From an optimization exercise on the open Yosys and OpenROAD flow, aimed at small area, a short achievable clock period and few clock cycles per item; shortcuts taken in it are not production practice. At most, simulation tests tie the RTL to the original design; equivalence was not proved. Some runs may be left out. An edit can pass the tests and still lose a function that they never use. For runs 8 and 9, only the layout was checked, not whether the RTL still works.

`design/flow/design.v`:
```
module part4_mac(clk, reset, a, b, f, valid_in, valid_out);
    input clk, reset, valid_in;
    input signed [13:0] a, b;
    output logic signed [27:0] f;
    output logic valid_out;
  logic [13:0] a_r;
  logic [6:0] neg_r, one_r, two_r;
  logic pp0_1;
  logic pp0_2;
  logic pp0_3;
  logic pp0_4;
  logic pp0_5;
  logic pp0_6;
  logic pp0_7;
  logic pp0_8;
  logic pp0_9;
  logic pp0_10;
  logic pp0_11;
  logic pp0_12;
  logic pp0_13;
  logic pp0_14;
  logic pp0_15;
  logic pp1_16;
  logic pp1_17;
  logic pp1_18;
  logic pp1_19;
  logic pp1_20;
  logic pp1_21;
  logic pp1_22;
  logic pp1_23;
  logic pp1_24;
  logic pp1_25;
  logic pp1_26;
  logic pp1_27;
  logic pp1_28;
  logic pp1_29;
  logic pp1_30;
  logic pp2_31;
  logic pp2_32;
  logic pp2_33;
  logic pp2_34;
  logic pp2_35;
  logic pp2_36;
  logic pp2_37;
  logic pp2_38;
  logic pp2_39;
  logic pp2_40;
  logic pp2_41;
  logic pp2_42;
  logic pp2_43;
  logic pp2_44;
  logic pp2_45;
  logic pp3_46;
  logic pp3_47;
  logic pp3_48;
  logic pp3_49;
  logic pp3_50;
  logic pp3_51;
  logic pp3_52;
  logic pp3_53;
  logic pp3_54;
  logic pp3_55;
  logic pp3_56;
  logic pp3_57;
  logic pp3_58;
  logic pp3_59;
  logic pp3_60;
  logic pp4_61;
  logic pp4_62;
  logic pp4_63;
  logic pp4_64;
  logic pp4_65;
  logic pp4_66;
  logic pp4_67;
  logic pp4_68;
  logic pp4_69;
  logic pp4_70;
  logic pp4_71;
  logic pp4_72;
  logic pp4_73;
  logic pp4_74;
  logic pp4_75;
  logic pp5_76;
  logic pp5_77;
  logic pp5_78;
  logic pp5_79;
  logic pp5_80;
  logic pp5_81;
  logic pp5_82;
  logic pp5_83;
  logic pp5_84;
  logic pp5_85;
  logic pp5_86;
  logic pp5_87;
  logic pp5_88;
  logic pp5_89;
  logic pp5_90;
  logic pp6_91;
  logic pp6_92;
  logic pp6_93;
  logic pp6_94;
  logic pp6_95;
  logic pp6_96;
  logic pp6_97;
  logic pp6_98;
  logic pp6_99;
  logic pp6_100;
  logic pp6_101;
  logic pp6_102;
  logic pp6_103;
  logic pp6_104;
  logic pp6_105;
  logic s106;
  logic c107;
  logic s108;
  logic c109;
  logic s110;
  logic c111;
  logic s112;
  logic c113;
  logic s114;
  logic c115;
  logic s116;
  logic c117;
  logic s118;
  logic c119;
  logic s120;
  logic c121;
  logic s122;
  logic c123;
  logic s124;
  logic c125;
  logic s126;
  logic c127;
  logic s128;
  logic c129;
  logic s130;
  logic c131;
  logic s132;
  logic c133;
  logic s134;
  logic c135;
  logic s136;
  logic c137;
  logic s138;
  logic c139;
  logic s140;
  logic c141;
  logic s142;
  logic c143;
  logic s144;
  logic c145;
  logic s146;
  logic c147;
  logic s148;
  logic c149;
  logic s150;
  logic c151;
  logic s152;
  logic c153;
  logic s154;
  logic c155;
  logic s156;
  logic c157;
  logic s158;
  logic c159;
  logic s160;
  logic c161;
  logic s162;
  logic c163;
  logic s164;
  logic c165;
  logic s166;
  logic c167;
  logic s168;
  logic c169;
  logic s170;
  logic c171;
  logic s172;
  logic c173;
  logic s174;
  logic c175;
  logic s176;
  logic c177;
  logic s178;
  logic c179;
  logic s180;
  logic c181;
  logic s182;
  logic c183;
  logic s184;
  logic c185;
  logic s186;
  logic c187;
  logic s188;
  logic c189;
  logic s190;
  logic c191;
  logic s192;
  logic c193;
  logic s194;
  logic c195;
  logic s196;
  logic c197;
  logic s198;
  logic c199;
  logic s200;
  logic c201;
  logic s202;
  logic c203;
  logic s204;
  logic c205;
  logic s206;
  logic c207;
  logic s208;
  logic c209;
  logic s210;
  logic c211;
  logic s212;
  logic c213;
  logic s214;
  logic c215;
  logic s216;
  logic c217;
  logic s218;
  logic c219;
  logic s220;
  logic c221;
  logic s222;
  logic c223;
  logic s224;
  logic c225;
  logic s226;
  logic c227;
  logic s228;
  logic c229;
  logic s230;
  logic c231;
  logic s232;
  logic c233;
  logic s234;
  logic c235;
  logic s236;
  logic c237;
  logic s238;
  logic c239;
  logic s240;
  logic c241;
  logic s242;
  logic c243;
  logic s244;
  logic c245;
  logic s246;
  logic c247;
  logic s248;
  logic c249;
  logic s250;
  logic c251;
  logic s252;
  logic c253;
  logic s254;
  logic c255;
  logic s256;
  logic c257;
  logic s258;
  logic c259;
  logic s260;
  logic c261;
  logic s262;
  logic c263;
  logic s264;
  logic c265;
  logic s266;
  logic c267;
  logic s268;
  logic c269;
  logic s270;
  logic c271;
  logic s272;
  logic c273;
  logic s274;
  logic c275;
  logic s276;
  logic c277;
  logic s278;
  logic c279;
  logic s280;
  logic c281;
  logic s282;
  logic c283;
  logic s284;
  logic c285;
  logic s286;
  logic c287;
  logic s288;
  logic c289;
  logic s290;
  logic c291;
  logic s292;
  logic c293;
  logic s294;
  logic c295;
  logic s296;
  logic c297;
  logic s298;
  logic c299;
  logic s300;
  logic c301;
  logic s302;
  logic c303;
  logic s304;
  logic c305;
  logic s306;
  logic c307;
  logic s308;
  logic c309;
  logic s310;
  logic c311;
  logic s312;
  logic c313;
  logic s314;
  logic c315;
  logic s316;
  logic c317;
  logic s318;
  logic c319;
  logic s320;
  logic c321;
  logic s322;
  logic c323;
  logic s324;
  logic c325;
  logic s326;
  logic c327;
  logic s328;
  logic c329;
  logic sag330;
  logic sag331;
  logic sag332;
  logic sag333;
  logic sag334;
  logic sag335;
  logic sag336;
  logic sag337;
  logic sag338;
  logic sag339;
  logic sag340;
  logic sag341;
  logic sag342;
  logic sag343;
  logic sag344;
  logic sag345;
  logic sag346;
  logic sag347;
  logic sag348;
  logic sag349;
  logic sag350;
  logic sag351;
  logic sag352;
  logic sag353;
  logic sag354;
  logic sag355;
  logic sag356;
  logic sag357;
  logic sap358;
  logic sap359;
  logic sap360;
  logic sap361;
  logic sap362;
  logic sap363;
  logic sap364;
  logic sap365;
  logic sap366;
  logic sap367;
  logic sap368;
  logic sap369;
  logic sap370;
  logic sap371;
  logic sap372;
  logic sap373;
  logic sap374;
  logic sap375;
  logic sap376;
  logic sap377;
  logic sap378;
  logic sap379;
  logic sap380;
  logic sap381;
  logic sap382;
  logic sap383;
  logic sap384;
  logic sap385;
  logic saG386;
  logic saP387;
  logic saG388;
  logic saP389;
  logic saG390;
  logic saP391;
  logic saG392;
  logic saP393;
  logic saG394;
  logic saP395;
  logic saG396;
  logic saP397;
  logic saG398;
  logic saP399;
  logic saG400;
  logic saP401;
  logic saG402;
  logic saP403;
  logic saG404;
  logic saP405;
  logic saG406;
  logic saP407;
  logic saG408;
  logic saP409;
  logic saG410;
  logic saP411;
  logic saG412;
  logic saP413;
  logic saG414;
  logic saP415;
  logic saG416;
  logic saP417;
  logic saG418;
  logic saP419;
  logic saG420;
  logic saP421;
  logic saG422;
  logic saP423;
  logic saG424;
  logic saP425;
  logic saG426;
  logic saP427;
  logic saG428;
  logic saP429;
  logic saG430;
  logic saP431;
  logic saG432;
  logic saP433;
  logic saG434;
  logic saP435;
  logic saG436;
  logic saP437;
  logic saG438;
  logic saP439;
  logic saG440;
  logic saP441;
  logic saG442;
  logic saP443;
  logic saG444;
  logic saP445;
  logic saG446;
  logic saP447;
  logic saG448;
  logic saP449;
  logic saG450;
  logic saP451;
  logic saG452;
  logic saP453;
  logic saG454;
  logic saP455;
  logic saG456;
  logic saP457;
  logic saG458;
  logic saP459;
  logic saG460;
  logic saP461;
  logic saG462;
  logic saP463;
  logic saG464;
  logic saP465;
  logic saG466;
  logic saP467;
  logic saG468;
  logic saP469;
  logic saG470;
  logic saP471;
  logic saG472;
  logic saP473;
  logic saG474;
  logic saP475;
  logic saG476;
  logic saP477;
  logic saG478;
  logic saP479;
  logic saG480;
  logic saP481;
  logic saG482;
  logic saP483;
  logic saG484;
  logic saP485;
  logic saG486;
  logic saP487;
  logic saG488;
  logic saP489;
  logic saG490;
  logic saP491;
  logic saG492;
  logic saP493;
  logic saG494;
  logic saP495;
  logic saG496;
  logic saP497;
  logic saG498;
  logic saP499;
  logic saG500;
  logic saP501;
  logic saG502;
  logic saP503;
  logic saG504;
  logic saP505;
  logic saG506;
  logic saP507;
  logic saG508;
  logic saP509;
  logic saG510;
  logic saP511;
  logic saG512;
  logic saP513;
  logic sas514;
  logic sas515;
  logic sas516;
  logic sas517;
  logic sas518;
  logic sas519;
  logic sas520;
  logic sas521;
  logic sas522;
  logic sas523;
  logic sas524;
  logic sas525;
  logic sas526;
  logic sas527;
  logic sas528;
  logic sas529;
  logic sas530;
  logic sas531;
  logic sas532;
  logic sas533;
  logic sas534;
  logic sas535;
  logic sas536;
  logic sas537;
  logic sas538;
  logic sas539;
  logic sas540;
  logic [27:0] accx;
  logic r1_c0_0;
  logic r1_c0_1;
  logic r1_c1_0;
  logic r1_c2_0;
  logic r1_c2_1;
  logic r1_c3_0;
  logic r1_c3_1;
  logic r1_c4_0;
  logic r1_c4_1;
  logic r1_c5_0;
  logic r1_c5_1;
  logic r1_c6_0;
  logic r1_c6_1;
  logic r1_c7_0;
  logic r1_c7_1;
  logic r1_c8_0;
  logic r1_c8_1;
  logic r1_c9_0;
  logic r1_c9_1;
  logic r1_c10_0;
  logic r1_c10_1;
  logic r1_c11_0;
  logic r1_c11_1;
  logic r1_c12_0;
  logic r1_c12_1;
  logic r1_c13_0;
  logic r1_c13_1;
  logic r1_c14_0;
  logic r1_c14_1;
  logic r1_c15_0;
  logic r1_c15_1;
  logic r1_c16_0;
  logic r1_c16_1;
  logic r1_c17_0;
  logic r1_c17_1;
  logic r1_c18_0;
  logic r1_c18_1;
  logic r1_c19_0;
  logic r1_c19_1;
  logic r1_c20_0;
  logic r1_c20_1;
  logic r1_c21_0;
  logic r1_c21_1;
  logic r1_c22_0;
  logic r1_c22_1;
  logic r1_c23_0;
  logic r1_c23_1;
  logic r1_c24_0;
  logic r1_c24_1;
  logic r1_c25_0;
  logic r1_c25_1;
  logic r1_c26_0;
  logic r1_c26_1;
  logic [1:0] sgn;
  logic sp_r;
  assign sp_r = sgn[1];
  assign pp0_1 = (one_r[0] & a_r[0]) ^ neg_r[0];
  assign pp0_2 = ((one_r[0] & a_r[1]) | (two_r[0] & a_r[0])) ^ neg_r[0];
  assign pp0_3 = ((one_r[0] & a_r[2]) | (two_r[0] & a_r[1])) ^ neg_r[0];
  assign pp0_4 = ((one_r[0] & a_r[3]) | (two_r[0] & a_r[2])) ^ neg_r[0];
  assign pp0_5 = ((one_r[0] & a_r[4]) | (two_r[0] & a_r[3])) ^ neg_r[0];
  assign pp0_6 = ((one_r[0] & a_r[5]) | (two_r[0] & a_r[4])) ^ neg_r[0];
  assign pp0_7 = ((one_r[0] & a_r[6]) | (two_r[0] & a_r[5])) ^ neg_r[0];
  assign pp0_8 = ((one_r[0] & a_r[7]) | (two_r[0] & a_r[6])) ^ neg_r[0];
  assign pp0_9 = ((one_r[0] & a_r[8]) | (two_r[0] & a_r[7])) ^ neg_r[0];
  assign pp0_10 = ((one_r[0] & a_r[9]) | (two_r[0] & a_r[8])) ^ neg_r[0];
  assign pp0_11 = ((one_r[0] & a_r[10]) | (two_r[0] & a_r[9])) ^ neg_r[0];
  assign pp0_12 = ((one_r[0] & a_r[11]) | (two_r[0] & a_r[10])) ^ neg_r[0];
  assign pp0_13 = ((one_r[0] & a_r[12]) | (two_r[0] & a_r[11])) ^ neg_r[0];
  assign pp0_14 = ((one_r[0] & a_r[13]) | (two_r[0] & a_r[12])) ^ neg_r[0];
  assign pp0_15 = ~(((one_r[0] & a_r[13]) | (two_r[0] & a_r[13])) ^ neg_r[0]);
  assign pp1_16 = (one_r[1] & a_r[0]) ^ neg_r[1];
  assign pp1_17 = ((one_r[1] & a_r[1]) | (two_r[1] & a_r[0])) ^ neg_r[1];
  assign pp1_18 = ((one_r[1] & a_r[2]) | (two_r[1] & a_r[1])) ^ neg_r[1];
  assign pp1_19 = ((one_r[1] & a_r[3]) | (two_r[1] & a_r[2])) ^ neg_r[1];
  assign pp1_20 = ((one_r[1] & a_r[4]) | (two_r[1] & a_r[3])) ^ neg_r[1];
  assign pp1_21 = ((one_r[1] & a_r[5]) | (two_r[1] & a_r[4])) ^ neg_r[1];
  assign pp1_22 = ((one_r[1] & a_r[6]) | (two_r[1] & a_r[5])) ^ neg_r[1];
  assign pp1_23 = ((one_r[1] & a_r[7]) | (two_r[1] & a_r[6])) ^ neg_r[1];
  assign pp1_24 = ((one_r[1] & a_r[8]) | (two_r[1] & a_r[7])) ^ neg_r[1];
  assign pp1_25 = ((one_r[1] & a_r[9]) | (two_r[1] & a_r[8])) ^ neg_r[1];
  assign pp1_26 = ((one_r[1] & a_r[10]) | (two_r[1] & a_r[9])) ^ neg_r[1];
  assign pp1_27 = ((one_r[1] & a_r[11]) | (two_r[1] & a_r[10])) ^ neg_r[1];
  assign pp1_28 = ((one_r[1] & a_r[12]) | (two_r[1] & a_r[11])) ^ neg_r[1];
  assign pp1_29 = ((one_r[1] & a_r[13]) | (two_r[1] & a_r[12])) ^ neg_r[1];
  assign pp1_30 = ~(((one_r[1] & a_r[13]) | (two_r[1] & a_r[13])) ^ neg_r[1]);
  assign pp2_31 = (one_r[2] & a_r[0]) ^ neg_r[2];
  assign pp2_32 = ((one_r[2] & a_r[1]) | (two_r[2] & a_r[0])) ^ neg_r[2];
  assign pp2_33 = ((one_r[2] & a_r[2]) | (two_r[2] & a_r[1])) ^ neg_r[2];
  assign pp2_34 = ((one_r[2] & a_r[3]) | (two_r[2] & a_r[2])) ^ neg_r[2];
  assign pp2_35 = ((one_r[2] & a_r[4]) | (two_r[2] & a_r[3])) ^ neg_r[2];
  assign pp2_36 = ((one_r[2] & a_r[5]) | (two_r[2] & a_r[4])) ^ neg_r[2];
  assign pp2_37 = ((one_r[2] & a_r[6]) | (two_r[2] & a_r[5])) ^ neg_r[2];
  assign pp2_38 = ((one_r[2] & a_r[7]) | (two_r[2] & a_r[6])) ^ neg_r[2];
  assign pp2_39 = ((one_r[2] & a_r[8]) | (two_r[2] & a_r[7])) ^ neg_r[2];
  assign pp2_40 = ((one_r[2] & a_r[9]) | (two_r[2] & a_r[8])) ^ neg_r[2];
  assign pp2_41 = ((one_r[2] & a_r[10]) | (two_r[2] & a_r[9])) ^ neg_r[2];
  assign pp2_42 = ((one_r[2] & a_r[11]) | (two_r[2] & a_r[10])) ^ neg_r[2];
  assign pp2_43 = ((one_r[2] & a_r[12]) | (two_r[2] & a_r[11])) ^ neg_r[2];
  assign pp2_44 = ((one_r[2] & a_r[13]) | (two_r[2] & a_r[12])) ^ neg_r[2];
  assign pp2_45 = ~(((one_r[2] & a_r[13]) | (two_r[2] & a_r[13])) ^ neg_r[2]);
  assign pp3_46 = (one_r[3] & a_r[0]) ^ neg_r[3];
  assign pp3_47 = ((one_r[3] & a_r[1]) | (two_r[3] & a_r[0])) ^ neg_r[3];
  assign pp3_48 = ((one_r[3] & a_r[2]) | (two_r[3] & a_r[1])) ^ neg_r[3];
  assign pp3_49 = ((one_r[3] & a_r[3]) | (two_r[3] & a_r[2])) ^ neg_r[3];
  assign pp3_50 = ((one_r[3] & a_r[4]) | (two_r[3] & a_r[3])) ^ neg_r[3];
  assign pp3_51 = ((one_r[3] & a_r[5]) | (two_r[3] & a_r[4])) ^ neg_r[3];
  assign pp3_52 = ((one_r[3] & a_r[6]) | (two_r[3] & a_r[5])) ^ neg_r[3];
  assign pp3_53 = ((one_r[3] & a_r[7]) | (two_r[3] & a_r[6])) ^ neg_r[3];
  assign pp3_54 = ((one_r[3] & a_r[8]) | (two_r[3] & a_r[7])) ^ neg_r[3];
  assign pp3_55 = ((one_r[3] & a_r[9]) | (two_r[3] & a_r[8])) ^ neg_r[3];
  assign pp3_56 = ((one_r[3] & a_r[10]) | (two_r[3] & a_r[9])) ^ neg_r[3];
  assign pp3_57 = ((one_r[3] & a_r[11]) | (two_r[3] & a_r[10])) ^ neg_r[3];
  assign pp3_58 = ((one_r[3] & a_r[12]) | (two_r[3] & a_r[11])) ^ neg_r[3];
  assign pp3_59 = ((one_r[3] & a_r[13]) | (two_r[3] & a_r[12])) ^ neg_r[3];
  assign pp3_60 = ~(((one_r[3] & a_r[13]) | (two_r[3] & a_r[13])) ^ neg_r[3]);
  assign pp4_61 = (one_r[4] & a_r[0]) ^ neg_r[4];
  assign pp4_62 = ((one_r[4] & a_r[1]) | (two_r[4] & a_r[0])) ^ neg_r[4];
  assign pp4_63 = ((one_r[4] & a_r[2]) | (two_r[4] & a_r[1])) ^ neg_r[4];
  assign pp4_64 = ((one_r[4] & a_r[3]) | (two_r[4] & a_r[2])) ^ neg_r[4];
  assign pp4_65 = ((one_r[4] & a_r[4]) | (two_r[4] & a_r[3])) ^ neg_r[4];
  assign pp4_66 = ((one_r[4] & a_r[5]) | (two_r[4] & a_r[4])) ^ neg_r[4];
  assign pp4_67 = ((one_r[4] & a_r[6]) | (two_r[4] & a_r[5])) ^ neg_r[4];
  assign pp4_68 = ((one_r[4] & a_r[7]) | (two_r[4] & a_r[6])) ^ neg_r[4];
  assign pp4_69 = ((one_r[4] & a_r[8]) | (two_r[4] & a_r[7])) ^ neg_r[4];
  assign pp4_70 = ((one_r[4] & a_r[9]) | (two_r[4] & a_r[8])) ^ neg_r[4];
  assign pp4_71 = ((one_r[4] & a_r[10]) | (two_r[4] & a_r[9])) ^ neg_r[4];
  assign pp4_72 = ((one_r[4] & a_r[11]) | (two_r[4] & a_r[10])) ^ neg_r[4];
  assign pp4_73 = ((one_r[4] & a_r[12]) | (two_r[4] & a_r[11])) ^ neg_r[4];
  assign pp4_74 = ((one_r[4] & a_r[13]) | (two_r[4] & a_r[12])) ^ neg_r[4];
  assign pp4_75 = ~(((one_r[4] & a_r[13]) | (two_r[4] & a_r[13])) ^ neg_r[4]);
  assign pp5_76 = (one_r[5] & a_r[0]) ^ neg_r[5];
  assign pp5_77 = ((one_r[5] & a_r[1]) | (two_r[5] & a_r[0])) ^ neg_r[5];
  assign pp5_78 = ((one_r[5] & a_r[2]) | (two_r[5] & a_r[1])) ^ neg_r[5];
  assign pp5_79 = ((one_r[5] & a_r[3]) | (two_r[5] & a_r[2])) ^ neg_r[5];
  assign pp5_80 = ((one_r[5] & a_r[4]) | (two_r[5] & a_r[3])) ^ neg_r[5];
  assign pp5_81 = ((one_r[5] & a_r[5]) | (two_r[5] & a_r[4])) ^ neg_r[5];
  assign pp5_82 = ((one_r[5] & a_r[6]) | (two_r[5] & a_r[5])) ^ neg_r[5];
  assign pp5_83 = ((one_r[5] & a_r[7]) | (two_r[5] & a_r[6])) ^ neg_r[5];
  assign pp5_84 = ((one_r[5] & a_r[8]) | (two_r[5] & a_r[7])) ^ neg_r[5];
  assign pp5_85 = ((one_r[5] & a_r[9]) | (two_r[5] & a_r[8])) ^ neg_r[5];
  assign pp5_86 = ((one_r[5] & a_r[10]) | (two_r[5] & a_r[9])) ^ neg_r[5];
  assign pp5_87 = ((one_r[5] & a_r[11]) | (two_r[5] & a_r[10])) ^ neg_r[5];
  assign pp5_88 = ((one_r[5] & a_r[12]) | (two_r[5] & a_r[11])) ^ neg_r[5];
  assign pp5_89 = ((one_r[5] & a_r[13]) | (two_r[5] & a_r[12])) ^ neg_r[5];
  assign pp5_90 = ~(((one_r[5] & a_r[13]) | (two_r[5] & a_r[13])) ^ neg_r[5]);
  assign pp6_91 = (one_r[6] & a_r[0]) ^ neg_r[6];
  assign pp6_92 = ((one_r[6] & a_r[1]) | (two_r[6] & a_r[0])) ^ neg_r[6];
  assign pp6_93 = ((one_r[6] & a_r[2]) | (two_r[6] & a_r[1])) ^ neg_r[6];
  assign pp6_94 = ((one_r[6] & a_r[3]) | (two_r[6] & a_r[2])) ^ neg_r[6];
  assign pp6_95 = ((one_r[6] & a_r[4]) | (two_r[6] & a_r[3])) ^ neg_r[6];
  assign pp6_96 = ((one_r[6] & a_r[5]) | (two_r[6] & a_r[4])) ^ neg_r[6];
  assign pp6_97 = ((one_r[6] & a_r[6]) | (two_r[6] & a_r[5])) ^ neg_r[6];
  assign pp6_98 = ((one_r[6] & a_r[7]) | (two_r[6] & a_r[6])) ^ neg_r[6];
  assign pp6_99 = ((one_r[6] & a_r[8]) | (two_r[6] & a_r[7])) ^ neg_r[6];
  assign pp6_100 = ((one_r[6] & a_r[9]) | (two_r[6] & a_r[8])) ^ neg_r[6];
  assign pp6_101 = ((one_r[6] & a_r[10]) | (two_r[6] & a_r[9])) ^ neg_r[6];
  assign pp6_102 = ((one_r[6] & a_r[11]) | (two_r[6] & a_r[10])) ^ neg_r[6];
  assign pp6_103 = ((one_r[6] & a_r[12]) | (two_r[6] & a_r[11])) ^ neg_r[6];
  assign pp6_104 = ((one_r[6] & a_r[13]) | (two_r[6] & a_r[12])) ^ neg_r[6];
  assign pp6_105 = ~(((one_r[6] & a_r[13]) | (two_r[6] & a_r[13])) ^ neg_r[6]);
  assign s106 = neg_r[5] ^ pp5_76;
  assign c107 = neg_r[5] & pp5_76;
  assign s108 = pp5_77 ^ pp4_64;
  assign c109 = pp5_77 & pp4_64;
  assign s110 = neg_r[6] ^ pp6_91 ^ pp5_78;
  assign c111 = (neg_r[6] & pp6_91) | (neg_r[6] & pp5_78) | (pp6_91 & pp5_78);
  assign s112 = pp4_65 ^ pp3_52;
  assign c113 = pp4_65 & pp3_52;
  assign s114 = pp6_92 ^ pp5_79 ^ pp4_66;
  assign c115 = (pp6_92 & pp5_79) | (pp6_92 & pp4_66) | (pp5_79 & pp4_66);
  assign s116 = pp3_53 ^ pp2_40;
  assign c117 = pp3_53 & pp2_40;
  assign s118 = 1'b1 ^ pp6_93 ^ pp5_80;
  assign c119 = (1'b1 & pp6_93) | (1'b1 & pp5_80) | (pp6_93 & pp5_80);
  assign s120 = pp4_67 ^ pp3_54 ^ pp2_41;
  assign c121 = (pp4_67 & pp3_54) | (pp4_67 & pp2_41) | (pp3_54 & pp2_41);
  assign s122 = 1'b1 ^ pp6_94 ^ pp5_81;
  assign c123 = (1'b1 & pp6_94) | (1'b1 & pp5_81) | (pp6_94 & pp5_81);
  assign s124 = pp4_68 ^ pp3_55;
  assign c125 = pp4_68 & pp3_55;
  assign s126 = pp6_95 ^ pp5_82 ^ pp4_69;
  assign c127 = (pp6_95 & pp5_82) | (pp6_95 & pp4_69) | (pp5_82 & pp4_69);
  assign s128 = 1'b1 ^ pp6_96;
  assign c129 = 1'b1 & pp6_96;
  assign s130 = neg_r[3] ^ pp3_46;
  assign c131 = neg_r[3] & pp3_46;
  assign s132 = pp3_47 ^ pp2_34;
  assign c133 = pp3_47 & pp2_34;
  assign s134 = neg_r[4] ^ pp4_61 ^ pp3_48;
  assign c135 = (neg_r[4] & pp4_61) | (neg_r[4] & pp3_48) | (pp4_61 & pp3_48);
  assign s136 = pp2_35 ^ pp1_22;
  assign c137 = pp2_35 & pp1_22;
  assign s138 = pp4_62 ^ pp3_49 ^ pp2_36;
  assign c139 = (pp4_62 & pp3_49) | (pp4_62 & pp2_36) | (pp3_49 & pp2_36);
  assign s140 = pp1_23 ^ pp0_10;
  assign c141 = pp1_23 & pp0_10;
  assign s142 = pp4_63 ^ pp3_50 ^ pp2_37;
  assign c143 = (pp4_63 & pp3_50) | (pp4_63 & pp2_37) | (pp3_50 & pp2_37);
  assign s144 = pp1_24 ^ pp0_11 ^ s106;
  assign c145 = (pp1_24 & pp0_11) | (pp1_24 & s106) | (pp0_11 & s106);
  assign s146 = pp3_51 ^ pp2_38 ^ pp1_25;
  assign c147 = (pp3_51 & pp2_38) | (pp3_51 & pp1_25) | (pp2_38 & pp1_25);
  assign s148 = pp0_12 ^ s108 ^ c107;
  assign c149 = (pp0_12 & s108) | (pp0_12 & c107) | (s108 & c107);
  assign s150 = pp2_39 ^ pp1_26 ^ pp0_13;
  assign c151 = (pp2_39 & pp1_26) | (pp2_39 & pp0_13) | (pp1_26 & pp0_13);
  assign s152 = s112 ^ s110 ^ c109;
  assign c153 = (s112 & s110) | (s112 & c109) | (s110 & c109);
  assign s154 = pp1_27 ^ pp0_14 ^ s116;
  assign c155 = (pp1_27 & pp0_14) | (pp1_27 & s116) | (pp0_14 & s116);
  assign s156 = s114 ^ c113 ^ c111;
  assign c157 = (s114 & c113) | (s114 & c111) | (c113 & c111);
  assign s158 = pp1_28 ^ pp0_15 ^ s120;
  assign c159 = (pp1_28 & pp0_15) | (pp1_28 & s120) | (pp0_15 & s120);
  assign s160 = s118 ^ c117 ^ c115;
  assign c161 = (s118 & c117) | (s118 & c115) | (c117 & c115);
  assign s162 = pp2_42 ^ pp1_29 ^ s124;
  assign c163 = (pp2_42 & pp1_29) | (pp2_42 & s124) | (pp1_29 & s124);
  assign s164 = s122 ^ c121 ^ c119;
  assign c165 = (s122 & c121) | (s122 & c119) | (c121 & c119);
  assign s166 = pp3_56 ^ pp2_43 ^ pp1_30;
  assign c167 = (pp3_56 & pp2_43) | (pp3_56 & pp1_30) | (pp2_43 & pp1_30);
  assign s168 = s126 ^ c125 ^ c123;
  assign c169 = (s126 & c125) | (s126 & c123) | (c125 & c123);
  assign s170 = pp5_83 ^ pp4_70 ^ pp3_57;
  assign c171 = (pp5_83 & pp4_70) | (pp5_83 & pp3_57) | (pp4_70 & pp3_57);
  assign s172 = pp2_44 ^ s128 ^ c127;
  assign c173 = (pp2_44 & s128) | (pp2_44 & c127) | (s128 & c127);
  assign s174 = pp6_97 ^ pp5_84 ^ pp4_71;
  assign c175 = (pp6_97 & pp5_84) | (pp6_97 & pp4_71) | (pp5_84 & pp4_71);
  assign s176 = pp3_58 ^ pp2_45 ^ c129;
  assign c177 = (pp3_58 & pp2_45) | (pp3_58 & c129) | (pp2_45 & c129);
  assign s178 = 1'b1 ^ pp6_98 ^ pp5_85;
  assign c179 = (1'b1 & pp6_98) | (1'b1 & pp5_85) | (pp6_98 & pp5_85);
  assign s180 = pp4_72 ^ pp3_59;
  assign c181 = pp4_72 & pp3_59;
  assign s182 = pp6_99 ^ pp5_86 ^ pp4_73;
  assign c183 = (pp6_99 & pp5_86) | (pp6_99 & pp4_73) | (pp5_86 & pp4_73);
  assign s184 = 1'b1 ^ pp6_100;
  assign c185 = 1'b1 & pp6_100;
  assign s186 = neg_r[2] ^ pp2_31;
  assign c187 = neg_r[2] & pp2_31;
  assign s188 = pp2_32 ^ pp1_19;
  assign c189 = pp2_32 & pp1_19;
  assign s190 = pp2_33 ^ pp1_20 ^ pp0_7;
  assign c191 = (pp2_33 & pp1_20) | (pp2_33 & pp0_7) | (pp1_20 & pp0_7);
  assign s192 = pp1_21 ^ pp0_8 ^ s132;
  assign c193 = (pp1_21 & pp0_8) | (pp1_21 & s132) | (pp0_8 & s132);
  assign s194 = pp0_9 ^ s136 ^ s134;
  assign c195 = (pp0_9 & s136) | (pp0_9 & s134) | (s136 & s134);
  assign s196 = s140 ^ s138 ^ c137;
  assign c197 = (s140 & s138) | (s140 & c137) | (s138 & c137);
  assign s198 = s144 ^ s142 ^ c141;
  assign c199 = (s144 & s142) | (s144 & c141) | (s142 & c141);
  assign s200 = s148 ^ s146 ^ c145;
  assign c201 = (s148 & s146) | (s148 & c145) | (s146 & c145);
  assign s202 = s152 ^ s150 ^ c149;
  assign c203 = (s152 & s150) | (s152 & c149) | (s150 & c149);
  assign s204 = s156 ^ s154 ^ c153;
  assign c205 = (s156 & s154) | (s156 & c153) | (s154 & c153);
  assign s206 = s160 ^ s158 ^ c157;
  assign c207 = (s160 & s158) | (s160 & c157) | (s158 & c157);
  assign s208 = s164 ^ s162 ^ c161;
  assign c209 = (s164 & s162) | (s164 & c161) | (s162 & c161);
  assign s210 = s168 ^ s166 ^ c165;
  assign c211 = (s168 & s166) | (s168 & c165) | (s166 & c165);
  assign s212 = s172 ^ s170 ^ c169;
  assign c213 = (s172 & s170) | (s172 & c169) | (s170 & c169);
  assign s214 = s176 ^ s174 ^ c173;
  assign c215 = (s176 & s174) | (s176 & c173) | (s174 & c173);
  assign s216 = s180 ^ s178 ^ c177;
  assign c217 = (s180 & s178) | (s180 & c177) | (s178 & c177);
  assign s218 = pp3_60 ^ s182 ^ c181;
  assign c219 = (pp3_60 & s182) | (pp3_60 & c181) | (s182 & c181);
  assign s220 = pp5_87 ^ pp4_74 ^ s184;
  assign c221 = (pp5_87 & pp4_74) | (pp5_87 & s184) | (pp4_74 & s184);
  assign s222 = pp6_101 ^ pp5_88 ^ pp4_75;
  assign c223 = (pp6_101 & pp5_88) | (pp6_101 & pp4_75) | (pp5_88 & pp4_75);
  assign s224 = 1'b1 ^ pp6_102;
  assign c225 = 1'b1 & pp6_102;
  assign s226 = neg_r[1] ^ pp1_16;
  assign c227 = neg_r[1] & pp1_16;
  assign s228 = pp1_17 ^ pp0_4;
  assign c229 = pp1_17 & pp0_4;
  assign s230 = pp1_18 ^ pp0_5 ^ s186;
  assign c231 = (pp1_18 & pp0_5) | (pp1_18 & s186) | (pp0_5 & s186);
  assign s232 = pp0_6 ^ s188 ^ c187;
  assign c233 = (pp0_6 & s188) | (pp0_6 & c187) | (s188 & c187);
  assign s234 = s130 ^ s190 ^ c189;
  assign c235 = (s130 & s190) | (s130 & c189) | (s190 & c189);
  assign s236 = c131 ^ s192 ^ c191;
  assign c237 = (c131 & s192) | (c131 & c191) | (s192 & c191);
  assign s238 = c133 ^ s194 ^ c193;
  assign c239 = (c133 & s194) | (c133 & c193) | (s194 & c193);
  assign s240 = c135 ^ s196 ^ c195;
  assign c241 = (c135 & s196) | (c135 & c195) | (s196 & c195);
  assign s242 = c139 ^ s198 ^ c197;
  assign c243 = (c139 & s198) | (c139 & c197) | (s198 & c197);
  assign s244 = c143 ^ s200 ^ c199;
  assign c245 = (c143 & s200) | (c143 & c199) | (s200 & c199);
  assign s246 = c147 ^ s202 ^ c201;
  assign c247 = (c147 & s202) | (c147 & c201) | (s202 & c201);
  assign s248 = c151 ^ s204 ^ c203;
  assign c249 = (c151 & s204) | (c151 & c203) | (s204 & c203);
  assign s250 = c155 ^ s206 ^ c205;
  assign c251 = (c155 & s206) | (c155 & c205) | (s206 & c205);
  assign s252 = c159 ^ s208 ^ c207;
  assign c253 = (c159 & s208) | (c159 & c207) | (s208 & c207);
  assign s254 = c163 ^ s210 ^ c209;
  assign c255 = (c163 & s210) | (c163 & c209) | (s210 & c209);
  assign s256 = c167 ^ s212 ^ c211;
  assign c257 = (c167 & s212) | (c167 & c211) | (s212 & c211);
  assign s258 = c171 ^ s214 ^ c213;
  assign c259 = (c171 & s214) | (c171 & c213) | (s214 & c213);
  assign s260 = c175 ^ s216 ^ c215;
  assign c261 = (c175 & s216) | (c175 & c215) | (s216 & c215);
  assign s262 = c179 ^ s218 ^ c217;
  assign c263 = (c179 & s218) | (c179 & c217) | (s218 & c217);
  assign s264 = c183 ^ s220 ^ c219;
  assign c265 = (c183 & s220) | (c183 & c219) | (s220 & c219);
  assign s266 = c185 ^ s222 ^ c221;
  assign c267 = (c185 & s222) | (c185 & c221) | (s222 & c221);
  assign s268 = pp5_89 ^ s224 ^ c223;
  assign c269 = (pp5_89 & s224) | (pp5_89 & c223) | (s224 & c223);
  assign s270 = pp6_103 ^ pp5_90 ^ c225;
  assign c271 = (pp6_103 & pp5_90) | (pp6_103 & c225) | (pp5_90 & c225);
  assign s272 = 1'b1 ^ pp6_104;
  assign c273 = 1'b1 & pp6_104;
  assign s274 = accx[0] ^ r1_c0_0 ^ r1_c0_1;
  assign c275 = (accx[0] & r1_c0_0) | (accx[0] & r1_c0_1) | (r1_c0_0 & r1_c0_1);
  assign s276 = accx[1] ^ r1_c1_0;
  assign c277 = accx[1] & r1_c1_0;
  assign s278 = accx[2] ^ r1_c2_0 ^ r1_c2_1;
  assign c279 = (accx[2] & r1_c2_0) | (accx[2] & r1_c2_1) | (r1_c2_0 & r1_c2_1);
  assign s280 = accx[3] ^ r1_c3_0 ^ r1_c3_1;
  assign c281 = (accx[3] & r1_c3_0) | (accx[3] & r1_c3_1) | (r1_c3_0 & r1_c3_1);
  assign s282 = accx[4] ^ r1_c4_0 ^ r1_c4_1;
  assign c283 = (accx[4] & r1_c4_0) | (accx[4] & r1_c4_1) | (r1_c4_0 & r1_c4_1);
  assign s284 = accx[5] ^ r1_c5_0 ^ r1_c5_1;
  assign c285 = (accx[5] & r1_c5_0) | (accx[5] & r1_c5_1) | (r1_c5_0 & r1_c5_1);
  assign s286 = accx[6] ^ r1_c6_0 ^ r1_c6_1;
  assign c287 = (accx[6] & r1_c6_0) | (accx[6] & r1_c6_1) | (r1_c6_0 & r1_c6_1);
  assign s288 = accx[7] ^ r1_c7_0 ^ r1_c7_1;
  assign c289 = (accx[7] & r1_c7_0) | (accx[7] & r1_c7_1) | (r1_c7_0 & r1_c7_1);
  assign s290 = accx[8] ^ r1_c8_0 ^ r1_c8_1;
  assign c291 = (accx[8] & r1_c8_0) | (accx[8] & r1_c8_1) | (r1_c8_0 & r1_c8_1);
  assign s292 = accx[9] ^ r1_c9_0 ^ r1_c9_1;
  assign c293 = (accx[9] & r1_c9_0) | (accx[9] & r1_c9_1) | (r1_c9_0 & r1_c9_1);
  assign s294 = accx[10] ^ r1_c10_0 ^ r1_c10_1;
  assign c295 = (accx[10] & r1_c10_0) | (accx[10] & r1_c10_1) | (r1_c10_0 & r1_c10_1);
  assign s296 = accx[11] ^ r1_c11_0 ^ r1_c11_1;
  assign c297 = (accx[11] & r1_c11_0) | (accx[11] & r1_c11_1) | (r1_c11_0 & r1_c11_1);
  assign s298 = accx[12] ^ r1_c12_0 ^ r1_c12_1;
  assign c299 = (accx[12] & r1_c12_0) | (accx[12] & r1_c12_1) | (r1_c12_0 & r1_c12_1);
  assign s300 = accx[13] ^ r1_c13_0 ^ r1_c13_1;
  assign c301 = (accx[13] & r1_c13_0) | (accx[13] & r1_c13_1) | (r1_c13_0 & r1_c13_1);
  assign s302 = accx[14] ^ r1_c14_0 ^ r1_c14_1;
  assign c303 = (accx[14] & r1_c14_0) | (accx[14] & r1_c14_1) | (r1_c14_0 & r1_c14_1);
  assign s304 = accx[15] ^ r1_c15_0 ^ r1_c15_1;
  assign c305 = (accx[15] & r1_c15_0) | (accx[15] & r1_c15_1) | (r1_c15_0 & r1_c15_1);
  assign s306 = accx[16] ^ r1_c16_0 ^ r1_c16_1;
  assign c307 = (accx[16] & r1_c16_0) | (accx[16] & r1_c16_1) | (r1_c16_0 & r1_c16_1);
  assign s308 = accx[17] ^ r1_c17_0 ^ r1_c17_1;
  assign c309 = (accx[17] & r1_c17_0) | (accx[17] & r1_c17_1) | (r1_c17_0 & r1_c17_1);
  assign s310 = accx[18] ^ r1_c18_0 ^ r1_c18_1;
  assign c311 = (accx[18] & r1_c18_0) | (accx[18] & r1_c18_1) | (r1_c18_0 & r1_c18_1);
  assign s312 = accx[19] ^ r1_c19_0 ^ r1_c19_1;
  assign c313 = (accx[19] & r1_c19_0) | (accx[19] & r1_c19_1) | (r1_c19_0 & r1_c19_1);
  assign s314 = accx[20] ^ r1_c20_0 ^ r1_c20_1;
  assign c315 = (accx[20] & r1_c20_0) | (accx[20] & r1_c20_1) | (r1_c20_0 & r1_c20_1);
  assign s316 = accx[21] ^ r1_c21_0 ^ r1_c21_1;
  assign c317 = (accx[21] & r1_c21_0) | (accx[21] & r1_c21_1) | (r1_c21_0 & r1_c21_1);
  assign s318 = accx[22] ^ r1_c22_0 ^ r1_c22_1;
  assign c319 = (accx[22] & r1_c22_0) | (accx[22] & r1_c22_1) | (r1_c22_0 & r1_c22_1);
  assign s320 = accx[23] ^ r1_c23_0 ^ r1_c23_1;
  assign c321 = (accx[23] & r1_c23_0) | (accx[23] & r1_c23_1) | (r1_c23_0 & r1_c23_1);
  assign s322 = accx[24] ^ r1_c24_0 ^ r1_c24_1;
  assign c323 = (accx[24] & r1_c24_0) | (accx[24] & r1_c24_1) | (r1_c24_0 & r1_c24_1);
  assign s324 = accx[25] ^ r1_c25_0 ^ r1_c25_1;
  assign c325 = (accx[25] & r1_c25_0) | (accx[25] & r1_c25_1) | (r1_c25_0 & r1_c25_1);
  assign s326 = accx[26] ^ r1_c26_0 ^ r1_c26_1;
  assign c327 = (accx[26] & r1_c26_0) | (accx[26] & r1_c26_1) | (r1_c26_0 & r1_c26_1);
  assign s328 = accx[27] ^ 1'b1;
  assign c329 = accx[27] & 1'b1;
  assign sag330 = s274 & 1'b0;
  assign sag331 = s276 & c275;
  assign sag332 = s278 & c277;
  assign sag333 = s280 & c279;
  assign sag334 = s282 & c281;
  assign sag335 = s284 & c283;
  assign sag336 = s286 & c285;
  assign sag337 = s288 & c287;
  assign sag338 = s290 & c289;
  assign sag339 = s292 & c291;
  assign sag340 = s294 & c293;
  assign sag341 = s296 & c295;
  assign sag342 = s298 & c297;
  assign sag343 = s300 & c299;
  assign sag344 = s302 & c301;
  assign sag345 = s304 & c303;
  assign sag346 = s306 & c305;
  assign sag347 = s308 & c307;
  assign sag348 = s310 & c309;
  assign sag349 = s312 & c311;
  assign sag350 = s314 & c313;
  assign sag351 = s316 & c315;
  assign sag352 = s318 & c317;
  assign sag353 = s320 & c319;
  assign sag354 = s322 & c321;
  assign sag355 = s324 & c323;
  assign sag356 = s326 & c325;
  assign sag357 = s328 & c327;
  assign sap358 = s274 ^ 1'b0;
  assign sap359 = s276 ^ c275;
  assign sap360 = s278 ^ c277;
  assign sap361 = s280 ^ c279;
  assign sap362 = s282 ^ c281;
  assign sap363 = s284 ^ c283;
  assign sap364 = s286 ^ c285;
  assign sap365 = s288 ^ c287;
  assign sap366 = s290 ^ c289;
  assign sap367 = s292 ^ c291;
  assign sap368 = s294 ^ c293;
  assign sap369 = s296 ^ c295;
  assign sap370 = s298 ^ c297;
  assign sap371 = s300 ^ c299;
  assign sap372 = s302 ^ c301;
  assign sap373 = s304 ^ c303;
  assign sap374 = s306 ^ c305;
  assign sap375 = s308 ^ c307;
  assign sap376 = s310 ^ c309;
  assign sap377 = s312 ^ c311;
  assign sap378 = s314 ^ c313;
  assign sap379 = s316 ^ c315;
  assign sap380 = s318 ^ c317;
  assign sap381 = s320 ^ c319;
  assign sap382 = s322 ^ c321;
  assign sap383 = s324 ^ c323;
  assign sap384 = s326 ^ c325;
  assign sap385 = s328 ^ c327;
  assign saG386 = sag331 | (sap359 & sag330);
  assign saP387 = sap359 & sap358;
  assign saG388 = sag333 | (sap361 & sag332);
  assign saP389 = sap361 & sap360;
  assign saG390 = sag335 | (sap363 & sag334);
  assign saP391 = sap363 & sap362;
  assign saG392 = sag337 | (sap365 & sag336);
  assign saP393 = sap365 & sap364;
  assign saG394 = sag339 | (sap367 & sag338);
  assign saP395 = sap367 & sap366;
  assign saG396 = sag341 | (sap369 & sag340);
  assign saP397 = sap369 & sap368;
  assign saG398 = sag343 | (sap371 & sag342);
  assign saP399 = sap371 & sap370;
  assign saG400 = sag345 | (sap373 & sag344);
  assign saP401 = sap373 & sap372;
  assign saG402 = sag347 | (sap375 & sag346);
  assign saP403 = sap375 & sap374;
  assign saG404 = sag349 | (sap377 & sag348);
  assign saP405 = sap377 & sap376;
  assign saG406 = sag351 | (sap379 & sag350);
  assign saP407 = sap379 & sap378;
  assign saG408 = sag353 | (sap381 & sag352);
  assign saP409 = sap381 & sap380;
  assign saG410 = sag355 | (sap383 & sag354);
  assign saP411 = sap383 & sap382;
  assign saG412 = sag357 | (sap385 & sag356);
  assign saP413 = sap385 & sap384;
  assign saG414 = sag332 | (sap360 & saG386);
  assign saP415 = sap360 & saP387;
  assign saG416 = saG388 | (saP389 & saG386);
  assign saP417 = saP389 & saP387;
  assign saG418 = sag336 | (sap364 & saG390);
  assign saP419 = sap364 & saP391;
  assign saG420 = saG392 | (saP393 & saG390);
  assign saP421 = saP393 & saP391;
  assign saG422 = sag340 | (sap368 & saG394);
  assign saP423 = sap368 & saP395;
  assign saG424 = saG396 | (saP397 & saG394);
  assign saP425 = saP397 & saP395;
  assign saG426 = sag344 | (sap372 & saG398);
  assign saP427 = sap372 & saP399;
  assign saG428 = saG400 | (saP401 & saG398);
  assign saP429 = saP401 & saP399;
  assign saG430 = sag348 | (sap376 & saG402);
  assign saP431 = sap376 & saP403;
  assign saG432 = saG404 | (saP405 & saG402);
  assign saP433 = saP405 & saP403;
  assign saG434 = sag352 | (sap380 & saG406);
  assign saP435 = sap380 & saP407;
  assign saG436 = saG408 | (saP409 & saG406);
  assign saP437 = saP409 & saP407;
  assign saG438 = sag356 | (sap384 & saG410);
  assign saP439 = sap384 & saP411;
  assign saG440 = saG412 | (saP413 & saG410);
  assign saP441 = saP413 & saP411;
  assign saG442 = sag334 | (sap362 & saG416);
  assign saP443 = sap362 & saP417;
  assign saG444 = saG390 | (saP391 & saG416);
  assign saP445 = saP391 & saP417;
  assign saG446 = saG418 | (saP419 & saG416);
  assign saP447 = saP419 & saP417;
  assign saG448 = saG420 | (saP421 & saG416);
  assign saP449 = saP421 & saP417;
  assign saG450 = sag342 | (sap370 & saG424);
  assign saP451 = sap370 & saP425;
  assign saG452 = saG398 | (saP399 & saG424);
  assign saP453 = saP399 & saP425;
  assign saG454 = saG426 | (saP427 & saG424);
  assign saP455 = saP427 & saP425;
  assign saG456 = saG428 | (saP429 & saG424);
  assign saP457 = saP429 & saP425;
  assign saG458 = sag350 | (sap378 & saG432);
  assign saP459 = sap378 & saP433;
  assign saG460 = saG406 | (saP407 & saG432);
  assign saP461 = saP407 & saP433;
  assign saG462 = saG434 | (saP435 & saG432);
  assign saP463 = saP435 & saP433;
  assign saG464 = saG436 | (saP437 & saG432);
  assign saP465 = saP437 & saP433;
  assign saG466 = sag338 | (sap366 & saG448);
  assign saP467 = sap366 & saP449;
  assign saG468 = saG394 | (saP395 & saG448);
  assign saP469 = saP395 & saP449;
  assign saG470 = saG422 | (saP423 & saG448);
  assign saP471 = saP423 & saP449;
  assign saG472 = saG424 | (saP425 & saG448);
  assign saP473 = saP425 & saP449;
  assign saG474 = saG450 | (saP451 & saG448);
  assign saP475 = saP451 & saP449;
  assign saG476 = saG452 | (saP453 & saG448);
  assign saP477 = saP453 & saP449;
  assign saG478 = saG454 | (saP455 & saG448);
  assign saP479 = saP455 & saP449;
  assign saG480 = saG456 | (saP457 & saG448);
  assign saP481 = saP457 & saP449;
  assign saG482 = sag354 | (sap382 & saG464);
  assign saP483 = sap382 & saP465;
  assign saG484 = saG410 | (saP411 & saG464);
  assign saP485 = saP411 & saP465;
  assign saG486 = saG438 | (saP439 & saG464);
  assign saP487 = saP439 & saP465;
  assign saG488 = saG440 | (saP441 & saG464);
  assign saP489 = saP441 & saP465;
  assign saG490 = sag346 | (sap374 & saG480);
  assign saP491 = sap374 & saP481;
  assign saG492 = saG402 | (saP403 & saG480);
  assign saP493 = saP403 & saP481;
  assign saG494 = saG430 | (saP431 & saG480);
  assign saP495 = saP431 & saP481;
  assign saG496 = saG432 | (saP433 & saG480);
  assign saP497 = saP433 & saP481;
  assign saG498 = saG458 | (saP459 & saG480);
  assign saP499 = saP459 & saP481;
  assign saG500 = saG460 | (saP461 & saG480);
  assign saP501 = saP461 & saP481;
  assign saG502 = saG462 | (saP463 & saG480);
  assign saP503 = saP463 & saP481;
  assign saG504 = saG464 | (saP465 & saG480);
  assign saP505 = saP465 & saP481;
  assign saG506 = saG482 | (saP483 & saG480);
  assign saP507 = saP483 & saP481;
  assign saG508 = saG484 | (saP485 & saG480);
  assign saP509 = saP485 & saP481;
  assign saG510 = saG486 | (saP487 & saG480);
  assign saP511 = saP487 & saP481;
  assign saG512 = saG488 | (saP489 & saG480);
  assign saP513 = saP489 & saP481;
  assign sas514 = sap359 ^ sag330;
  assign sas515 = sap360 ^ saG386;
  assign sas516 = sap361 ^ saG414;
  assign sas517 = sap362 ^ saG416;
  assign sas518 = sap363 ^ saG442;
  assign sas519 = sap364 ^ saG444;
  assign sas520 = sap365 ^ saG446;
  assign sas521 = sap366 ^ saG448;
  assign sas522 = sap367 ^ saG466;
  assign sas523 = sap368 ^ saG468;
  assign sas524 = sap369 ^ saG470;
  assign sas525 = sap370 ^ saG472;
  assign sas526 = sap371 ^ saG474;
  assign sas527 = sap372 ^ saG476;
  assign sas528 = sap373 ^ saG478;
  assign sas529 = sap374 ^ saG480;
  assign sas530 = sap375 ^ saG490;
  assign sas531 = sap376 ^ saG492;
  assign sas532 = sap377 ^ saG494;
  assign sas533 = sap378 ^ saG496;
  assign sas534 = sap379 ^ saG498;
  assign sas535 = sap380 ^ saG500;
  assign sas536 = sap381 ^ saG502;
  assign sas537 = sap382 ^ saG504;
  assign sas538 = sap383 ^ saG506;
  assign sas539 = sap384 ^ saG508;
  assign sas540 = sap385 ^ saG510;
  logic [1:0] v;       
  logic [0:0] rd;      
  logic take;
  assign take = valid_in & ~reset;
  always_ff @(posedge clk) begin
    a_r <= take ? a : 14'd0;    
    neg_r[0] <= b[1];
    one_r[0] <= b[0] ^ 1'b0;
    two_r[0] <= (b[1] ^ b[0]) & ~(b[0] ^ 1'b0);
    neg_r[1] <= b[3];
    one_r[1] <= b[2] ^ b[1];
    two_r[1] <= (b[3] ^ b[2]) & ~(b[2] ^ b[1]);
    neg_r[2] <= b[5];
    one_r[2] <= b[4] ^ b[3];
    two_r[2] <= (b[5] ^ b[4]) & ~(b[4] ^ b[3]);
    neg_r[3] <= b[7];
    one_r[3] <= b[6] ^ b[5];
    two_r[3] <= (b[7] ^ b[6]) & ~(b[6] ^ b[5]);
    neg_r[4] <= b[9];
    one_r[4] <= b[8] ^ b[7];
    two_r[4] <= (b[9] ^ b[8]) & ~(b[8] ^ b[7]);
    neg_r[5] <= b[11];
    one_r[5] <= b[10] ^ b[9];
    two_r[5] <= (b[11] ^ b[10]) & ~(b[10] ^ b[9]);
    neg_r[6] <= b[13];
    one_r[6] <= b[12] ^ b[11];
    two_r[6] <= (b[13] ^ b[12]) & ~(b[12] ^ b[11]);
    sgn <= {sgn, a[13] ^ b[13]};
    r1_c0_0 <= pp0_1;
    r1_c0_1 <= neg_r[0];
    r1_c1_0 <= pp0_2;
    r1_c2_0 <= s226;
    r1_c2_1 <= pp0_3;
    r1_c3_0 <= c227;
    r1_c3_1 <= s228;
    r1_c4_0 <= c229;
    r1_c4_1 <= s230;
    r1_c5_0 <= c231;
    r1_c5_1 <= s232;
    r1_c6_0 <= c233;
    r1_c6_1 <= s234;
    r1_c7_0 <= c235;
    r1_c7_1 <= s236;
    r1_c8_0 <= c237;
    r1_c8_1 <= s238;
    r1_c9_0 <= c239;
    r1_c9_1 <= s240;
    r1_c10_0 <= c241;
    r1_c10_1 <= s242;
    r1_c11_0 <= c243;
    r1_c11_1 <= s244;
    r1_c12_0 <= c245;
    r1_c12_1 <= s246;
    r1_c13_0 <= c247;
    r1_c13_1 <= s248;
    r1_c14_0 <= c249;
    r1_c14_1 <= s250;
    r1_c15_0 <= c251;
    r1_c15_1 <= s252;
    r1_c16_0 <= c253;
    r1_c16_1 <= s254;
    r1_c17_0 <= c255;
    r1_c17_1 <= s256;
    r1_c18_0 <= c257;
    r1_c18_1 <= s258;
    r1_c19_0 <= c259;
    r1_c19_1 <= s260;
    r1_c20_0 <= c261;
    r1_c20_1 <= s262;
    r1_c21_0 <= c263;
    r1_c21_1 <= s264;
    r1_c22_0 <= c265;
    r1_c22_1 <= s266;
    r1_c23_0 <= c267;
    r1_c23_1 <= s268;
    r1_c24_0 <= c269;
    r1_c24_1 <= s270;
    r1_c25_0 <= c271;
    r1_c25_1 <= s272;
    r1_c26_0 <= c273;
    r1_c26_1 <= pp6_105;
  end
  always_ff @(posedge clk) begin
    if (reset) begin
      v <= '0;
      valid_out <= 1'b0;
    end else begin
      v <= {v, valid_in};
      valid_out <= v[1];
    end
    rd <= reset;
  end
  logic [27:0] sum, raw;
  logic ovp, ovn, zr, clr, keep, ovp_n, ovn_n;
  assign clr = reset | (|rd);
  assign accx[26:0] = {27{ovp}} | (raw[26:0] & {27{keep}});
  assign accx[27] = ovn | (raw[27] & ~ovp & ~zr);
  assign f = accx;
  assign sum = {sas540, sas539, sas538, sas537, sas536, sas535, sas534, sas533, sas532, sas531, sas530, sas529, sas528, sas527, sas526, sas525, sas524, sas523, sas522, sas521, sas520, sas519, sas518, sas517, sas516, sas515, sas514, sap358};
  assign ovp_n = ~clr & ~accx[27] & ~sp_r & sum[27];
  assign ovn_n = ~clr & accx[27] & sp_r & ~sum[27];
  always_ff @(posedge clk) begin
    raw <= sum;
    zr <= clr;
    ovp <= ovp_n;
    ovn <= ovn_n;
    keep <= ~clr & ~ovn_n;    
  end
endmodule
```
`design/flow/config.mk`:
```
export PLATFORM = sky130hd
export DESIGN_NAME = part4_mac
export DESIGN_NICKNAME = part4_mac
export VERILOG_FILES = /design/flow/design.v
export SDC_FILE = /design/flow/constraint.sdc
export NUM_CORES = 4
export LEC_CHECK = 0
export CAP_MARGIN = 20
export CORE_MARGIN = 2
export CORE_UTILIZATION = 65
export PLACE_DENSITY = 0.75
export SETUP_SLACK_MARGIN = 3.1
export SLEW_MARGIN = 20
```
`design/flow/constraint.sdc`:
```
create_clock -name core_clock -period 6.0 [get_ports {clk}]
set_input_delay 1.2000 -clock core_clock [delete_from_list [all_inputs] [get_ports {clk}]]
set_output_delay 1.2000 -clock core_clock [all_outputs]
set_load 0.01 [all_outputs]
```
`design/flow/flow/run.sh`:
```
#!/bin/bash
# The standard layout, with one extra step between synthesis and
# floorplan: flow/bubble.py removes the inverters that Yosys's full-adder
# extraction leaves around full adders (a full adder is self-dual, so it can
# work on complemented inputs and give complemented outputs instead).
# Registers and the logic function are unchanged.
set -uo pipefail
R=$PWD/orfs/results/sky130hd/part4_mac/base
bash standard.sh synth > synth.log 2>&1 || exit 1
cp "$R/1_2_yosys.v" 1_2_yosys_standard.v
python3 flow/bubble.py 1_2_yosys_standard.v "$R/1_2_yosys.v" > bubble.log 2>&1 || exit 1
touch "$R/1_2_yosys.v"
bash standard.sh finish > standard.log 2>&1
```
`design/flow/standard.sh`:
```
#!/bin/bash
# synth_recipe.tcl (not shown) runs the flow's synth.tcl, then flattens the netlist and writes it again
# the make line also repeats each setting of config.mk as NAME=value (left out here)
make -C /OpenROAD-flow-scripts/flow DESIGN_CONFIG=/design/flow/config.mk WORK_HOME=/design/flow/orfs CLKGATE_MAP_FILE= SYNTH_SCRIPT=/design/flow/synth_recipe.tcl "${@:-finish}"
```
`design/flow/flow/bubble.py`:
```
#!/usr/bin/env python3
"""Remove inverters around full-adder cells in a flat Yosys netlist.

A full adder is self-dual: FA(~a, ~b, ~c) = (~sum, ~cout). Yosys's full-adder
extraction often builds adders whose inputs and outputs all go through
inverters. This pass removes every inverter that does not drive a port,
chooses for each full adder whether it works on true or complemented
signals so that as few signals as possible are needed in both polarities,
and puts back one inverter per signal that is still needed inverted.
The logic function of every register input and output port is unchanged.

usage: bubble.py netlist.v [out.v]
"""
import re
import sys
from collections import defaultdict

OUT_PINS = {'X', 'Y', 'Q', 'Q_N', 'SUM', 'COUT', 'HI', 'LO'}
src = open(sys.argv[1]).read()
dst = sys.argv[2] if len(sys.argv) > 2 else sys.argv[1]

m = re.search(r'^\s*module\s+(\S+)\s*\((.*?)\);', src, re.S | re.M)
top = m.group(1)
# port bit names
ports = set()
for d, rng, names in re.findall(r'^\s*(input|output|inout)\s*(\[\d+:\d+\])?\s*([^;]+);', src, re.M):
    for n in names.split(','):
        n = n.strip()
        if rng:
            hi, lo = map(int, rng[1:-1].split(':'))
            for i in range(min(hi, lo), max(hi, lo) + 1):
                ports.add(f'{n}[{i}]')
        else:
            ports.add(n)

inst_re = re.compile(r'^\s*(sky130_fd_sc_hd__\w+)\s+(\S+)\s*\((.*?)\);\s*$', re.S | re.M)
pin_re = re.compile(r'\.(\w+)\((.*?)\)\s*(?:,|$)', re.S)


raw = {}


def norm(net):
    r = net.strip()
    net = r
    if net.startswith('\\'):
        net = net[1:].strip()
    raw.setdefault(net, r + (' ' if r.startswith('\\') else ''))
    return net


def vname(net):
    """net name as written in Verilog"""
    if net in raw:
        return raw[net]
    if re.fullmatch(r'[A-Za-z_][A-Za-z0-9_$]*(\[\d+\])?', net):
        return net
    if re.fullmatch(r'.*\[\d+\]', net):
        b, i = re.fullmatch(r'(.*)(\[\d+\])', net).groups()
        if re.fullmatch(r'[A-Za-z_][A-Za-z0-9_$]*', b):
            return net
        return '\\' + b + ' ' + i
    return '\\' + net + ' '


insts = []
for mm in inst_re.finditer(src):
    typ, name, body = mm.groups()
    pins = [(p, norm(n)) for p, n in pin_re.findall(body)]
    insts.append({'type': typ, 'name': name, 'pins': pins, 'span': mm.span()})

driver = {}
for k, it in enumerate(insts):
    for p, n in it['pins']:
        if p in OUT_PINS:
            driver[n] = (k, p)


def is_inv(it):
    return re.match(r'sky130_fd_sc_hd__(clk)?inv_\d+$', it['type']) is not None


def is_fa(it):
    return re.match(r'sky130_fd_sc_hd__fa_\d+$', it['type']) is not None


def pin(it, p):
    for q, n in it['pins']:
        if q == p:
            return n
    return None


removable = set()
for k, it in enumerate(insts):
    if is_inv(it) and pin(it, 'Y') not in ports and pin(it, 'A') is not None:
        removable.add(k)

memo = {}


def base(net):
    """(base net, polarity) of a net, looking through removable inverters"""
    if net in memo:
        return memo[net]
    d = driver.get(net)
    if d is not None and d[0] in removable:
        b, p = base(pin(insts[d[0]], 'A'))
        r = (b, p ^ 1)
    else:
        r = (net, 0)
    memo[net] = r
    return r


fas = [k for k, it in enumerate(insts) if is_fa(it)]
flippable = set()
for k in fas:
    outs = [pin(insts[k], 'SUM'), pin(insts[k], 'COUT')]
    if not any(o in ports for o in outs if o):
        flippable.add(k)

flip = defaultdict(int)
phys = defaultdict(int)
cnt = defaultdict(lambda: [0, 0])
demands = []          # (inst, pin, base, pol)
by_inst = defaultdict(list)
for k, it in enumerate(insts):
    if k in removable:
        continue
    for p, n in it['pins']:
        if p in OUT_PINS or n == '' or "'" in n:
            continue
        b, pol = base(n)
        demands.append([k, p, b, pol])
        by_inst[k].append(len(demands) - 1)
        cnt[b][pol] += 1


def needs(b):
    return 1 if cnt[b][phys[b] ^ 1] > 0 else 0


before = sum(needs(b) for b in list(cnt))
changed = True
passes = 0
while changed and passes < 50:
    changed = False
    passes += 1
    for k in fas:
        if k not in flippable:
            continue
        it = insts[k]
        outs = [o for o in (pin(it, 'SUM'), pin(it, 'COUT')) if o]
        aff = set(demands[i][2] for i in by_inst[k]) | set(outs)
        old = sum(needs(b) for b in aff)
        for i in by_inst[k]:
            d = demands[i]
            cnt[d[2]][d[3]] -= 1
            d[3] ^= 1
            cnt[d[2]][d[3]] += 1
        for o in outs:
            phys[o] ^= 1
        new = sum(needs(b) for b in aff)
        if new < old:
            flip[k] ^= 1
            changed = True
        else:   # undo
            for i in by_inst[k]:
                d = demands[i]
                cnt[d[2]][d[3]] -= 1
                d[3] ^= 1
                cnt[d[2]][d[3]] += 1
            for o in outs:
                phys[o] ^= 1
after = sum(needs(b) for b in list(cnt))

# rebuild
invnet = {}
newinst = []
newwires = []
conn = {}
for k, p, b, pol in demands:
    if pol == phys[b]:
        conn[(k, p)] = b
    else:
        if b not in invnet:
            j = len(invnet)
            invnet[b] = f'bbl_n{j}'
            newwires.append(f'bbl_n{j}')
            newinst.append(f'  sky130_fd_sc_hd__inv_1 bbl_i{j} (\n    .A({vname(b)}),\n    .Y(bbl_n{j})\n  );\n')
        conn[(k, p)] = invnet[b]

out = []
pos = 0
for k, it in enumerate(insts):
    s, e = it['span']
    out.append(src[pos:s])
    pos = e
    if k in removable:
        continue
    lines = [f'  {it["type"]} {it["name"]} (']
    pl = []
    for p, n in it['pins']:
        n2 = conn.get((k, p), n)
        pl.append(f'    .{p}({vname(n2) if n2 else ""})')
    lines.append(',\n'.join(pl))
    lines.append('  );')
    out.append('\n'.join(lines))
rest = src[pos:]
i = rest.rfind('endmodule')
out.append(rest[:i] + ''.join(newinst) + rest[i:])
text = ''.join(out)
# declare the new wires after the module header
hdr_end = m.end()
decl = ''.join(f'  wire {w};\n' for w in newwires)
text = text[:hdr_end] + '\n' + decl + text[hdr_end:]
open(dst, 'w').write(text)
print(f'bubble: {len(removable)} inverters removed, {len(invnet)} added '
      f'({before} -> {after} by count), {sum(flip.values())} of {len(fas)} full adders flipped',
      file=sys.stderr)
```
**Run 1: clock distribution**

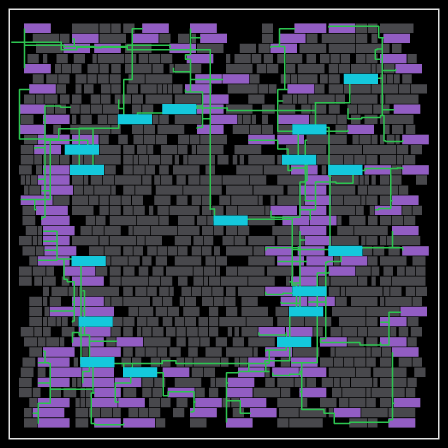
clock wires -> green  # length 1530 microns
flip-flops -> purple  # count 126
clock drivers -> cyan  # count 17
routed clock nets = 18
worst clock skew: 7.81 ps
clock network latency to the later pin of the worst-skew pair: 420 ps

**Run 1: routing congestion**

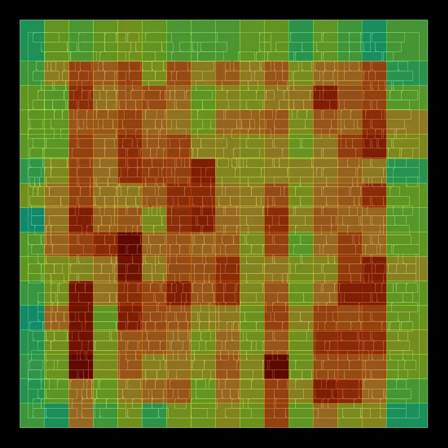
Layout Utilization: 85.4%
Total Routing Usage GR: 32.9%

**Run 1: gate-type map**

Scale bar: 20 microns.
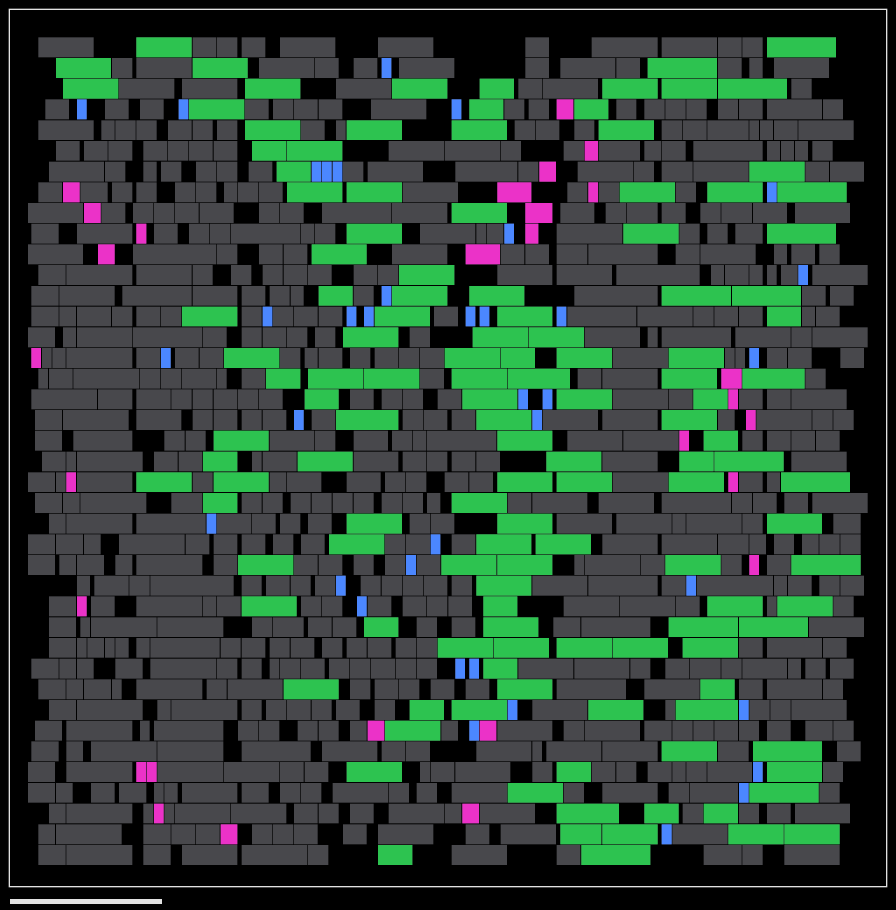
inverters -> blue  # cells 37
adder and majority cells -> green  # cells 131
NOR gates -> magenta  # cells 28, where spread over the die
multi-input logic portion of the cell area: 54.3%
commonest non-fill, non-tap cell in the layout: dfxtp_1
Finished Layout Cells: 988

==> qor.log, run 1 <==
qor: sta.slew-limit-headroom 39.0%
qor: sta.unrepaired_setup_endpoints_after_global_routing yes
qor: sta.achievable-frequency 315 MHz
qor: route.detail_route.wl_per_cell 22.2 microns
qor: hold_path.whs_path_depth 0
qor: sta.timing.final.setup_violations 0
qor: setup_path.arrival 3510 ps
qor: sta.final-hold-violation-count 0
qor: setup_path.cp_slowest_stage_delay 490 ps
qor: route.post_drt_via_cell_ratio 6.24
qor: floorplan.effective_utilization_at_floorplan 66.8%
qor: setup_path.worstReg2RegStart ovp
qor: job.max_cap_viols 0
qor: sta.timing_max_transition_violations_final 0
qor: finish.diodes 0
qor: hold_path.min_path_type reg -> reg
qor: hold_path.worstHoldStart sgn[0]
qor: route.postRouteAntennaNets 0
qor: setup_path.crit_type reg -> reg
qor: cts.clock_sinks 126
qor: finish.syn_to_final_growth 27.9%
qor: cts.root_buffer clkbuf_16
qor: synth.post_syn_area_per_cell 11.0 sq um
qor: setup_path.timing.reg2reg.setup_slack 2830 ps
qor: global_routing.grt_remaining_overflow 0
qor: route.detailroute.via_count 6162
qor: floorplan.ioPinCount 60
qor: setup_path.path_cells buf_6, a21o_1, fa_1, ha_4, inv_1, a2111o_1, o2bb2ai_4, a41oi_1, o21ba_2, o21bai_1, xor2_1
qor: placement.place.detailed.hpwl 13.0 mm
qor: hold_path.hold_path_end sgn[1]
qor: floorplan.core 12000 sq um
qor: synth.warnings_synthesis 1
qor: route.drtIter0Drc 904
qor: setup_path.cp-start-kind flop
qor: setup_path.worstPathRequired 6340 ps
qor: route.drt_drc_violations_left 0
qor: synth.syn_nets 893
qor: cts.num_cts_buffers 17
qor: cts.path_clk_slew 60 ps
qor: setup_path.timing.reg2reg.worst_path_depth 11
qor: finish.layout-drive-gt1-share 23.3%
qor: cts.cts_hold_buffers 0
qor: sta.timing.setup.tns 0 ps
qor: status.status finished clean
qor: global_routing.grt_pass1_wl 32.8 mm
qor: cts.htreeDepth 4
qor: global_routing.first_global_vias 6150
qor: sta.final.period_utilization 52.9%
qor: floorplan.placementRows 40
qor: setup_path.crit_path_max_fanout 8
qor: sta.final_period_minus_worst_setup_slack 3170 ps
qor: cts.clockBufferDepth 2
qor: placement.numPortBuffers 59
qor: global_routing.grt_max_degree 17
qor: floorplan.dieWidth 115 microns
qor: sta.worst_slew_pin_slew 913 ps
qor: finish.total_number_of_nets_in_the_final_design 990
qor: global_routing.antenna_found_initial 0
qor: placement.globalplace.congestion 0.872
qor: setup_path.slowest_stage_cell_on_the_critical_path fa_1
qor: route.drt_pre_antenna_iters 6
qor: cts.cts_tree built
qor: setup_path.setup.worst_path.end_class flop
qor: floorplan.dieHeight 115 microns
qor: setup_path.worst_r2r_endpoint raw[23]
qor: synth.syn-instance-count 731
qor: synth.synth.cell_area 8020 sq um
qor: route.totalWireLength 21.9 mm
qor: floorplan.die-area 13200 sq um
Testbench counts for the RTL of run 1, summed over its fixed seeds: cycles 4,824, items 4,800.
## run 1: layout by cell type, fill, tap and decap left out, types with 18 or more instances in the layout
master	count
a21o_1	30
a22oi_1	80
and2_1	18
buf_4	64
clkdlybuf4s50_1	35
dfxtp_1	97
dfxtp_4	28
dlygate4sd2_1	24
fa_1	86
ha_1	24
inv_1	37
nand2_1	24
xnor2_1	81
xor2_1	43
## run 1: state kept, by name (all words and copies together) (netlist names), 2 cells and up
register / count
sgn: 2
one_r: 7
two_r: 7
raw: 28
a_r: 14
v: 2
neg_r: 7
## run 1: stage by stage
| stage | util, % | setup slack [ps] | std cells | hold slack [ps] | cell area (sq um) |
|---|---|---|---|---|---|
| after floorplan | - | 2890 | 731 | 310 | 8260 |
| after global routing | 85.4 | 2740 | 988 | 336 | 10300 |
| after detailed placement | 72.2 | 2250 | 886 | 325 | 8670 |
| final | 85.4 | 2830 | 988 | 345 | 10300 |
| after CTS | 82.7 | 2910 | 963 | 337 | 9940 |
| after global placement | 72.2 | 2350 | 886 | 317 | 8670 |
## run 1: final cells by class
type / count / area (sq um)
clock buffer: 21 / 450
fill: 583 / 1760
sequential: 126 / 2630
clock inverter: 11 / 165
timing repair buffer: 129 / 1120
multi-input combinational: 517 / 5570
inverter: 37 / 139
tap: 147 / 184
## run 1: worst max-delay path, delay by kind of cell, from the launching register on
kind | cells | cell delay [ps]
xor gates and xnor gates | 1 | 190
DFF | 1 | 400
AOI/OAI and AO/OA | 6 | 1480
adders and majority gates | 2 | 810
buffers and inverters | 2 | 200
## run 1: worst max-delay path by stage
stage,from,endpoint,depth (start not counted)
after floorplan,keep,keep,12
after global placement,keep,raw[22],10
after detailed placement,ovp,raw[22],10
after CTS,keep,keep,10
after global routing,ovp,keep,11
final,ovp,raw[23],11
## run 1: layer usage
| layer | up-vias | track usage, % | wire length (microns) |
|---|---|---|---|
| li1 | 2668 | - | - |
| met1 | 3072 | 45.8 | 9080 |
| met2 | 373 | 53.1 | 10500 |
| met3 | 49 | 5.48 | 1850 |
| met4 | 0 | 10.5 | 498 |
| met5 | - | 0 | 0 |
## run 1: repair_timing
item / in CTS / in global routing
buffers inserted: 45 / 25
pin swaps: 21 / 21
endpoints found under the setup margin: 71 / 33
resized for setup: 113 / 27
## Run 2: what changed since run 1
--- a/design/flow/config.mk
+++ b/design/flow/config.mk
@@ -8,6 +8,7 @@
 export CAP_MARGIN = 20
 export CORE_MARGIN = 2
 export CORE_UTILIZATION = 65
+export CTS_BUF_LIST = sky130_fd_sc_hd__clkbuf_4 sky130_fd_sc_hd__clkbuf_8
 export PLACE_DENSITY = 0.75
 export SETUP_SLACK_MARGIN = 3.1
 export SLEW_MARGIN = 20
**Run 2: sequential cells grouped by signal name**

Other sequential cells in the stronger gray, the rest of the logic in the fainter gray.
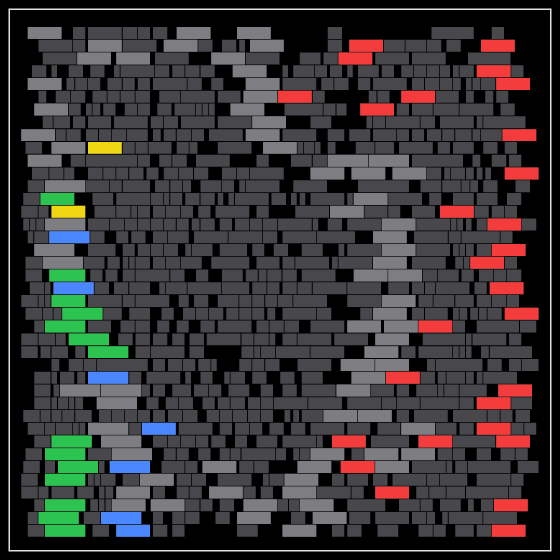
a_r -> green  # flops 14
one_r -> blue  # flops 7
sgn -> yellow  # flops 2
raw -> red  # flops 28
not colored = 75
register cell area after layout: 2630 sq um
share of cell area taken by flip-flops and latches: 26.5%

**Run 2: routing congestion**

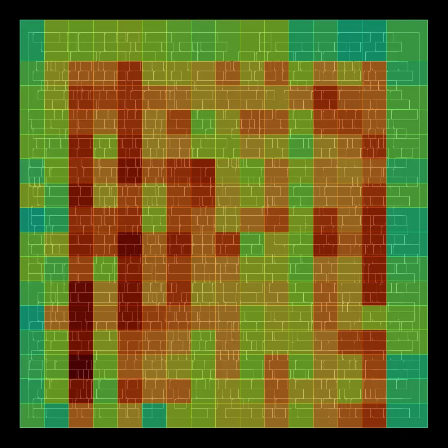
mean routed wirelength per cell: 20.6 microns
met3 track utilization from global routing: 5.80%
Layout Utilization: 82.5%
Total Routing Usage GR: 31.8%

**Run 2: gate-type map**

Scale bar: 20 microns.
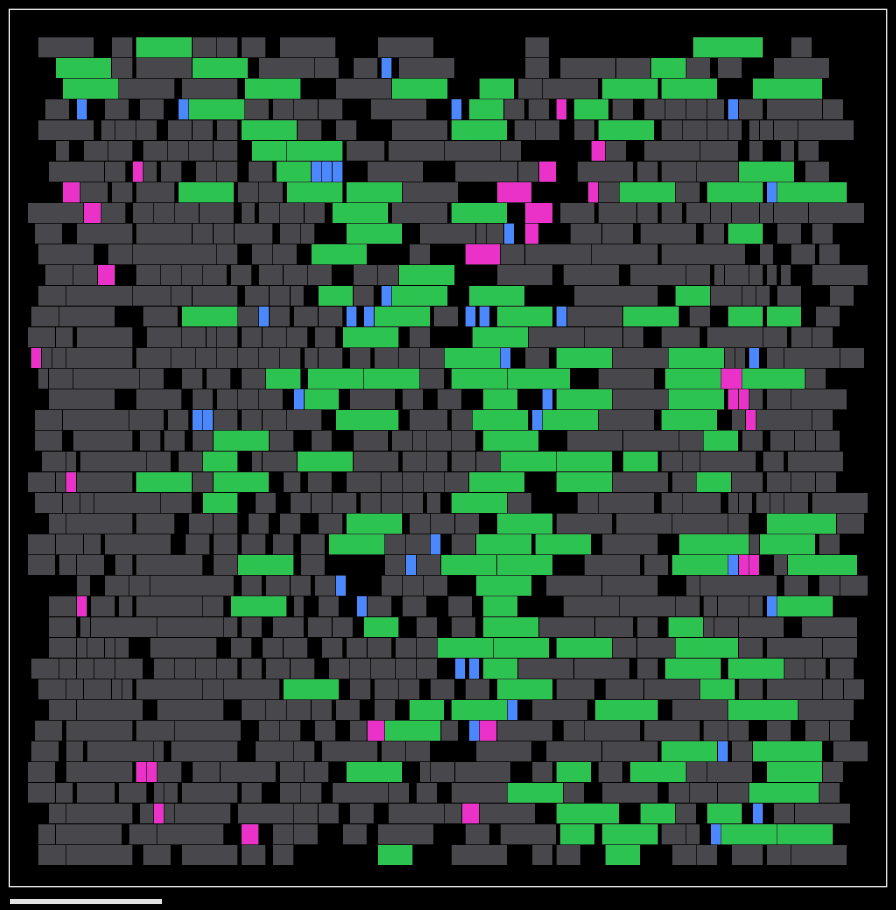
Finished Layout Cells: 983
multi-input logic portion of the cell area: 54.9%

==> qor.log, run 2 <==
qor: setup_path.cp_slowest_stage_delay 500 ps
qor: finish.total_number_of_nets_in_the_final_design 985
qor: placement.place.detailed.hpwl 13.0 mm
qor: cts.path_clk_slew 70 ps
qor: cts.root_buffer clkbuf_8
qor: floorplan.dieHeight 115 microns
qor: route.wl_met2 9.58 mm
qor: sta.final.setup_skew 12.7 ps
qor: setup_path.arrival 3530 ps
qor: sta.final-hold-violation-count 0
qor: synth.synth.cell_area 8020 sq um
qor: sta.timing.setup.tns 0 ps
qor: global_routing.grt_remaining_overflow 0
qor: floorplan.core 12000 sq um
qor: setup_path.path_delay_family compound AO/OA/AOI/OAI gates
qor: route.met3_length 1.53 mm
qor: global_routing.antenna_found_initial 0
qor: cts.htreeDepth 4
qor: finish.syn_to_final_growth 23.7%
qor: route.post_drt_via_cell_ratio 5.97
qor: sta.achievable-frequency 312 MHz
qor: finish.layout-drive-gt1-share 21.2%
qor: synth.syn-instance-count 731
qor: setup_path.crit_type reg -> reg
qor: cts.cts_hold_buffers 0
qor: sta.final_period_minus_worst_setup_slack 3200 ps
qor: setup_path.setup.worst_path.end_class flop
qor: route.totalWireLength 20.3 mm
qor: cts.clock_sinks 126
qor: setup_path.slowest_stage_cell_on_the_critical_path fa_1
qor: synth.warnings_synthesis 1
qor: setup_path.cp-start-kind flop
qor: placement.numPortBuffers 59
qor: hold_path.whs_path_depth 0
qor: sta.timing.final.setup_violations 0
qor: hold_path.min_path_type reg -> reg
qor: finish.diodes 0
qor: hold_path.worstHoldStart sgn[0]
qor: setup_path.timing.reg2reg.setup_slack 2800 ps
qor: synth.syn_nets 893
qor: global_routing.first_global_vias 6107
qor: finish.top_register raw
qor: route.drt_pre_antenna_iters 6
qor: sta.slew-limit-headroom 36.9%
qor: status.status finished clean
qor: cts.num_cts_buffers 17
qor: placement.globalplace.congestion 0.872
qor: finish.largest_registers raw x28, a_r x14
qor: route.postRouteAntennaNets 0
qor: route.drt_drc_violations_left 0
qor: setup_path.worstReg2RegStart keep
qor: cts.clock_latency 450 ps
qor: setup_path.worst_r2r_endpoint keep
qor: route.route.layer.met1.wl 8.80 mm
qor: sta.worst_slew_pin_slew 945 ps
qor: setup_path.path_cells buf_4, a21o_1, fa_1, ha_4, a2111o_1, a21oi_4, o2bb2ai_4, and3b_4, o2111a_2, o21a_1, o31a_1
qor: job.max_cap_viols 0
qor: global_routing.grt_max_degree 17
qor: route.top_signal_layer_used met4
qor: cts.cts_tree built
qor: route.drtIter0Drc 690
qor: route.detailroute.via_count 5871
qor: sta.timing_max_transition_violations_final 0
qor: cts.clockBufferDepth 2
qor: floorplan.effective_utilization_at_floorplan 66.8%
qor: sta.unrepaired_setup_endpoints_after_global_routing yes
qor: floorplan.dieWidth 115 microns
qor: floorplan.ioPinCount 60
qor: synth.post_syn_area_per_cell 11.0 sq um
qor: setup_path.worstPathRequired 6330 ps
-- run 2: what timing repair did --
item / 4_1_cts / 5_1_grt
setup buffers: 49 / 16
endpoints found under the setup margin: 71 / 33
pin swaps: 24 / 20
resized for setup: 96 / 24
-- run 2: area by class of cell --
type / count / area (sq um)
clock buffer: 21 / 270
clock inverter: 11 / 165
fill: 665 / 2100
inverter: 37 / 139
multi-input combinational: 517 / 5440
sequential: 126 / 2630
tap: 147 / 184
timing repair buffer: 124 / 1090
-- run 2: metal layers --
layer,up-vias,GRT usage [%]
li1,2654,-
met3,32,5.80
met2,304,52.5
met1,2881,43.5
met4,0,9.00
met5,-,0
-- run 2: worst max-delay path by stage --
stage                     startpoint       to  slack [ps]  depth (start not counted)
after global routing             ovp     keep        2730                         11
after detailed placement         ovp  raw[22]        2250                         10
after CTS                       keep     keep        2810                         11
after floorplan                 keep     keep        2890                         12
after global placement          keep  raw[22]        2350                         10
final                           keep     keep        2800                         11
-- run 2: per-stage QoR --
stage / instance area [sq um] / hold WS, ps / worst slack (ps) / instances / utilization (%)
global placement: 8670 / 317 / 2350 / 886 / 72.2
floorplan: 8260 / 310 / 2890 / 731 / -
detailed placement: 8670 / 325 / 2250 / 886 / 72.2
finish: 9910 / 348 / 2800 / 983 / 82.5
CTS: 9690 / 341 / 2810 / 967 / 80.7
global route: 9910 / 349 / 2730 / 983 / 82.5
## Run 3: what changed since run 2
--- a/design/flow/config.mk
+++ b/design/flow/config.mk
@@ -7,8 +7,7 @@
 export LEC_CHECK = 0
 export CAP_MARGIN = 20
 export CORE_MARGIN = 2
-export CORE_UTILIZATION = 65
+export CORE_UTILIZATION = 40
 export CTS_BUF_LIST = sky130_fd_sc_hd__clkbuf_4 sky130_fd_sc_hd__clkbuf_8
-export PLACE_DENSITY = 0.75
 export SETUP_SLACK_MARGIN = 3.1
 export SLEW_MARGIN = 20
**Run 3: sequential cells grouped by signal name**

Other sequential cells in the stronger gray, the rest of the logic in the fainter gray.
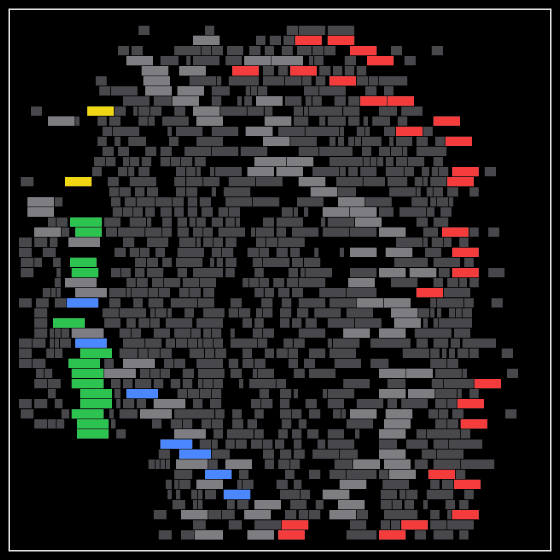
share of cell area taken by flip-flops and latches: 25.7%

**Run 3: supply voltage drop heat map**

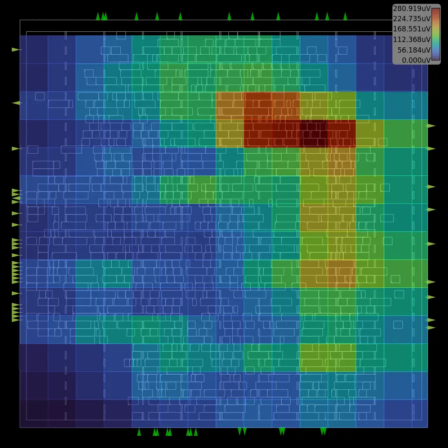

**Run 3: clock distribution**

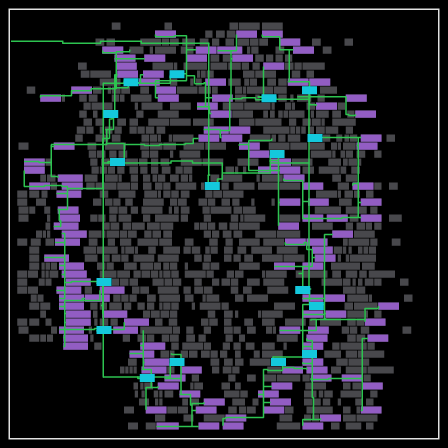
worst clock skew: 13.9 ps
clock network latency to the later pin of the worst-skew pair: 460 ps

==> qor.log, run 3 <==
qor: status.status finished clean
qor: sta.slew-limit-headroom 41.5%
qor: setup_path.critical_path.n_buffers_inverters 1
qor: route.post_drt_via_cell_ratio 5.18
qor: sta.timing.final.setup_violations 0
qor: setup_path.arrival 3560 ps
qor: setup_path.path_delay_family compound AO/OA/AOI/OAI gates
qor: floorplan.dieHeight 146 microns
qor: route.detail_route.wl_per_cell 18.0 microns
qor: cts.cts_hold_buffers 0
qor: finish.fin_area 10200 sq um
qor: setup_path.slowest_stage_cell_on_the_critical_path fa_1
qor: hold_path.min_path_type reg -> reg
qor: finish.layout-drive-gt1-share 23.8%
qor: synth.post_syn_area_per_cell 11.0 sq um
qor: cts.clock_sinks 126
qor: global_routing.grt_remaining_overflow 0
qor: cts.cts_tree built
qor: setup_path.crit_type reg -> reg
qor: synth.warnings_synthesis 1
qor: finish.largest_register_ff_count 28
qor: placement.place.detailed.hpwl 13.5 mm
qor: cts.clockBufferDepth 2
qor: finish.largest_registers raw x28, a_r x14
qor: setup_path.crit_path_max_fanout 4
qor: global_routing.antenna_found_initial 0
qor: finish.commonest_non_fill_non_tap_cell_in_the_layout dfxtp_1
qor: cts.path_clk_slew 80 ps
qor: finish.fillerInstances 1717
qor: finish.diodes 0
qor: floorplan.placementRows 51
qor: finish.total_number_of_nets_in_the_final_design 997
qor: job.max_cap_viols 0
qor: finish.most-common-layout-cells dfxtp_1 (97), fa_1 (85), xnor2_1 (80), a22oi_1 (78), buf_4 (69)
qor: synth.syn_nets 893
qor: route.drt_pre_antenna_iters 5
qor: sta.worst_slew_pin_slew 876 ps
qor: global_routing.grtUsageTotal 19.3%
qor: route.drt_drc_violations_left 0
qor: placement.globalplace.congestion 0.835
qor: route.detailroute.via_count 5754
qor: setup_path.path_cells buf_6, a21o_1, fa_1, ha_4, a2111o_1, a21oi_4, o2bb2ai_4, and3b_4, o2111a_2, o21a_1, o31a_1
qor: sta.final-hold-violation-count 0
qor: route.drtIter0Drc 287
qor: placement.numPortBuffers 59
qor: setup_path.worstPathRequired 6340 ps
qor: route.totalWireLength 20.0 mm
qor: global_routing.grt_max_degree 17
qor: setup_path.cp-start-kind flop
qor: finish.syn_to_final_growth 27.4%
qor: sta.timing.setup.tns 0 ps
qor: sta.unrepaired_setup_endpoints_after_global_routing yes
qor: synth.synth.cell_area 8020 sq um
qor: global_routing.grt_pass1_wl 32.3 mm
qor: floorplan.dieWidth 146 microns
qor: floorplan.effective_utilization_at_floorplan 40.9%
qor: floorplan.ioPinCount 60
qor: global_routing.first_global_vias 6074
qor: sta.achievable-frequency 311 MHz
qor: floorplan.core 19600 sq um
qor: route.postRouteAntennaNets 0
qor: placement.dpl_cell_area 8820 sq um
qor: cts.htreeDepth 4
qor: cts.num_cts_buffers 17
qor: cts.root_buffer clkbuf_8
qor: finish.top_register raw
qor: sta.final_period_minus_worst_setup_slack 3220 ps
qor: sta.final.period_utilization 53.7%
qor: setup_path.cp_slowest_stage_delay 530 ps
qor: synth.syn-instance-count 731
qor: floorplan.die-area 21200 sq um
qor: setup_path.setup.worst_path.end_class flop
qor: sta.timing_max_transition_violations_final 0
-- run 3: final cells by class --
cell class / count / area (sq um) / area share, %
Tap cell: 265 / 332 / 3.25
Timing Repair Buffer: 136 / 1200 / 11.7
Inverter: 37 / 139 / 1.36
Clock buffer: 23 / 298 / 2.92
Sequential cell: 126 / 2630 / 25.7
Clock inverter: 7 / 87.6 / 0.858
Multi-Input combinational cell: 517 / 5530 / 54.2
-- run 3: repair_timing --
| item | 4_1_cts | 5_1_grt |
|---|---|---|
| setup endpoints to repair | 71 | 34 |
| gates cloned | 0 | 0 |
| pin swaps | 24 | 21 |
| resized for setup | 109 | 30 |
| setup buffers | 51 | 26 |
-- run 3: through the flow --
step           utilization (%)  cells  setup WS (ps)  hold WS [ps]
2_1_floorplan                -    731           2890           310
3_3_place_gp              45.0   1004           2250           347
3_5_place_dp              45.0   1004           2190           338
4_1_cts                   50.5   1085           2790           363
5_1_grt                   52.1   1111           2730           367
6_report                  52.1   1111           2780           357
-- run 3: path summary, 6_finish.rpt --
kind	from	to	depth (start not counted)	slack [ps]
min	sgn[0]	sgn[1]	0	360
max	keep	keep	11	2780
min reg2reg	sgn[0]	sgn[1]	0	360
max reg2reg	keep	keep	11	2780
-- run 3: routing by layer --
layer	vias up	GRT usage, %	wire length (microns)
met4	0	7.75	459
met5	-	0	0
met1	2862	25.3	8620
met2	184	31.6	9620
li1	2677	-	-
met3	31	3.82	1270
## Run 4: what changed since run 3
--- a/design/flow/config.mk
+++ b/design/flow/config.mk
@@ -7,7 +7,9 @@
 export LEC_CHECK = 0
 export CAP_MARGIN = 20
 export CORE_MARGIN = 2
-export CORE_UTILIZATION = 40
+export CORE_UTILIZATION = 65
 export CTS_BUF_LIST = sky130_fd_sc_hd__clkbuf_4 sky130_fd_sc_hd__clkbuf_8
-export SETUP_SLACK_MARGIN = 3.1
+export PLACE_DENSITY = 0.75
+export SETUP_SLACK_MARGIN = 3.3
 export SLEW_MARGIN = 20
+export TNS_END_PERCENT = 10
**Run 4: sequential cells grouped by signal name**

Other sequential cells in the stronger gray, the rest of the logic in the fainter gray.
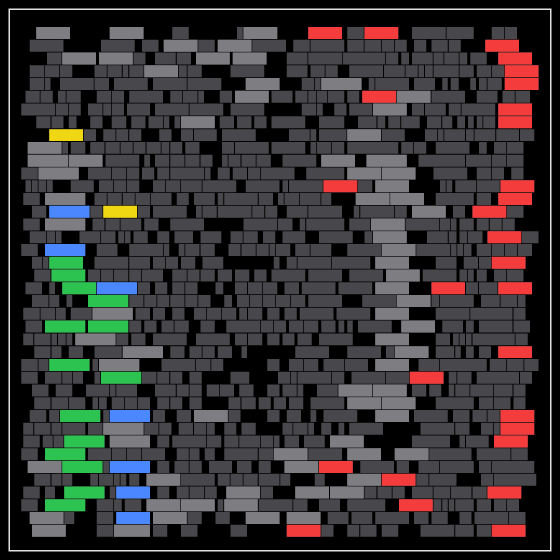
Layout Utilization: 81.7%
share of cell area taken by flip-flops and latches: 26.8%

**Run 4: gate-type map**

Scale bar: 20 microns.
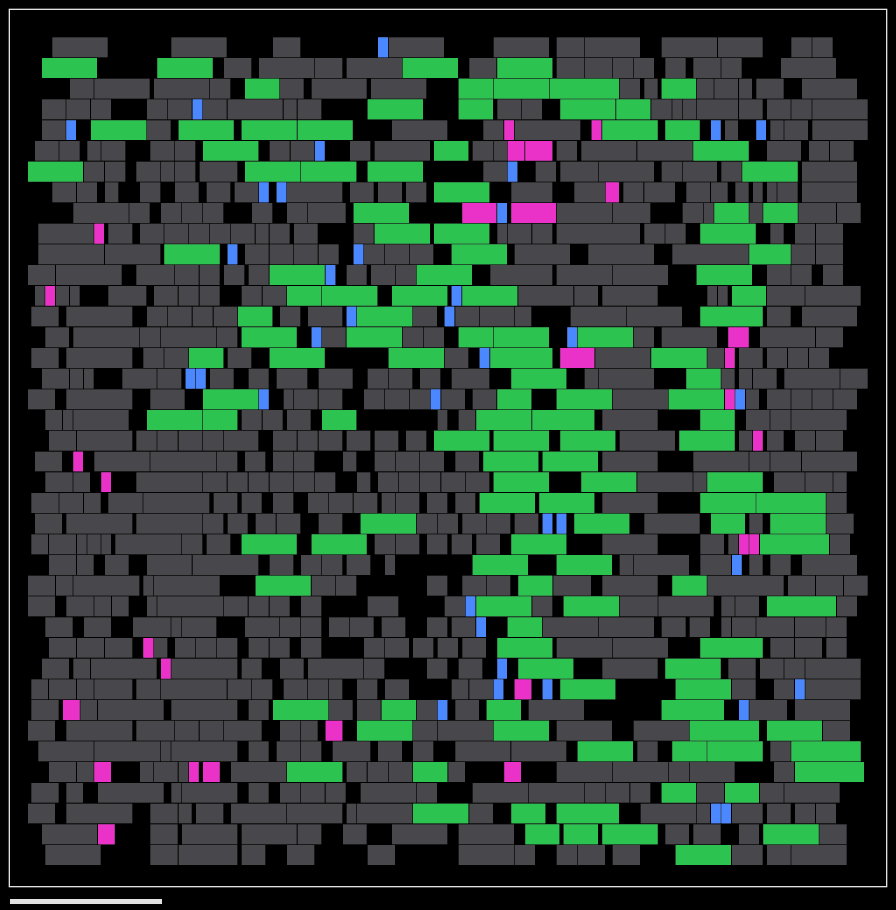
inverters -> blue  # cells 37
adder and majority cells -> green  # cells 131
NOR gates -> magenta  # cells 28, where spread over the die

**Run 4: supply voltage drop heat map**

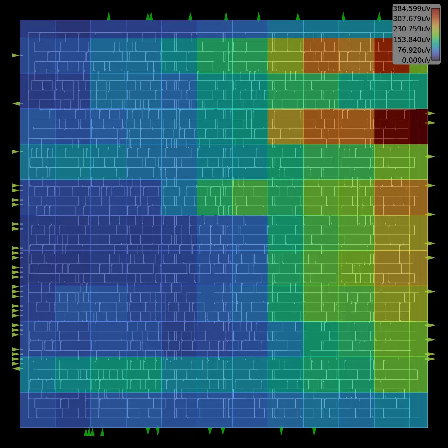

==> qor.log, run 4 <==
qor: placement.numPlacedInstances 886
qor: sta.timing.final.setup_violations 0
qor: finish.syn_to_final_growth 22.4%
qor: sta.timing.setup.tns 0 ps
qor: synth.syn-instance-count 731
qor: finish.fillerInstances 729
qor: route.totalWireLength 20.3 mm
qor: global_routing.grtUsageTotal 31.5%
qor: sta.timing_max_transition_violations_final 0
qor: setup_path.crit_path_max_fanout 7
qor: global_routing.grt_remaining_overflow 0
qor: hold_path.min_path_type reg -> reg
qor: cts.clock_sinks 126
qor: route.drt_pre_antenna_iters 5
qor: floorplan.die-area 13200 sq um
qor: synth.synth.cell_area 8020 sq um
qor: finish.instances_no_fill 978
qor: setup_path.setup.worst_path.end_class flop
qor: global_routing.first_global_vias 5986
qor: synth.syn_nets 893
qor: finish.diodes 0
qor: sta.finalWorstSetupSlack 2760 ps
qor: sta.final.setup_skew 11.3 ps
qor: cts.clock_latency 460 ps
qor: setup_path.cp-start-kind flop
qor: finish.top_register raw
qor: job.max_cap_viols 0
qor: setup_path.critical_path.n_buffers_inverters 2
qor: sta.final-hold-violation-count 0
qor: cts.htreeDepth 4
qor: synth.warnings_synthesis 1
qor: setup_path.path_delay_family compound AO/OA/AOI/OAI gates
qor: sta.slew-limit-headroom 40.3%
qor: setup_path.slowest_stage_cell_on_the_critical_path fa_1
qor: cts.path_clk_slew 80 ps
qor: finish.commonest_non_fill_non_tap_cell_in_the_layout dfxtp_1
qor: cts.cts_tree built
qor: floorplan.dieWidth 115 microns
qor: placement.dpl_worst_slack 2230 ps
qor: sta.final_period_minus_worst_setup_slack 3240 ps
qor: finish.most-common-layout-cells dfxtp_1 (97), fa_1 (85), a22oi_1 (83), xnor2_1 (81), clkdlybuf4s50_1 (58)
qor: route.detailroute.via_count 5877
qor: status.status finished clean
qor: setup_path.path_cells buf_6, a21o_1, fa_1, ha_1, a2111o_1, a21oi_4, o2bb2ai_4, and3b_4, o2111a_2, buf_4, nor2_2, xnor3_1
qor: floorplan.effective_utilization_at_floorplan 66.8%
qor: finish.layout-drive-gt1-share 20.3%
qor: floorplan.placementRows 40
qor: placement.globalplace.congestion 0.892
qor: route.detail_route.wl_per_cell 20.7 microns
qor: route.drtIter0Drc 667
qor: setup_path.worstPathRequired 6340 ps
qor: cts.num_cts_buffers 17
qor: route.post_drt_via_cell_ratio 6.01
qor: placement.numPortBuffers 59
qor: cts.clockBufferDepth 2
qor: global_routing.grt_pass1_wl 31.5 mm
qor: synth.post_syn_area_per_cell 11.0 sq um
qor: setup_path.crit_type reg -> reg
qor: route.postRouteAntennaNets 0
qor: finish.largest_registers raw x28, a_r x14
qor: sta.achievable-frequency 309 MHz
qor: finish.largest_register_ff_count 28
qor: cts.root_buffer clkbuf_8
qor: route.drt_drc_violations_left 0
qor: setup_path.arrival 3580 ps
qor: floorplan.dieHeight 115 microns
qor: sta.worst_slew_pin_slew 894 ps
qor: floorplan.ioPinCount 60
qor: sta.unrepaired_setup_endpoints_after_global_routing yes
qor: floorplan.core 12000 sq um
qor: setup_path.cp_slowest_stage_delay 480 ps
qor: sta.final.period_utilization 54.0%
qor: global_routing.antenna_found_initial 0
qor: global_routing.grt_max_degree 17
qor: finish.total_number_of_nets_in_the_final_design 980
qor: placement.place.detailed.hpwl 13.2 mm
-- run 4: cell types whose count changed in the layout (fill, tap and decap cells not counted), sizes merged --
| cell | previous run | this run |
|---|---|---|
| clkbuf | 23 | 18 |
| inv | 37 | 42 |
| clkinv | 4 | 6 |
| clkdlybuf4s50 | 31 | 58 |
| dlymetal6s2s | 3 | 0 |
| clkinvlp | 1 | 2 |
| dlygate4sd2 | 25 | 0 |
| bufinv | 2 | 1 |
| buf | 77 | 61 |
-- run 4: area by class of cell --
class	instances	area [sq um]	area share [%]
multi-input combinational	517	5430	55.3
inverter	37	139	1.41
timing repair buffer	119	1060	10.8
clock buffer	18	248	2.52
clock inverter	14	133	1.35
sequential	126	2630	26.8
tap	147	184	1.87
-- run 4: final timing paths --
| kind | endpoint | start | cells after the start | slack (ps) |
|---|---|---|---|---|
| max | raw[27] | keep | 12 | 2760 |
| min | sgn[1] | sgn[0] | 0 | 360 |
| max reg2reg | raw[27] | keep | 12 | 2760 |
| min reg2reg | sgn[1] | sgn[0] | 0 | 360 |
-- run 4: worst reg2reg max path, cell delays in order, from the launching register on --
cell and delay [ps]:
dfxtp_4 400, buf_6 150, a21o_1 180, fa_1 480, ha_1 220, a2111o_1 460
a21oi_4 180, o2bb2ai_4 90, and3b_4 200, o2111a_2 290, buf_4 150, nor2_2 100
xnor3_1 220
-- run 4: stage by stage --
step	hold WS, ps	cell area [sq um]	utilization [%]
2_1_floorplan	310	8110	-
3_3_place_gp	312	8630	71.9
3_5_place_dp	343	8630	71.9
4_1_cts	365	9350	77.9
5_1_grt	370	9820	81.7
6_report	359	9820	81.7
-- run 4: repair_timing --
action	in CTS	in global routing
pin swaps	16	17
setup endpoints to repair	78	74
setup buffers	22	38
resized for setup	56	51
hold buffers	0	0
-- run 4: per-layer routing --
layer	wire length, microns	global-route usage [%]	up-vias
li1	-	-	2653
met1	8940	43.8	2908
met2	9430	49.5	279
met3	1540	8.38	37
met4	342	8.03	0
met5	0	0	-
## Run 5: what changed since run 4
--- a/design/flow/config.mk
+++ b/design/flow/config.mk
@@ -10,6 +10,6 @@
 export CORE_UTILIZATION = 65
 export CTS_BUF_LIST = sky130_fd_sc_hd__clkbuf_4 sky130_fd_sc_hd__clkbuf_8
 export PLACE_DENSITY = 0.75
-export SETUP_SLACK_MARGIN = 3.3
+export SETUP_SLACK_MARGIN = 2.9
 export SLEW_MARGIN = 20
 export TNS_END_PERCENT = 10
**Run 5: sequential cells grouped by signal name**

Other sequential cells in the stronger gray, the rest of the logic in the fainter gray.
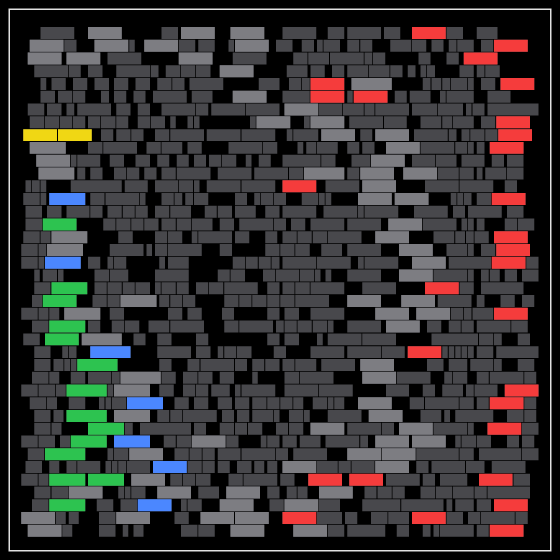
one_r -> blue  # flops 7
a_r -> green  # flops 14
sgn -> yellow  # flops 2
raw -> red  # flops 28
Layout Utilization: 78.0%
share of cell area taken by flip-flops and latches: 27.5%
register cell area after layout: 2580 sq um

**Run 5: met1 routing**

Scale bar: 20 microns. Supply wires on this layer in gray.
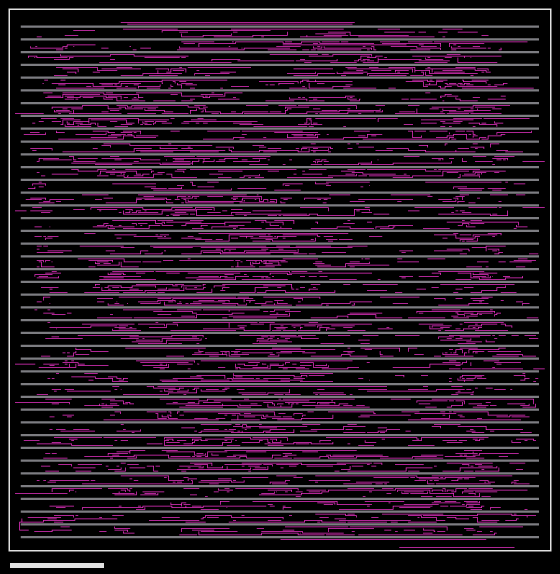
nets with wire on the layer = 845
wire length on this layer = 8330 microns
via count: 5637
global-route met1 utilization: 42.7%

**Run 5: routing congestion**

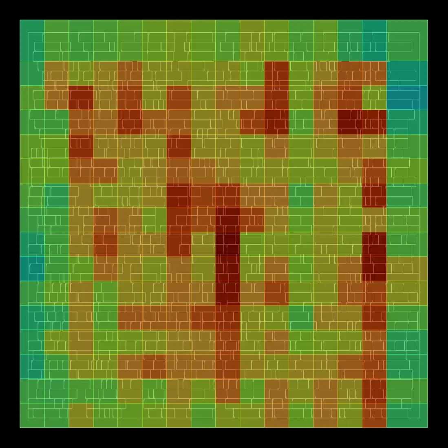
met3 track utilization from global routing: 7.17%
routing usage on met2: 46.5%
layer carrying the most global-route usage: met2
mean routed wirelength per cell: 20.1 microns
Total Routing Usage GR: 30.1%

==> qor.log, run 5 <==
qor: sta.achievable-frequency 309 MHz
qor: setup_path.cp-start-kind flop
qor: global_routing.antenna_found_initial 0
qor: sta.worst_slew_pin_slew 945 ps
qor: setup_path.arrival 3580 ps
qor: sta.unrepaired_setup_endpoints_after_global_routing yes
qor: cts.cts_hold_buffers 0
qor: finish.commonest_non_fill_non_tap_cell_in_the_layout dfxtp_1
qor: synth.warnings_synthesis 1
qor: finish.total_number_of_nets_in_the_final_design 935
qor: global_routing.grt_pass1_wl 30.2 mm
qor: hold_path.worstHoldStart sgn[0]
qor: sta.timing.final.setup_violations 0
qor: finish.diodes 0
qor: floorplan.core 12000 sq um
qor: floorplan.placementRows 40
qor: global_routing.grt_max_degree 17
qor: setup_path.path_cells buf_4, a21o_1, fa_2, ha_4, a211o_1, a21oi_4, o2bb2ai_4, and3b_4, o2111a_2, o21a_4, o31a_1
qor: cts.num_cts_buffers 17
qor: sta.final_period_minus_worst_setup_slack 3240 ps
qor: setup_path.slowest_stage_cell_on_the_critical_path fa_2
qor: setup_path.critical_path.n_buffers_inverters 1
qor: sta.final.hold.worst_slack 331 ps
qor: finish.multiInputGateArea 5330 sq um
qor: sta.final.period_utilization 53.9%
qor: synth.syn-instance-count 731
qor: placement.numPortBuffers 59
qor: cts.root_buffer clkbuf_8
qor: setup_path.crit_path_start ovp
qor: setup_path.crit_type reg -> reg
qor: finish.instances_no_fill 932
qor: finish.largest_registers raw x28, a_r x14
qor: route.post_drt_via_cell_ratio 6.05
qor: setup_path.setup.worst_path.end_class flop
qor: finish.most-common-layout-cells dfxtp_1 (98), a22oi_1 (91), fa_1 (88), xnor2_1 (81), clkdlybuf4s50_1 (59)
qor: global_routing.grt_remaining_overflow 0
qor: cts.clock_latency 450 ps
qor: job.max_cap_viols 0
qor: setup_path.crit_path_max_fanout 8
qor: route.totalWireLength 18.7 mm
qor: setup_path.worstReg2RegStart ovp
qor: setup_path.cp_slowest_stage_delay 570 ps
qor: finish.syn_to_final_growth 16.9%
qor: cts.clock_sinks 126
qor: sta.timing.setup.tns 0 ps
qor: floorplan.effective_utilization_at_floorplan 66.8%
qor: placement.place.detailed.hpwl 13.0 mm
qor: floorplan.dieWidth 115 microns
qor: setup_path.worstPathRequired 6340 ps
qor: placement.numPlacedInstances 886
qor: cts.clockBufferDepth 2
qor: synth.synth.cell_area 8020 sq um
qor: route.postRouteAntennaNets 0
qor: sta.timing_max_transition_violations_final 0
qor: cts.path_clk_slew 70 ps
qor: route.drt_drc_violations_left 0
qor: placement.globalplace.congestion 0.902
qor: cts.htreeDepth 4
qor: synth.syn_nets 893
qor: route.drtIter0Drc 565
qor: sta.slew-limit-headroom 36.9%
qor: floorplan.dieHeight 115 microns
qor: floorplan.ioPinCount 60
qor: finish.fillerInstances 810
qor: sta.final.setup_skew 8.82 ps
qor: sta.final-hold-violation-count 0
qor: finish.layout-drive-gt1-share 13.2%
qor: cts.cts_tree built
qor: global_routing.first_global_vias 5848
qor: status.status finished clean
qor: finish.top_register raw
qor: synth.post_syn_area_per_cell 11.0 sq um
qor: hold_path.min_path_type reg -> reg
qor: finish.largest_register_ff_count 28
qor: route.drt_pre_antenna_iters 6
qor: floorplan.die-area 13200 sq um
qor: setup_path.path_delay_family compound AO/OA/AOI/OAI gates
run 5: path summary, 6_finish.rpt:
path	slack [ps]	depth (start not counted)	to
worst min register to register	330	0	sgn[1]
worst max-delay path	2760	11	keep
worst min-delay path	330	0	sgn[1]
worst max register to register	2760	11	keep
run 5: metrics by stage:
| step | setup slack, ps | cell area [sq um] |
|---|---|---|
| final | 2760 | 9370 |
| after global routing | 2700 | 9370 |
| after CTS | 2810 | 9290 |
| after detailed placement | 2150 | 8630 |
| after global placement | 2360 | 8630 |
| after floorplan | 2880 | 8110 |
run 5: area by class of cell:
cell class	instances	share of cell area [%]
Clock buffer	21	2.95
Tap cell	147	1.96
Clock inverter	10	1.48
Inverter	37	1.48
Multi-Input combinational cell	517	56.8
Timing Repair Buffer	74	7.76
Sequential cell	126	27.5
run 5: layer usage:
layer	vias up	global-route usage, %	part of all wire (%)
met5	-	0	0
met4	0	8.76	1.5
met3	26	7.17	8.0
met2	287	46.5	46
met1	2764	42.7	45
li1	2560	-	-
run 5: repair_timing:
item,CTS,global route
setup endpoints to repair,66,22
resized for setup,40,17
buffers inserted,13,2
pin swaps,6,6
## Run 6: what changed since run 5
--- a/design/flow/config.mk
+++ b/design/flow/config.mk
@@ -10,6 +10,6 @@
 export CORE_UTILIZATION = 65
 export CTS_BUF_LIST = sky130_fd_sc_hd__clkbuf_4 sky130_fd_sc_hd__clkbuf_8
 export PLACE_DENSITY = 0.75
-export SETUP_SLACK_MARGIN = 2.9
+export SETUP_SLACK_MARGIN = 3.1
 export SLEW_MARGIN = 20
 export TNS_END_PERCENT = 10
**Run 6: met1 routing**

Scale bar: 20 microns. Supply wires on this layer in gray.
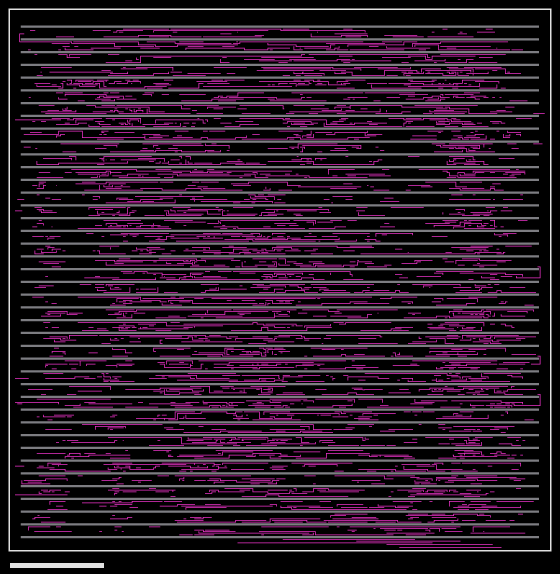
wire length on this layer = 8600 microns
longest straight run = 41.4 microns

**Run 6: routing congestion**

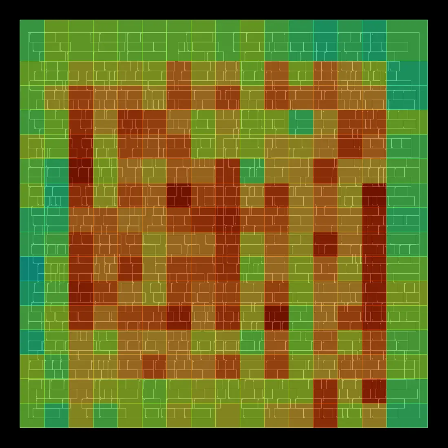
Layout Utilization: 80.1%
met3 track utilization from global routing: 8.01%
Total Routing Usage GR: 31.7%
mean routed wirelength per cell: 20.6 microns

**Run 6: gate-type map**

Scale bar: 20 microns.
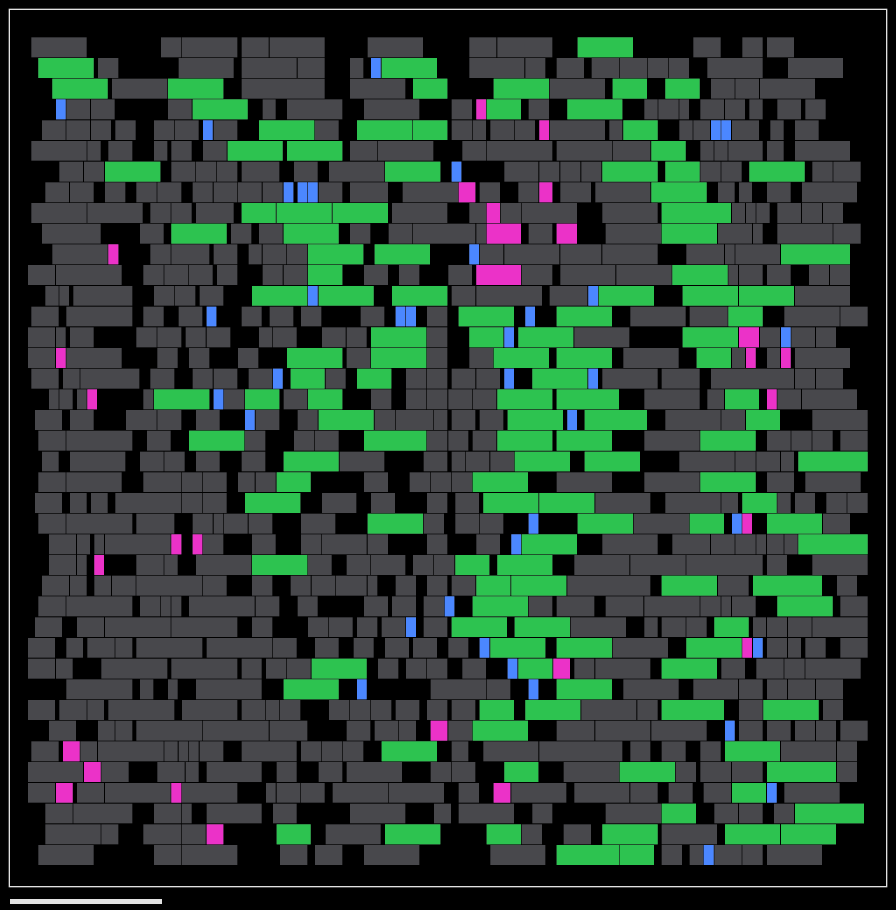
adder and majority cells -> green  # cells 131
NOR gates -> magenta  # cells 28, where spread over the die
inverters -> blue  # cells 37
Finished Layout Cells: 951
multi-input logic portion of the cell area: 55.7%

==> qor.log, run 6 <==
qor: finish.largest_registers raw x28, a_r x14
qor: cts.num_cts_buffers 17
qor: synth.syn_nets 893
qor: finish.fillerInstances 766
qor: setup_path.setup.worst_path.end_class flop
qor: sta.finalWorstSetupSlack 2790 ps
qor: sta.slew-limit-headroom 37.4%
qor: floorplan.ioPinCount 60
qor: placement.place.detailed.hpwl 13.1 mm
qor: floorplan.effective_utilization_at_floorplan 66.8%
qor: cts.clockBufferDepth 2
qor: setup_path.timing.reg2reg.worst_path_depth 11
qor: finish.layout-drive-gt1-share 16.5%
qor: global_routing.grt_max_degree 17
qor: floorplan.die-area 13200 sq um
qor: sta.achievable-frequency 311 MHz
qor: cts.clock_latency 450 ps
qor: route.totalWireLength 19.6 mm
qor: setup_path.crit_path_max_fanout 7
qor: placement.numPlacedInstances 886
qor: sta.worst_slew_pin_slew 938 ps
qor: status.status finished clean
qor: finish.top_register raw
qor: sta.timing.setup.tns 0 ps
qor: finish.total_number_of_nets_in_the_final_design 954
qor: sta.final.period_utilization 53.6%
qor: synth.syn-instance-count 731
qor: setup_path.slowest_stage_cell_on_the_critical_path fa_1
qor: finish.diodes 0
qor: placement.globalplace.congestion 0.921
qor: hold_path.min_path_type reg -> reg
qor: setup_path.worst_r2r_endpoint keep
qor: sta.final.setup_skew 13.1 ps
qor: global_routing.grt_remaining_overflow 0
qor: floorplan.dieWidth 115 microns
qor: setup_path.timing.reg2reg.setup_slack 2790 ps
qor: synth.synth.cell_area 8020 sq um
qor: cts.clock_sinks 126
qor: global_routing.first_global_vias 6012
qor: setup_path.worstReg2RegStart keep
qor: synth.post_syn_area_per_cell 11.0 sq um
qor: hold_path.worstHoldStart sgn[0]
qor: job.max_cap_viols 0
qor: finish.largest_register_ff_count 28
qor: floorplan.dieHeight 115 microns
qor: route.post_drt_via_cell_ratio 6.07
qor: setup_path.cp_slowest_stage_delay 490 ps
qor: setup_path.cp-start-kind flop
qor: global_routing.grt_pass1_wl 31.9 mm
qor: floorplan.core 12000 sq um
qor: route.drt_drc_violations_left 0
qor: finish.most-common-layout-cells dfxtp_1 (98), a22oi_1 (88), fa_1 (86), xnor2_1 (81), clkdlybuf4s50_1 (58)
qor: sta.unrepaired_setup_endpoints_after_global_routing yes
qor: sta.timing.final.setup_violations 0
qor: global_routing.antenna_found_initial 0
qor: route.postRouteAntennaNets 0
qor: synth.warnings_synthesis 1
qor: sta.final-hold-violation-count 0
qor: setup_path.crit_type reg -> reg
qor: setup_path.arrival 3550 ps
qor: route.drt_pre_antenna_iters 5
qor: global_routing.globalRoute.busiestLayer met2
qor: placement.dpl_worst_slack 2160 ps
qor: placement.numPortBuffers 59
qor: setup_path.path_cells buf_4, a21o_1, fa_1, ha_1, a211o_1, a21oi_4, o2bb2ai_4, and3b_4, o2111a_2, o21a_1, o31a_1
qor: cts.cts_tree built
qor: global_routing.gr-usage-met2 49.6%
[run 6: per-stage QoR]
| step | instance area, sq um | hold WS (ps) | utilization (%) |
|---|---|---|---|
| 6_report | 9620 | 330 | 80.1 |
| 4_1_cts | 9390 | 329 | 78.2 |
| 3_5_place_dp | 8630 | 312 | 71.9 |
| 3_3_place_gp | 8630 | 310 | 71.9 |
| 2_1_floorplan | 8110 | 310 | - |
| 5_1_grt | 9620 | 336 | 80.1 |
[run 6: repair_timing]
action,4_1_cts,5_1_grt
pin swaps,9,4
hold buffers,0,0
resized for setup,46,40
setup endpoints to repair,71,61
setup buffers,22,12
[run 6: layer usage]
metal	share of wire, %	up-vias
met1	44	2887
met2	47	261
met4	1.7	0
met3	7.7	31
met5	0	-
li1	-	2591
[run 6: critical path: cells and delay by family (launching register included)]
kind,cells,cell delay (ps)
DFF,1,400
adders and majority gates,2,830
and+or+nand+nor,1,200
AOI/OAI and AO/OA,7,1510
buffers and inverters,1,150
[run 6: cell type report]
class	instances	area, sq um	area share [%]
tap	147	184	1.91
clock buffer	19	255	2.65
multi-input combinational	517	5360	55.7
clock inverter	12	169	1.76
inverter	37	139	1.44
timing repair buffer	93	897	9.32
sequential	126	2620	27.2
[run 6: worst max-delay path by stage]
stage / from / end / slack [ps] / cells past startpoint
finish: keep / keep / 2790 / 11
global route: keep / keep / 2700 / 11
CTS: two_r[2] / r1_c15_1 / 2820 / 7
detailed placement: keep / keep / 2160 / 10
global placement: keep / raw[22] / 2340 / 10
floorplan: keep / keep / 2890 / 12
## Run 7: what changed since run 6
==> design/flow/flow/run.sh (replaced) <==
#!/bin/bash
# The standard layout, with two changes:
#  - one extra step between synthesis and floorplan: flow/bubble.py removes
#    the inverters that Yosys's full-adder extraction leaves around full
#    adders (a full adder is self-dual, so it can work on complemented inputs
#    and give complemented outputs instead). Registers and the logic
#    function are unchanged.
#  - the I/O ports are buffered with buf_2 cells instead of the default
#    delay-buffer cells.
set -uo pipefail
R=$PWD/orfs/results/sky130hd/part4_mac/base
P='BUFFER_PORTS_ARGS=-buffer_cell sky130_fd_sc_hd__buf_2'
bash standard.sh "$P" synth > synth.log 2>&1 || exit 1
cp "$R/1_2_yosys.v" 1_2_yosys_standard.v
python3 flow/bubble.py 1_2_yosys_standard.v "$R/1_2_yosys.v" > bubble.log 2>&1 || exit 1
touch "$R/1_2_yosys.v"
bash standard.sh "$P" finish > standard.log 2>&1
--- a/design/flow/config.mk
+++ b/design/flow/config.mk
@@ -9,6 +9,7 @@
 export CORE_MARGIN = 2
 export CORE_UTILIZATION = 65
 export CTS_BUF_LIST = sky130_fd_sc_hd__clkbuf_4 sky130_fd_sc_hd__clkbuf_8
+export GPL_ROUTABILITY_DRIVEN = 0
 export PLACE_DENSITY = 0.75
 export SETUP_SLACK_MARGIN = 3.1
 export SLEW_MARGIN = 20
**Run 7: sequential cells grouped by signal name**

Other sequential cells in the stronger gray, the rest of the logic in the fainter gray.
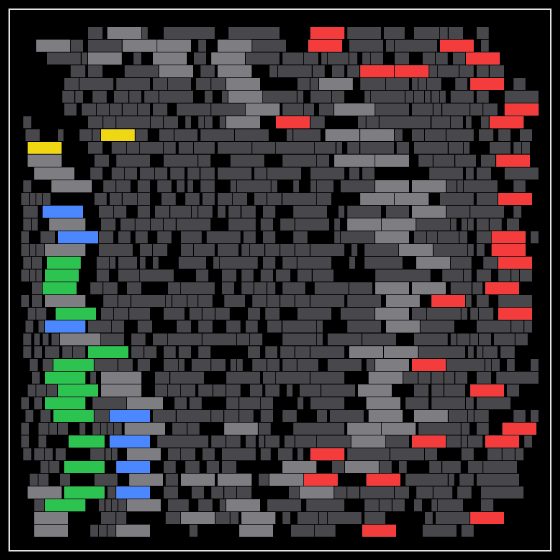
raw -> red  # flops 28
sgn -> yellow  # flops 2
one_r -> blue  # flops 7
a_r -> green  # flops 14
not colored = 75

**Run 7: clock distribution**

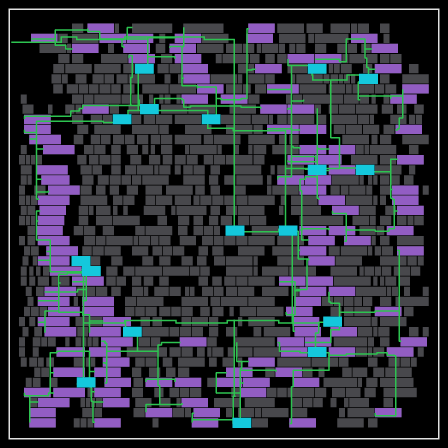
flip-flops -> purple  # count 126
clock wires -> green  # length 1570 microns
clock drivers -> cyan  # count 17
routed clock nets = 18
worst clock skew: 12.2 ps

**Run 7: met1 routing**

Scale bar: 20 microns. Supply wires on this layer in gray.
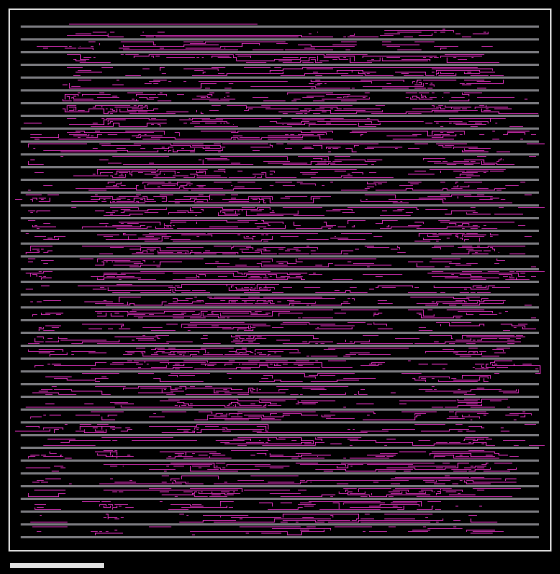
share of all routed wire = 44%
wire length on this layer = 8190 microns
nets with wire on the layer = 853
longest straight run = 42.8 microns
main direction = horizontal

==> qor.log, run 7 <==
qor: status.status finished clean
qor: sta.timing.final.setup_violations 0
qor: finish.commonest_non_fill_non_tap_cell_in_the_layout dfxtp_1
qor: hold_path.min_path_type reg -> reg
qor: synth.warnings_synthesis 1
qor: sta.unrepaired_setup_endpoints_after_global_routing yes
qor: finish.largest_register_ff_count 28
qor: floorplan.dieHeight 115 microns
qor: finish.layout-drive-gt1-share 23.4%
qor: job.max_cap_viols 0
qor: global_routing.grt_remaining_overflow 0
qor: sta.final_period_minus_worst_setup_slack 3200 ps
qor: setup_path.critical_path.n_buffers_inverters 1
qor: setup_path.timing.reg2reg.worst_path_depth 11
qor: setup_path.path_delay_family compound AO/OA/AOI/OAI gates
qor: cts.clock_sinks 126
qor: cts.clock_latency 460 ps
qor: global_routing.grt_max_degree 17
qor: route.post_drt_via_cell_ratio 6.04
qor: setup_path.slowest_stage_cell_on_the_critical_path fa_2
qor: setup_path.cp_slowest_stage_delay 580 ps
qor: floorplan.core 12000 sq um
qor: finish.diodes 0
qor: setup_path.path_cells buf_12, a21o_1, fa_2, ha_4, a211o_1, a21oi_2, o2bb2ai_4, and3b_4, o2111a_2, o21a_1, o31a_1
qor: placement.dpl_worst_slack 2180 ps
qor: sta.timing.setup.tns 0 ps
qor: route.drt_pre_antenna_iters 7
qor: global_routing.antenna_found_initial 0
qor: route.detailroute.via_count 5690
qor: cts.htreeDepth 4
qor: setup_path.worstPathRequired 6340 ps
qor: setup_path.crit_path_max_fanout 8
qor: setup_path.arrival 3540 ps
qor: finish.syn_to_final_growth 16.6%
qor: finish.fin_area 9350 sq um
qor: sta.final.period_utilization 53.3%
qor: global_routing.grtUsageTotal 30.1%
qor: sta.final-hold-violation-count 0
qor: route.totalWireLength 18.8 mm
qor: finish.total_number_of_nets_in_the_final_design 944
qor: setup_path.critical_path_depth 11
qor: synth.syn_nets 893
qor: cts.root_buffer clkbuf_8
qor: synth.synth.cell_area 8020 sq um
qor: floorplan.die-area 13200 sq um
qor: setup_path.setup.worst_path.end_class flop
qor: floorplan.dieWidth 115 microns
qor: sta.slew-limit-headroom 36.7%
qor: sta.worst_slew_pin_slew 949 ps
qor: finish.finalCoreUtilization 77.8%
qor: finish.largest_registers raw x28, a_r x14
qor: cts.num_cts_buffers 17
qor: placement.place.detailed.hpwl 12.7 mm
qor: placement.dpl_cell_area 8340 sq um
qor: finish.top_register raw
qor: cts.path_clk_slew 80 ps
qor: hold_path.whs_path_depth 0
qor: floorplan.placementRows 40
qor: placement.numPortBuffers 59
qor: global_routing.first_global_vias 5779
qor: finish.most-common-layout-cells dfxtp_1 (98), a22oi_1 (89), fa_1 (87), xnor2_1 (81), buf_2 (59)
qor: floorplan.effective_utilization_at_floorplan 66.8%
qor: sta.achievable-frequency 313 MHz
qor: floorplan.ioPinCount 60
qor: cts.clockBufferDepth 2
qor: sta.timing_max_transition_violations_final 0
qor: setup_path.cp-start-kind flop
qor: synth.syn-instance-count 731
qor: route.drt_drc_violations_left 0
qor: global_routing.grt_pass1_wl 30.1 mm
qor: synth.post_syn_area_per_cell 11.0 sq um
qor: route.drtIter0Drc 657
qor: route.detail_route.wl_per_cell 19.9 microns
qor: setup_path.crit_type reg -> reg
qor: cts.cts_tree built
qor: sta.finalWorstSetupSlack 2800 ps
qor: route.postRouteAntennaNets 0
run 7: path summary, 6_finish.rpt:
check / slack (ps) / end / start
max: 2800 / keep / ovp
min: 360 / sgn[1] / sgn[0]
max reg2reg: 2800 / keep / ovp
min reg2reg: 360 / sgn[1] / sgn[0]
run 7: cell type report:
cell class	instances	area (sq um)
clock inverters	14	215
fillers	792	2670
clock buffers	18	248
well taps	147	184
repair buffers	83	563
flip-flops and latches	126	2620
inverters	37	139
multi-input cells	517	5380
run 7: metal layers:
metal	global-route usage [%]	routed length, microns	up-vias
met5	0	0	-
met4	7.95	273	0
met3	7.70	1560	38
met2	46.4	8720	308
met1	42.9	8190	2767
li1	-	-	2577
run 7: timing repair:
action                                  in CTS  in global routing
pin swaps                                   17                  8
endpoints found under the setup margin      71                 35
buffers inserted                            19                  4
gates cloned                                 1                  0
resized for setup                           48                 41
hold buffers                                 0                  0
run 7: per-stage QoR:
stage	hold WS, ps	instances
after detailed placement	329	886
after CTS	348	938
final	360	942
after floorplan	310	731
after global placement	312	886
after global routing	357	942
run 7: worst register-to-register path, cell delays in order, from the launching register on:
cell,delay (ps)
dfxtp_4,400
buf_12,150
a21o_1,180
fa_2,580
ha_4,210
a211o_1,290
a21oi_2,220
o2bb2ai_4,100
and3b_4,200
o2111a_2,280
o21a_1,220
o31a_1,240
## Run 8: what changed since run 7
--- a/design/flow/design.v
+++ b/design/flow/design.v
@@ -334,217 +334,7 @@
   logic c327;
   logic s328;
   logic c329;
-  logic sag330;
-  logic sag331;
-  logic sag332;
-  logic sag333;
-  logic sag334;
-  logic sag335;
-  logic sag336;
-  logic sag337;
-  logic sag338;
-  logic sag339;
-  logic sag340;
-  logic sag341;
-  logic sag342;
-  logic sag343;
-  logic sag344;
-  logic sag345;
-  logic sag346;
-  logic sag347;
-  logic sag348;
-  logic sag349;
-  logic sag350;
-  logic sag351;
-  logic sag352;
-  logic sag353;
-  logic sag354;
-  logic sag355;
-  logic sag356;
-  logic sag357;
-  logic sap358;
-  logic sap359;
-  logic sap360;
-  logic sap361;
-  logic sap362;
-  logic sap363;
-  logic sap364;
-  logic sap365;
-  logic sap366;
-  logic sap367;
-  logic sap368;
-  logic sap369;
-  logic sap370;
-  logic sap371;
-  logic sap372;
-  logic sap373;
-  logic sap374;
-  logic sap375;
-  logic sap376;
-  logic sap377;
-  logic sap378;
-  logic sap379;
-  logic sap380;
-  logic sap381;
-  logic sap382;
-  logic sap383;
-  logic sap384;
-  logic sap385;
-  logic saG386;
-  logic saP387;
-  logic saG388;
-  logic saP389;
-  logic saG390;
-  logic saP391;
-  logic saG392;
-  logic saP393;
-  logic saG394;
-  logic saP395;
-  logic saG396;
-  logic saP397;
-  logic saG398;
-  logic saP399;
-  logic saG400;
-  logic saP401;
-  logic saG402;
-  logic saP403;
-  logic saG404;
-  logic saP405;
-  logic saG406;
-  logic saP407;
-  logic saG408;
-  logic saP409;
-  logic saG410;
-  logic saP411;
-  logic saG412;
-  logic saP413;
-  logic saG414;
-  logic saP415;
-  logic saG416;
-  logic saP417;
-  logic saG418;
-  logic saP419;
-  logic saG420;
-  logic saP421;
-  logic saG422;
-  logic saP423;
-  logic saG424;
-  logic saP425;
-  logic saG426;
-  logic saP427;
-  logic saG428;
-  logic saP429;
-  logic saG430;
-  logic saP431;
-  logic saG432;
-  logic saP433;
-  logic saG434;
-  logic saP435;
-  logic saG436;
-  logic saP437;
-  logic saG438;
-  logic saP439;
-  logic saG440;
-  logic saP441;
-  logic saG442;
-  logic saP443;
-  logic saG444;
-  logic saP445;
-  logic saG446;
-  logic saP447;
-  logic saG448;
-  logic saP449;
-  logic saG450;
-  logic saP451;
-  logic saG452;
-  logic saP453;
-  logic saG454;
-  logic saP455;
-  logic saG456;
-  logic saP457;
-  logic saG458;
-  logic saP459;
-  logic saG460;
-  logic saP461;
-  logic saG462;
-  logic saP463;
-  logic saG464;
-  logic saP465;
-  logic saG466;
-  logic saP467;
-  logic saG468;
-  logic saP469;
-  logic saG470;
-  logic saP471;
-  logic saG472;
-  logic saP473;
-  logic saG474;
-  logic saP475;
-  logic saG476;
-  logic saP477;
-  logic saG478;
-  logic saP479;
-  logic saG480;
-  logic saP481;
-  logic saG482;
-  logic saP483;
-  logic saG484;
-  logic saP485;
-  logic saG486;
-  logic saP487;
-  logic saG488;
-  logic saP489;
-  logic saG490;
-  logic saP491;
-  logic saG492;
-  logic saP493;
-  logic saG494;
-  logic saP495;
-  logic saG496;
-  logic saP497;
-  logic saG498;
-  logic saP499;
-  logic saG500;
-  logic saP501;
-  logic saG502;
-  logic saP503;
-  logic saG504;
-  logic saP505;
-  logic saG506;
-  logic saP507;
-  logic saG508;
-  logic saP509;
-  logic saG510;
-  logic saP511;
-  logic saG512;
-  logic saP513;
-  logic sas514;
-  logic sas515;
-  logic sas516;
-  logic sas517;
-  logic sas518;
-  logic sas519;
-  logic sas520;
-  logic sas521;
-  logic sas522;
-  logic sas523;
-  logic sas524;
-  logic sas525;
-  logic sas526;
-  logic sas527;
-  logic sas528;
-  logic sas529;
-  logic sas530;
-  logic sas531;
-  logic sas532;
-  logic sas533;
-  logic sas534;
-  logic sas535;
-  logic sas536;
-  logic sas537;
-  logic sas538;
-  logic sas539;
-  logic sas540;
+  logic [27:0] sa;
   logic [27:0] accx;
   logic r1_c0_0;
   logic r1_c0_1;
@@ -931,217 +721,7 @@
   assign c327 = (accx[26] & r1_c26_0) | (accx[26] & r1_c26_1) | (r1_c26_0 & r1_c26_1);
   assign s328 = accx[27] ^ 1'b1;
   assign c329 = accx[27] & 1'b1;
-  assign sag330 = s274 & 1'b0;
-  assign sag331 = s276 & c275;
-  assign sag332 = s278 & c277;
-  assign sag333 = s280 & c279;
-  assign sag334 = s282 & c281;
-  assign sag335 = s284 & c283;
-  assign sag336 = s286 & c285;
-  assign sag337 = s288 & c287;
-  assign sag338 = s290 & c289;
-  assign sag339 = s292 & c291;
-  assign sag340 = s294 & c293;
-  assign sag341 = s296 & c295;
-  assign sag342 = s298 & c297;
-  assign sag343 = s300 & c299;
-  assign sag344 = s302 & c301;
-  assign sag345 = s304 & c303;
-  assign sag346 = s306 & c305;
-  assign sag347 = s308 & c307;
-  assign sag348 = s310 & c309;
-  assign sag349 = s312 & c311;
-  assign sag350 = s314 & c313;
-  assign sag351 = s316 & c315;
-  assign sag352 = s318 & c317;
-  assign sag353 = s320 & c319;
-  assign sag354 = s322 & c321;
-  assign sag355 = s324 & c323;
-  assign sag356 = s326 & c325;
-  assign sag357 = s328 & c327;
-  assign sap358 = s274 ^ 1'b0;
-  assign sap359 = s276 ^ c275;
-  assign sap360 = s278 ^ c277;
-  assign sap361 = s280 ^ c279;
-  assign sap362 = s282 ^ c281;
-  assign sap363 = s284 ^ c283;
-  assign sap364 = s286 ^ c285;
-  assign sap365 = s288 ^ c287;
-  assign sap366 = s290 ^ c289;
-  assign sap367 = s292 ^ c291;
-  assign sap368 = s294 ^ c293;
-  assign sap369 = s296 ^ c295;
-  assign sap370 = s298 ^ c297;
-  assign sap371 = s300 ^ c299;
-  assign sap372 = s302 ^ c301;
-  assign sap373 = s304 ^ c303;
-  assign sap374 = s306 ^ c305;
-  assign sap375 = s308 ^ c307;
-  assign sap376 = s310 ^ c309;
-  assign sap377 = s312 ^ c311;
-  assign sap378 = s314 ^ c313;
-  assign sap379 = s316 ^ c315;
-  assign sap380 = s318 ^ c317;
-  assign sap381 = s320 ^ c319;
-  assign sap382 = s322 ^ c321;
-  assign sap383 = s324 ^ c323;
-  assign sap384 = s326 ^ c325;
-  assign sap385 = s328 ^ c327;
-  assign saG386 = sag331 | (sap359 & sag330);
-  assign saP387 = sap359 & sap358;
-  assign saG388 = sag333 | (sap361 & sag332);
-  assign saP389 = sap361 & sap360;
-  assign saG390 = sag335 | (sap363 & sag334);
-  assign saP391 = sap363 & sap362;
-  assign saG392 = sag337 | (sap365 & sag336);
-  assign saP393 = sap365 & sap364;
-  assign saG394 = sag339 | (sap367 & sag338);
-  assign saP395 = sap367 & sap366;
-  assign saG396 = sag341 | (sap369 & sag340);
-  assign saP397 = sap369 & sap368;
-  assign saG398 = sag343 | (sap371 & sag342);
-  assign saP399 = sap371 & sap370;
-  assign saG400 = sag345 | (sap373 & sag344);
-  assign saP401 = sap373 & sap372;
-  assign saG402 = sag347 | (sap375 & sag346);
-  assign saP403 = sap375 & sap374;
-  assign saG404 = sag349 | (sap377 & sag348);
-  assign saP405 = sap377 & sap376;
-  assign saG406 = sag351 | (sap379 & sag350);
-  assign saP407 = sap379 & sap378;
-  assign saG408 = sag353 | (sap381 & sag352);
-  assign saP409 = sap381 & sap380;
-  assign saG410 = sag355 | (sap383 & sag354);
-  assign saP411 = sap383 & sap382;
-  assign saG412 = sag357 | (sap385 & sag356);
-  assign saP413 = sap385 & sap384;
-  assign saG414 = sag332 | (sap360 & saG386);
-  assign saP415 = sap360 & saP387;
-  assign saG416 = saG388 | (saP389 & saG386);
-  assign saP417 = saP389 & saP387;
-  assign saG418 = sag336 | (sap364 & saG390);
-  assign saP419 = sap364 & saP391;
-  assign saG420 = saG392 | (saP393 & saG390);
-  assign saP421 = saP393 & saP391;
-  assign saG422 = sag340 | (sap368 & saG394);
-  assign saP423 = sap368 & saP395;
-  assign saG424 = saG396 | (saP397 & saG394);
-  assign saP425 = saP397 & saP395;
-  assign saG426 = sag344 | (sap372 & saG398);
-  assign saP427 = sap372 & saP399;
-  assign saG428 = saG400 | (saP401 & saG398);
-  assign saP429 = saP401 & saP399;
-  assign saG430 = sag348 | (sap376 & saG402);
-  assign saP431 = sap376 & saP403;
-  assign saG432 = saG404 | (saP405 & saG402);
-  assign saP433 = saP405 & saP403;
-  assign saG434 = sag352 | (sap380 & saG406);
-  assign saP435 = sap380 & saP407;
-  assign saG436 = saG408 | (saP409 & saG406);
-  assign saP437 = saP409 & saP407;
-  assign saG438 = sag356 | (sap384 & saG410);
-  assign saP439 = sap384 & saP411;
-  assign saG440 = saG412 | (saP413 & saG410);
-  assign saP441 = saP413 & saP411;
-  assign saG442 = sag334 | (sap362 & saG416);
-  assign saP443 = sap362 & saP417;
-  assign saG444 = saG390 | (saP391 & saG416);
-  assign saP445 = saP391 & saP417;
-  assign saG446 = saG418 | (saP419 & saG416);
-  assign saP447 = saP419 & saP417;
-  assign saG448 = saG420 | (saP421 & saG416);
-  assign saP449 = saP421 & saP417;
-  assign saG450 = sag342 | (sap370 & saG424);
-  assign saP451 = sap370 & saP425;
-  assign saG452 = saG398 | (saP399 & saG424);
-  assign saP453 = saP399 & saP425;
-  assign saG454 = saG426 | (saP427 & saG424);
-  assign saP455 = saP427 & saP425;
-  assign saG456 = saG428 | (saP429 & saG424);
-  assign saP457 = saP429 & saP425;
-  assign saG458 = sag350 | (sap378 & saG432);
-  assign saP459 = sap378 & saP433;
-  assign saG460 = saG406 | (saP407 & saG432);
-  assign saP461 = saP407 & saP433;
-  assign saG462 = saG434 | (saP435 & saG432);
-  assign saP463 = saP435 & saP433;
-  assign saG464 = saG436 | (saP437 & saG432);
-  assign saP465 = saP437 & saP433;
-  assign saG466 = sag338 | (sap366 & saG448);
-  assign saP467 = sap366 & saP449;
-  assign saG468 = saG394 | (saP395 & saG448);
-  assign saP469 = saP395 & saP449;
-  assign saG470 = saG422 | (saP423 & saG448);
-  assign saP471 = saP423 & saP449;
-  assign saG472 = saG424 | (saP425 & saG448);
-  assign saP473 = saP425 & saP449;
-  assign saG474 = saG450 | (saP451 & saG448);
-  assign saP475 = saP451 & saP449;
-  assign saG476 = saG452 | (saP453 & saG448);
-  assign saP477 = saP453 & saP449;
-  assign saG478 = saG454 | (saP455 & saG448);
-  assign saP479 = saP455 & saP449;
-  assign saG480 = saG456 | (saP457 & saG448);
-  assign saP481 = saP457 & saP449;
-  assign saG482 = sag354 | (sap382 & saG464);
-  assign saP483 = sap382 & saP465;
-  assign saG484 = saG410 | (saP411 & saG464);
-  assign saP485 = saP411 & saP465;
-  assign saG486 = saG438 | (saP439 & saG464);
-  assign saP487 = saP439 & saP465;
-  assign saG488 = saG440 | (saP441 & saG464);
-  assign saP489 = saP441 & saP465;
-  assign saG490 = sag346 | (sap374 & saG480);
-  assign saP491 = sap374 & saP481;
-  assign saG492 = saG402 | (saP403 & saG480);
-  assign saP493 = saP403 & saP481;
-  assign saG494 = saG430 | (saP431 & saG480);
-  assign saP495 = saP431 & saP481;
-  assign saG496 = saG432 | (saP433 & saG480);
-  assign saP497 = saP433 & saP481;
-  assign saG498 = saG458 | (saP459 & saG480);
-  assign saP499 = saP459 & saP481;
-  assign saG500 = saG460 | (saP461 & saG480);
-  assign saP501 = saP461 & saP481;
-  assign saG502 = saG462 | (saP463 & saG480);
-  assign saP503 = saP463 & saP481;
-  assign saG504 = saG464 | (saP465 & saG480);
-  assign saP505 = saP465 & saP481;
-  assign saG506 = saG482 | (saP483 & saG480);
-  assign saP507 = saP483 & saP481;
-  assign saG508 = saG484 | (saP485 & saG480);
-  assign saP509 = saP485 & saP481;
-  assign saG510 = saG486 | (saP487 & saG480);
-  assign saP511 = saP487 & saP481;
-  assign saG512 = saG488 | (saP489 & saG480);
-  assign saP513 = saP489 & saP481;
-  assign sas514 = sap359 ^ sag330;
-  assign sas515 = sap360 ^ saG386;
-  assign sas516 = sap361 ^ saG414;
-  assign sas517 = sap362 ^ saG416;
-  assign sas518 = sap363 ^ saG442;
-  assign sas519 = sap364 ^ saG444;
-  assign sas520 = sap365 ^ saG446;
-  assign sas521 = sap366 ^ saG448;
-  assign sas522 = sap367 ^ saG466;
-  assign sas523 = sap368 ^ saG468;
-  assign sas524 = sap369 ^ saG470;
-  assign sas525 = sap370 ^ saG472;
-  assign sas526 = sap371 ^ saG474;
-  assign sas527 = sap372 ^ saG476;
-  assign sas528 = sap373 ^ saG478;
-  assign sas529 = sap374 ^ saG480;
-  assign sas530 = sap375 ^ saG490;
-  assign sas531 = sap376 ^ saG492;
-  assign sas532 = sap377 ^ saG494;
-  assign sas533 = sap378 ^ saG496;
-  assign sas534 = sap379 ^ saG498;
-  assign sas535 = sap380 ^ saG500;
-  assign sas536 = sap381 ^ saG502;
-  assign sas537 = sap382 ^ saG504;
-  assign sas538 = sap383 ^ saG506;
-  assign sas539 = sap384 ^ saG508;
-  assign sas540 = sap385 ^ saG510;
+  assign sa = {s328, s326, s324, s322, s320, s318, s316, s314, s312, s310, s308, s306, s304, s302, s300, s298, s296, s294, s292, s290, s288, s286, s284, s282, s280, s278, s276, s274} + {c327, c325, c323, c321, c319, c317, c315, c313, c311, c309, c307, c305, c303, c301, c299, c297, c295, c293, c291, c289, c287, c285, c283, c281, c279, c277, c275, 1'b0};
   logic [1:0] v;       
   logic [0:0] rd;      
   logic take;
@@ -1240,7 +820,7 @@
   assign accx[26:0] = {27{ovp}} | (raw[26:0] & {27{keep}});
   assign accx[27] = ovn | (raw[27] & ~ovp & ~zr);
   assign f = accx;
-  assign sum = {sas540, sas539, sas538, sas537, sas536, sas535, sas534, sas533, sas532, sas531, sas530, sas529, sas528, sas527, sas526, sas525, sas524, sas523, sas522, sas521, sas520, sas519, sas518, sas517, sas516, sas515, sas514, sap358};
+  assign sum = {sa[27], sa[26], sa[25], sa[24], sa[23], sa[22], sa[21], sa[20], sa[19], sa[18], sa[17], sa[16], sa[15], sa[14], sa[13], sa[12], sa[11], sa[10], sa[9], sa[8], sa[7], sa[6], sa[5], sa[4], sa[3], sa[2], sa[1], sa[0]};
   assign ovp_n = ~clr & ~accx[27] & ~sp_r & sum[27];
   assign ovn_n = ~clr & accx[27] & sp_r & ~sum[27];
   always_ff @(posedge clk) begin
--- a/design/flow/config.mk
+++ b/design/flow/config.mk
@@ -9,7 +9,6 @@
 export CORE_MARGIN = 2
 export CORE_UTILIZATION = 65
 export CTS_BUF_LIST = sky130_fd_sc_hd__clkbuf_4 sky130_fd_sc_hd__clkbuf_8
-export GPL_ROUTABILITY_DRIVEN = 0
 export PLACE_DENSITY = 0.75
 export SETUP_SLACK_MARGIN = 3.1
 export SLEW_MARGIN = 20
**Run 8: sequential cells grouped by signal name**

Other sequential cells in the stronger gray, the rest of the logic in the fainter gray.
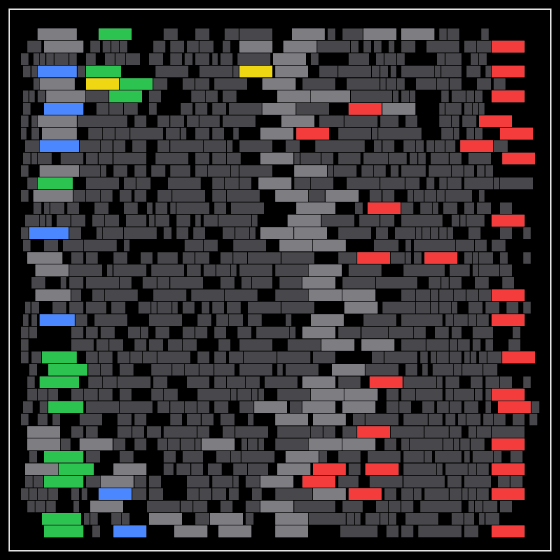
one_r -> blue  # flops 7
a_r -> green  # flops 14
raw -> red  # flops 28
sgn -> yellow  # flops 2
register cell area after layout: 2600 sq um
share of cell area taken by flip-flops and latches: 26.5%
Layout Utilization: 77.5%

**Run 8: clock distribution**

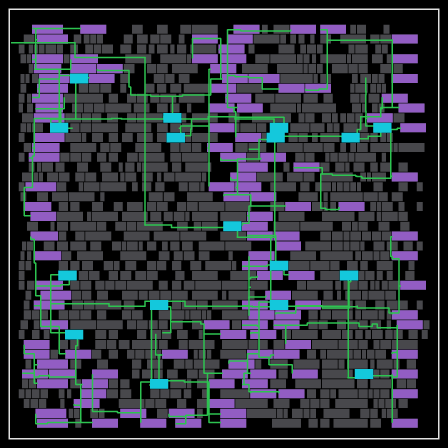
worst clock skew: 9.86 ps

**Run 8: met1 routing**

Scale bar: 20 microns. Supply wires on this layer in gray.
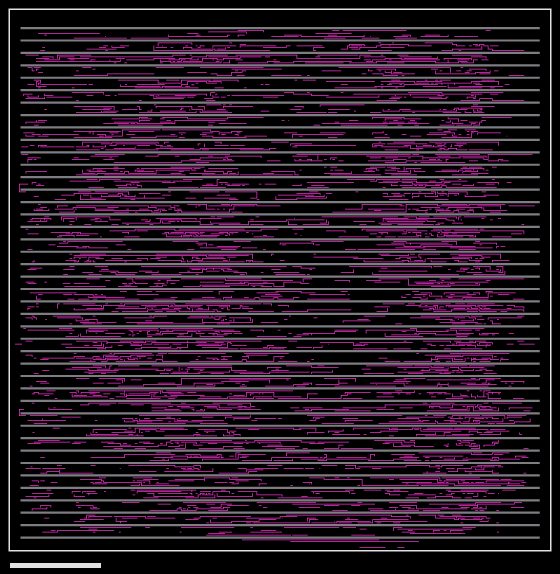
via count: 6422
global-route met1 utilization: 43.3%
drt total wl: 21.3 mm

==> qor.log, run 8 <==
qor: placement.numPortBuffers 59
qor: floorplan.effective_utilization_at_floorplan 66.9%
qor: cts.clock_latency 460 ps
qor: synth.syn-instance-count 810
qor: finish.diodes 0
qor: hold_path.min_path_type reg -> reg
qor: sta.timing.setup.tns 0 ps
qor: cts.clockBufferDepth 2
qor: floorplan.core 12700 sq um
qor: cts.root_buffer clkbuf_8
qor: finish.commonest_non_fill_non_tap_cell_in_the_layout dfxtp_1
qor: global_routing.grt_pass1_wl 34.4 mm
qor: route.post_drt_via_cell_ratio 6.12
qor: finish.largest_register_ff_count 28
qor: sta.timing_max_transition_violations_final 0
qor: sta.final.period_utilization 51.4%
qor: global_routing.grtUsageTotal 31.2%
qor: cts.clock_sinks 126
qor: setup_path.setup.worst_path.end_class flop
qor: route.postRouteAntennaNets 0
qor: floorplan.placementRows 41
qor: global_routing.antenna_found_initial 0
qor: setup_path.crit_type reg -> reg
qor: sta.final_period_minus_worst_setup_slack 3080 ps
qor: finish.fillerInstances 857
qor: cts.num_cts_buffers 17
qor: route.drtIter0Drc 837
qor: finish.most-common-layout-cells dfxtp_1 (98), a22oi_1 (89), xnor2_1 (85), fa_1 (85), buf_2 (59)
qor: setup_path.cp-start-kind flop
qor: synth.warnings_synthesis 1
qor: job.max_cap_viols 0
qor: floorplan.ioPinCount 60
qor: finish.syn_to_final_growth 15.9%
qor: finish.top_register raw
qor: synth.synth.cell_area 8480 sq um
qor: cts.cts_tree built
qor: route.drt_pre_antenna_iters 5
qor: sta.unrepaired_setup_endpoints_after_global_routing yes
qor: setup_path.crit_path_max_fanout 14
qor: floorplan.dieHeight 118 microns
qor: finish.total_number_of_nets_in_the_final_design 1023
qor: finish.layout-drive-gt1-share 24.5%
qor: route.detail_route.wl_per_cell 20.3 microns
qor: global_routing.grt_max_degree 17
qor: cts.htreeDepth 4
qor: cts.path_clk_slew 80 ps
qor: sta.achievable-frequency 324 MHz
qor: placement.place.detailed.hpwl 14.2 mm
qor: placement.globalplace.congestion 0.925
qor: finish.largest_registers raw x28, a_r x14
qor: sta.worst_slew_pin_slew 898 ps
qor: cts.cts_hold_buffers 0
qor: route.drt_drc_violations_left 0
qor: sta.final-hold-violation-count 0
qor: status.status finished clean
qor: floorplan.die-area 14000 sq um
qor: global_routing.first_global_vias 6647
qor: setup_path.worstPathRequired 6330 ps
qor: synth.post_syn_area_per_cell 10.5 sq um
qor: global_routing.grt_remaining_overflow 0
qor: setup_path.arrival 3420 ps
qor: synth.syn_nets 969
run 8: critical path, cell delays in order, from the launching register on:
cell and delay, ps:
dfxtp_2 520, a22oi_1 130, xor2_1 200, fa_1 580
fa_1 470, fa_1 560, inv_1 60, fa_1 440
run 8: worst paths after layout:
kind,from,to,slack (ps),cells after the start
max,a_r[4],r1_c16_1,2920,7
min,sgn[0],sgn[1],360,0
max reg2reg,a_r[4],r1_c16_1,2920,7
min reg2reg,sgn[0],sgn[1],360,0
run 8: repair_timing:
item	CTS	global route
cloned	0	1
setup buffers	19	12
gates resized for setup	46	58
hold endpoints to repair	0	0
setup endpoints to repair	69	36
pin swaps	12	27
run 8: area by class of cell:
| cell class | count | area (sq um) | share of cell area, % |
|---|---|---|---|
| multi-input cells | 592 | 5850 | 59.6 |
| flip-flops and latches | 126 | 2600 | 26.5 |
| repair buffers | 91 | 602 | 6.13 |
| clock buffers | 21 | 283 | 2.88 |
| well taps | 172 | 215 | 2.19 |
| inverters | 36 | 135 | 1.38 |
| clock inverters | 11 | 133 | 1.35 |
run 8: metrics by stage:
| step | cells | area [sq um] | setup WS, ps | util (%) | hold WS, ps |
|---|---|---|---|---|---|
| finish | 1049 | 9820 | 2920 | 77.5 | 364 |
| global route | 1049 | 9820 | 2830 | 77.5 | 388 |
| CTS | 1036 | 9460 | 2880 | 74.6 | 359 |
| detailed placement | 985 | 8770 | 2360 | 69.2 | 347 |
| global placement | 985 | 8770 | 2450 | 69.2 | 362 |
| floorplan | 810 | 8580 | 2970 | - | 310 |
run 8: metal layers:
layer	wire [microns]	part of all wire [%]	up-vias	track usage [%]
li1	-	-	2880	-
met1	8950	42	3112	43.3
met2	9830	46	360	48.1
met3	1910	9.0	70	6.90
met4	639	3.0	0	11.7
met5	0	0	-	0
## Run 9: what changed since run 8
--- a/design/flow/design.v
+++ b/design/flow/design.v
@@ -334,7 +334,245 @@
   logic c327;
   logic s328;
   logic c329;
-  logic [27:0] sa;
+  logic sag330;
+  logic sag331;
+  logic sag332;
+  logic sag333;
+  logic sag334;
+  logic sag335;
+  logic sag336;
+  logic sag337;
+  logic sag338;
+  logic sag339;
+  logic sag340;
+  logic sag341;
+  logic sag342;
+  logic sag343;
+  logic sag344;
+  logic sag345;
+  logic sag346;
+  logic sag347;
+  logic sag348;
+  logic sag349;
+  logic sag350;
+  logic sag351;
+  logic sag352;
+  logic sag353;
+  logic sag354;
+  logic sag355;
+  logic sag356;
+  logic sag357;
+  logic sap358;
+  logic sap359;
+  logic sap360;
+  logic sap361;
+  logic sap362;
+  logic sap363;
+  logic sap364;
+  logic sap365;
+  logic sap366;
+  logic sap367;
+  logic sap368;
+  logic sap369;
+  logic sap370;
+  logic sap371;
+  logic sap372;
+  logic sap373;
+  logic sap374;
+  logic sap375;
+  logic sap376;
+  logic sap377;
+  logic sap378;
+  logic sap379;
+  logic sap380;
+  logic sap381;
+  logic sap382;
+  logic sap383;
+  logic sap384;
+  logic sap385;
+  logic sat386;
+  logic sat387;
+  logic sat388;
+  logic sat389;
+  logic sat390;
+  logic sat391;
+  logic sat392;
+  logic sat393;
+  logic sat394;
+  logic sat395;
+  logic sat396;
+  logic sat397;
+  logic sat398;
+  logic sat399;
+  logic sat400;
+  logic sat401;
+  logic sat402;
+  logic sat403;
+  logic sat404;
+  logic sat405;
+  logic sat406;
+  logic sat407;
+  logic sat408;
+  logic sat409;
+  logic sat410;
+  logic sat411;
+  logic sat412;
+  logic sat413;
+  logic saG414;
+  logic saG415;
+  logic saP416;
+  logic saG417;
+  logic saP418;
+  logic saG419;
+  logic saP420;
+  logic saG421;
+  logic saP422;
+  logic saG423;
+  logic saP424;
+  logic saG425;
+  logic saP426;
+  logic saG427;
+  logic saP428;
+  logic saG429;
+  logic saP430;
+  logic saG431;
+  logic saP432;
+  logic saG433;
+  logic saP434;
+  logic saG435;
+  logic saP436;
+  logic saG437;
+  logic saP438;
+  logic saG439;
+  logic saP440;
+  logic saG441;
+  logic saG442;
+  logic saG443;
+  logic saP444;
+  logic saG445;
+  logic saP446;
+  logic saG447;
+  logic saP448;
+  logic saG449;
+  logic saP450;
+  logic saG451;
+  logic saP452;
+  logic saG453;
+  logic saP454;
+  logic saG455;
+  logic saP456;
+  logic saG457;
+  logic saP458;
+  logic saG459;
+  logic saP460;
+  logic saG461;
+  logic saP462;
+  logic saG463;
+  logic saP464;
+  logic saG465;
+  logic saP466;
+  logic saG467;
+  logic saG468;
+  logic saG469;
+  logic saG470;
+  logic saG471;
+  logic saP472;
+  logic saG473;
+  logic saP474;
+  logic saG475;
+  logic saP476;
+  logic saG477;
+  logic saP478;
+  logic saG479;
+  logic saP480;
+  logic saG481;
+  logic saP482;
+  logic saG483;
+  logic saP484;
+  logic saG485;
+  logic saP486;
+  logic saG487;
+  logic saG488;
+  logic saG489;
+  logic saG490;
+  logic saG491;
+  logic saG492;
+  logic saG493;
+  logic saG494;
+  logic saG495;
+  logic saP496;
+  logic saG497;
+  logic saP498;
+  logic saG499;
+  logic saP500;
+  logic saG501;
+  logic saP502;
+  logic saG503;
+  logic saG504;
+  logic saG505;
+  logic saG506;
+  logic saG507;
+  logic saG508;
+  logic saG509;
+  logic saG510;
+  logic saG511;
+  logic saG512;
+  logic saG513;
+  logic saG514;
+  logic sau515;
+  logic sas516;
+  logic sau517;
+  logic sas518;
+  logic sau519;
+  logic sas520;
+  logic sau521;
+  logic sas522;
+  logic sau523;
+  logic sas524;
+  logic sau525;
+  logic sas526;
+  logic sau527;
+  logic sas528;
+  logic sau529;
+  logic sas530;
+  logic sau531;
+  logic sas532;
+  logic sau533;
+  logic sas534;
+  logic sau535;
+  logic sas536;
+  logic sau537;
+  logic sas538;
+  logic sau539;
+  logic sas540;
+  logic sau541;
+  logic sas542;
+  logic sau543;
+  logic sas544;
+  logic sau545;
+  logic sas546;
+  logic sau547;
+  logic sas548;
+  logic sau549;
+  logic sas550;
+  logic sau551;
+  logic sas552;
+  logic sau553;
+  logic sas554;
+  logic sau555;
+  logic sas556;
+  logic sau557;
+  logic sas558;
+  logic sau559;
+  logic sas560;
+  logic sau561;
+  logic sas562;
+  logic sau563;
+  logic sas564;
+  logic sau565;
+  logic sas566;
+  logic sau567;
+  logic sas568;
   logic [27:0] accx;
   logic r1_c0_0;
   logic r1_c0_1;
@@ -721,7 +959,245 @@
   assign c327 = (accx[26] & r1_c26_0) | (accx[26] & r1_c26_1) | (r1_c26_0 & r1_c26_1);
   assign s328 = accx[27] ^ 1'b1;
   assign c329 = accx[27] & 1'b1;
-  assign sa = {s328, s326, s324, s322, s320, s318, s316, s314, s312, s310, s308, s306, s304, s302, s300, s298, s296, s294, s292, s290, s288, s286, s284, s282, s280, s278, s276, s274} + {c327, c325, c323, c321, c319, c317, c315, c313, c311, c309, c307, c305, c303, c301, c299, c297, c295, c293, c291, c289, c287, c285, c283, c281, c279, c277, c275, 1'b0};
+  assign sag330 = s274 & 1'b0;
+  assign sag331 = s276 & c275;
+  assign sag332 = s278 & c277;
+  assign sag333 = s280 & c279;
+  assign sag334 = s282 & c281;
+  assign sag335 = s284 & c283;
+  assign sag336 = s286 & c285;
+  assign sag337 = s288 & c287;
+  assign sag338 = s290 & c289;
+  assign sag339 = s292 & c291;
+  assign sag340 = s294 & c293;
+  assign sag341 = s296 & c295;
+  assign sag342 = s298 & c297;
+  assign sag343 = s300 & c299;
+  assign sag344 = s302 & c301;
+  assign sag345 = s304 & c303;
+  assign sag346 = s306 & c305;
+  assign sag347 = s308 & c307;
+  assign sag348 = s310 & c309;
+  assign sag349 = s312 & c311;
+  assign sag350 = s314 & c313;
+  assign sag351 = s316 & c315;
+  assign sag352 = s318 & c317;
+  assign sag353 = s320 & c319;
+  assign sag354 = s322 & c321;
+  assign sag355 = s324 & c323;
+  assign sag356 = s326 & c325;
+  assign sag357 = s328 & c327;
+  assign sap358 = s274 ^ 1'b0;
+  assign sap359 = s276 ^ c275;
+  assign sap360 = s278 ^ c277;
+  assign sap361 = s280 ^ c279;
+  assign sap362 = s282 ^ c281;
+  assign sap363 = s284 ^ c283;
+  assign sap364 = s286 ^ c285;
+  assign sap365 = s288 ^ c287;
+  assign sap366 = s290 ^ c289;
+  assign sap367 = s292 ^ c291;
+  assign sap368 = s294 ^ c293;
+  assign sap369 = s296 ^ c295;
+  assign sap370 = s298 ^ c297;
+  assign sap371 = s300 ^ c299;
+  assign sap372 = s302 ^ c301;
+  assign sap373 = s304 ^ c303;
+  assign sap374 = s306 ^ c305;
+  assign sap375 = s308 ^ c307;
+  assign sap376 = s310 ^ c309;
+  assign sap377 = s312 ^ c311;
+  assign sap378 = s314 ^ c313;
+  assign sap379 = s316 ^ c315;
+  assign sap380 = s318 ^ c317;
+  assign sap381 = s320 ^ c319;
+  assign sap382 = s322 ^ c321;
+  assign sap383 = s324 ^ c323;
+  assign sap384 = s326 ^ c325;
+  assign sap385 = s328 ^ c327;
+  assign sat386 = s274 | 1'b0;
+  assign sat387 = s276 | c275;
+  assign sat388 = s278 | c277;
+  assign sat389 = s280 | c279;
+  assign sat390 = s282 | c281;
+  assign sat391 = s284 | c283;
+  assign sat392 = s286 | c285;
+  assign sat393 = s288 | c287;
+  assign sat394 = s290 | c289;
+  assign sat395 = s292 | c291;
+  assign sat396 = s294 | c293;
+  assign sat397 = s296 | c295;
+  assign sat398 = s298 | c297;
+  assign sat399 = s300 | c299;
+  assign sat400 = s302 | c301;
+  assign sat401 = s304 | c303;
+  assign sat402 = s306 | c305;
+  assign sat403 = s308 | c307;
+  assign sat404 = s310 | c309;
+  assign sat405 = s312 | c311;
+  assign sat406 = s314 | c313;
+  assign sat407 = s316 | c315;
+  assign sat408 = s318 | c317;
+  assign sat409 = s320 | c319;
+  assign sat410 = s322 | c321;
+  assign sat411 = s324 | c323;
+  assign sat412 = s326 | c325;
+  assign sat413 = s328 | c327;
+  assign saG414 = sag331 | (sat386 & sag330);
+  assign saG415 = sag333 | (sat388 & sag332);
+  assign saP416 = sat388 & sat387;
+  assign saG417 = sag335 | (sat390 & sag334);
+  assign saP418 = sat390 & sat389;
+  assign saG419 = sag337 | (sat392 & sag336);
+  assign saP420 = sat392 & sat391;
+  assign saG421 = sag339 | (sat394 & sag338);
+  assign saP422 = sat394 & sat393;
+  assign saG423 = sag341 | (sat396 & sag340);
+  assign saP424 = sat396 & sat395;
+  assign saG425 = sag343 | (sat398 & sag342);
+  assign saP426 = sat398 & sat397;
+  assign saG427 = sag345 | (sat400 & sag344);
+  assign saP428 = sat400 & sat399;
+  assign saG429 = sag347 | (sat402 & sag346);
+  assign saP430 = sat402 & sat401;
+  assign saG431 = sag349 | (sat404 & sag348);
+  assign saP432 = sat404 & sat403;
+  assign saG433 = sag351 | (sat406 & sag350);
+  assign saP434 = sat406 & sat405;
+  assign saG435 = sag353 | (sat408 & sag352);
+  assign saP436 = sat408 & sat407;
+  assign saG437 = sag355 | (sat410 & sag354);
+  assign saP438 = sat410 & sat409;
+  assign saG439 = sag357 | (sat412 & sag356);
+  assign saP440 = sat412 & sat411;
+  assign saG441 = sag332 | (sat387 & saG414);
+  assign saG442 = saG415 | (saP416 & saG414);
+  assign saG443 = sag336 | (sat391 & saG417);
+  assign saP444 = sat391 & saP418;
+  assign saG445 = saG419 | (saP420 & saG417);
+  assign saP446 = saP420 & saP418;
+  assign saG447 = sag340 | (sat395 & saG421);
+  assign saP448 = sat395 & saP422;
+  assign saG449 = saG423 | (saP424 & saG421);
+  assign saP450 = saP424 & saP422;
+  assign saG451 = sag344 | (sat399 & saG425);
+  assign saP452 = sat399 & saP426;
+  assign saG453 = saG427 | (saP428 & saG425);
+  assign saP454 = saP428 & saP426;
+  assign saG455 = sag348 | (sat403 & saG429);
+  assign saP456 = sat403 & saP430;
+  assign saG457 = saG431 | (saP432 & saG429);
+  assign saP458 = saP432 & saP430;
+  assign saG459 = sag352 | (sat407 & saG433);
+  assign saP460 = sat407 & saP434;
+  assign saG461 = saG435 | (saP436 & saG433);
+  assign saP462 = saP436 & saP434;
+  assign saG463 = sag356 | (sat411 & saG437);
+  assign saP464 = sat411 & saP438;
+  assign saG465 = saG439 | (saP440 & saG437);
+  assign saP466 = saP440 & saP438;
+  assign saG467 = sag334 | (sat389 & saG442);
+  assign saG468 = saG417 | (saP418 & saG442);
+  assign saG469 = saG443 | (saP444 & saG442);
+  assign saG470 = saG445 | (saP446 & saG442);
+  assign saG471 = sag342 | (sat397 & saG449);
+  assign saP472 = sat397 & saP450;
+  assign saG473 = saG425 | (saP426 & saG449);
+  assign saP474 = saP426 & saP450;
+  assign saG475 = saG451 | (saP452 & saG449);
+  assign saP476 = saP452 & saP450;
+  assign saG477 = saG453 | (saP454 & saG449);
+  assign saP478 = saP454 & saP450;
+  assign saG479 = sag350 | (sat405 & saG457);
+  assign saP480 = sat405 & saP458;
+  assign saG481 = saG433 | (saP434 & saG457);
+  assign saP482 = saP434 & saP458;
+  assign saG483 = saG459 | (saP460 & saG457);
+  assign saP484 = saP460 & saP458;
+  assign saG485 = saG461 | (saP462 & saG457);
+  assign saP486 = saP462 & saP458;
+  assign saG487 = sag338 | (sat393 & saG470);
+  assign saG488 = saG421 | (saP422 & saG470);
+  assign saG489 = saG447 | (saP448 & saG470);
+  assign saG490 = saG449 | (saP450 & saG470);
+  assign saG491 = saG471 | (saP472 & saG470);
+  assign saG492 = saG473 | (saP474 & saG470);
+  assign saG493 = saG475 | (saP476 & saG470);
+  assign saG494 = saG477 | (saP478 & saG470);
+  assign saG495 = sag354 | (sat409 & saG485);
+  assign saP496 = sat409 & saP486;
+  assign saG497 = saG437 | (saP438 & saG485);
+  assign saP498 = saP438 & saP486;
+  assign saG499 = saG463 | (saP464 & saG485);
+  assign saP500 = saP464 & saP486;
+  assign saG501 = saG465 | (saP466 & saG485);
+  assign saP502 = saP466 & saP486;
+  assign saG503 = sag346 | (sat401 & saG494);
+  assign saG504 = saG429 | (saP430 & saG494);
+  assign saG505 = saG455 | (saP456 & saG494);
+  assign saG506 = saG457 | (saP458 & saG494);
+  assign saG507 = saG479 | (saP480 & saG494);
+  assign saG508 = saG481 | (saP482 & saG494);
+  assign saG509 = saG483 | (saP484 & saG494);
+  assign saG510 = saG485 | (saP486 & saG494);
+  assign saG511 = saG495 | (saP496 & saG494);
+  assign saG512 = saG497 | (saP498 & saG494);
+  assign saG513 = saG499 | (saP500 & saG494);
+  assign saG514 = saG501 | (saP502 & saG494);
+  assign sau515 = sap359 ^ sat386;
+  assign sas516 = sag330 ? sau515 : sap359;
+  assign sau517 = sap360 ^ sat387;
+  assign sas518 = saG414 ? sau517 : sap360;
+  assign sau519 = sap361 ^ sat388;
+  assign sas520 = saG441 ? sau519 : sap361;
+  assign sau521 = sap362 ^ sat389;
+  assign sas522 = saG442 ? sau521 : sap362;
+  assign sau523 = sap363 ^ sat390;
+  assign sas524 = saG467 ? sau523 : sap363;
+  assign sau525 = sap364 ^ sat391;
+  assign sas526 = saG468 ? sau525 : sap364;
+  assign sau527 = sap365 ^ sat392;
+  assign sas528 = saG469 ? sau527 : sap365;
+  assign sau529 = sap366 ^ sat393;
+  assign sas530 = saG470 ? sau529 : sap366;
+  assign sau531 = sap367 ^ sat394;
+  assign sas532 = saG487 ? sau531 : sap367;
+  assign sau533 = sap368 ^ sat395;
+  assign sas534 = saG488 ? sau533 : sap368;
+  assign sau535 = sap369 ^ sat396;
+  assign sas536 = saG489 ? sau535 : sap369;
+  assign sau537 = sap370 ^ sat397;
+  assign sas538 = saG490 ? sau537 : sap370;
+  assign sau539 = sap371 ^ sat398;
+  assign sas540 = saG491 ? sau539 : sap371;
+  assign sau541 = sap372 ^ sat399;
+  assign sas542 = saG492 ? sau541 : sap372;
+  assign sau543 = sap373 ^ sat400;
+  assign sas544 = saG493 ? sau543 : sap373;
+  assign sau545 = sap374 ^ sat401;
+  assign sas546 = saG494 ? sau545 : sap374;
+  assign sau547 = sap375 ^ sat402;
+  assign sas548 = saG503 ? sau547 : sap375;
+  assign sau549 = sap376 ^ sat403;
+  assign sas550 = saG504 ? sau549 : sap376;
+  assign sau551 = sap377 ^ sat404;
+  assign sas552 = saG505 ? sau551 : sap377;
+  assign sau553 = sap378 ^ sat405;
+  assign sas554 = saG506 ? sau553 : sap378;
+  assign sau555 = sap379 ^ sat406;
+  assign sas556 = saG507 ? sau555 : sap379;
+  assign sau557 = sap380 ^ sat407;
+  assign sas558 = saG508 ? sau557 : sap380;
+  assign sau559 = sap381 ^ sat408;
+  assign sas560 = saG509 ? sau559 : sap381;
+  assign sau561 = sap382 ^ sat409;
+  assign sas562 = saG510 ? sau561 : sap382;
+  assign sau563 = sap383 ^ sat410;
+  assign sas564 = saG511 ? sau563 : sap383;
+  assign sau565 = sap384 ^ sat411;
+  assign sas566 = saG512 ? sau565 : sap384;
+  assign sau567 = sap385 ^ sat412;
+  assign sas568 = saG513 ? sau567 : sap385;
   logic [1:0] v;       
   logic [0:0] rd;      
   logic take;
@@ -820,7 +1296,7 @@
   assign accx[26:0] = {27{ovp}} | (raw[26:0] & {27{keep}});
   assign accx[27] = ovn | (raw[27] & ~ovp & ~zr);
   assign f = accx;
-  assign sum = {sa[27], sa[26], sa[25], sa[24], sa[23], sa[22], sa[21], sa[20], sa[19], sa[18], sa[17], sa[16], sa[15], sa[14], sa[13], sa[12], sa[11], sa[10], sa[9], sa[8], sa[7], sa[6], sa[5], sa[4], sa[3], sa[2], sa[1], sa[0]};
+  assign sum = {sas568, sas566, sas564, sas562, sas560, sas558, sas556, sas554, sas552, sas550, sas548, sas546, sas544, sas542, sas540, sas538, sas536, sas534, sas532, sas530, sas528, sas526, sas524, sas522, sas520, sas518, sas516, sap358};
   assign ovp_n = ~clr & ~accx[27] & ~sp_r & sum[27];
   assign ovn_n = ~clr & accx[27] & sp_r & ~sum[27];
   always_ff @(posedge clk) begin
==> design/flow/flow/run.sh (replaced) <==
#!/bin/bash
# The standard layout, with one extra step between synthesis and
# floorplan: flow/bubble.py removes the inverters that Yosys's full-adder
# extraction leaves around full adders (a full adder is self-dual, so it can
# work on complemented inputs and give complemented outputs instead).
# Registers and the logic function are unchanged.
set -uo pipefail
R=$PWD/orfs/results/sky130hd/part4_mac/base
bash standard.sh synth > synth.log 2>&1 || exit 1
cp "$R/1_2_yosys.v" 1_2_yosys_standard.v
python3 flow/bubble.py 1_2_yosys_standard.v "$R/1_2_yosys.v" > bubble.log 2>&1 || exit 1
touch "$R/1_2_yosys.v"
bash standard.sh finish > standard.log 2>&1
--- a/design/flow/config.mk
+++ b/design/flow/config.mk
@@ -12,4 +12,3 @@
 export PLACE_DENSITY = 0.75
 export SETUP_SLACK_MARGIN = 3.1
 export SLEW_MARGIN = 20
-export TNS_END_PERCENT = 10
**Run 9: supply voltage drop heat map**

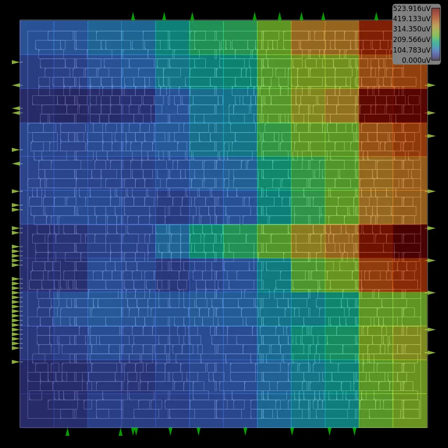

**Run 9: sequential cells grouped by signal name**

Other sequential cells in the stronger gray, the rest of the logic in the fainter gray.
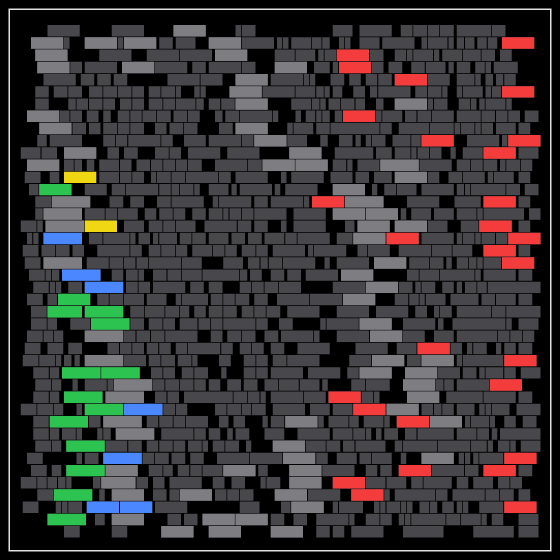
a_r -> green  # flops 14
sgn -> yellow  # flops 2
raw -> red  # flops 28
one_r -> blue  # flops 7
not colored = 75

**Run 9: clock distribution**

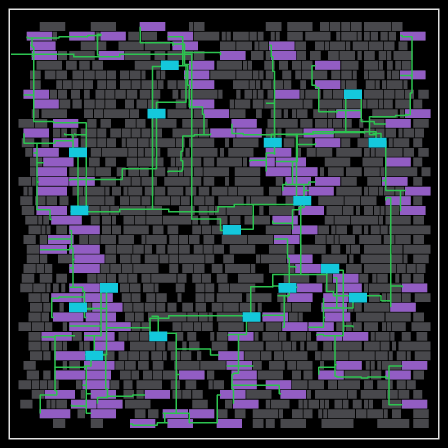
clock drivers -> cyan  # count 17
clock wires -> green  # length 1640 microns
flip-flops -> purple  # count 126
routed clock nets = 18
worst clock skew: 13.1 ps

==> qor.log, run 9 <==
qor: finish.fillerInstances 772
qor: setup_path.crit_type reg -> reg
qor: cts.clockBufferDepth 2
qor: synth.post_syn_area_per_cell 10.4 sq um
qor: finish.largest_register_ff_count 28
qor: global_routing.antenna_found_initial 1
qor: cts.root_buffer clkbuf_8
qor: finish.largest_registers raw x28, a_r x14
qor: floorplan.effective_utilization_at_floorplan 66.3%
qor: setup_path.worstPathRequired 6330 ps
qor: route.detail_route.wl_per_cell 20.7 microns
qor: cts.cts_tree built
qor: route.totalWireLength 23.4 mm
qor: cts.clock_sinks 126
qor: cts.clock_latency 460 ps
qor: sta.final.period_utilization 56.0%
qor: finish.diodes 0
qor: sta.achievable-frequency 298 MHz
qor: route.post_drt_via_cell_ratio 5.95
qor: finish.fin_area 10900 sq um
qor: sta.slew-limit-headroom 44.0%
qor: global_routing.grt_remaining_overflow 0
qor: global_routing.first_global_vias 6851
qor: finish.multiInputGateArea 6130 sq um
qor: hold_path.min_path_type reg -> reg
qor: placement.dpl_cell_area 9490 sq um
qor: sta.final_period_minus_worst_setup_slack 3360 ps
qor: synth.synth.cell_area 8780 sq um
qor: sta.unrepaired_setup_endpoints_after_global_routing yes
qor: finish.syn_to_final_growth 23.9%
qor: synth.syn-instance-count 847
qor: finish.commonest_non_fill_non_tap_cell_in_the_layout dfxtp_1
qor: cts.htreeDepth 4
qor: setup_path.setup.worst_path.end_class flop
qor: cts.num_cts_buffers 17
qor: setup_path.crit_path_max_fanout 7
qor: placement.globalplace.congestion 0.902
qor: finish.most-common-layout-cells dfxtp_1 (96), fa_1 (84), a22oi_1 (80), inv_1 (80), xnor2_1 (78)
qor: finish.top_register raw
qor: setup_path.arrival 3690 ps
qor: route.drt_drc_violations_left 0
qor: cts.path_clk_slew 80 ps
qor: sta.final-hold-violation-count 0
qor: job.max_cap_viols 0
qor: floorplan.dieHeight 120 microns
qor: floorplan.core 13200 sq um
qor: status.status finished clean
qor: finish.regArea 2630 sq um
qor: sta.timing_max_transition_violations_final 0
qor: placement.place.detailed.hpwl 14.8 mm
qor: global_routing.grtUsageTotal 32.2%
qor: route.detailroute.via_count 6738
qor: global_routing.grt_max_degree 17
qor: synth.warnings_synthesis 1
qor: setup_path.cp-start-kind flop
qor: hold_path.whs_path_depth 0
qor: synth.syn_nets 1036
qor: sta.timing.final.setup_violations 0
qor: finish.total_number_of_nets_in_the_final_design 1132
qor: setup_path.timing.reg2reg.worst_path_depth 14
qor: setup_path.timing.reg2reg.setup_slack 2640 ps
qor: sta.timing.setup.tns 0 ps
qor: sta.worst_slew_pin_slew 839 ps
qor: hold_path.worstHoldStart sgn[0]
run 9: routing by layer:
| metal | track usage, % | vias to the layer above | part of all wire, % |
|---|---|---|---|
| met1 | 42.4 | 3303 | 41 |
| li1 | - | 2997 | - |
| met3 | 8.49 | 69 | 8.4 |
| met2 | 51.8 | 369 | 47 |
| met4 | 11.0 | 0 | 3.0 |
| met5 | 0 | - | 0 |
run 9: what timing repair did:
action | 4_1_cts | 5_1_grt
gates resized for setup | 114 | 46
hold buffers | 0 | 0
setup buffers | 40 | 26
endpoints found under the setup margin | 68 | 34
cloned | 2 | 0
pin swaps | 24 | 29
run 9: layout make-up:
type,instances,area share (%)
Sequential cell,126,24.2
Inverter,86,2.97
Tap cell,176,2.02
Multi-Input combinational cell,585,56.4
Timing Repair Buffer,127,10.8
Clock inverter,13,1.29
Clock buffer,19,2.35
run 9: path summary, 6_finish.rpt:
path | end
setup / recovery | raw[17]
hold / removal | sgn[1]
setup reg to reg | raw[17]
hold reg to reg | sgn[1]
run 9: critical path, cell delays in order (launching register included):
cell,delay [ps]
dfxtp_4,380
buf_12,140
a21o_1,190
fa_1,570
inv_2,70
ha_4,170
nor4_4,330
o31ai_4,140
a211oi_4,320
buf_4,180
a31oi_4,130
buf_4,200
nor2_4,120
o21bai_1,120
xnor2_1,160
run 9: through the flow:
| step | setup WS, ps | hold WS [ps] | util [%] | instances |
|---|---|---|---|---|
| 2_1_floorplan | 3070 | 310 | - | 847 |
| 3_5_place_dp | 2420 | 314 | 71.7 | 1032 |
| 4_1_cts | 2910 | 332 | 79.1 | 1106 |
| 5_1_grt | 2570 | 338 | 82.1 | 1132 |
| 6_report | 2640 | 330 | 82.1 | 1132 |
| 3_3_place_gp | 2530 | 314 | 71.7 | 1032 |
## Run 10: what changed since run 9
--- a/design/flow/design.v
+++ b/design/flow/design.v
@@ -390,189 +390,251 @@
   logic sap383;
   logic sap384;
   logic sap385;
-  logic sat386;
-  logic sat387;
-  logic sat388;
-  logic sat389;
-  logic sat390;
-  logic sat391;
-  logic sat392;
-  logic sat393;
-  logic sat394;
-  logic sat395;
-  logic sat396;
-  logic sat397;
-  logic sat398;
-  logic sat399;
-  logic sat400;
-  logic sat401;
-  logic sat402;
-  logic sat403;
-  logic sat404;
-  logic sat405;
-  logic sat406;
-  logic sat407;
-  logic sat408;
-  logic sat409;
-  logic sat410;
-  logic sat411;
-  logic sat412;
-  logic sat413;
+  logic saG386;
+  logic saP387;
+  logic saG388;
+  logic saP389;
+  logic saG390;
+  logic saP391;
+  logic saG392;
+  logic saP393;
+  logic saG394;
+  logic saP395;
+  logic saG396;
+  logic saP397;
+  logic saG398;
+  logic saP399;
+  logic saG400;
+  logic saP401;
+  logic saG402;
+  logic saP403;
+  logic saG404;
+  logic saP405;
+  logic saG406;
+  logic saP407;
+  logic saG408;
+  logic saP409;
+  logic saG410;
+  logic saP411;
+  logic saG412;
+  logic saP413;
   logic saG414;
-  logic saG415;
-  logic saP416;
-  logic saG417;
-  logic saP418;
-  logic saG419;
-  logic saP420;
-  logic saG421;
-  logic saP422;
-  logic saG423;
-  logic saP424;
-  logic saG425;
-  logic saP426;
-  logic saG427;
-  logic saP428;
-  logic saG429;
-  logic saP430;
-  logic saG431;
-  logic saP432;
-  logic saG433;
-  logic saP434;
-  logic saG435;
-  logic saP436;
-  logic saG437;
-  logic saP438;
-  logic saG439;
-  logic saP440;
-  logic saG441;
+  logic saP415;
+  logic saG416;
+  logic saP417;
+  logic saG418;
+  logic saP419;
+  logic saG420;
+  logic saP421;
+  logic saG422;
+  logic saP423;
+  logic saG424;
+  logic saP425;
+  logic saG426;
+  logic saP427;
+  logic saG428;
+  logic saP429;
+  logic saG430;
+  logic saP431;
+  logic saG432;
+  logic saP433;
+  logic saG434;
+  logic saP435;
+  logic saG436;
+  logic saP437;
+  logic saG438;
+  logic saP439;
+  logic saG440;
+  logic saP441;
   logic saG442;
-  logic saG443;
-  logic saP444;
-  logic saG445;
-  logic saP446;
-  logic saG447;
-  logic saP448;
-  logic saG449;
-  logic saP450;
-  logic saG451;
-  logic saP452;
-  logic saG453;
-  logic saP454;
-  logic saG455;
-  logic saP456;
-  logic saG457;
-  logic saP458;
-  logic saG459;
-  logic saP460;
-  logic saG461;
-  logic saP462;
-  logic saG463;
-  logic saP464;
-  logic saG465;
-  logic saP466;
-  logic saG467;
+  logic saP443;
+  logic saG444;
+  logic saP445;
+  logic saG446;
+  logic saP447;
+  logic saG448;
+  logic saP449;
+  logic saG450;
+  logic saP451;
+  logic saG452;
+  logic saP453;
+  logic saG454;
+  logic saP455;
+  logic saG456;
+  logic saP457;
+  logic saG458;
+  logic saP459;
+  logic saG460;
+  logic saP461;
+  logic saG462;
+  logic saP463;
+  logic saG464;
+  logic saP465;
+  logic saG466;
+  logic saP467;
   logic saG468;
-  logic saG469;
+  logic saP469;
   logic saG470;
-  logic saG471;
-  logic saP472;
-  logic saG473;
-  logic saP474;
-  logic saG475;
-  logic saP476;
-  logic saG477;
-  logic saP478;
-  logic saG479;
-  logic saP480;
-  logic saG481;
-  logic saP482;
-  logic saG483;
-  logic saP484;
-  logic saG485;
-  logic saP486;
-  logic saG487;
+  logic saP471;
+  logic saG472;
+  logic saP473;
+  logic saG474;
+  logic saP475;
+  logic saG476;
+  logic saP477;
+  logic saG478;
+  logic saP479;
+  logic saG480;
+  logic saP481;
+  logic saG482;
+  logic saP483;
+  logic saG484;
+  logic saP485;
+  logic saG486;
+  logic saP487;
   logic saG488;
-  logic saG489;
+  logic saP489;
   logic saG490;
-  logic saG491;
+  logic saP491;
   logic saG492;
-  logic saG493;
+  logic saP493;
   logic saG494;
-  logic saG495;
-  logic saP496;
-  logic saG497;
-  logic saP498;
-  logic saG499;
-  logic saP500;
-  logic saG501;
-  logic saP502;
-  logic saG503;
+  logic saP495;
+  logic saG496;
+  logic saP497;
+  logic saG498;
+  logic saP499;
+  logic saG500;
+  logic saP501;
+  logic saG502;
+  logic saP503;
   logic saG504;
-  logic saG505;
+  logic saP505;
   logic saG506;
-  logic saG507;
+  logic saP507;
   logic saG508;
-  logic saG509;
+  logic saP509;
   logic saG510;
-  logic saG511;
+  logic saP511;
   logic saG512;
-  logic saG513;
+  logic saP513;
   logic saG514;
-  logic sau515;
-  logic sas516;
-  logic sau517;
-  logic sas518;
-  logic sau519;
-  logic sas520;
-  logic sau521;
-  logic sas522;
-  logic sau523;
-  logic sas524;
-  logic sau525;
-  logic sas526;
-  logic sau527;
-  logic sas528;
-  logic sau529;
-  logic sas530;
-  logic sau531;
-  logic sas532;
-  logic sau533;
-  logic sas534;
-  logic sau535;
-  logic sas536;
-  logic sau537;
-  logic sas538;
-  logic sau539;
-  logic sas540;
-  logic sau541;
-  logic sas542;
-  logic sau543;
-  logic sas544;
-  logic sau545;
-  logic sas546;
-  logic sau547;
-  logic sas548;
-  logic sau549;
-  logic sas550;
-  logic sau551;
-  logic sas552;
-  logic sau553;
-  logic sas554;
-  logic sau555;
-  logic sas556;
-  logic sau557;
-  logic sas558;
-  logic sau559;
-  logic sas560;
-  logic sau561;
-  logic sas562;
-  logic sau563;
-  logic sas564;
-  logic sau565;
-  logic sas566;
-  logic sau567;
-  logic sas568;
+  logic saP515;
+  logic saG516;
+  logic saP517;
+  logic saG518;
+  logic saP519;
+  logic saG520;
+  logic saP521;
+  logic saG522;
+  logic saP523;
+  logic saG524;
+  logic saP525;
+  logic saG526;
+  logic saP527;
+  logic saG528;
+  logic saP529;
+  logic saG530;
+  logic saP531;
+  logic saG532;
+  logic saP533;
+  logic saG534;
+  logic saP535;
+  logic saG536;
+  logic saP537;
+  logic saG538;
+  logic saP539;
+  logic saG540;
+  logic saP541;
+  logic saG542;
+  logic saP543;
+  logic saG544;
+  logic saP545;
+  logic saG546;
+  logic saP547;
+  logic saG548;
+  logic saP549;
+  logic saG550;
+  logic saP551;
+  logic saG552;
+  logic saP553;
+  logic saG554;
+  logic saP555;
+  logic saG556;
+  logic saP557;
+  logic saG558;
+  logic saP559;
+  logic saG560;
+  logic saP561;
+  logic saG562;
+  logic saP563;
+  logic saG564;
+  logic saP565;
+  logic saG566;
+  logic saP567;
+  logic saG568;
+  logic saP569;
+  logic saG570;
+  logic saP571;
+  logic saG572;
+  logic saP573;
+  logic saG574;
+  logic saP575;
+  logic saG576;
+  logic saP577;
+  logic saG578;
+  logic saP579;
+  logic saG580;
+  logic saP581;
+  logic saG582;
+  logic saP583;
+  logic saG584;
+  logic saP585;
+  logic saG586;
+  logic saP587;
+  logic saG588;
+  logic saP589;
+  logic saG590;
+  logic saP591;
+  logic saG592;
+  logic saP593;
+  logic saG594;
+  logic saP595;
+  logic saG596;
+  logic saP597;
+  logic saG598;
+  logic saP599;
+  logic saG600;
+  logic saP601;
+  logic saG602;
+  logic saP603;
+  logic sas604;
+  logic sas605;
+  logic sas606;
+  logic sas607;
+  logic sas608;
+  logic sas609;
+  logic sas610;
+  logic sas611;
+  logic sas612;
+  logic sas613;
+  logic sas614;
+  logic sas615;
+  logic sas616;
+  logic sas617;
+  logic sas618;
+  logic sas619;
+  logic sas620;
+  logic sas621;
+  logic sas622;
+  logic sas623;
+  logic sas624;
+  logic sas625;
+  logic sas626;
+  logic sas627;
+  logic sas628;
+  logic sas629;
+  logic sas630;
   logic [27:0] accx;
   logic r1_c0_0;
   logic r1_c0_1;
@@ -1015,189 +1077,251 @@
   assign sap383 = s324 ^ c323;
   assign sap384 = s326 ^ c325;
   assign sap385 = s328 ^ c327;
-  assign sat386 = s274 | 1'b0;
-  assign sat387 = s276 | c275;
-  assign sat388 = s278 | c277;
-  assign sat389 = s280 | c279;
-  assign sat390 = s282 | c281;
-  assign sat391 = s284 | c283;
-  assign sat392 = s286 | c285;
-  assign sat393 = s288 | c287;
-  assign sat394 = s290 | c289;
-  assign sat395 = s292 | c291;
-  assign sat396 = s294 | c293;
-  assign sat397 = s296 | c295;
-  assign sat398 = s298 | c297;
-  assign sat399 = s300 | c299;
-  assign sat400 = s302 | c301;
-  assign sat401 = s304 | c303;
-  assign sat402 = s306 | c305;
-  assign sat403 = s308 | c307;
-  assign sat404 = s310 | c309;
-  assign sat405 = s312 | c311;
-  assign sat406 = s314 | c313;
-  assign sat407 = s316 | c315;
-  assign sat408 = s318 | c317;
-  assign sat409 = s320 | c319;
-  assign sat410 = s322 | c321;
-  assign sat411 = s324 | c323;
-  assign sat412 = s326 | c325;
-  assign sat413 = s328 | c327;
-  assign saG414 = sag331 | (sat386 & sag330);
-  assign saG415 = sag333 | (sat388 & sag332);
-  assign saP416 = sat388 & sat387;
-  assign saG417 = sag335 | (sat390 & sag334);
-  assign saP418 = sat390 & sat389;
-  assign saG419 = sag337 | (sat392 & sag336);
-  assign saP420 = sat392 & sat391;
-  assign saG421 = sag339 | (sat394 & sag338);
-  assign saP422 = sat394 & sat393;
-  assign saG423 = sag341 | (sat396 & sag340);
-  assign saP424 = sat396 & sat395;
-  assign saG425 = sag343 | (sat398 & sag342);
-  assign saP426 = sat398 & sat397;
-  assign saG427 = sag345 | (sat400 & sag344);
-  assign saP428 = sat400 & sat399;
-  assign saG429 = sag347 | (sat402 & sag346);
-  assign saP430 = sat402 & sat401;
-  assign saG431 = sag349 | (sat404 & sag348);
-  assign saP432 = sat404 & sat403;
-  assign saG433 = sag351 | (sat406 & sag350);
-  assign saP434 = sat406 & sat405;
-  assign saG435 = sag353 | (sat408 & sag352);
-  assign saP436 = sat408 & sat407;
-  assign saG437 = sag355 | (sat410 & sag354);
-  assign saP438 = sat410 & sat409;
-  assign saG439 = sag357 | (sat412 & sag356);
-  assign saP440 = sat412 & sat411;
-  assign saG441 = sag332 | (sat387 & saG414);
-  assign saG442 = saG415 | (saP416 & saG414);
-  assign saG443 = sag336 | (sat391 & saG417);
-  assign saP444 = sat391 & saP418;
-  assign saG445 = saG419 | (saP420 & saG417);
-  assign saP446 = saP420 & saP418;
-  assign saG447 = sag340 | (sat395 & saG421);
-  assign saP448 = sat395 & saP422;
-  assign saG449 = saG423 | (saP424 & saG421);
-  assign saP450 = saP424 & saP422;
-  assign saG451 = sag344 | (sat399 & saG425);
-  assign saP452 = sat399 & saP426;
-  assign saG453 = saG427 | (saP428 & saG425);
-  assign saP454 = saP428 & saP426;
-  assign saG455 = sag348 | (sat403 & saG429);
-  assign saP456 = sat403 & saP430;
-  assign saG457 = saG431 | (saP432 & saG429);
-  assign saP458 = saP432 & saP430;
-  assign saG459 = sag352 | (sat407 & saG433);
-  assign saP460 = sat407 & saP434;
-  assign saG461 = saG435 | (saP436 & saG433);
-  assign saP462 = saP436 & saP434;
-  assign saG463 = sag356 | (sat411 & saG437);
-  assign saP464 = sat411 & saP438;
-  assign saG465 = saG439 | (saP440 & saG437);
-  assign saP466 = saP440 & saP438;
-  assign saG467 = sag334 | (sat389 & saG442);
-  assign saG468 = saG417 | (saP418 & saG442);
-  assign saG469 = saG443 | (saP444 & saG442);
-  assign saG470 = saG445 | (saP446 & saG442);
-  assign saG471 = sag342 | (sat397 & saG449);
-  assign saP472 = sat397 & saP450;
-  assign saG473 = saG425 | (saP426 & saG449);
-  assign saP474 = saP426 & saP450;
-  assign saG475 = saG451 | (saP452 & saG449);
-  assign saP476 = saP452 & saP450;
-  assign saG477 = saG453 | (saP454 & saG449);
-  assign saP478 = saP454 & saP450;
-  assign saG479 = sag350 | (sat405 & saG457);
-  assign saP480 = sat405 & saP458;
-  assign saG481 = saG433 | (saP434 & saG457);
-  assign saP482 = saP434 & saP458;
-  assign saG483 = saG459 | (saP460 & saG457);
-  assign saP484 = saP460 & saP458;
-  assign saG485 = saG461 | (saP462 & saG457);
-  assign saP486 = saP462 & saP458;
-  assign saG487 = sag338 | (sat393 & saG470);
-  assign saG488 = saG421 | (saP422 & saG470);
-  assign saG489 = saG447 | (saP448 & saG470);
-  assign saG490 = saG449 | (saP450 & saG470);
-  assign saG491 = saG471 | (saP472 & saG470);
-  assign saG492 = saG473 | (saP474 & saG470);
-  assign saG493 = saG475 | (saP476 & saG470);
-  assign saG494 = saG477 | (saP478 & saG470);
-  assign saG495 = sag354 | (sat409 & saG485);
-  assign saP496 = sat409 & saP486;
-  assign saG497 = saG437 | (saP438 & saG485);
-  assign saP498 = saP438 & saP486;
-  assign saG499 = saG463 | (saP464 & saG485);
-  assign saP500 = saP464 & saP486;
-  assign saG501 = saG465 | (saP466 & saG485);
-  assign saP502 = saP466 & saP486;
-  assign saG503 = sag346 | (sat401 & saG494);
-  assign saG504 = saG429 | (saP430 & saG494);
-  assign saG505 = saG455 | (saP456 & saG494);
-  assign saG506 = saG457 | (saP458 & saG494);
-  assign saG507 = saG479 | (saP480 & saG494);
-  assign saG508 = saG481 | (saP482 & saG494);
-  assign saG509 = saG483 | (saP484 & saG494);
-  assign saG510 = saG485 | (saP486 & saG494);
-  assign saG511 = saG495 | (saP496 & saG494);
-  assign saG512 = saG497 | (saP498 & saG494);
-  assign saG513 = saG499 | (saP500 & saG494);
-  assign saG514 = saG501 | (saP502 & saG494);
-  assign sau515 = sap359 ^ sat386;
-  assign sas516 = sag330 ? sau515 : sap359;
-  assign sau517 = sap360 ^ sat387;
-  assign sas518 = saG414 ? sau517 : sap360;
-  assign sau519 = sap361 ^ sat388;
-  assign sas520 = saG441 ? sau519 : sap361;
-  assign sau521 = sap362 ^ sat389;
-  assign sas522 = saG442 ? sau521 : sap362;
-  assign sau523 = sap363 ^ sat390;
-  assign sas524 = saG467 ? sau523 : sap363;
-  assign sau525 = sap364 ^ sat391;
-  assign sas526 = saG468 ? sau525 : sap364;
-  assign sau527 = sap365 ^ sat392;
-  assign sas528 = saG469 ? sau527 : sap365;
-  assign sau529 = sap366 ^ sat393;
-  assign sas530 = saG470 ? sau529 : sap366;
-  assign sau531 = sap367 ^ sat394;
-  assign sas532 = saG487 ? sau531 : sap367;
-  assign sau533 = sap368 ^ sat395;
-  assign sas534 = saG488 ? sau533 : sap368;
-  assign sau535 = sap369 ^ sat396;
-  assign sas536 = saG489 ? sau535 : sap369;
-  assign sau537 = sap370 ^ sat397;
-  assign sas538 = saG490 ? sau537 : sap370;
-  assign sau539 = sap371 ^ sat398;
-  assign sas540 = saG491 ? sau539 : sap371;
-  assign sau541 = sap372 ^ sat399;
-  assign sas542 = saG492 ? sau541 : sap372;
-  assign sau543 = sap373 ^ sat400;
-  assign sas544 = saG493 ? sau543 : sap373;
-  assign sau545 = sap374 ^ sat401;
-  assign sas546 = saG494 ? sau545 : sap374;
-  assign sau547 = sap375 ^ sat402;
-  assign sas548 = saG503 ? sau547 : sap375;
-  assign sau549 = sap376 ^ sat403;
-  assign sas550 = saG504 ? sau549 : sap376;
-  assign sau551 = sap377 ^ sat404;
-  assign sas552 = saG505 ? sau551 : sap377;
-  assign sau553 = sap378 ^ sat405;
-  assign sas554 = saG506 ? sau553 : sap378;
-  assign sau555 = sap379 ^ sat406;
-  assign sas556 = saG507 ? sau555 : sap379;
-  assign sau557 = sap380 ^ sat407;
-  assign sas558 = saG508 ? sau557 : sap380;
-  assign sau559 = sap381 ^ sat408;
-  assign sas560 = saG509 ? sau559 : sap381;
-  assign sau561 = sap382 ^ sat409;
-  assign sas562 = saG510 ? sau561 : sap382;
-  assign sau563 = sap383 ^ sat410;
-  assign sas564 = saG511 ? sau563 : sap383;
-  assign sau565 = sap384 ^ sat411;
-  assign sas566 = saG512 ? sau565 : sap384;
-  assign sau567 = sap385 ^ sat412;
-  assign sas568 = saG513 ? sau567 : sap385;
+  assign saG386 = sag331 | (sap359 & sag330);
+  assign saP387 = sap359 & sap358;
+  assign saG388 = sag332 | (sap360 & sag331);
+  assign saP389 = sap360 & sap359;
+  assign saG390 = sag333 | (sap361 & sag332);
+  assign saP391 = sap361 & sap360;
+  assign saG392 = sag334 | (sap362 & sag333);
+  assign saP393 = sap362 & sap361;
+  assign saG394 = sag335 | (sap363 & sag334);
+  assign saP395 = sap363 & sap362;
+  assign saG396 = sag336 | (sap364 & sag335);
+  assign saP397 = sap364 & sap363;
+  assign saG398 = sag337 | (sap365 & sag336);
+  assign saP399 = sap365 & sap364;
+  assign saG400 = sag338 | (sap366 & sag337);
+  assign saP401 = sap366 & sap365;
+  assign saG402 = sag339 | (sap367 & sag338);
+  assign saP403 = sap367 & sap366;
+  assign saG404 = sag340 | (sap368 & sag339);
+  assign saP405 = sap368 & sap367;
+  assign saG406 = sag341 | (sap369 & sag340);
+  assign saP407 = sap369 & sap368;
+  assign saG408 = sag342 | (sap370 & sag341);
+  assign saP409 = sap370 & sap369;
+  assign saG410 = sag343 | (sap371 & sag342);
+  assign saP411 = sap371 & sap370;
+  assign saG412 = sag344 | (sap372 & sag343);
+  assign saP413 = sap372 & sap371;
+  assign saG414 = sag345 | (sap373 & sag344);
+  assign saP415 = sap373 & sap372;
+  assign saG416 = sag346 | (sap374 & sag345);
+  assign saP417 = sap374 & sap373;
+  assign saG418 = sag347 | (sap375 & sag346);
+  assign saP419 = sap375 & sap374;
+  assign saG420 = sag348 | (sap376 & sag347);
+  assign saP421 = sap376 & sap375;
+  assign saG422 = sag349 | (sap377 & sag348);
+  assign saP423 = sap377 & sap376;
+  assign saG424 = sag350 | (sap378 & sag349);
+  assign saP425 = sap378 & sap377;
+  assign saG426 = sag351 | (sap379 & sag350);
+  assign saP427 = sap379 & sap378;
+  assign saG428 = sag352 | (sap380 & sag351);
+  assign saP429 = sap380 & sap379;
+  assign saG430 = sag353 | (sap381 & sag352);
+  assign saP431 = sap381 & sap380;
+  assign saG432 = sag354 | (sap382 & sag353);
+  assign saP433 = sap382 & sap381;
+  assign saG434 = sag355 | (sap383 & sag354);
+  assign saP435 = sap383 & sap382;
+  assign saG436 = sag356 | (sap384 & sag355);
+  assign saP437 = sap384 & sap383;
+  assign saG438 = sag357 | (sap385 & sag356);
+  assign saP439 = sap385 & sap384;
+  assign saG440 = saG388 | (saP389 & sag330);
+  assign saP441 = saP389 & sap358;
+  assign saG442 = saG390 | (saP391 & saG386);
+  assign saP443 = saP391 & saP387;
+  assign saG444 = saG392 | (saP393 & saG388);
+  assign saP445 = saP393 & saP389;
+  assign saG446 = saG394 | (saP395 & saG390);
+  assign saP447 = saP395 & saP391;
+  assign saG448 = saG396 | (saP397 & saG392);
+  assign saP449 = saP397 & saP393;
+  assign saG450 = saG398 | (saP399 & saG394);
+  assign saP451 = saP399 & saP395;
+  assign saG452 = saG400 | (saP401 & saG396);
+  assign saP453 = saP401 & saP397;
+  assign saG454 = saG402 | (saP403 & saG398);
+  assign saP455 = saP403 & saP399;
+  assign saG456 = saG404 | (saP405 & saG400);
+  assign saP457 = saP405 & saP401;
+  assign saG458 = saG406 | (saP407 & saG402);
+  assign saP459 = saP407 & saP403;
+  assign saG460 = saG408 | (saP409 & saG404);
+  assign saP461 = saP409 & saP405;
+  assign saG462 = saG410 | (saP411 & saG406);
+  assign saP463 = saP411 & saP407;
+  assign saG464 = saG412 | (saP413 & saG408);
+  assign saP465 = saP413 & saP409;
+  assign saG466 = saG414 | (saP415 & saG410);
+  assign saP467 = saP415 & saP411;
+  assign saG468 = saG416 | (saP417 & saG412);
+  assign saP469 = saP417 & saP413;
+  assign saG470 = saG418 | (saP419 & saG414);
+  assign saP471 = saP419 & saP415;
+  assign saG472 = saG420 | (saP421 & saG416);
+  assign saP473 = saP421 & saP417;
+  assign saG474 = saG422 | (saP423 & saG418);
+  assign saP475 = saP423 & saP419;
+  assign saG476 = saG424 | (saP425 & saG420);
+  assign saP477 = saP425 & saP421;
+  assign saG478 = saG426 | (saP427 & saG422);
+  assign saP479 = saP427 & saP423;
+  assign saG480 = saG428 | (saP429 & saG424);
+  assign saP481 = saP429 & saP425;
+  assign saG482 = saG430 | (saP431 & saG426);
+  assign saP483 = saP431 & saP427;
+  assign saG484 = saG432 | (saP433 & saG428);
+  assign saP485 = saP433 & saP429;
+  assign saG486 = saG434 | (saP435 & saG430);
+  assign saP487 = saP435 & saP431;
+  assign saG488 = saG436 | (saP437 & saG432);
+  assign saP489 = saP437 & saP433;
+  assign saG490 = saG438 | (saP439 & saG434);
+  assign saP491 = saP439 & saP435;
+  assign saG492 = saG444 | (saP445 & sag330);
+  assign saP493 = saP445 & sap358;
+  assign saG494 = saG446 | (saP447 & saG386);
+  assign saP495 = saP447 & saP387;
+  assign saG496 = saG448 | (saP449 & saG440);
+  assign saP497 = saP449 & saP441;
+  assign saG498 = saG450 | (saP451 & saG442);
+  assign saP499 = saP451 & saP443;
+  assign saG500 = saG452 | (saP453 & saG444);
+  assign saP501 = saP453 & saP445;
+  assign saG502 = saG454 | (saP455 & saG446);
+  assign saP503 = saP455 & saP447;
+  assign saG504 = saG456 | (saP457 & saG448);
+  assign saP505 = saP457 & saP449;
+  assign saG506 = saG458 | (saP459 & saG450);
+  assign saP507 = saP459 & saP451;
+  assign saG508 = saG460 | (saP461 & saG452);
+  assign saP509 = saP461 & saP453;
+  assign saG510 = saG462 | (saP463 & saG454);
+  assign saP511 = saP463 & saP455;
+  assign saG512 = saG464 | (saP465 & saG456);
+  assign saP513 = saP465 & saP457;
+  assign saG514 = saG466 | (saP467 & saG458);
+  assign saP515 = saP467 & saP459;
+  assign saG516 = saG468 | (saP469 & saG460);
+  assign saP517 = saP469 & saP461;
+  assign saG518 = saG470 | (saP471 & saG462);
+  assign saP519 = saP471 & saP463;
+  assign saG520 = saG472 | (saP473 & saG464);
+  assign saP521 = saP473 & saP465;
+  assign saG522 = saG474 | (saP475 & saG466);
+  assign saP523 = saP475 & saP467;
+  assign saG524 = saG476 | (saP477 & saG468);
+  assign saP525 = saP477 & saP469;
+  assign saG526 = saG478 | (saP479 & saG470);
+  assign saP527 = saP479 & saP471;
+  assign saG528 = saG480 | (saP481 & saG472);
+  assign saP529 = saP481 & saP473;
+  assign saG530 = saG482 | (saP483 & saG474);
+  assign saP531 = saP483 & saP475;
+  assign saG532 = saG484 | (saP485 & saG476);
+  assign saP533 = saP485 & saP477;
+  assign saG534 = saG486 | (saP487 & saG478);
+  assign saP535 = saP487 & saP479;
+  assign saG536 = saG488 | (saP489 & saG480);
+  assign saP537 = saP489 & saP481;
+  assign saG538 = saG490 | (saP491 & saG482);
+  assign saP539 = saP491 & saP483;
+  assign saG540 = saG500 | (saP501 & sag330);
+  assign saP541 = saP501 & sap358;
+  assign saG542 = saG502 | (saP503 & saG386);
+  assign saP543 = saP503 & saP387;
+  assign saG544 = saG504 | (saP505 & saG440);
+  assign saP545 = saP505 & saP441;
+  assign saG546 = saG506 | (saP507 & saG442);
+  assign saP547 = saP507 & saP443;
+  assign saG548 = saG508 | (saP509 & saG492);
+  assign saP549 = saP509 & saP493;
+  assign saG550 = saG510 | (saP511 & saG494);
+  assign saP551 = saP511 & saP495;
+  assign saG552 = saG512 | (saP513 & saG496);
+  assign saP553 = saP513 & saP497;
+  assign saG554 = saG514 | (saP515 & saG498);
+  assign saP555 = saP515 & saP499;
+  assign saG556 = saG516 | (saP517 & saG500);
+  assign saP557 = saP517 & saP501;
+  assign saG558 = saG518 | (saP519 & saG502);
+  assign saP559 = saP519 & saP503;
+  assign saG560 = saG520 | (saP521 & saG504);
+  assign saP561 = saP521 & saP505;
+  assign saG562 = saG522 | (saP523 & saG506);
+  assign saP563 = saP523 & saP507;
+  assign saG564 = saG524 | (saP525 & saG508);
+  assign saP565 = saP525 & saP509;
+  assign saG566 = saG526 | (saP527 & saG510);
+  assign saP567 = saP527 & saP511;
+  assign saG568 = saG528 | (saP529 & saG512);
+  assign saP569 = saP529 & saP513;
+  assign saG570 = saG530 | (saP531 & saG514);
+  assign saP571 = saP531 & saP515;
+  assign saG572 = saG532 | (saP533 & saG516);
+  assign saP573 = saP533 & saP517;
+  assign saG574 = saG534 | (saP535 & saG518);
+  assign saP575 = saP535 & saP519;
+  assign saG576 = saG536 | (saP537 & saG520);
+  assign saP577 = saP537 & saP521;
+  assign saG578 = saG538 | (saP539 & saG522);
+  assign saP579 = saP539 & saP523;
+  assign saG580 = saG556 | (saP557 & sag330);
+  assign saP581 = saP557 & sap358;
+  assign saG582 = saG558 | (saP559 & saG386);
+  assign saP583 = saP559 & saP387;
+  assign saG584 = saG560 | (saP561 & saG440);
+  assign saP585 = saP561 & saP441;
+  assign saG586 = saG562 | (saP563 & saG442);
+  assign saP587 = saP563 & saP443;
+  assign saG588 = saG564 | (saP565 & saG492);
+  assign saP589 = saP565 & saP493;
+  assign saG590 = saG566 | (saP567 & saG494);
+  assign saP591 = saP567 & saP495;
+  assign saG592 = saG568 | (saP569 & saG496);
+  assign saP593 = saP569 & saP497;
+  assign saG594 = saG570 | (saP571 & saG498);
+  assign saP595 = saP571 & saP499;
+  assign saG596 = saG572 | (saP573 & saG540);
+  assign saP597 = saP573 & saP541;
+  assign saG598 = saG574 | (saP575 & saG542);
+  assign saP599 = saP575 & saP543;
+  assign saG600 = saG576 | (saP577 & saG544);
+  assign saP601 = saP577 & saP545;
+  assign saG602 = saG578 | (saP579 & saG546);
+  assign saP603 = saP579 & saP547;
+  assign sas604 = sap359 ^ sag330;
+  assign sas605 = sap360 ^ saG386;
+  assign sas606 = sap361 ^ saG440;
+  assign sas607 = sap362 ^ saG442;
+  assign sas608 = sap363 ^ saG492;
+  assign sas609 = sap364 ^ saG494;
+  assign sas610 = sap365 ^ saG496;
+  assign sas611 = sap366 ^ saG498;
+  assign sas612 = sap367 ^ saG540;
+  assign sas613 = sap368 ^ saG542;
+  assign sas614 = sap369 ^ saG544;
+  assign sas615 = sap370 ^ saG546;
+  assign sas616 = sap371 ^ saG548;
+  assign sas617 = sap372 ^ saG550;
+  assign sas618 = sap373 ^ saG552;
+  assign sas619 = sap374 ^ saG554;
+  assign sas620 = sap375 ^ saG580;
+  assign sas621 = sap376 ^ saG582;
+  assign sas622 = sap377 ^ saG584;
+  assign sas623 = sap378 ^ saG586;
+  assign sas624 = sap379 ^ saG588;
+  assign sas625 = sap380 ^ saG590;
+  assign sas626 = sap381 ^ saG592;
+  assign sas627 = sap382 ^ saG594;
+  assign sas628 = sap383 ^ saG596;
+  assign sas629 = sap384 ^ saG598;
+  assign sas630 = sap385 ^ saG600;
   logic [1:0] v;       
   logic [0:0] rd;      
   logic take;
@@ -1296,7 +1420,7 @@
   assign accx[26:0] = {27{ovp}} | (raw[26:0] & {27{keep}});
   assign accx[27] = ovn | (raw[27] & ~ovp & ~zr);
   assign f = accx;
-  assign sum = {sas568, sas566, sas564, sas562, sas560, sas558, sas556, sas554, sas552, sas550, sas548, sas546, sas544, sas542, sas540, sas538, sas536, sas534, sas532, sas530, sas528, sas526, sas524, sas522, sas520, sas518, sas516, sap358};
+  assign sum = {sas630, sas629, sas628, sas627, sas626, sas625, sas624, sas623, sas622, sas621, sas620, sas619, sas618, sas617, sas616, sas615, sas614, sas613, sas612, sas611, sas610, sas609, sas608, sas607, sas606, sas605, sas604, sap358};
   assign ovp_n = ~clr & ~accx[27] & ~sp_r & sum[27];
   assign ovn_n = ~clr & accx[27] & sp_r & ~sum[27];
   always_ff @(posedge clk) begin
--- a/design/flow/config.mk
+++ b/design/flow/config.mk
@@ -12,3 +12,4 @@
 export PLACE_DENSITY = 0.75
 export SETUP_SLACK_MARGIN = 3.1
 export SLEW_MARGIN = 20
+export TNS_END_PERCENT = 10
**Run 10: supply voltage drop heat map**

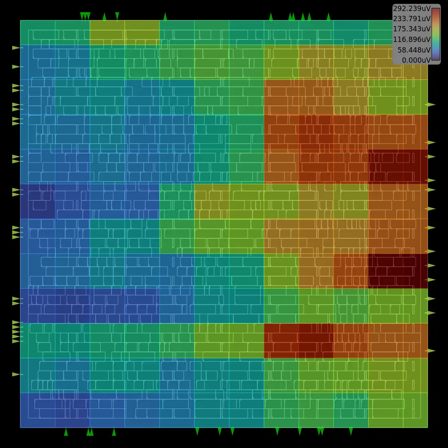

**Run 10: clock distribution**

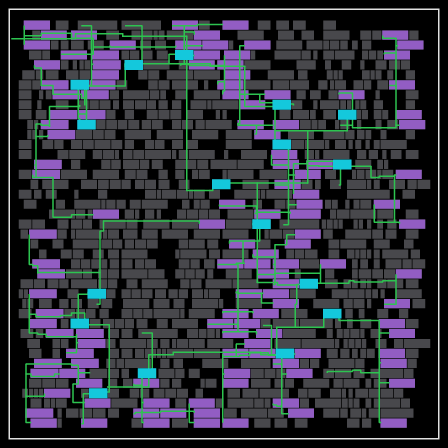
clock drivers -> cyan  # count 17
flip-flops -> purple  # count 126
clock wires -> green  # length 1580 microns
flops lie = spread over the die

**Run 10: routing congestion**

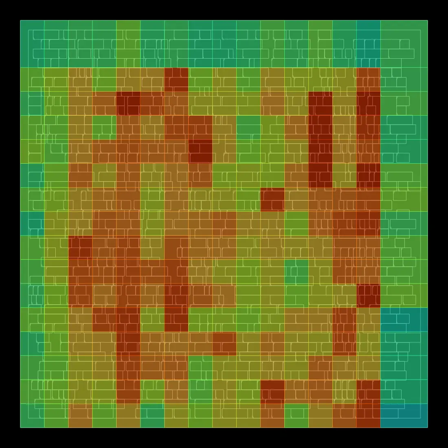
Layout Utilization: 77.1%
routing usage on met2: 49.5%
Total Routing Usage GR: 30.6%
mean routed wirelength per cell: 19.1 microns
global-route met1 utilization: 41.8%

==> qor.log, run 10 <==
qor: floorplan.placementRows 41
qor: synth.synth.cell_area 8300 sq um
qor: finish.layout-drive-gt1-share 12.7%
qor: setup_path.worst_r2r_endpoint raw[24]
qor: hold_path.worstHoldStart sgn[0]
qor: global_routing.antenna_found_initial 0
qor: route.totalWireLength 19.5 mm
qor: setup_path.timing.reg2reg.setup_slack 2840 ps
qor: finish.diodes 0
qor: synth.warnings_synthesis 1
qor: finish.largest_register_ff_count 28
qor: placement.place.detailed.hpwl 14.2 mm
qor: cts.clock_sinks 126
qor: sta.timing.final.setup_violations 0
qor: sta.timing_max_transition_violations_final 0
qor: placement.dpl_cell_area 9000 sq um
qor: status.status finished clean
qor: setup_path.path_cells buf_12, a21o_1, fa_1, ha_1, nand2_1, o211a_1, or3b_1, a311o_1, a21oi_2, a221oi_2, xnor2_1
qor: setup_path.cp_slowest_stage_delay 420 ps
qor: setup_path.arrival 3490 ps
qor: global_routing.grt_pass1_wl 31.3 mm
qor: route.drt_pre_antenna_iters 7
qor: cts.clockBufferDepth 2
qor: setup_path.setup.worst_path.end_class flop
qor: sta.final_period_minus_worst_setup_slack 3160 ps
qor: route.postRouteAntennaNets 0
qor: sta.worst_slew_pin_slew 911 ps
qor: finish.fillerInstances 841
qor: finish.total_number_of_nets_in_the_final_design 994
qor: setup_path.cp-start-kind flop
qor: cts.htreeDepth 4
qor: hold_path.min_path_type reg -> reg
qor: finish.most-common-layout-cells dfxtp_1 (98), a22oi_1 (89), fa_1 (86), xnor2_1 (83), clkdlybuf4s50_1 (57)
qor: setup_path.crit_path_max_fanout 10
qor: setup_path.crit_type reg -> reg
qor: sta.final.period_utilization 52.6%
qor: sta.final-hold-violation-count 0
qor: floorplan.ioPinCount 60
qor: global_routing.grt_remaining_overflow 0
qor: route.detailroute.via_count 6001
qor: sta.final.hold.worst_slack 360 ps
qor: global_routing.first_global_vias 5990
qor: sta.slew-limit-headroom 39.2%
qor: finish.syn_to_final_growth 16.7%
qor: synth.syn-instance-count 801
qor: job.max_cap_viols 0
qor: finish.commonest_non_fill_non_tap_cell_in_the_layout dfxtp_1
Testbench counts for the RTL of run 10, summed over its fixed seeds: cycles 4,824, items 4,800.
[run 10: area by class of cell]
class	count	area, sq um	share of cell area [%]
inverters	38	143	1.47
multi-input cells	584	5610	57.9
clock inverters	12	184	1.90
flip-flops and latches	126	2560	26.5
well taps	172	215	2.22
clock buffers	20	263	2.71
repair buffers	68	713	7.36
[run 10: worst max path at each step]
stage	startpoint	end	slack, ps	cells past startpoint
2_1_floorplan	keep	raw[24]	2940	12
3_3_place_gp	ovp	keep	2440	11
3_5_place_dp	ovp	keep	2430	11
4_1_cts	keep	raw[24]	2860	11
5_1_grt	keep	raw[21]	2740	11
6_report	keep	raw[24]	2840	11
[run 10: routing by layer]
layer  track usage [%]  part of all wire (%)  vias up  wire, microns
met3              7.67                   7.0       42           1370
met4              7.53                   1.5        0            297
met2              49.5                    47      279           9170
met1              41.8                    44     2890           8660
met5                 0                     0        -              0
li1                  -                     -     2790              -
[run 10: worst max-delay path: cells and delay by family (launching register included)]
kind	cells	cell delay, ps
simple gates	2	490
flops	1	370
fa+ha+maj	2	830
compound gates	5	1080
xor+xnor	1	130
buf+inv	1	140
[run 10: what timing repair did]
action / in CTS / in global routing
hold buffers: 0 / 0
pin swaps: 11 / 2
resized for setup: 49 / 12
setup buffers: 3 / 3
endpoints found under the setup margin: 62 / 62
gates cloned: 1 / 0
[run 10: metrics by stage]
step / utilization, %
after global routing: 77.1
after floorplan: -
after detailed placement: 71.6
after global placement: 71.6
final: 77.1
after CTS: 76.4
## Run 11: what changed since run 10
--- a/design/flow/config.mk
+++ b/design/flow/config.mk
@@ -10,6 +10,6 @@
 export CORE_UTILIZATION = 65
 export CTS_BUF_LIST = sky130_fd_sc_hd__clkbuf_4 sky130_fd_sc_hd__clkbuf_8
 export PLACE_DENSITY = 0.75
-export SETUP_SLACK_MARGIN = 3.1
+export SETUP_SLACK_MARGIN = 2.9
 export SLEW_MARGIN = 20
 export TNS_END_PERCENT = 10
**Run 11: clock distribution**

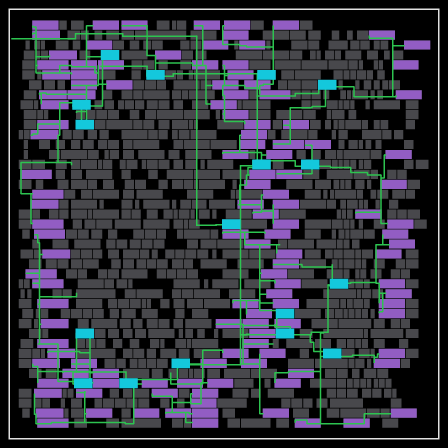
clock drivers -> cyan  # count 17
clock wires -> green  # length 1530 microns
flip-flops -> purple  # count 126
routed clock nets = 18
flops lie = spread over the die

**Run 11: gate-type map**

Scale bar: 20 microns.
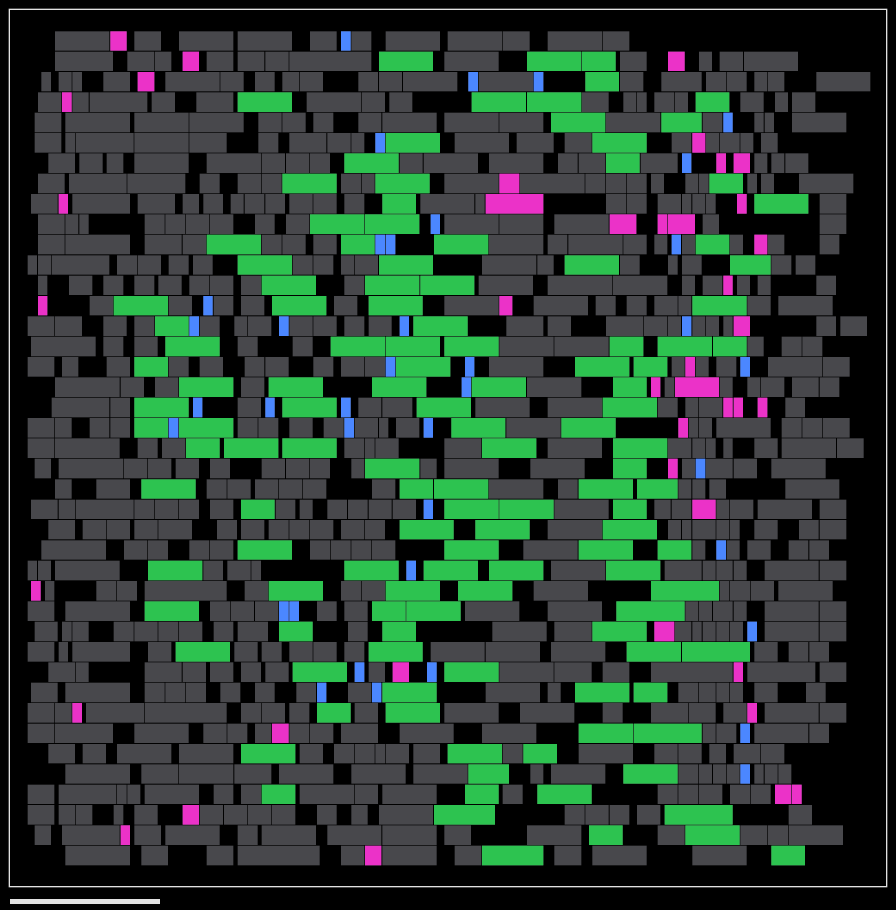
Finished Layout Cells: 1021
multi-input logic portion of the cell area: 57.5%

**Run 11: sequential cells grouped by signal name**

Other sequential cells in the stronger gray, the rest of the logic in the fainter gray.
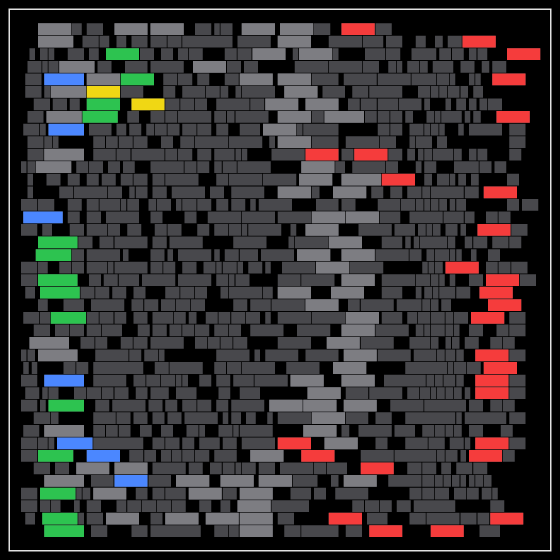
register cell area after layout: 2590 sq um
share of cell area taken by flip-flops and latches: 26.7%
Layout Utilization: 77.2%

==> qor.log, run 11 <==
qor: hold_path.min_path_type reg -> reg
qor: synth.syn-instance-count 801
qor: cts.cts_tree built
qor: global_routing.first_global_vias 6049
qor: hold_path.worstHoldStart sgn[0]
qor: finish.layout-drive-gt1-share 11.8%
qor: route.drt_drc_violations_left 0
qor: sta.unrepaired_setup_endpoints_after_global_routing yes
qor: setup_path.cp-start-kind flop
qor: floorplan.dieHeight 117 microns
qor: finish.multiInputGateArea 5580 sq um
qor: placement.numPlacedInstances 981
qor: global_routing.grtUsageTotal 29.5%
qor: placement.dpl_worst_slack 2330 ps
qor: placement.numPortBuffers 59
qor: sta.final-hold-violation-count 0
qor: finish.commonest_non_fill_non_tap_cell_in_the_layout dfxtp_1
qor: cts.clock_sinks 126
qor: setup_path.path_cells buf_12, a21o_1, fa_1, ha_4, and2_4, a221o_1, o211ai_1, buf_4, o211ai_1, nor3_2, xor2_1, buf_4, nor3_1
qor: floorplan.effective_utilization_at_floorplan 66.1%
qor: setup_path.crit_path_max_fanout 5
qor: setup_path.crit_type reg -> reg
qor: sta.timing_max_transition_violations_final 0
qor: floorplan.dieWidth 117 microns
qor: route.post_drt_via_cell_ratio 6.01
qor: synth.synth.cell_area 8300 sq um
qor: synth.syn_nets 960
qor: sta.final.setup_skew 9.38 ps
qor: setup_path.cp_slowest_stage_delay 570 ps
qor: cts.root_buffer clkbuf_8
qor: global_routing.antenna_found_initial 0
qor: finish.total_number_of_nets_in_the_final_design 996
qor: route.detailroute.via_count 6139
qor: setup_path.worstPathRequired 6350 ps
qor: sta.timing.final.setup_violations 0
qor: sta.finalWorstSetupSlack 2730 ps
qor: finish.diodes 0
qor: setup_path.worstReg2RegStart keep
qor: setup_path.arrival 3620 ps
qor: route.postRouteAntennaNets 0
qor: route.totalWireLength 19.5 mm
qor: global_routing.grt_max_degree 22
qor: route.drtIter0Drc 634
qor: finish.most-common-layout-cells dfxtp_1 (98), a22oi_1 (89), fa_1 (86), xnor2_1 (82), clkdlybuf4s50_1 (59)
qor: cts.cts_hold_buffers 0
qor: cts.htreeDepth 4
qor: finish.fillerInstances 843
qor: floorplan.die-area 13700 sq um
qor: sta.achievable-frequency 306 MHz
qor: floorplan.placementRows 41
qor: sta.timing.setup.tns 0 ps
qor: synth.post_syn_area_per_cell 10.4 sq um
qor: sta.slew-limit-headroom 39.9%
qor: global_routing.grt_pass1_wl 30.5 mm
qor: setup_path.crit_path_start keep
qor: placement.globalplace.congestion 0.969
qor: finish.largest_registers raw x28, a_r x14
qor: setup_path.setup.worst_path.end_class flop
qor: cts.num_cts_buffers 17
qor: cts.clockBufferDepth 2
qor: synth.warnings_synthesis 1
qor: status.status finished clean
qor: finish.syn_to_final_growth 16.8%
qor: floorplan.ioPinCount 60
qor: sta.final_period_minus_worst_setup_slack 3270 ps
qor: placement.place.detailed.hpwl 13.8 mm
qor: sta.final.period_utilization 54.5%
qor: job.max_cap_viols 0
qor: finish.top_register raw
qor: sta.worst_slew_pin_slew 900 ps
qor: route.drt_pre_antenna_iters 6
qor: cts.path_clk_slew 70 ps
qor: setup_path.slowest_stage_cell_on_the_critical_path fa_1
qor: route.detail_route.wl_per_cell 19.1 microns
qor: floorplan.core 12600 sq um
qor: cts.clock_latency 440 ps
qor: finish.largest_register_ff_count 28
qor: global_routing.grt_remaining_overflow 0
## run 11: through the flow
step / hold slack [ps] / area (sq um)
4_1_cts: 340 / 9510
3_5_place_dp: 318 / 8950
2_1_floorplan: 310 / 8350
3_3_place_gp: 317 / 8950
5_1_grt: 363 / 9700
6_report: 352 / 9700
## run 11: worst max-delay path, delay by kind of cell (launching register included)
family	cells	cell delay, ps
AO/OA/AOI/OAI	4	840
XOR/XNOR	1	100
adder cells (fa/ha/maj)	2	790
buffers and inverters	3	480
flip-flops	1	380
AND/OR/NAND/NOR	3	590
## run 11: path summary, 6_finish.rpt
check | to | slack, ps | cells after the start
setup / recovery | ovn | 2730 | 13
hold / removal | sgn[1] | 350 | 0
setup reg to reg | ovn | 2730 | 13
hold reg to reg | sgn[1] | 350 | 0
## run 11: what timing repair did
item / 4_1_cts / 5_1_grt
setup buffers: 4 / 4
pin swaps: 3 / 16
cloned: 0 / 1
gates resized for setup: 36 / 30
endpoints found under the setup margin: 59 / 30
## run 11: per-layer routing
layer / up-vias / global-route usage [%] / wire length [microns]
met1: 2956 / 40.6 / 8390
met5: - / 0 / 0
met2: 346 / 45.9 / 8900
met4: 0 / 11.5 / 417
met3: 36 / 6.49 / 1750
li1: 2801 / - / -
## run 11: final cells by class
cell class	count	area share (%)
clock buffer	20	2.71
multi-input combinational	584	57.5
tap	172	2.22
sequential	126	26.7
clock inverter	11	1.96
inverter	38	1.47
timing repair buffer	70	7.38
## Run 12: what changed since run 11
--- a/design/flow/config.mk
+++ b/design/flow/config.mk
@@ -7,9 +7,9 @@
 export LEC_CHECK = 0
 export CAP_MARGIN = 20
 export CORE_MARGIN = 2
-export CORE_UTILIZATION = 65
+export CORE_UTILIZATION = 75
 export CTS_BUF_LIST = sky130_fd_sc_hd__clkbuf_4 sky130_fd_sc_hd__clkbuf_8
-export PLACE_DENSITY = 0.75
-export SETUP_SLACK_MARGIN = 2.9
+export PLACE_DENSITY = 0.85
+export SETUP_SLACK_MARGIN = 3.1
 export SLEW_MARGIN = 20
 export TNS_END_PERCENT = 10
**Run 12: sequential cells grouped by signal name**

Other sequential cells in the stronger gray, the rest of the logic in the fainter gray.
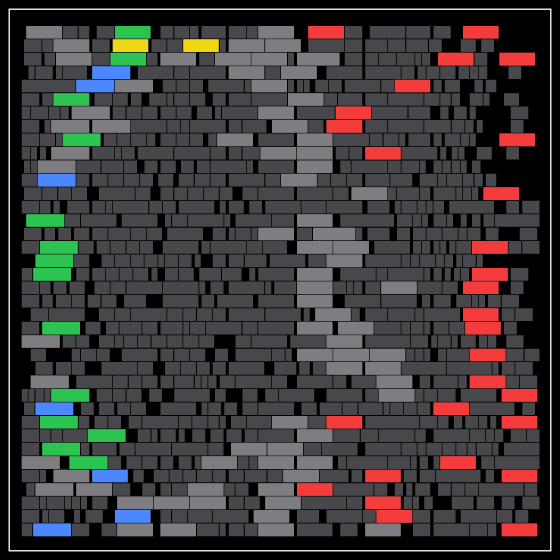
one_r -> blue  # flops 7
a_r -> green  # flops 14
sgn -> yellow  # flops 2
raw -> red  # flops 28
not colored = 75
Layout Utilization: 89.3%
register cell area after layout: 2560 sq um
share of cell area taken by flip-flops and latches: 26.5%

**Run 12: gate-type map**

Scale bar: 20 microns.
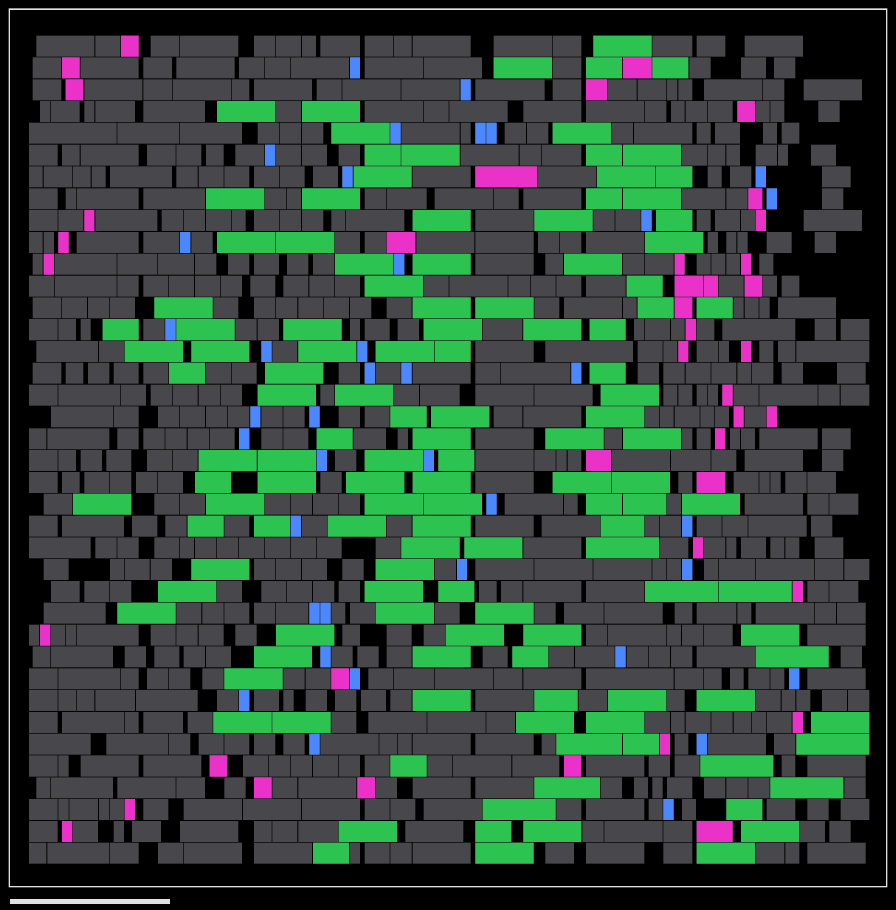
inverters -> blue  # cells 38
adder and majority cells -> green  # cells 128
NOR gates -> magenta  # cells 41, where spread over the die

**Run 12: clock distribution**

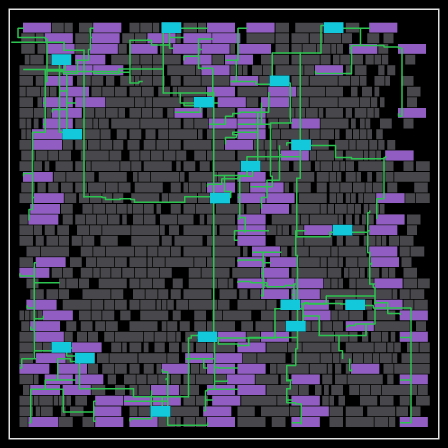
clock drivers -> cyan  # count 17
clock wires -> green  # length 1590 microns
flip-flops -> purple  # count 126
flops lie = spread over the die
worst clock skew: 10.7 ps
clock network latency to the later pin of the worst-skew pair: 470 ps

==> qor.log, run 12 <==
qor: synth.post_syn_area_per_cell 10.4 sq um
qor: finish.syn_to_final_growth 16.6%
qor: finish.most-common-layout-cells dfxtp_1 (98), a22oi_1 (89), fa_1 (86), xnor2_1 (83), clkdlybuf4s50_1 (59)
qor: finish.fillerInstances 449
qor: setup_path.worst_r2r_endpoint raw[27]
qor: placement.place.detailed.hpwl 14.6 mm
qor: sta.finalWorstSetupSlack 2530 ps
qor: finish.top_register raw
qor: placement.globalplace.congestion 0.936
qor: status.status finished clean
qor: setup_path.crit_path_max_fanout 7
qor: setup_path.worstPathRequired 6380 ps
qor: setup_path.timing.reg2reg.worst_path_depth 12
qor: route.detail_route.wl_per_cell 26.2 microns
qor: setup_path.cp_slowest_stage_delay 520 ps
qor: setup_path.slowest_stage_cell_on_the_critical_path fa_1
qor: floorplan.dieWidth 109 microns
qor: route.drt_drc_violations_left 0
qor: setup_path.arrival 3840 ps
qor: setup_path.critical_path.endpoint raw[27]
qor: setup_path.crit_type reg -> reg
qor: sta.achievable-frequency 289 MHz
qor: hold_path.min_path_type reg -> reg
qor: cts.clockBufferDepth 2
qor: sta.final_period_minus_worst_setup_slack 3470 ps
qor: synth.syn_nets 960
qor: placement.dpl_worst_slack 2430 ps
qor: global_routing.grt_remaining_overflow 0
qor: synth.warnings_synthesis 1
qor: floorplan.core 10800 sq um
qor: route.drt_pre_antenna_iters 10
qor: setup_path.setup.worst_path.end_class flop
qor: setup_path.cp_common_cell nor3_2
qor: setup_path.crit_path_start keep
qor: finish.largest_register_ff_count 28
qor: sta.unrepaired_setup_endpoints_after_global_routing yes
qor: floorplan.ioPinCount 60
qor: setup_path.cp-start-kind flop
qor: finish.commonest_non_fill_non_tap_cell_in_the_layout dfxtp_1
qor: synth.synth.cell_area 8300 sq um
qor: global_routing.grtUsageTotal 41.2%
qor: sta.timing.final.setup_violations 0
qor: sta.slew-limit-headroom 40.0%
qor: finish.fin_area 9680 sq um
qor: cts.cts_hold_buffers 0
qor: route.post_drt_via_cell_ratio 7.08
qor: floorplan.placementRows 38
qor: sta.final-hold-violation-count 0
qor: cts.cts_tree built
qor: cts.root_buffer clkbuf_8
qor: route.totalWireLength 26.0 mm
qor: route.drtIter0Drc 1112
qor: job.max_cap_viols 0
qor: global_routing.grt_max_degree 28
qor: setup_path.timing.reg2reg.setup_slack 2530 ps
qor: placement.dpl_cell_area 8960 sq um
qor: finish.diodes 0
[run 12: per-stage QoR]
stage	hold WS (ps)	cells	util, %
floorplan	310	801	-
finish	345	994	89.3
CTS	346	986	87.7
global route	363	994	89.3
detailed placement	324	949	82.7
global placement	312	949	82.7
[run 12: worst min-delay path by stage]
stage / end / cells past startpoint / from
after detailed placement: sgn[1] / 0 / sgn[0]
after global placement: sgn[1] / 0 / sgn[0]
after floorplan: sgn[1] / 0 / sgn[0]
final: sgn[1] / 0 / sgn[0]
after global routing: sgn[1] / 0 / sgn[0]
after CTS: sgn[1] / 0 / sgn[0]
[run 12: critical path, delay by kind of cell, from the launching register on]
family / cells / cell delay (ps)
simple gates: 4 / 770
flops: 1 / 380
fa+ha+maj: 2 / 960
compound gates: 2 / 530
buf+inv: 2 / 330
xor+xnor: 2 / 390
[run 12: timing repair]
item / in CTS / in global routing
setup endpoints to repair: 66 / 66
setup buffers: 5 / 6
pin swaps: 10 / 5
cloned: 0 / 2
resized for setup: 41 / 16
[run 12: cell type report]
type	count	area, sq um	area share (%)
well taps	140	175	1.81
inverters	38	143	1.47
clock inverters	14	169	1.75
repair buffers	74	763	7.89
clock buffers	18	241	2.50
flip-flops and latches	126	2560	26.5
multi-input cells	584	5620	58.1
[run 12: routing by layer]
layer	vias to the layer above	global-route usage [%]	wire, microns
met2	712	67.1	11700
met4	0	20.2	2200
met5	-	0	0
met3	252	11.2	3300
li1	2809	-	-
met1	3261	50.9	8860
## Run 13: what changed since run 12
==> design/flow/flow/run.sh (replaced) <==
#!/bin/bash
# The standard layout, with two changes:
#  - one extra step between synthesis and floorplan: flow/bubble.py removes
#    the inverters that Yosys's full-adder extraction leaves around full
#    adders (a full adder is self-dual, so it can work on complemented inputs
#    and give complemented outputs instead). Registers and the logic
#    function are unchanged.
#  - the I/O ports are buffered with buf_2 cells instead of the default
#    delay-buffer cells.
set -uo pipefail
R=$PWD/orfs/results/sky130hd/part4_mac/base
P='BUFFER_PORTS_ARGS=-buffer_cell sky130_fd_sc_hd__buf_2'
bash standard.sh "$P" synth > synth.log 2>&1 || exit 1
cp "$R/1_2_yosys.v" 1_2_yosys_standard.v
python3 flow/bubble.py 1_2_yosys_standard.v "$R/1_2_yosys.v" > bubble.log 2>&1 || exit 1
touch "$R/1_2_yosys.v"
bash standard.sh "$P" finish > standard.log 2>&1
--- a/design/flow/config.mk
+++ b/design/flow/config.mk
@@ -7,9 +7,9 @@
 export LEC_CHECK = 0
 export CAP_MARGIN = 20
 export CORE_MARGIN = 2
-export CORE_UTILIZATION = 75
+export CORE_UTILIZATION = 55
 export CTS_BUF_LIST = sky130_fd_sc_hd__clkbuf_4 sky130_fd_sc_hd__clkbuf_8
-export PLACE_DENSITY = 0.85
+export PLACE_DENSITY = 0.7
 export SETUP_SLACK_MARGIN = 3.1
 export SLEW_MARGIN = 20
 export TNS_END_PERCENT = 10
**Run 13: supply voltage drop heat map**

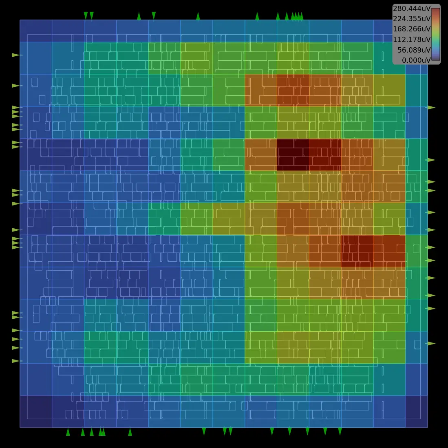

**Run 13: met1 routing**

Scale bar: 50 microns. Supply wires on this layer in gray.
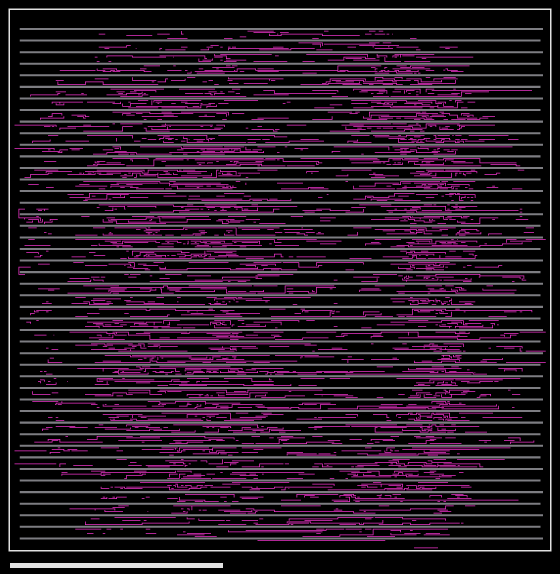
longest straight run = 46.7 microns
nets with wire on the layer = 897
share of all routed wire = 46%
main direction = horizontal
via count: 6043
drt total wl: 19.1 mm
global-route met1 utilization: 34.6%

**Run 13: sequential cells grouped by signal name**

Other sequential cells in the stronger gray, the rest of the logic in the fainter gray.
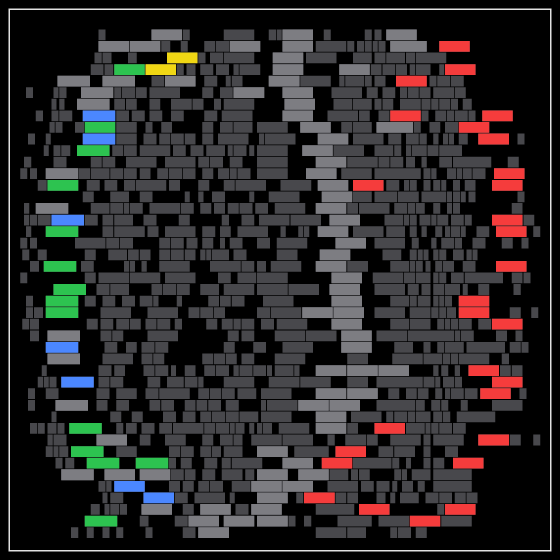
sgn -> yellow  # flops 2
a_r -> green  # flops 14
raw -> red  # flops 28
one_r -> blue  # flops 7
not colored = 75
share of cell area taken by flip-flops and latches: 27.3%
Layout Utilization: 64.0%

==> qor.log, run 13 <==
qor: status.status finished clean
qor: synth.syn_nets 960
qor: setup_path.cp-start-kind flop
qor: placement.place.detailed.hpwl 13.7 mm
qor: global_routing.grt_pass1_wl 30.9 mm
qor: placement.numPlacedInstances 993
qor: finish.multiInputGateArea 5600 sq um
qor: global_routing.grt_max_degree 28
qor: route.drt_drc_violations_left 0
qor: sta.timing_max_transition_violations_final 0
qor: sta.achievable-frequency 309 MHz
qor: finish.top_register raw
qor: route.post_drt_via_cell_ratio 5.85
qor: global_routing.grt_remaining_overflow 0
qor: cts.htreeDepth 4
qor: route.drtIter0Drc 769
qor: cts.path_clk_slew 80 ps
qor: finish.diodes 0
qor: finish.fillerInstances 1195
qor: finish.largest_register_ff_count 28
qor: route.detail_route.wl_per_cell 18.5 microns
qor: synth.syn-instance-count 801
qor: finish.commonest_non_fill_non_tap_cell_in_the_layout dfxtp_1
qor: setup_path.worstPathRequired 6340 ps
qor: sta.final.setup_skew 11.2 ps
qor: floorplan.core 14600 sq um
qor: sta.final.hold.worst_slack 327 ps
qor: floorplan.ioPinCount 60
qor: setup_path.critical_path.n_buffers_inverters 2
qor: floorplan.effective_utilization_at_floorplan 56.7%
qor: route.postRouteAntennaNets 0
qor: sta.slew-limit-headroom 41.1%
qor: finish.layout-drive-gt1-share 18.8%
qor: finish.total_number_of_nets_in_the_final_design 995
qor: cts.clock_latency 440 ps
qor: finish.instances_no_fill 1033
qor: sta.final.period_utilization 53.9%
qor: setup_path.path_delay_family adder cells
qor: finish.most-common-layout-cells dfxtp_1 (98), a22oi_1 (89), fa_1 (86), xnor2_1 (83), buf_2 (59)
qor: placement.globalplace.congestion 0.956
qor: sta.final_period_minus_worst_setup_slack 3230 ps
qor: setup_path.path_cells clkbuf_16, a21o_1, fa_1, ha_2, nand4_1, nor3_2, nand2_1, o211ai_1, nor3_1, xor2_1, buf_4, o21ba_2
qor: cts.cts_tree built
qor: floorplan.dieHeight 127 microns
qor: setup_path.arrival 3570 ps
qor: setup_path.slowest_stage_cell_on_the_critical_path fa_1
qor: sta.unrepaired_setup_endpoints_after_global_routing yes
qor: finish.regArea 2560 sq um
qor: sta.final-hold-violation-count 0
qor: setup_path.crit_type reg -> reg
qor: finish.syn_to_final_growth 12.9%
qor: sta.worst_slew_pin_slew 882 ps
qor: setup_path.cp_slowest_stage_delay 450 ps
qor: synth.warnings_synthesis 1
qor: sta.timing.setup.tns 0 ps
qor: global_routing.first_global_vias 6080
qor: cts.num_cts_buffers 17
qor: synth.post_syn_area_per_cell 10.4 sq um
qor: setup_path.setup.worst_path.end_class flop
qor: floorplan.placementRows 44
qor: floorplan.dieWidth 127 microns
qor: placement.numPortBuffers 59
qor: synth.synth.cell_area 8300 sq um
qor: cts.root_buffer clkbuf_8
qor: sta.timing.final.setup_violations 0
qor: finish.largest_registers raw x28, a_r x14
qor: floorplan.die-area 16100 sq um
qor: setup_path.crit_path_max_fanout 7
qor: global_routing.grtUsageTotal 24.4%
qor: global_routing.antenna_found_initial 0
qor: cts.clockBufferDepth 2
qor: route.drt_pre_antenna_iters 5
qor: hold_path.min_path_type reg -> reg
qor: job.max_cap_viols 0
qor: cts.clock_sinks 126
-- run 13: final timing paths --
| check | cells past startpoint | startpoint | to | slack, ps |
|---|---|---|---|---|
| setup / recovery | 12 | keep | keep | 2770 |
| hold / removal | 0 | sgn[0] | sgn[1] | 330 |
| setup reg to reg | 12 | keep | keep | 2770 |
| hold reg to reg | 0 | sgn[0] | sgn[1] | 330 |
-- run 13: routing by layer --
metal | wire (microns) | track usage (%)
met1 | 8850 | 34.6
met2 | 8680 | 37.8
met3 | 1260 | 5.27
met4 | 338 | 7.24
met5 | 0 | 0
-- run 13: layout make-up --
type	instances	area share (%)
clock buffers	21	2.88
clock inverters	11	1.51
inverters	38	1.52
multi-input cells	584	59.7
flip-flops and latches	126	27.3
well taps	184	2.46
repair buffers	69	4.59
-- run 13: through the flow --
step | util, % | setup WS (ps) | cell area (sq um)
finish | 64.0 | 2770 | 9370
global route | 64.0 | 2710 | 9370
CTS | 63.1 | 2850 | 9240
detailed placement | 59.6 | 2540 | 8720
global placement | 59.6 | 2580 | 8720
floorplan | - | 2940 | 8490
-- run 13: worst reg2reg max path, cell delays in order, from the launching register on --
cell	delay (ps)
dfxtp_4	380
clkbuf_16	170
a21o_1	210
fa_1	450
ha_2	410
nand4_1	190
nor3_2	340
nand2_1	90
o211ai_1	280
nor3_1	100
xor2_1	150
buf_4	160
o21ba_2	190
-- run 13: timing repair --
| action | CTS | global route |
|---|---|---|
| resized for setup | 40 | 12 |
| pin swaps | 8 | 4 |
| setup buffers | 2 | 4 |
| endpoints found under the setup margin | 38 | 36 |
| cloned | 0 | 2 |
| hold buffers | 0 | 0 |
## Run 14: what changed since run 13
--- a/design/flow/config.mk
+++ b/design/flow/config.mk
@@ -7,9 +7,9 @@
 export LEC_CHECK = 0
 export CAP_MARGIN = 20
 export CORE_MARGIN = 2
-export CORE_UTILIZATION = 55
+export CORE_UTILIZATION = 65
 export CTS_BUF_LIST = sky130_fd_sc_hd__clkbuf_4 sky130_fd_sc_hd__clkbuf_8
-export PLACE_DENSITY = 0.7
+export PLACE_DENSITY = 0.75
 export SETUP_SLACK_MARGIN = 3.1
 export SLEW_MARGIN = 20
 export TNS_END_PERCENT = 10
**Run 14: met1 routing**

Scale bar: 20 microns. Supply wires on this layer in gray.
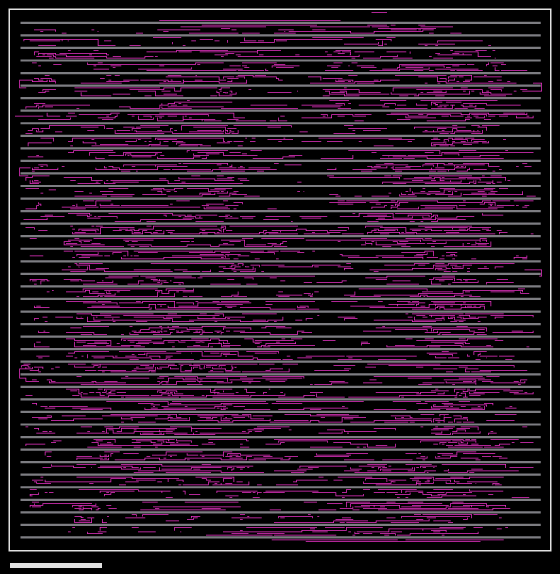
main direction = horizontal
nets with wire on the layer = 901
longest straight run = 40.9 microns
wire length on this layer = 8680 microns

**Run 14: gate-type map**

Scale bar: 20 microns.
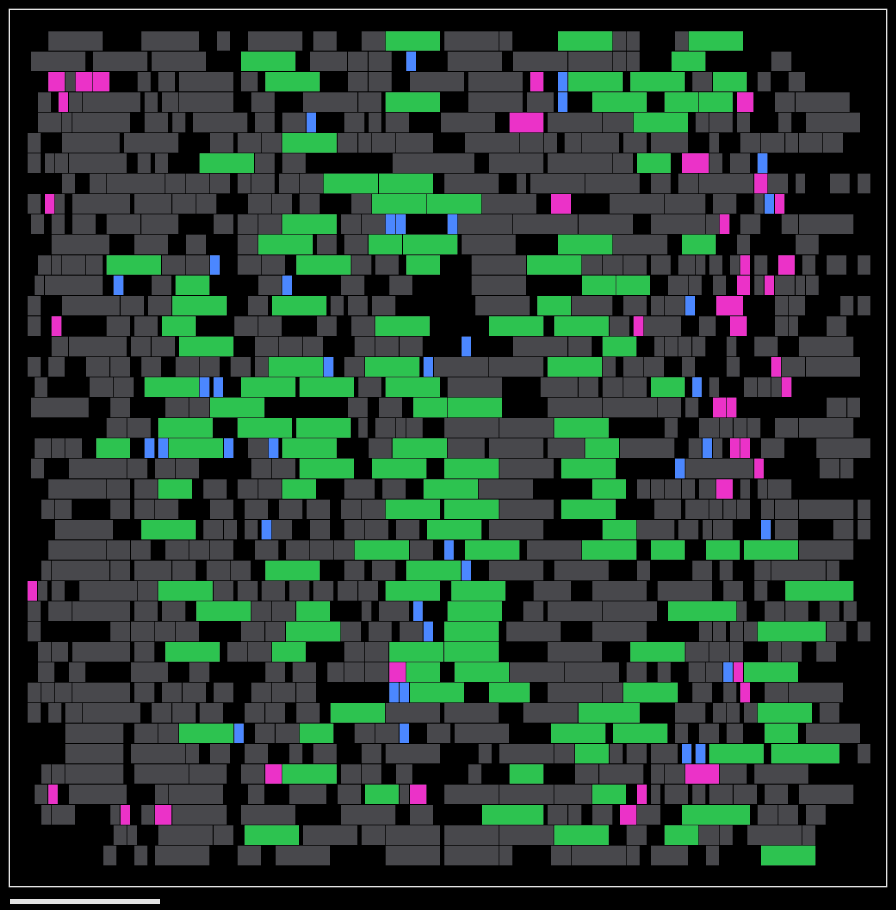
multi-input logic portion of the cell area: 59.9%
Finished Layout Cells: 1022

**Run 14: clock distribution**

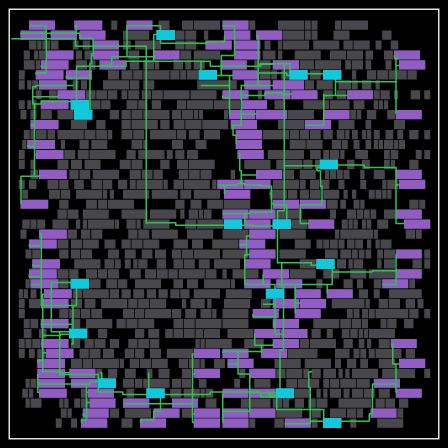
clock wires -> green  # length 1490 microns
flip-flops -> purple  # count 126
clock drivers -> cyan  # count 17
flops lie = spread over the die
routed clock nets = 18

==> qor.log, run 14 <==
qor: global_routing.grt_pass1_wl 31.2 mm
qor: floorplan.die-area 13700 sq um
qor: sta.timing.setup.tns 0 ps
qor: sta.timing_max_transition_violations_final 0
qor: finish.layout-drive-gt1-share 18.5%
qor: finish.largest_register_ff_count 28
qor: setup_path.cp-start-kind flop
qor: sta.final_period_minus_worst_setup_slack 3190 ps
qor: route.drt_pre_antenna_iters 5
qor: sta.final.setup_skew 8.97 ps
qor: global_routing.grt_max_degree 17
qor: cts.cts_tree built
qor: floorplan.effective_utilization_at_floorplan 66.1%
qor: setup_path.arrival 3530 ps
qor: route.totalWireLength 19.8 mm
qor: synth.syn-instance-count 801
qor: route.drt_drc_violations_left 0
qor: route.drtIter0Drc 722
qor: finish.diodes 0
qor: floorplan.ioPinCount 60
qor: finish.total_number_of_nets_in_the_final_design 998
qor: placement.globalplace.congestion 0.886
qor: synth.post_syn_area_per_cell 10.4 sq um
qor: floorplan.dieHeight 117 microns
qor: hold_path.min_path_type reg -> reg
qor: route.post_drt_via_cell_ratio 5.92
qor: cts.num_cts_buffers 17
qor: finish.largest_registers raw x28, a_r x14
qor: finish.top_register raw
qor: finish.most-common-layout-cells dfxtp_1 (98), a22oi_1 (89), fa_1 (86), xnor2_1 (83), buf_2 (59)
qor: job.max_cap_viols 0
qor: cts.clockBufferDepth 2
qor: global_routing.grt_remaining_overflow 0
qor: route.detailroute.via_count 6052
qor: cts.clock_latency 440 ps
qor: sta.timing.final.setup_violations 0
qor: synth.warnings_synthesis 1
qor: sta.achievable-frequency 313 MHz
qor: route.detail_route.wl_per_cell 19.4 microns
qor: finish.syn_to_final_growth 11.8%
qor: cts.htreeDepth 4
qor: placement.numPortBuffers 59
qor: finish.commonest_non_fill_non_tap_cell_in_the_layout dfxtp_1
qor: setup_path.worstPathRequired 6340 ps
qor: sta.slew-limit-headroom 39.2%
qor: sta.worst_slew_pin_slew 911 ps
qor: global_routing.antenna_found_initial 0
qor: floorplan.dieWidth 117 microns
qor: cts.clock_sinks 126
qor: status.status finished clean
qor: global_routing.first_global_vias 5991
qor: cts.path_clk_slew 70 ps
qor: setup_path.crit_path_max_fanout 7
qor: sta.final-hold-violation-count 0
qor: global_routing.grtUsageTotal 30.3%
qor: cts.root_buffer clkbuf_8
qor: finish.fillerInstances 910
qor: synth.synth.cell_area 8300 sq um
qor: setup_path.setup.worst_path.end_class flop
qor: placement.place.detailed.hpwl 13.9 mm
qor: synth.syn_nets 960
qor: sta.final.period_utilization 53.2%
qor: sta.unrepaired_setup_endpoints_after_global_routing yes
qor: setup_path.crit_type reg -> reg
qor: floorplan.placementRows 41
qor: floorplan.core 12600 sq um
qor: route.postRouteAntennaNets 0
qor: cts.cts_hold_buffers 0
qor: finish.finalCoreUtilization 73.8%
==> run 14: final timing paths <==
kind,startpoint,endpoint,slack (ps),depth (start not counted)
hold reg to reg,sgn[0],sgn[1],380,0
setup / recovery,keep,keep,2810,11
hold / removal,sgn[0],sgn[1],380,0
setup reg to reg,keep,keep,2810,11
==> run 14: final cells by class <==
cell class	instances	area, sq um	share of cell area, %
clock inverters	11	96.3	1.04
inverters	38	143	1.54
flip-flops and latches	126	2560	27.6
clock buffers	19	255	2.75
repair buffers	72	447	4.81
well taps	172	215	2.32
multi-input cells	584	5560	59.9
==> run 14: critical path, cell delays in order (launching register included) <==
cell	delay, ps
dfxtp_4	380
clkbuf_16	170
a21o_1	200
fa_1	440
ha_1	440
nand4_1	230
nor3_2	300
nand2_1	90
o211ai_1	300
nor3_2	110
xor2_2	190
o21ba_2	240
==> run 14: timing repair <==
item,in CTS,in global routing
buffers inserted,11,1
cloned,0,1
endpoints found under the setup margin,68,32
hold endpoints to repair,0,0
pin swaps,13,0
gates resized for setup,35,5
==> run 14: routing by layer <==
layer / share of wire [%] / track usage (%) / vias up
met3: 7.8 / 6.33 / 35
met1: 44 / 42.6 / 2902
li1: - / - / 2800
met4: 1.8 / 9.33 / 0
met5: 0 / 0 / -
met2: 46 / 47.5 / 315
==> run 14: stage by stage <==
step | worst slack (ps) | cells | hold WS [ps] | instance area, sq um
6_report | 2810 | 1022 | 380 | 9280
2_1_floorplan | 2940 | 801 | 310 | 8490
3_3_place_gp | 2290 | 979 | 359 | 8690
5_1_grt | 2720 | 1022 | 387 | 9280
3_5_place_dp | 2160 | 979 | 357 | 8690
4_1_cts | 2870 | 1020 | 374 | 9230
## Run 15: what changed since run 14
--- a/design/flow/config.mk
+++ b/design/flow/config.mk
@@ -9,6 +9,8 @@
 export CORE_MARGIN = 2
 export CORE_UTILIZATION = 65
 export CTS_BUF_LIST = sky130_fd_sc_hd__clkbuf_4 sky130_fd_sc_hd__clkbuf_8
+export CTS_CLUSTER_DIAMETER = 150
+export CTS_CLUSTER_SIZE = 40
 export PLACE_DENSITY = 0.75
 export SETUP_SLACK_MARGIN = 3.1
 export SLEW_MARGIN = 20
**Run 15: supply voltage drop heat map**

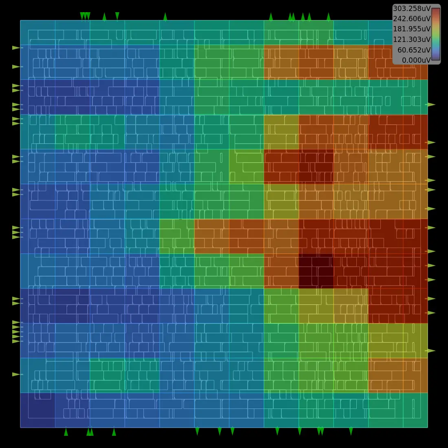

**Run 15: routing congestion**

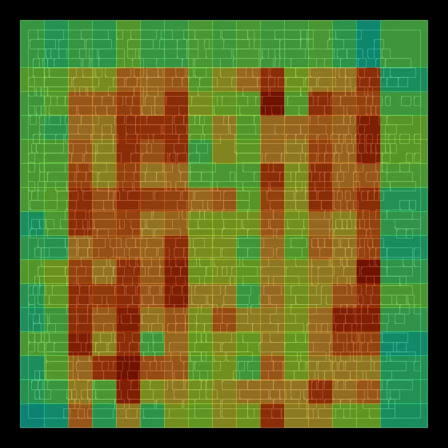
Total Routing Usage GR: 30.3%
mean routed wirelength per cell: 19.4 microns
global-route met1 utilization: 42.6%
Layout Utilization: 73.8%

**Run 15: sequential cells grouped by signal name**

Other sequential cells in the stronger gray, the rest of the logic in the fainter gray.
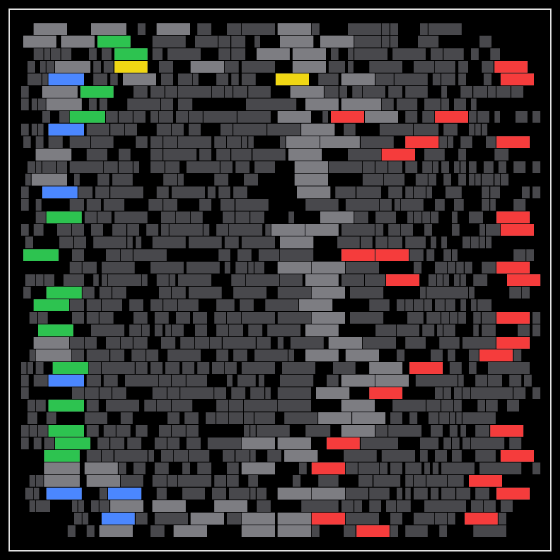
a_r -> green  # flops 14
raw -> red  # flops 28
one_r -> blue  # flops 7
sgn -> yellow  # flops 2
not colored = 75

==> qor.log, run 15 <==
qor: global_routing.grt_max_degree 17
qor: route.drt_drc_violations_left 0
qor: placement.globalplace.congestion 0.886
qor: setup_path.crit_path_max_fanout 7
qor: setup_path.arrival 3530 ps
qor: sta.timing_max_transition_violations_final 0
qor: setup_path.worstPathRequired 6340 ps
qor: route.postRouteAntennaNets 0
qor: finish.most-common-layout-cells dfxtp_1 (98), a22oi_1 (89), fa_1 (86), xnor2_1 (83), buf_2 (59)
qor: setup_path.timing.reg2reg.worst_path_depth 11
qor: setup_path.cp_common_cell nor3_2
qor: cts.htreeDepth 4
qor: floorplan.die-area 13700 sq um
qor: placement.numPortBuffers 59
qor: job.max_cap_viols 0
qor: hold_path.hold_path_end sgn[1]
qor: cts.clockBufferDepth 2
qor: finish.instances_no_fill 1022
qor: floorplan.placementRows 41
qor: finish.largest_register_ff_count 28
qor: cts.path_clk_slew 70 ps
qor: cts.clock_sinks 126
qor: setup_path.setup.worst_path.end_class flop
qor: cts.cts_hold_buffers 0
qor: status.status finished clean
qor: synth.post_syn_area_per_cell 10.4 sq um
qor: cts.cts_tree built
qor: route.post_drt_via_cell_ratio 5.92
qor: finish.largest_registers raw x28, a_r x14
qor: floorplan.core 12600 sq um
qor: setup_path.cp-start-kind flop
qor: hold_path.whs_path_depth 0
qor: route.drt_pre_antenna_iters 5
qor: global_routing.first_global_vias 5991
qor: sta.final.period_utilization 53.2%
qor: route.drtIter0Drc 722
qor: sta.timing.final.setup_violations 0
qor: sta.timing.setup.tns 0 ps
qor: global_routing.antenna_found_initial 0
qor: setup_path.timing.reg2reg.setup_slack 2810 ps
qor: floorplan.effective_utilization_at_floorplan 66.1%
qor: setup_path.worst_r2r_endpoint keep
qor: finish.commonest_non_fill_non_tap_cell_in_the_layout dfxtp_1
qor: setup_path.path_cells clkbuf_16, a21o_1, fa_1, ha_1, nand4_1, nor3_2, nand2_1, o211ai_1, nor3_2, xor2_2, o21ba_2
qor: hold_path.min_path_type reg -> reg
qor: route.totalWireLength 19.8 mm
qor: sta.final-hold-violation-count 0
qor: sta.worst_slew_pin_slew 911 ps
run 15: worst register-to-register path: cells and delay by family, from the launching register on:
family | cells | cell delay [ps]
xor gates and xnor gates | 1 | 190
and+or+nand+nor | 4 | 730
AOI/OAI and AO/OA | 3 | 740
adders and majority gates | 2 | 880
buffers and inverters | 1 | 170
DFF | 1 | 380
run 15: layer usage:
metal / GRT usage [%] / wire, microns / up-vias
met2: 47.5 / 9190 / 315
li1: - / - / 2800
met4: 9.33 / 352 / 0
met5: 0 / 0 / -
met3: 6.33 / 1550 / 35
met1: 42.6 / 8680 / 2902
run 15: cell type report:
cell class | count | area [sq um]
fillers | 910 | 3290
repair buffers | 72 | 447
well taps | 172 | 215
multi-input cells | 584 | 5560
clock buffers | 19 | 255
flip-flops and latches | 126 | 2560
inverters | 38 | 143
clock inverters | 11 | 96.3
run 15: repair_timing:
action                     in CTS  in global routing
gates resized for setup        35                  5
pin swaps                      13                  0
cloned                          0                  1
setup endpoints to repair      68                 32
buffers inserted               11                  1
run 15: worst max-delay path by stage:
| stage | startpoint | to | slack, ps | cells past startpoint |
|---|---|---|---|---|
| 2_1_floorplan | keep | raw[24] | 2940 | 12 |
| 3_3_place_gp | keep | keep | 2290 | 10 |
| 3_5_place_dp | keep | keep | 2160 | 10 |
| 4_1_cts | keep | keep | 2870 | 11 |
| 5_1_grt | keep | keep | 2720 | 11 |
| 6_report | keep | keep | 2810 | 11 |
run 15: per-stage QoR:
| step | util [%] | cell area, sq um | setup slack (ps) |
|---|---|---|---|
| 4_1_cts | 73.4 | 9230 | 2870 |
| 6_report | 73.8 | 9280 | 2810 |
| 3_3_place_gp | 69.2 | 8690 | 2290 |
| 5_1_grt | 73.8 | 9280 | 2720 |
| 3_5_place_dp | 69.2 | 8690 | 2160 |
| 2_1_floorplan | - | 8490 | 2940 |
## Run 16: what changed since run 15
--- a/design/flow/config.mk
+++ b/design/flow/config.mk
@@ -9,9 +9,8 @@
 export CORE_MARGIN = 2
 export CORE_UTILIZATION = 65
 export CTS_BUF_LIST = sky130_fd_sc_hd__clkbuf_4 sky130_fd_sc_hd__clkbuf_8
-export CTS_CLUSTER_DIAMETER = 150
-export CTS_CLUSTER_SIZE = 40
+export GPL_ROUTABILITY_DRIVEN = 0
 export PLACE_DENSITY = 0.75
-export SETUP_SLACK_MARGIN = 3.1
+export SETUP_SLACK_MARGIN = 3.0
 export SLEW_MARGIN = 20
 export TNS_END_PERCENT = 10
**Run 16: sequential cells grouped by signal name**

Other sequential cells in the stronger gray, the rest of the logic in the fainter gray.
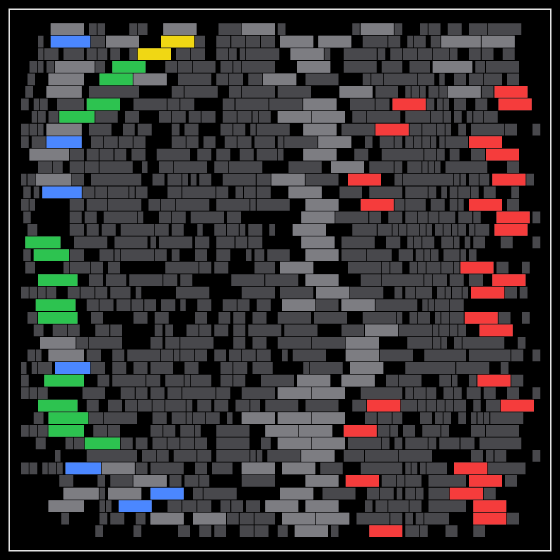
raw -> red  # flops 28
one_r -> blue  # flops 7
a_r -> green  # flops 14
sgn -> yellow  # flops 2
share of cell area taken by flip-flops and latches: 27.3%
register cell area after layout: 2590 sq um
Layout Utilization: 75.4%

**Run 16: met1 routing**

Scale bar: 20 microns. Supply wires on this layer in gray.
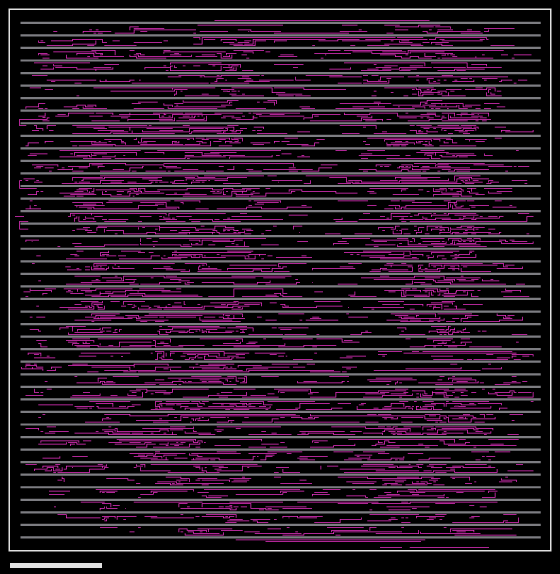
share of all routed wire = 43%
nets with wire on the layer = 902

**Run 16: routing congestion**

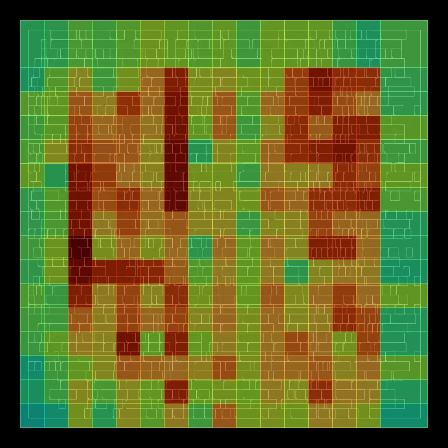
mean routed wirelength per cell: 19.8 microns
routing usage on met2: 48.5%

==> qor.log, run 16 <==
qor: finish.syn_to_final_growth 14.1%
qor: setup_path.timing.reg2reg.setup_slack 2830 ps
qor: setup_path.critical_path.endpoint ovp
qor: floorplan.dieHeight 117 microns
qor: cts.clock_sinks 126
qor: sta.timing.final.setup_violations 0
qor: finish.layout-drive-gt1-share 20.3%
qor: route.wl_met2 9.40 mm
qor: sta.final.period_utilization 52.8%
qor: floorplan.core 12600 sq um
qor: floorplan.ioPinCount 60
qor: setup_path.critical_path.n_buffers_inverters 3
qor: global_routing.antenna_found_initial 0
qor: cts.htreeDepth 4
qor: setup_path.worstReg2RegStart keep
qor: setup_path.path_delay_family adder cells
qor: synth.post_syn_area_per_cell 10.4 sq um
qor: finish.commonest_non_fill_non_tap_cell_in_the_layout dfxtp_1
qor: sta.worst_slew_pin_slew 888 ps
qor: setup_path.crit_type reg -> reg
qor: setup_path.crit_path_max_fanout 13
qor: synth.warnings_synthesis 1
qor: cts.clock_latency 460 ps
qor: sta.achievable-frequency 316 MHz
qor: finish.diodes 0
qor: cts.path_clk_slew 80 ps
qor: route.drt_pre_antenna_iters 8
qor: setup_path.cp_slowest_stage_delay 440 ps
qor: route.drtIter0Drc 784
qor: synth.synth.cell_area 8300 sq um
qor: setup_path.setup.worst_path.end_class flop
qor: sta.finalWorstSetupSlack 2830 ps
qor: status.status finished clean
qor: setup_path.timing.reg2reg.worst_path_depth 13
qor: job.max_cap_viols 0
qor: sta.final-hold-violation-count 0
qor: global_routing.grt_remaining_overflow 0
qor: finish.largest_register_ff_count 28
qor: synth.syn_nets 960
qor: route.drt_drc_violations_left 0
qor: setup_path.worstPathRequired 6360 ps
qor: setup_path.critical_path_depth 13
qor: floorplan.die-area 13700 sq um
qor: cts.clockBufferDepth 2
qor: sta.slew-limit-headroom 40.7%
qor: finish.top_register raw
qor: global_routing.first_global_vias 6250
qor: global_routing.grt_pass1_wl 32.2 mm
qor: setup_path.path_cells buf_4, buf_6, a21o_1, fa_1, ha_2, nand2_1, nor3_2, nand2_1, o211ai_1, nor3_2, xor2_1, buf_4, nor4_1
qor: setup_path.arrival 3530 ps
qor: setup_path.crit_path_start keep
qor: setup_path.slowest_stage_cell_on_the_critical_path fa_1
qor: global_routing.grtUsageTotal 31.2%
qor: route.met3_length 1.74 mm
qor: global_routing.grt_max_degree 17
qor: sta.final.setup_skew 10.8 ps
qor: finish.fillerInstances 855
qor: sta.timing_max_transition_violations_final 0
qor: sta.final_period_minus_worst_setup_slack 3170 ps
qor: sta.timing.setup.tns 0 ps
qor: route.top_signal_layer_used met4
qor: floorplan.effective_utilization_at_floorplan 66.1%
qor: placement.dpl_worst_slack 2300 ps
qor: synth.syn-instance-count 801
qor: cts.cts_tree built
qor: setup_path.worst_r2r_endpoint ovp
qor: setup_path.cp-start-kind flop
qor: route.totalWireLength 20.2 mm
qor: finish.largest_registers raw x28, a_r x14
qor: route.detailroute.via_count 6159
qor: placement.numPortBuffers 59
qor: finish.total_number_of_nets_in_the_final_design 999
qor: floorplan.dieWidth 117 microns
qor: cts.root_buffer clkbuf_8
qor: placement.place.detailed.hpwl 13.8 mm
qor: cts.num_cts_buffers 17
qor: hold_path.min_path_type reg -> reg
qor: finish.multiInputGateArea 5640 sq um
qor: finish.most-common-layout-cells dfxtp_1 (98), a22oi_1 (90), fa_1 (85), xnor2_1 (83), buf_2 (59)
qor: route.post_drt_via_cell_ratio 6.01
qor: route.route.layer.met1.wl 8.66 mm
qor: floorplan.placementRows 41
qor: route.postRouteAntennaNets 0
qor: sta.unrepaired_setup_endpoints_after_global_routing yes
run 16: changes by cell type in the layout (fill, tap and decap cells not counted), sizes merged:
cell / change
clkbuf: -2
bufinv: +4
clkinv: -2
buf: +2
inv: +2
clkinvlp: -2
run 16: layout make-up:
class	count	area share, %
sequential	126	27.3
timing repair buffer	73	4.57
multi-input combinational	584	59.5
clock buffer	18	2.61
tap	172	2.27
clock inverter	13	2.25
inverter	38	1.51
run 16: timing repair:
item | 4_1_cts | 5_1_grt
setup buffers | 10 | 4
endpoints found under the setup margin | 68 | 23
hold buffers | 0 | 0
gates resized for setup | 59 | 11
pin swaps | 15 | 5
run 16: worst min-delay path by stage:
stage	cells past startpoint	end	startpoint	slack (ps)
2_1_floorplan	0	sgn[1]	sgn[0]	310
3_3_place_gp	0	sgn[1]	sgn[0]	320
3_5_place_dp	0	sgn[1]	sgn[0]	310
4_1_cts	0	sgn[1]	sgn[0]	330
5_1_grt	0	sgn[1]	sgn[0]	350
6_report	0	sgn[1]	sgn[0]	330
run 16: per-layer routing:
layer,GRT usage (%),vias up
li1,-,2805
met1,43.1,2975
met2,48.5,330
met3,8.55,49
met4,9.80,0
met5,0,-
run 16: metrics by stage:
stage	instances	util (%)	hold WS (ps)	instance area [sq um]
after floorplan	801	-	310	8440
after global placement	979	69.1	315	8680
after detailed placement	979	69.1	315	8680
after CTS	1020	74.8	331	9400
after global routing	1024	75.4	351	9470
final	1024	75.4	332	9470

static timing again, ports no longer ideal:
In the flow no input, the clock included, has a driving cell. The finished layouts below were timed again as built, in two steps. Step 1 assumes that a clkbuf_16 drives the clock port and a buf_2 every other input. Step 2, shift: input delay + t, output delay - t, t = (earliest + latest rising clock arrival at the registers) / 2. This alone moves slack from input paths to output paths. Three values: no drivers, after step 1, after step 2; two values: the first two.
run	shift t [ns]	setup slack, ns	slew at the worst register clock pin (ns)	worst slew at a driven data input, ns	cell pins on the clock port's net
run 1	0.453	2.828 / 2.828 / 2.828	0.06 / 0.06	0.05	1
run 2	0.475	2.800 / 2.800 / 2.800	0.08 / 0.08	0.05	1
run 3	0.487	2.780 / 2.780 / 2.780	0.08 / 0.08	0.03	1
run 4	0.488	2.762 / 2.762 / 2.762	0.08 / 0.08	0.04	1
run 5	0.482	2.764 / 2.764 / 2.764	0.07 / 0.07	0.03	1
run 6	0.482	2.787 / 2.787 / 2.787	0.08 / 0.08	0.05	1
run 7	0.488	2.801 / 2.801 / 2.801	0.08 / 0.08	0.03	1
run 8	0.489	2.916 / 2.916 / 2.916	0.08 / 0.08	0.03	1
run 9	0.491	2.642 / 2.642 / 2.642	0.08 / 0.08	0.04	1
run 10	0.483	2.843 / 2.843 / 2.843	0.08 / 0.08	0.04	1
run 11	0.470	2.729 / 2.729 / 2.729	0.08 / 0.08	0.03	1
run 12	0.506	2.535 / 2.535 / 2.535	0.08 / 0.08	0.04	1
run 13	0.473	2.767 / 2.767 / 2.767	0.08 / 0.08	0.03	1
run 14	0.476	2.808 / 2.808 / 2.808	0.07 / 0.07	0.04	1
run 15	0.476	2.808 / 2.808 / 2.808	0.07 / 0.07	0.04	1
run 16	0.489	2.832 / 2.832 / 2.832	0.08 / 0.08	0.03	1
After both steps every run listed still meets setup and hold.
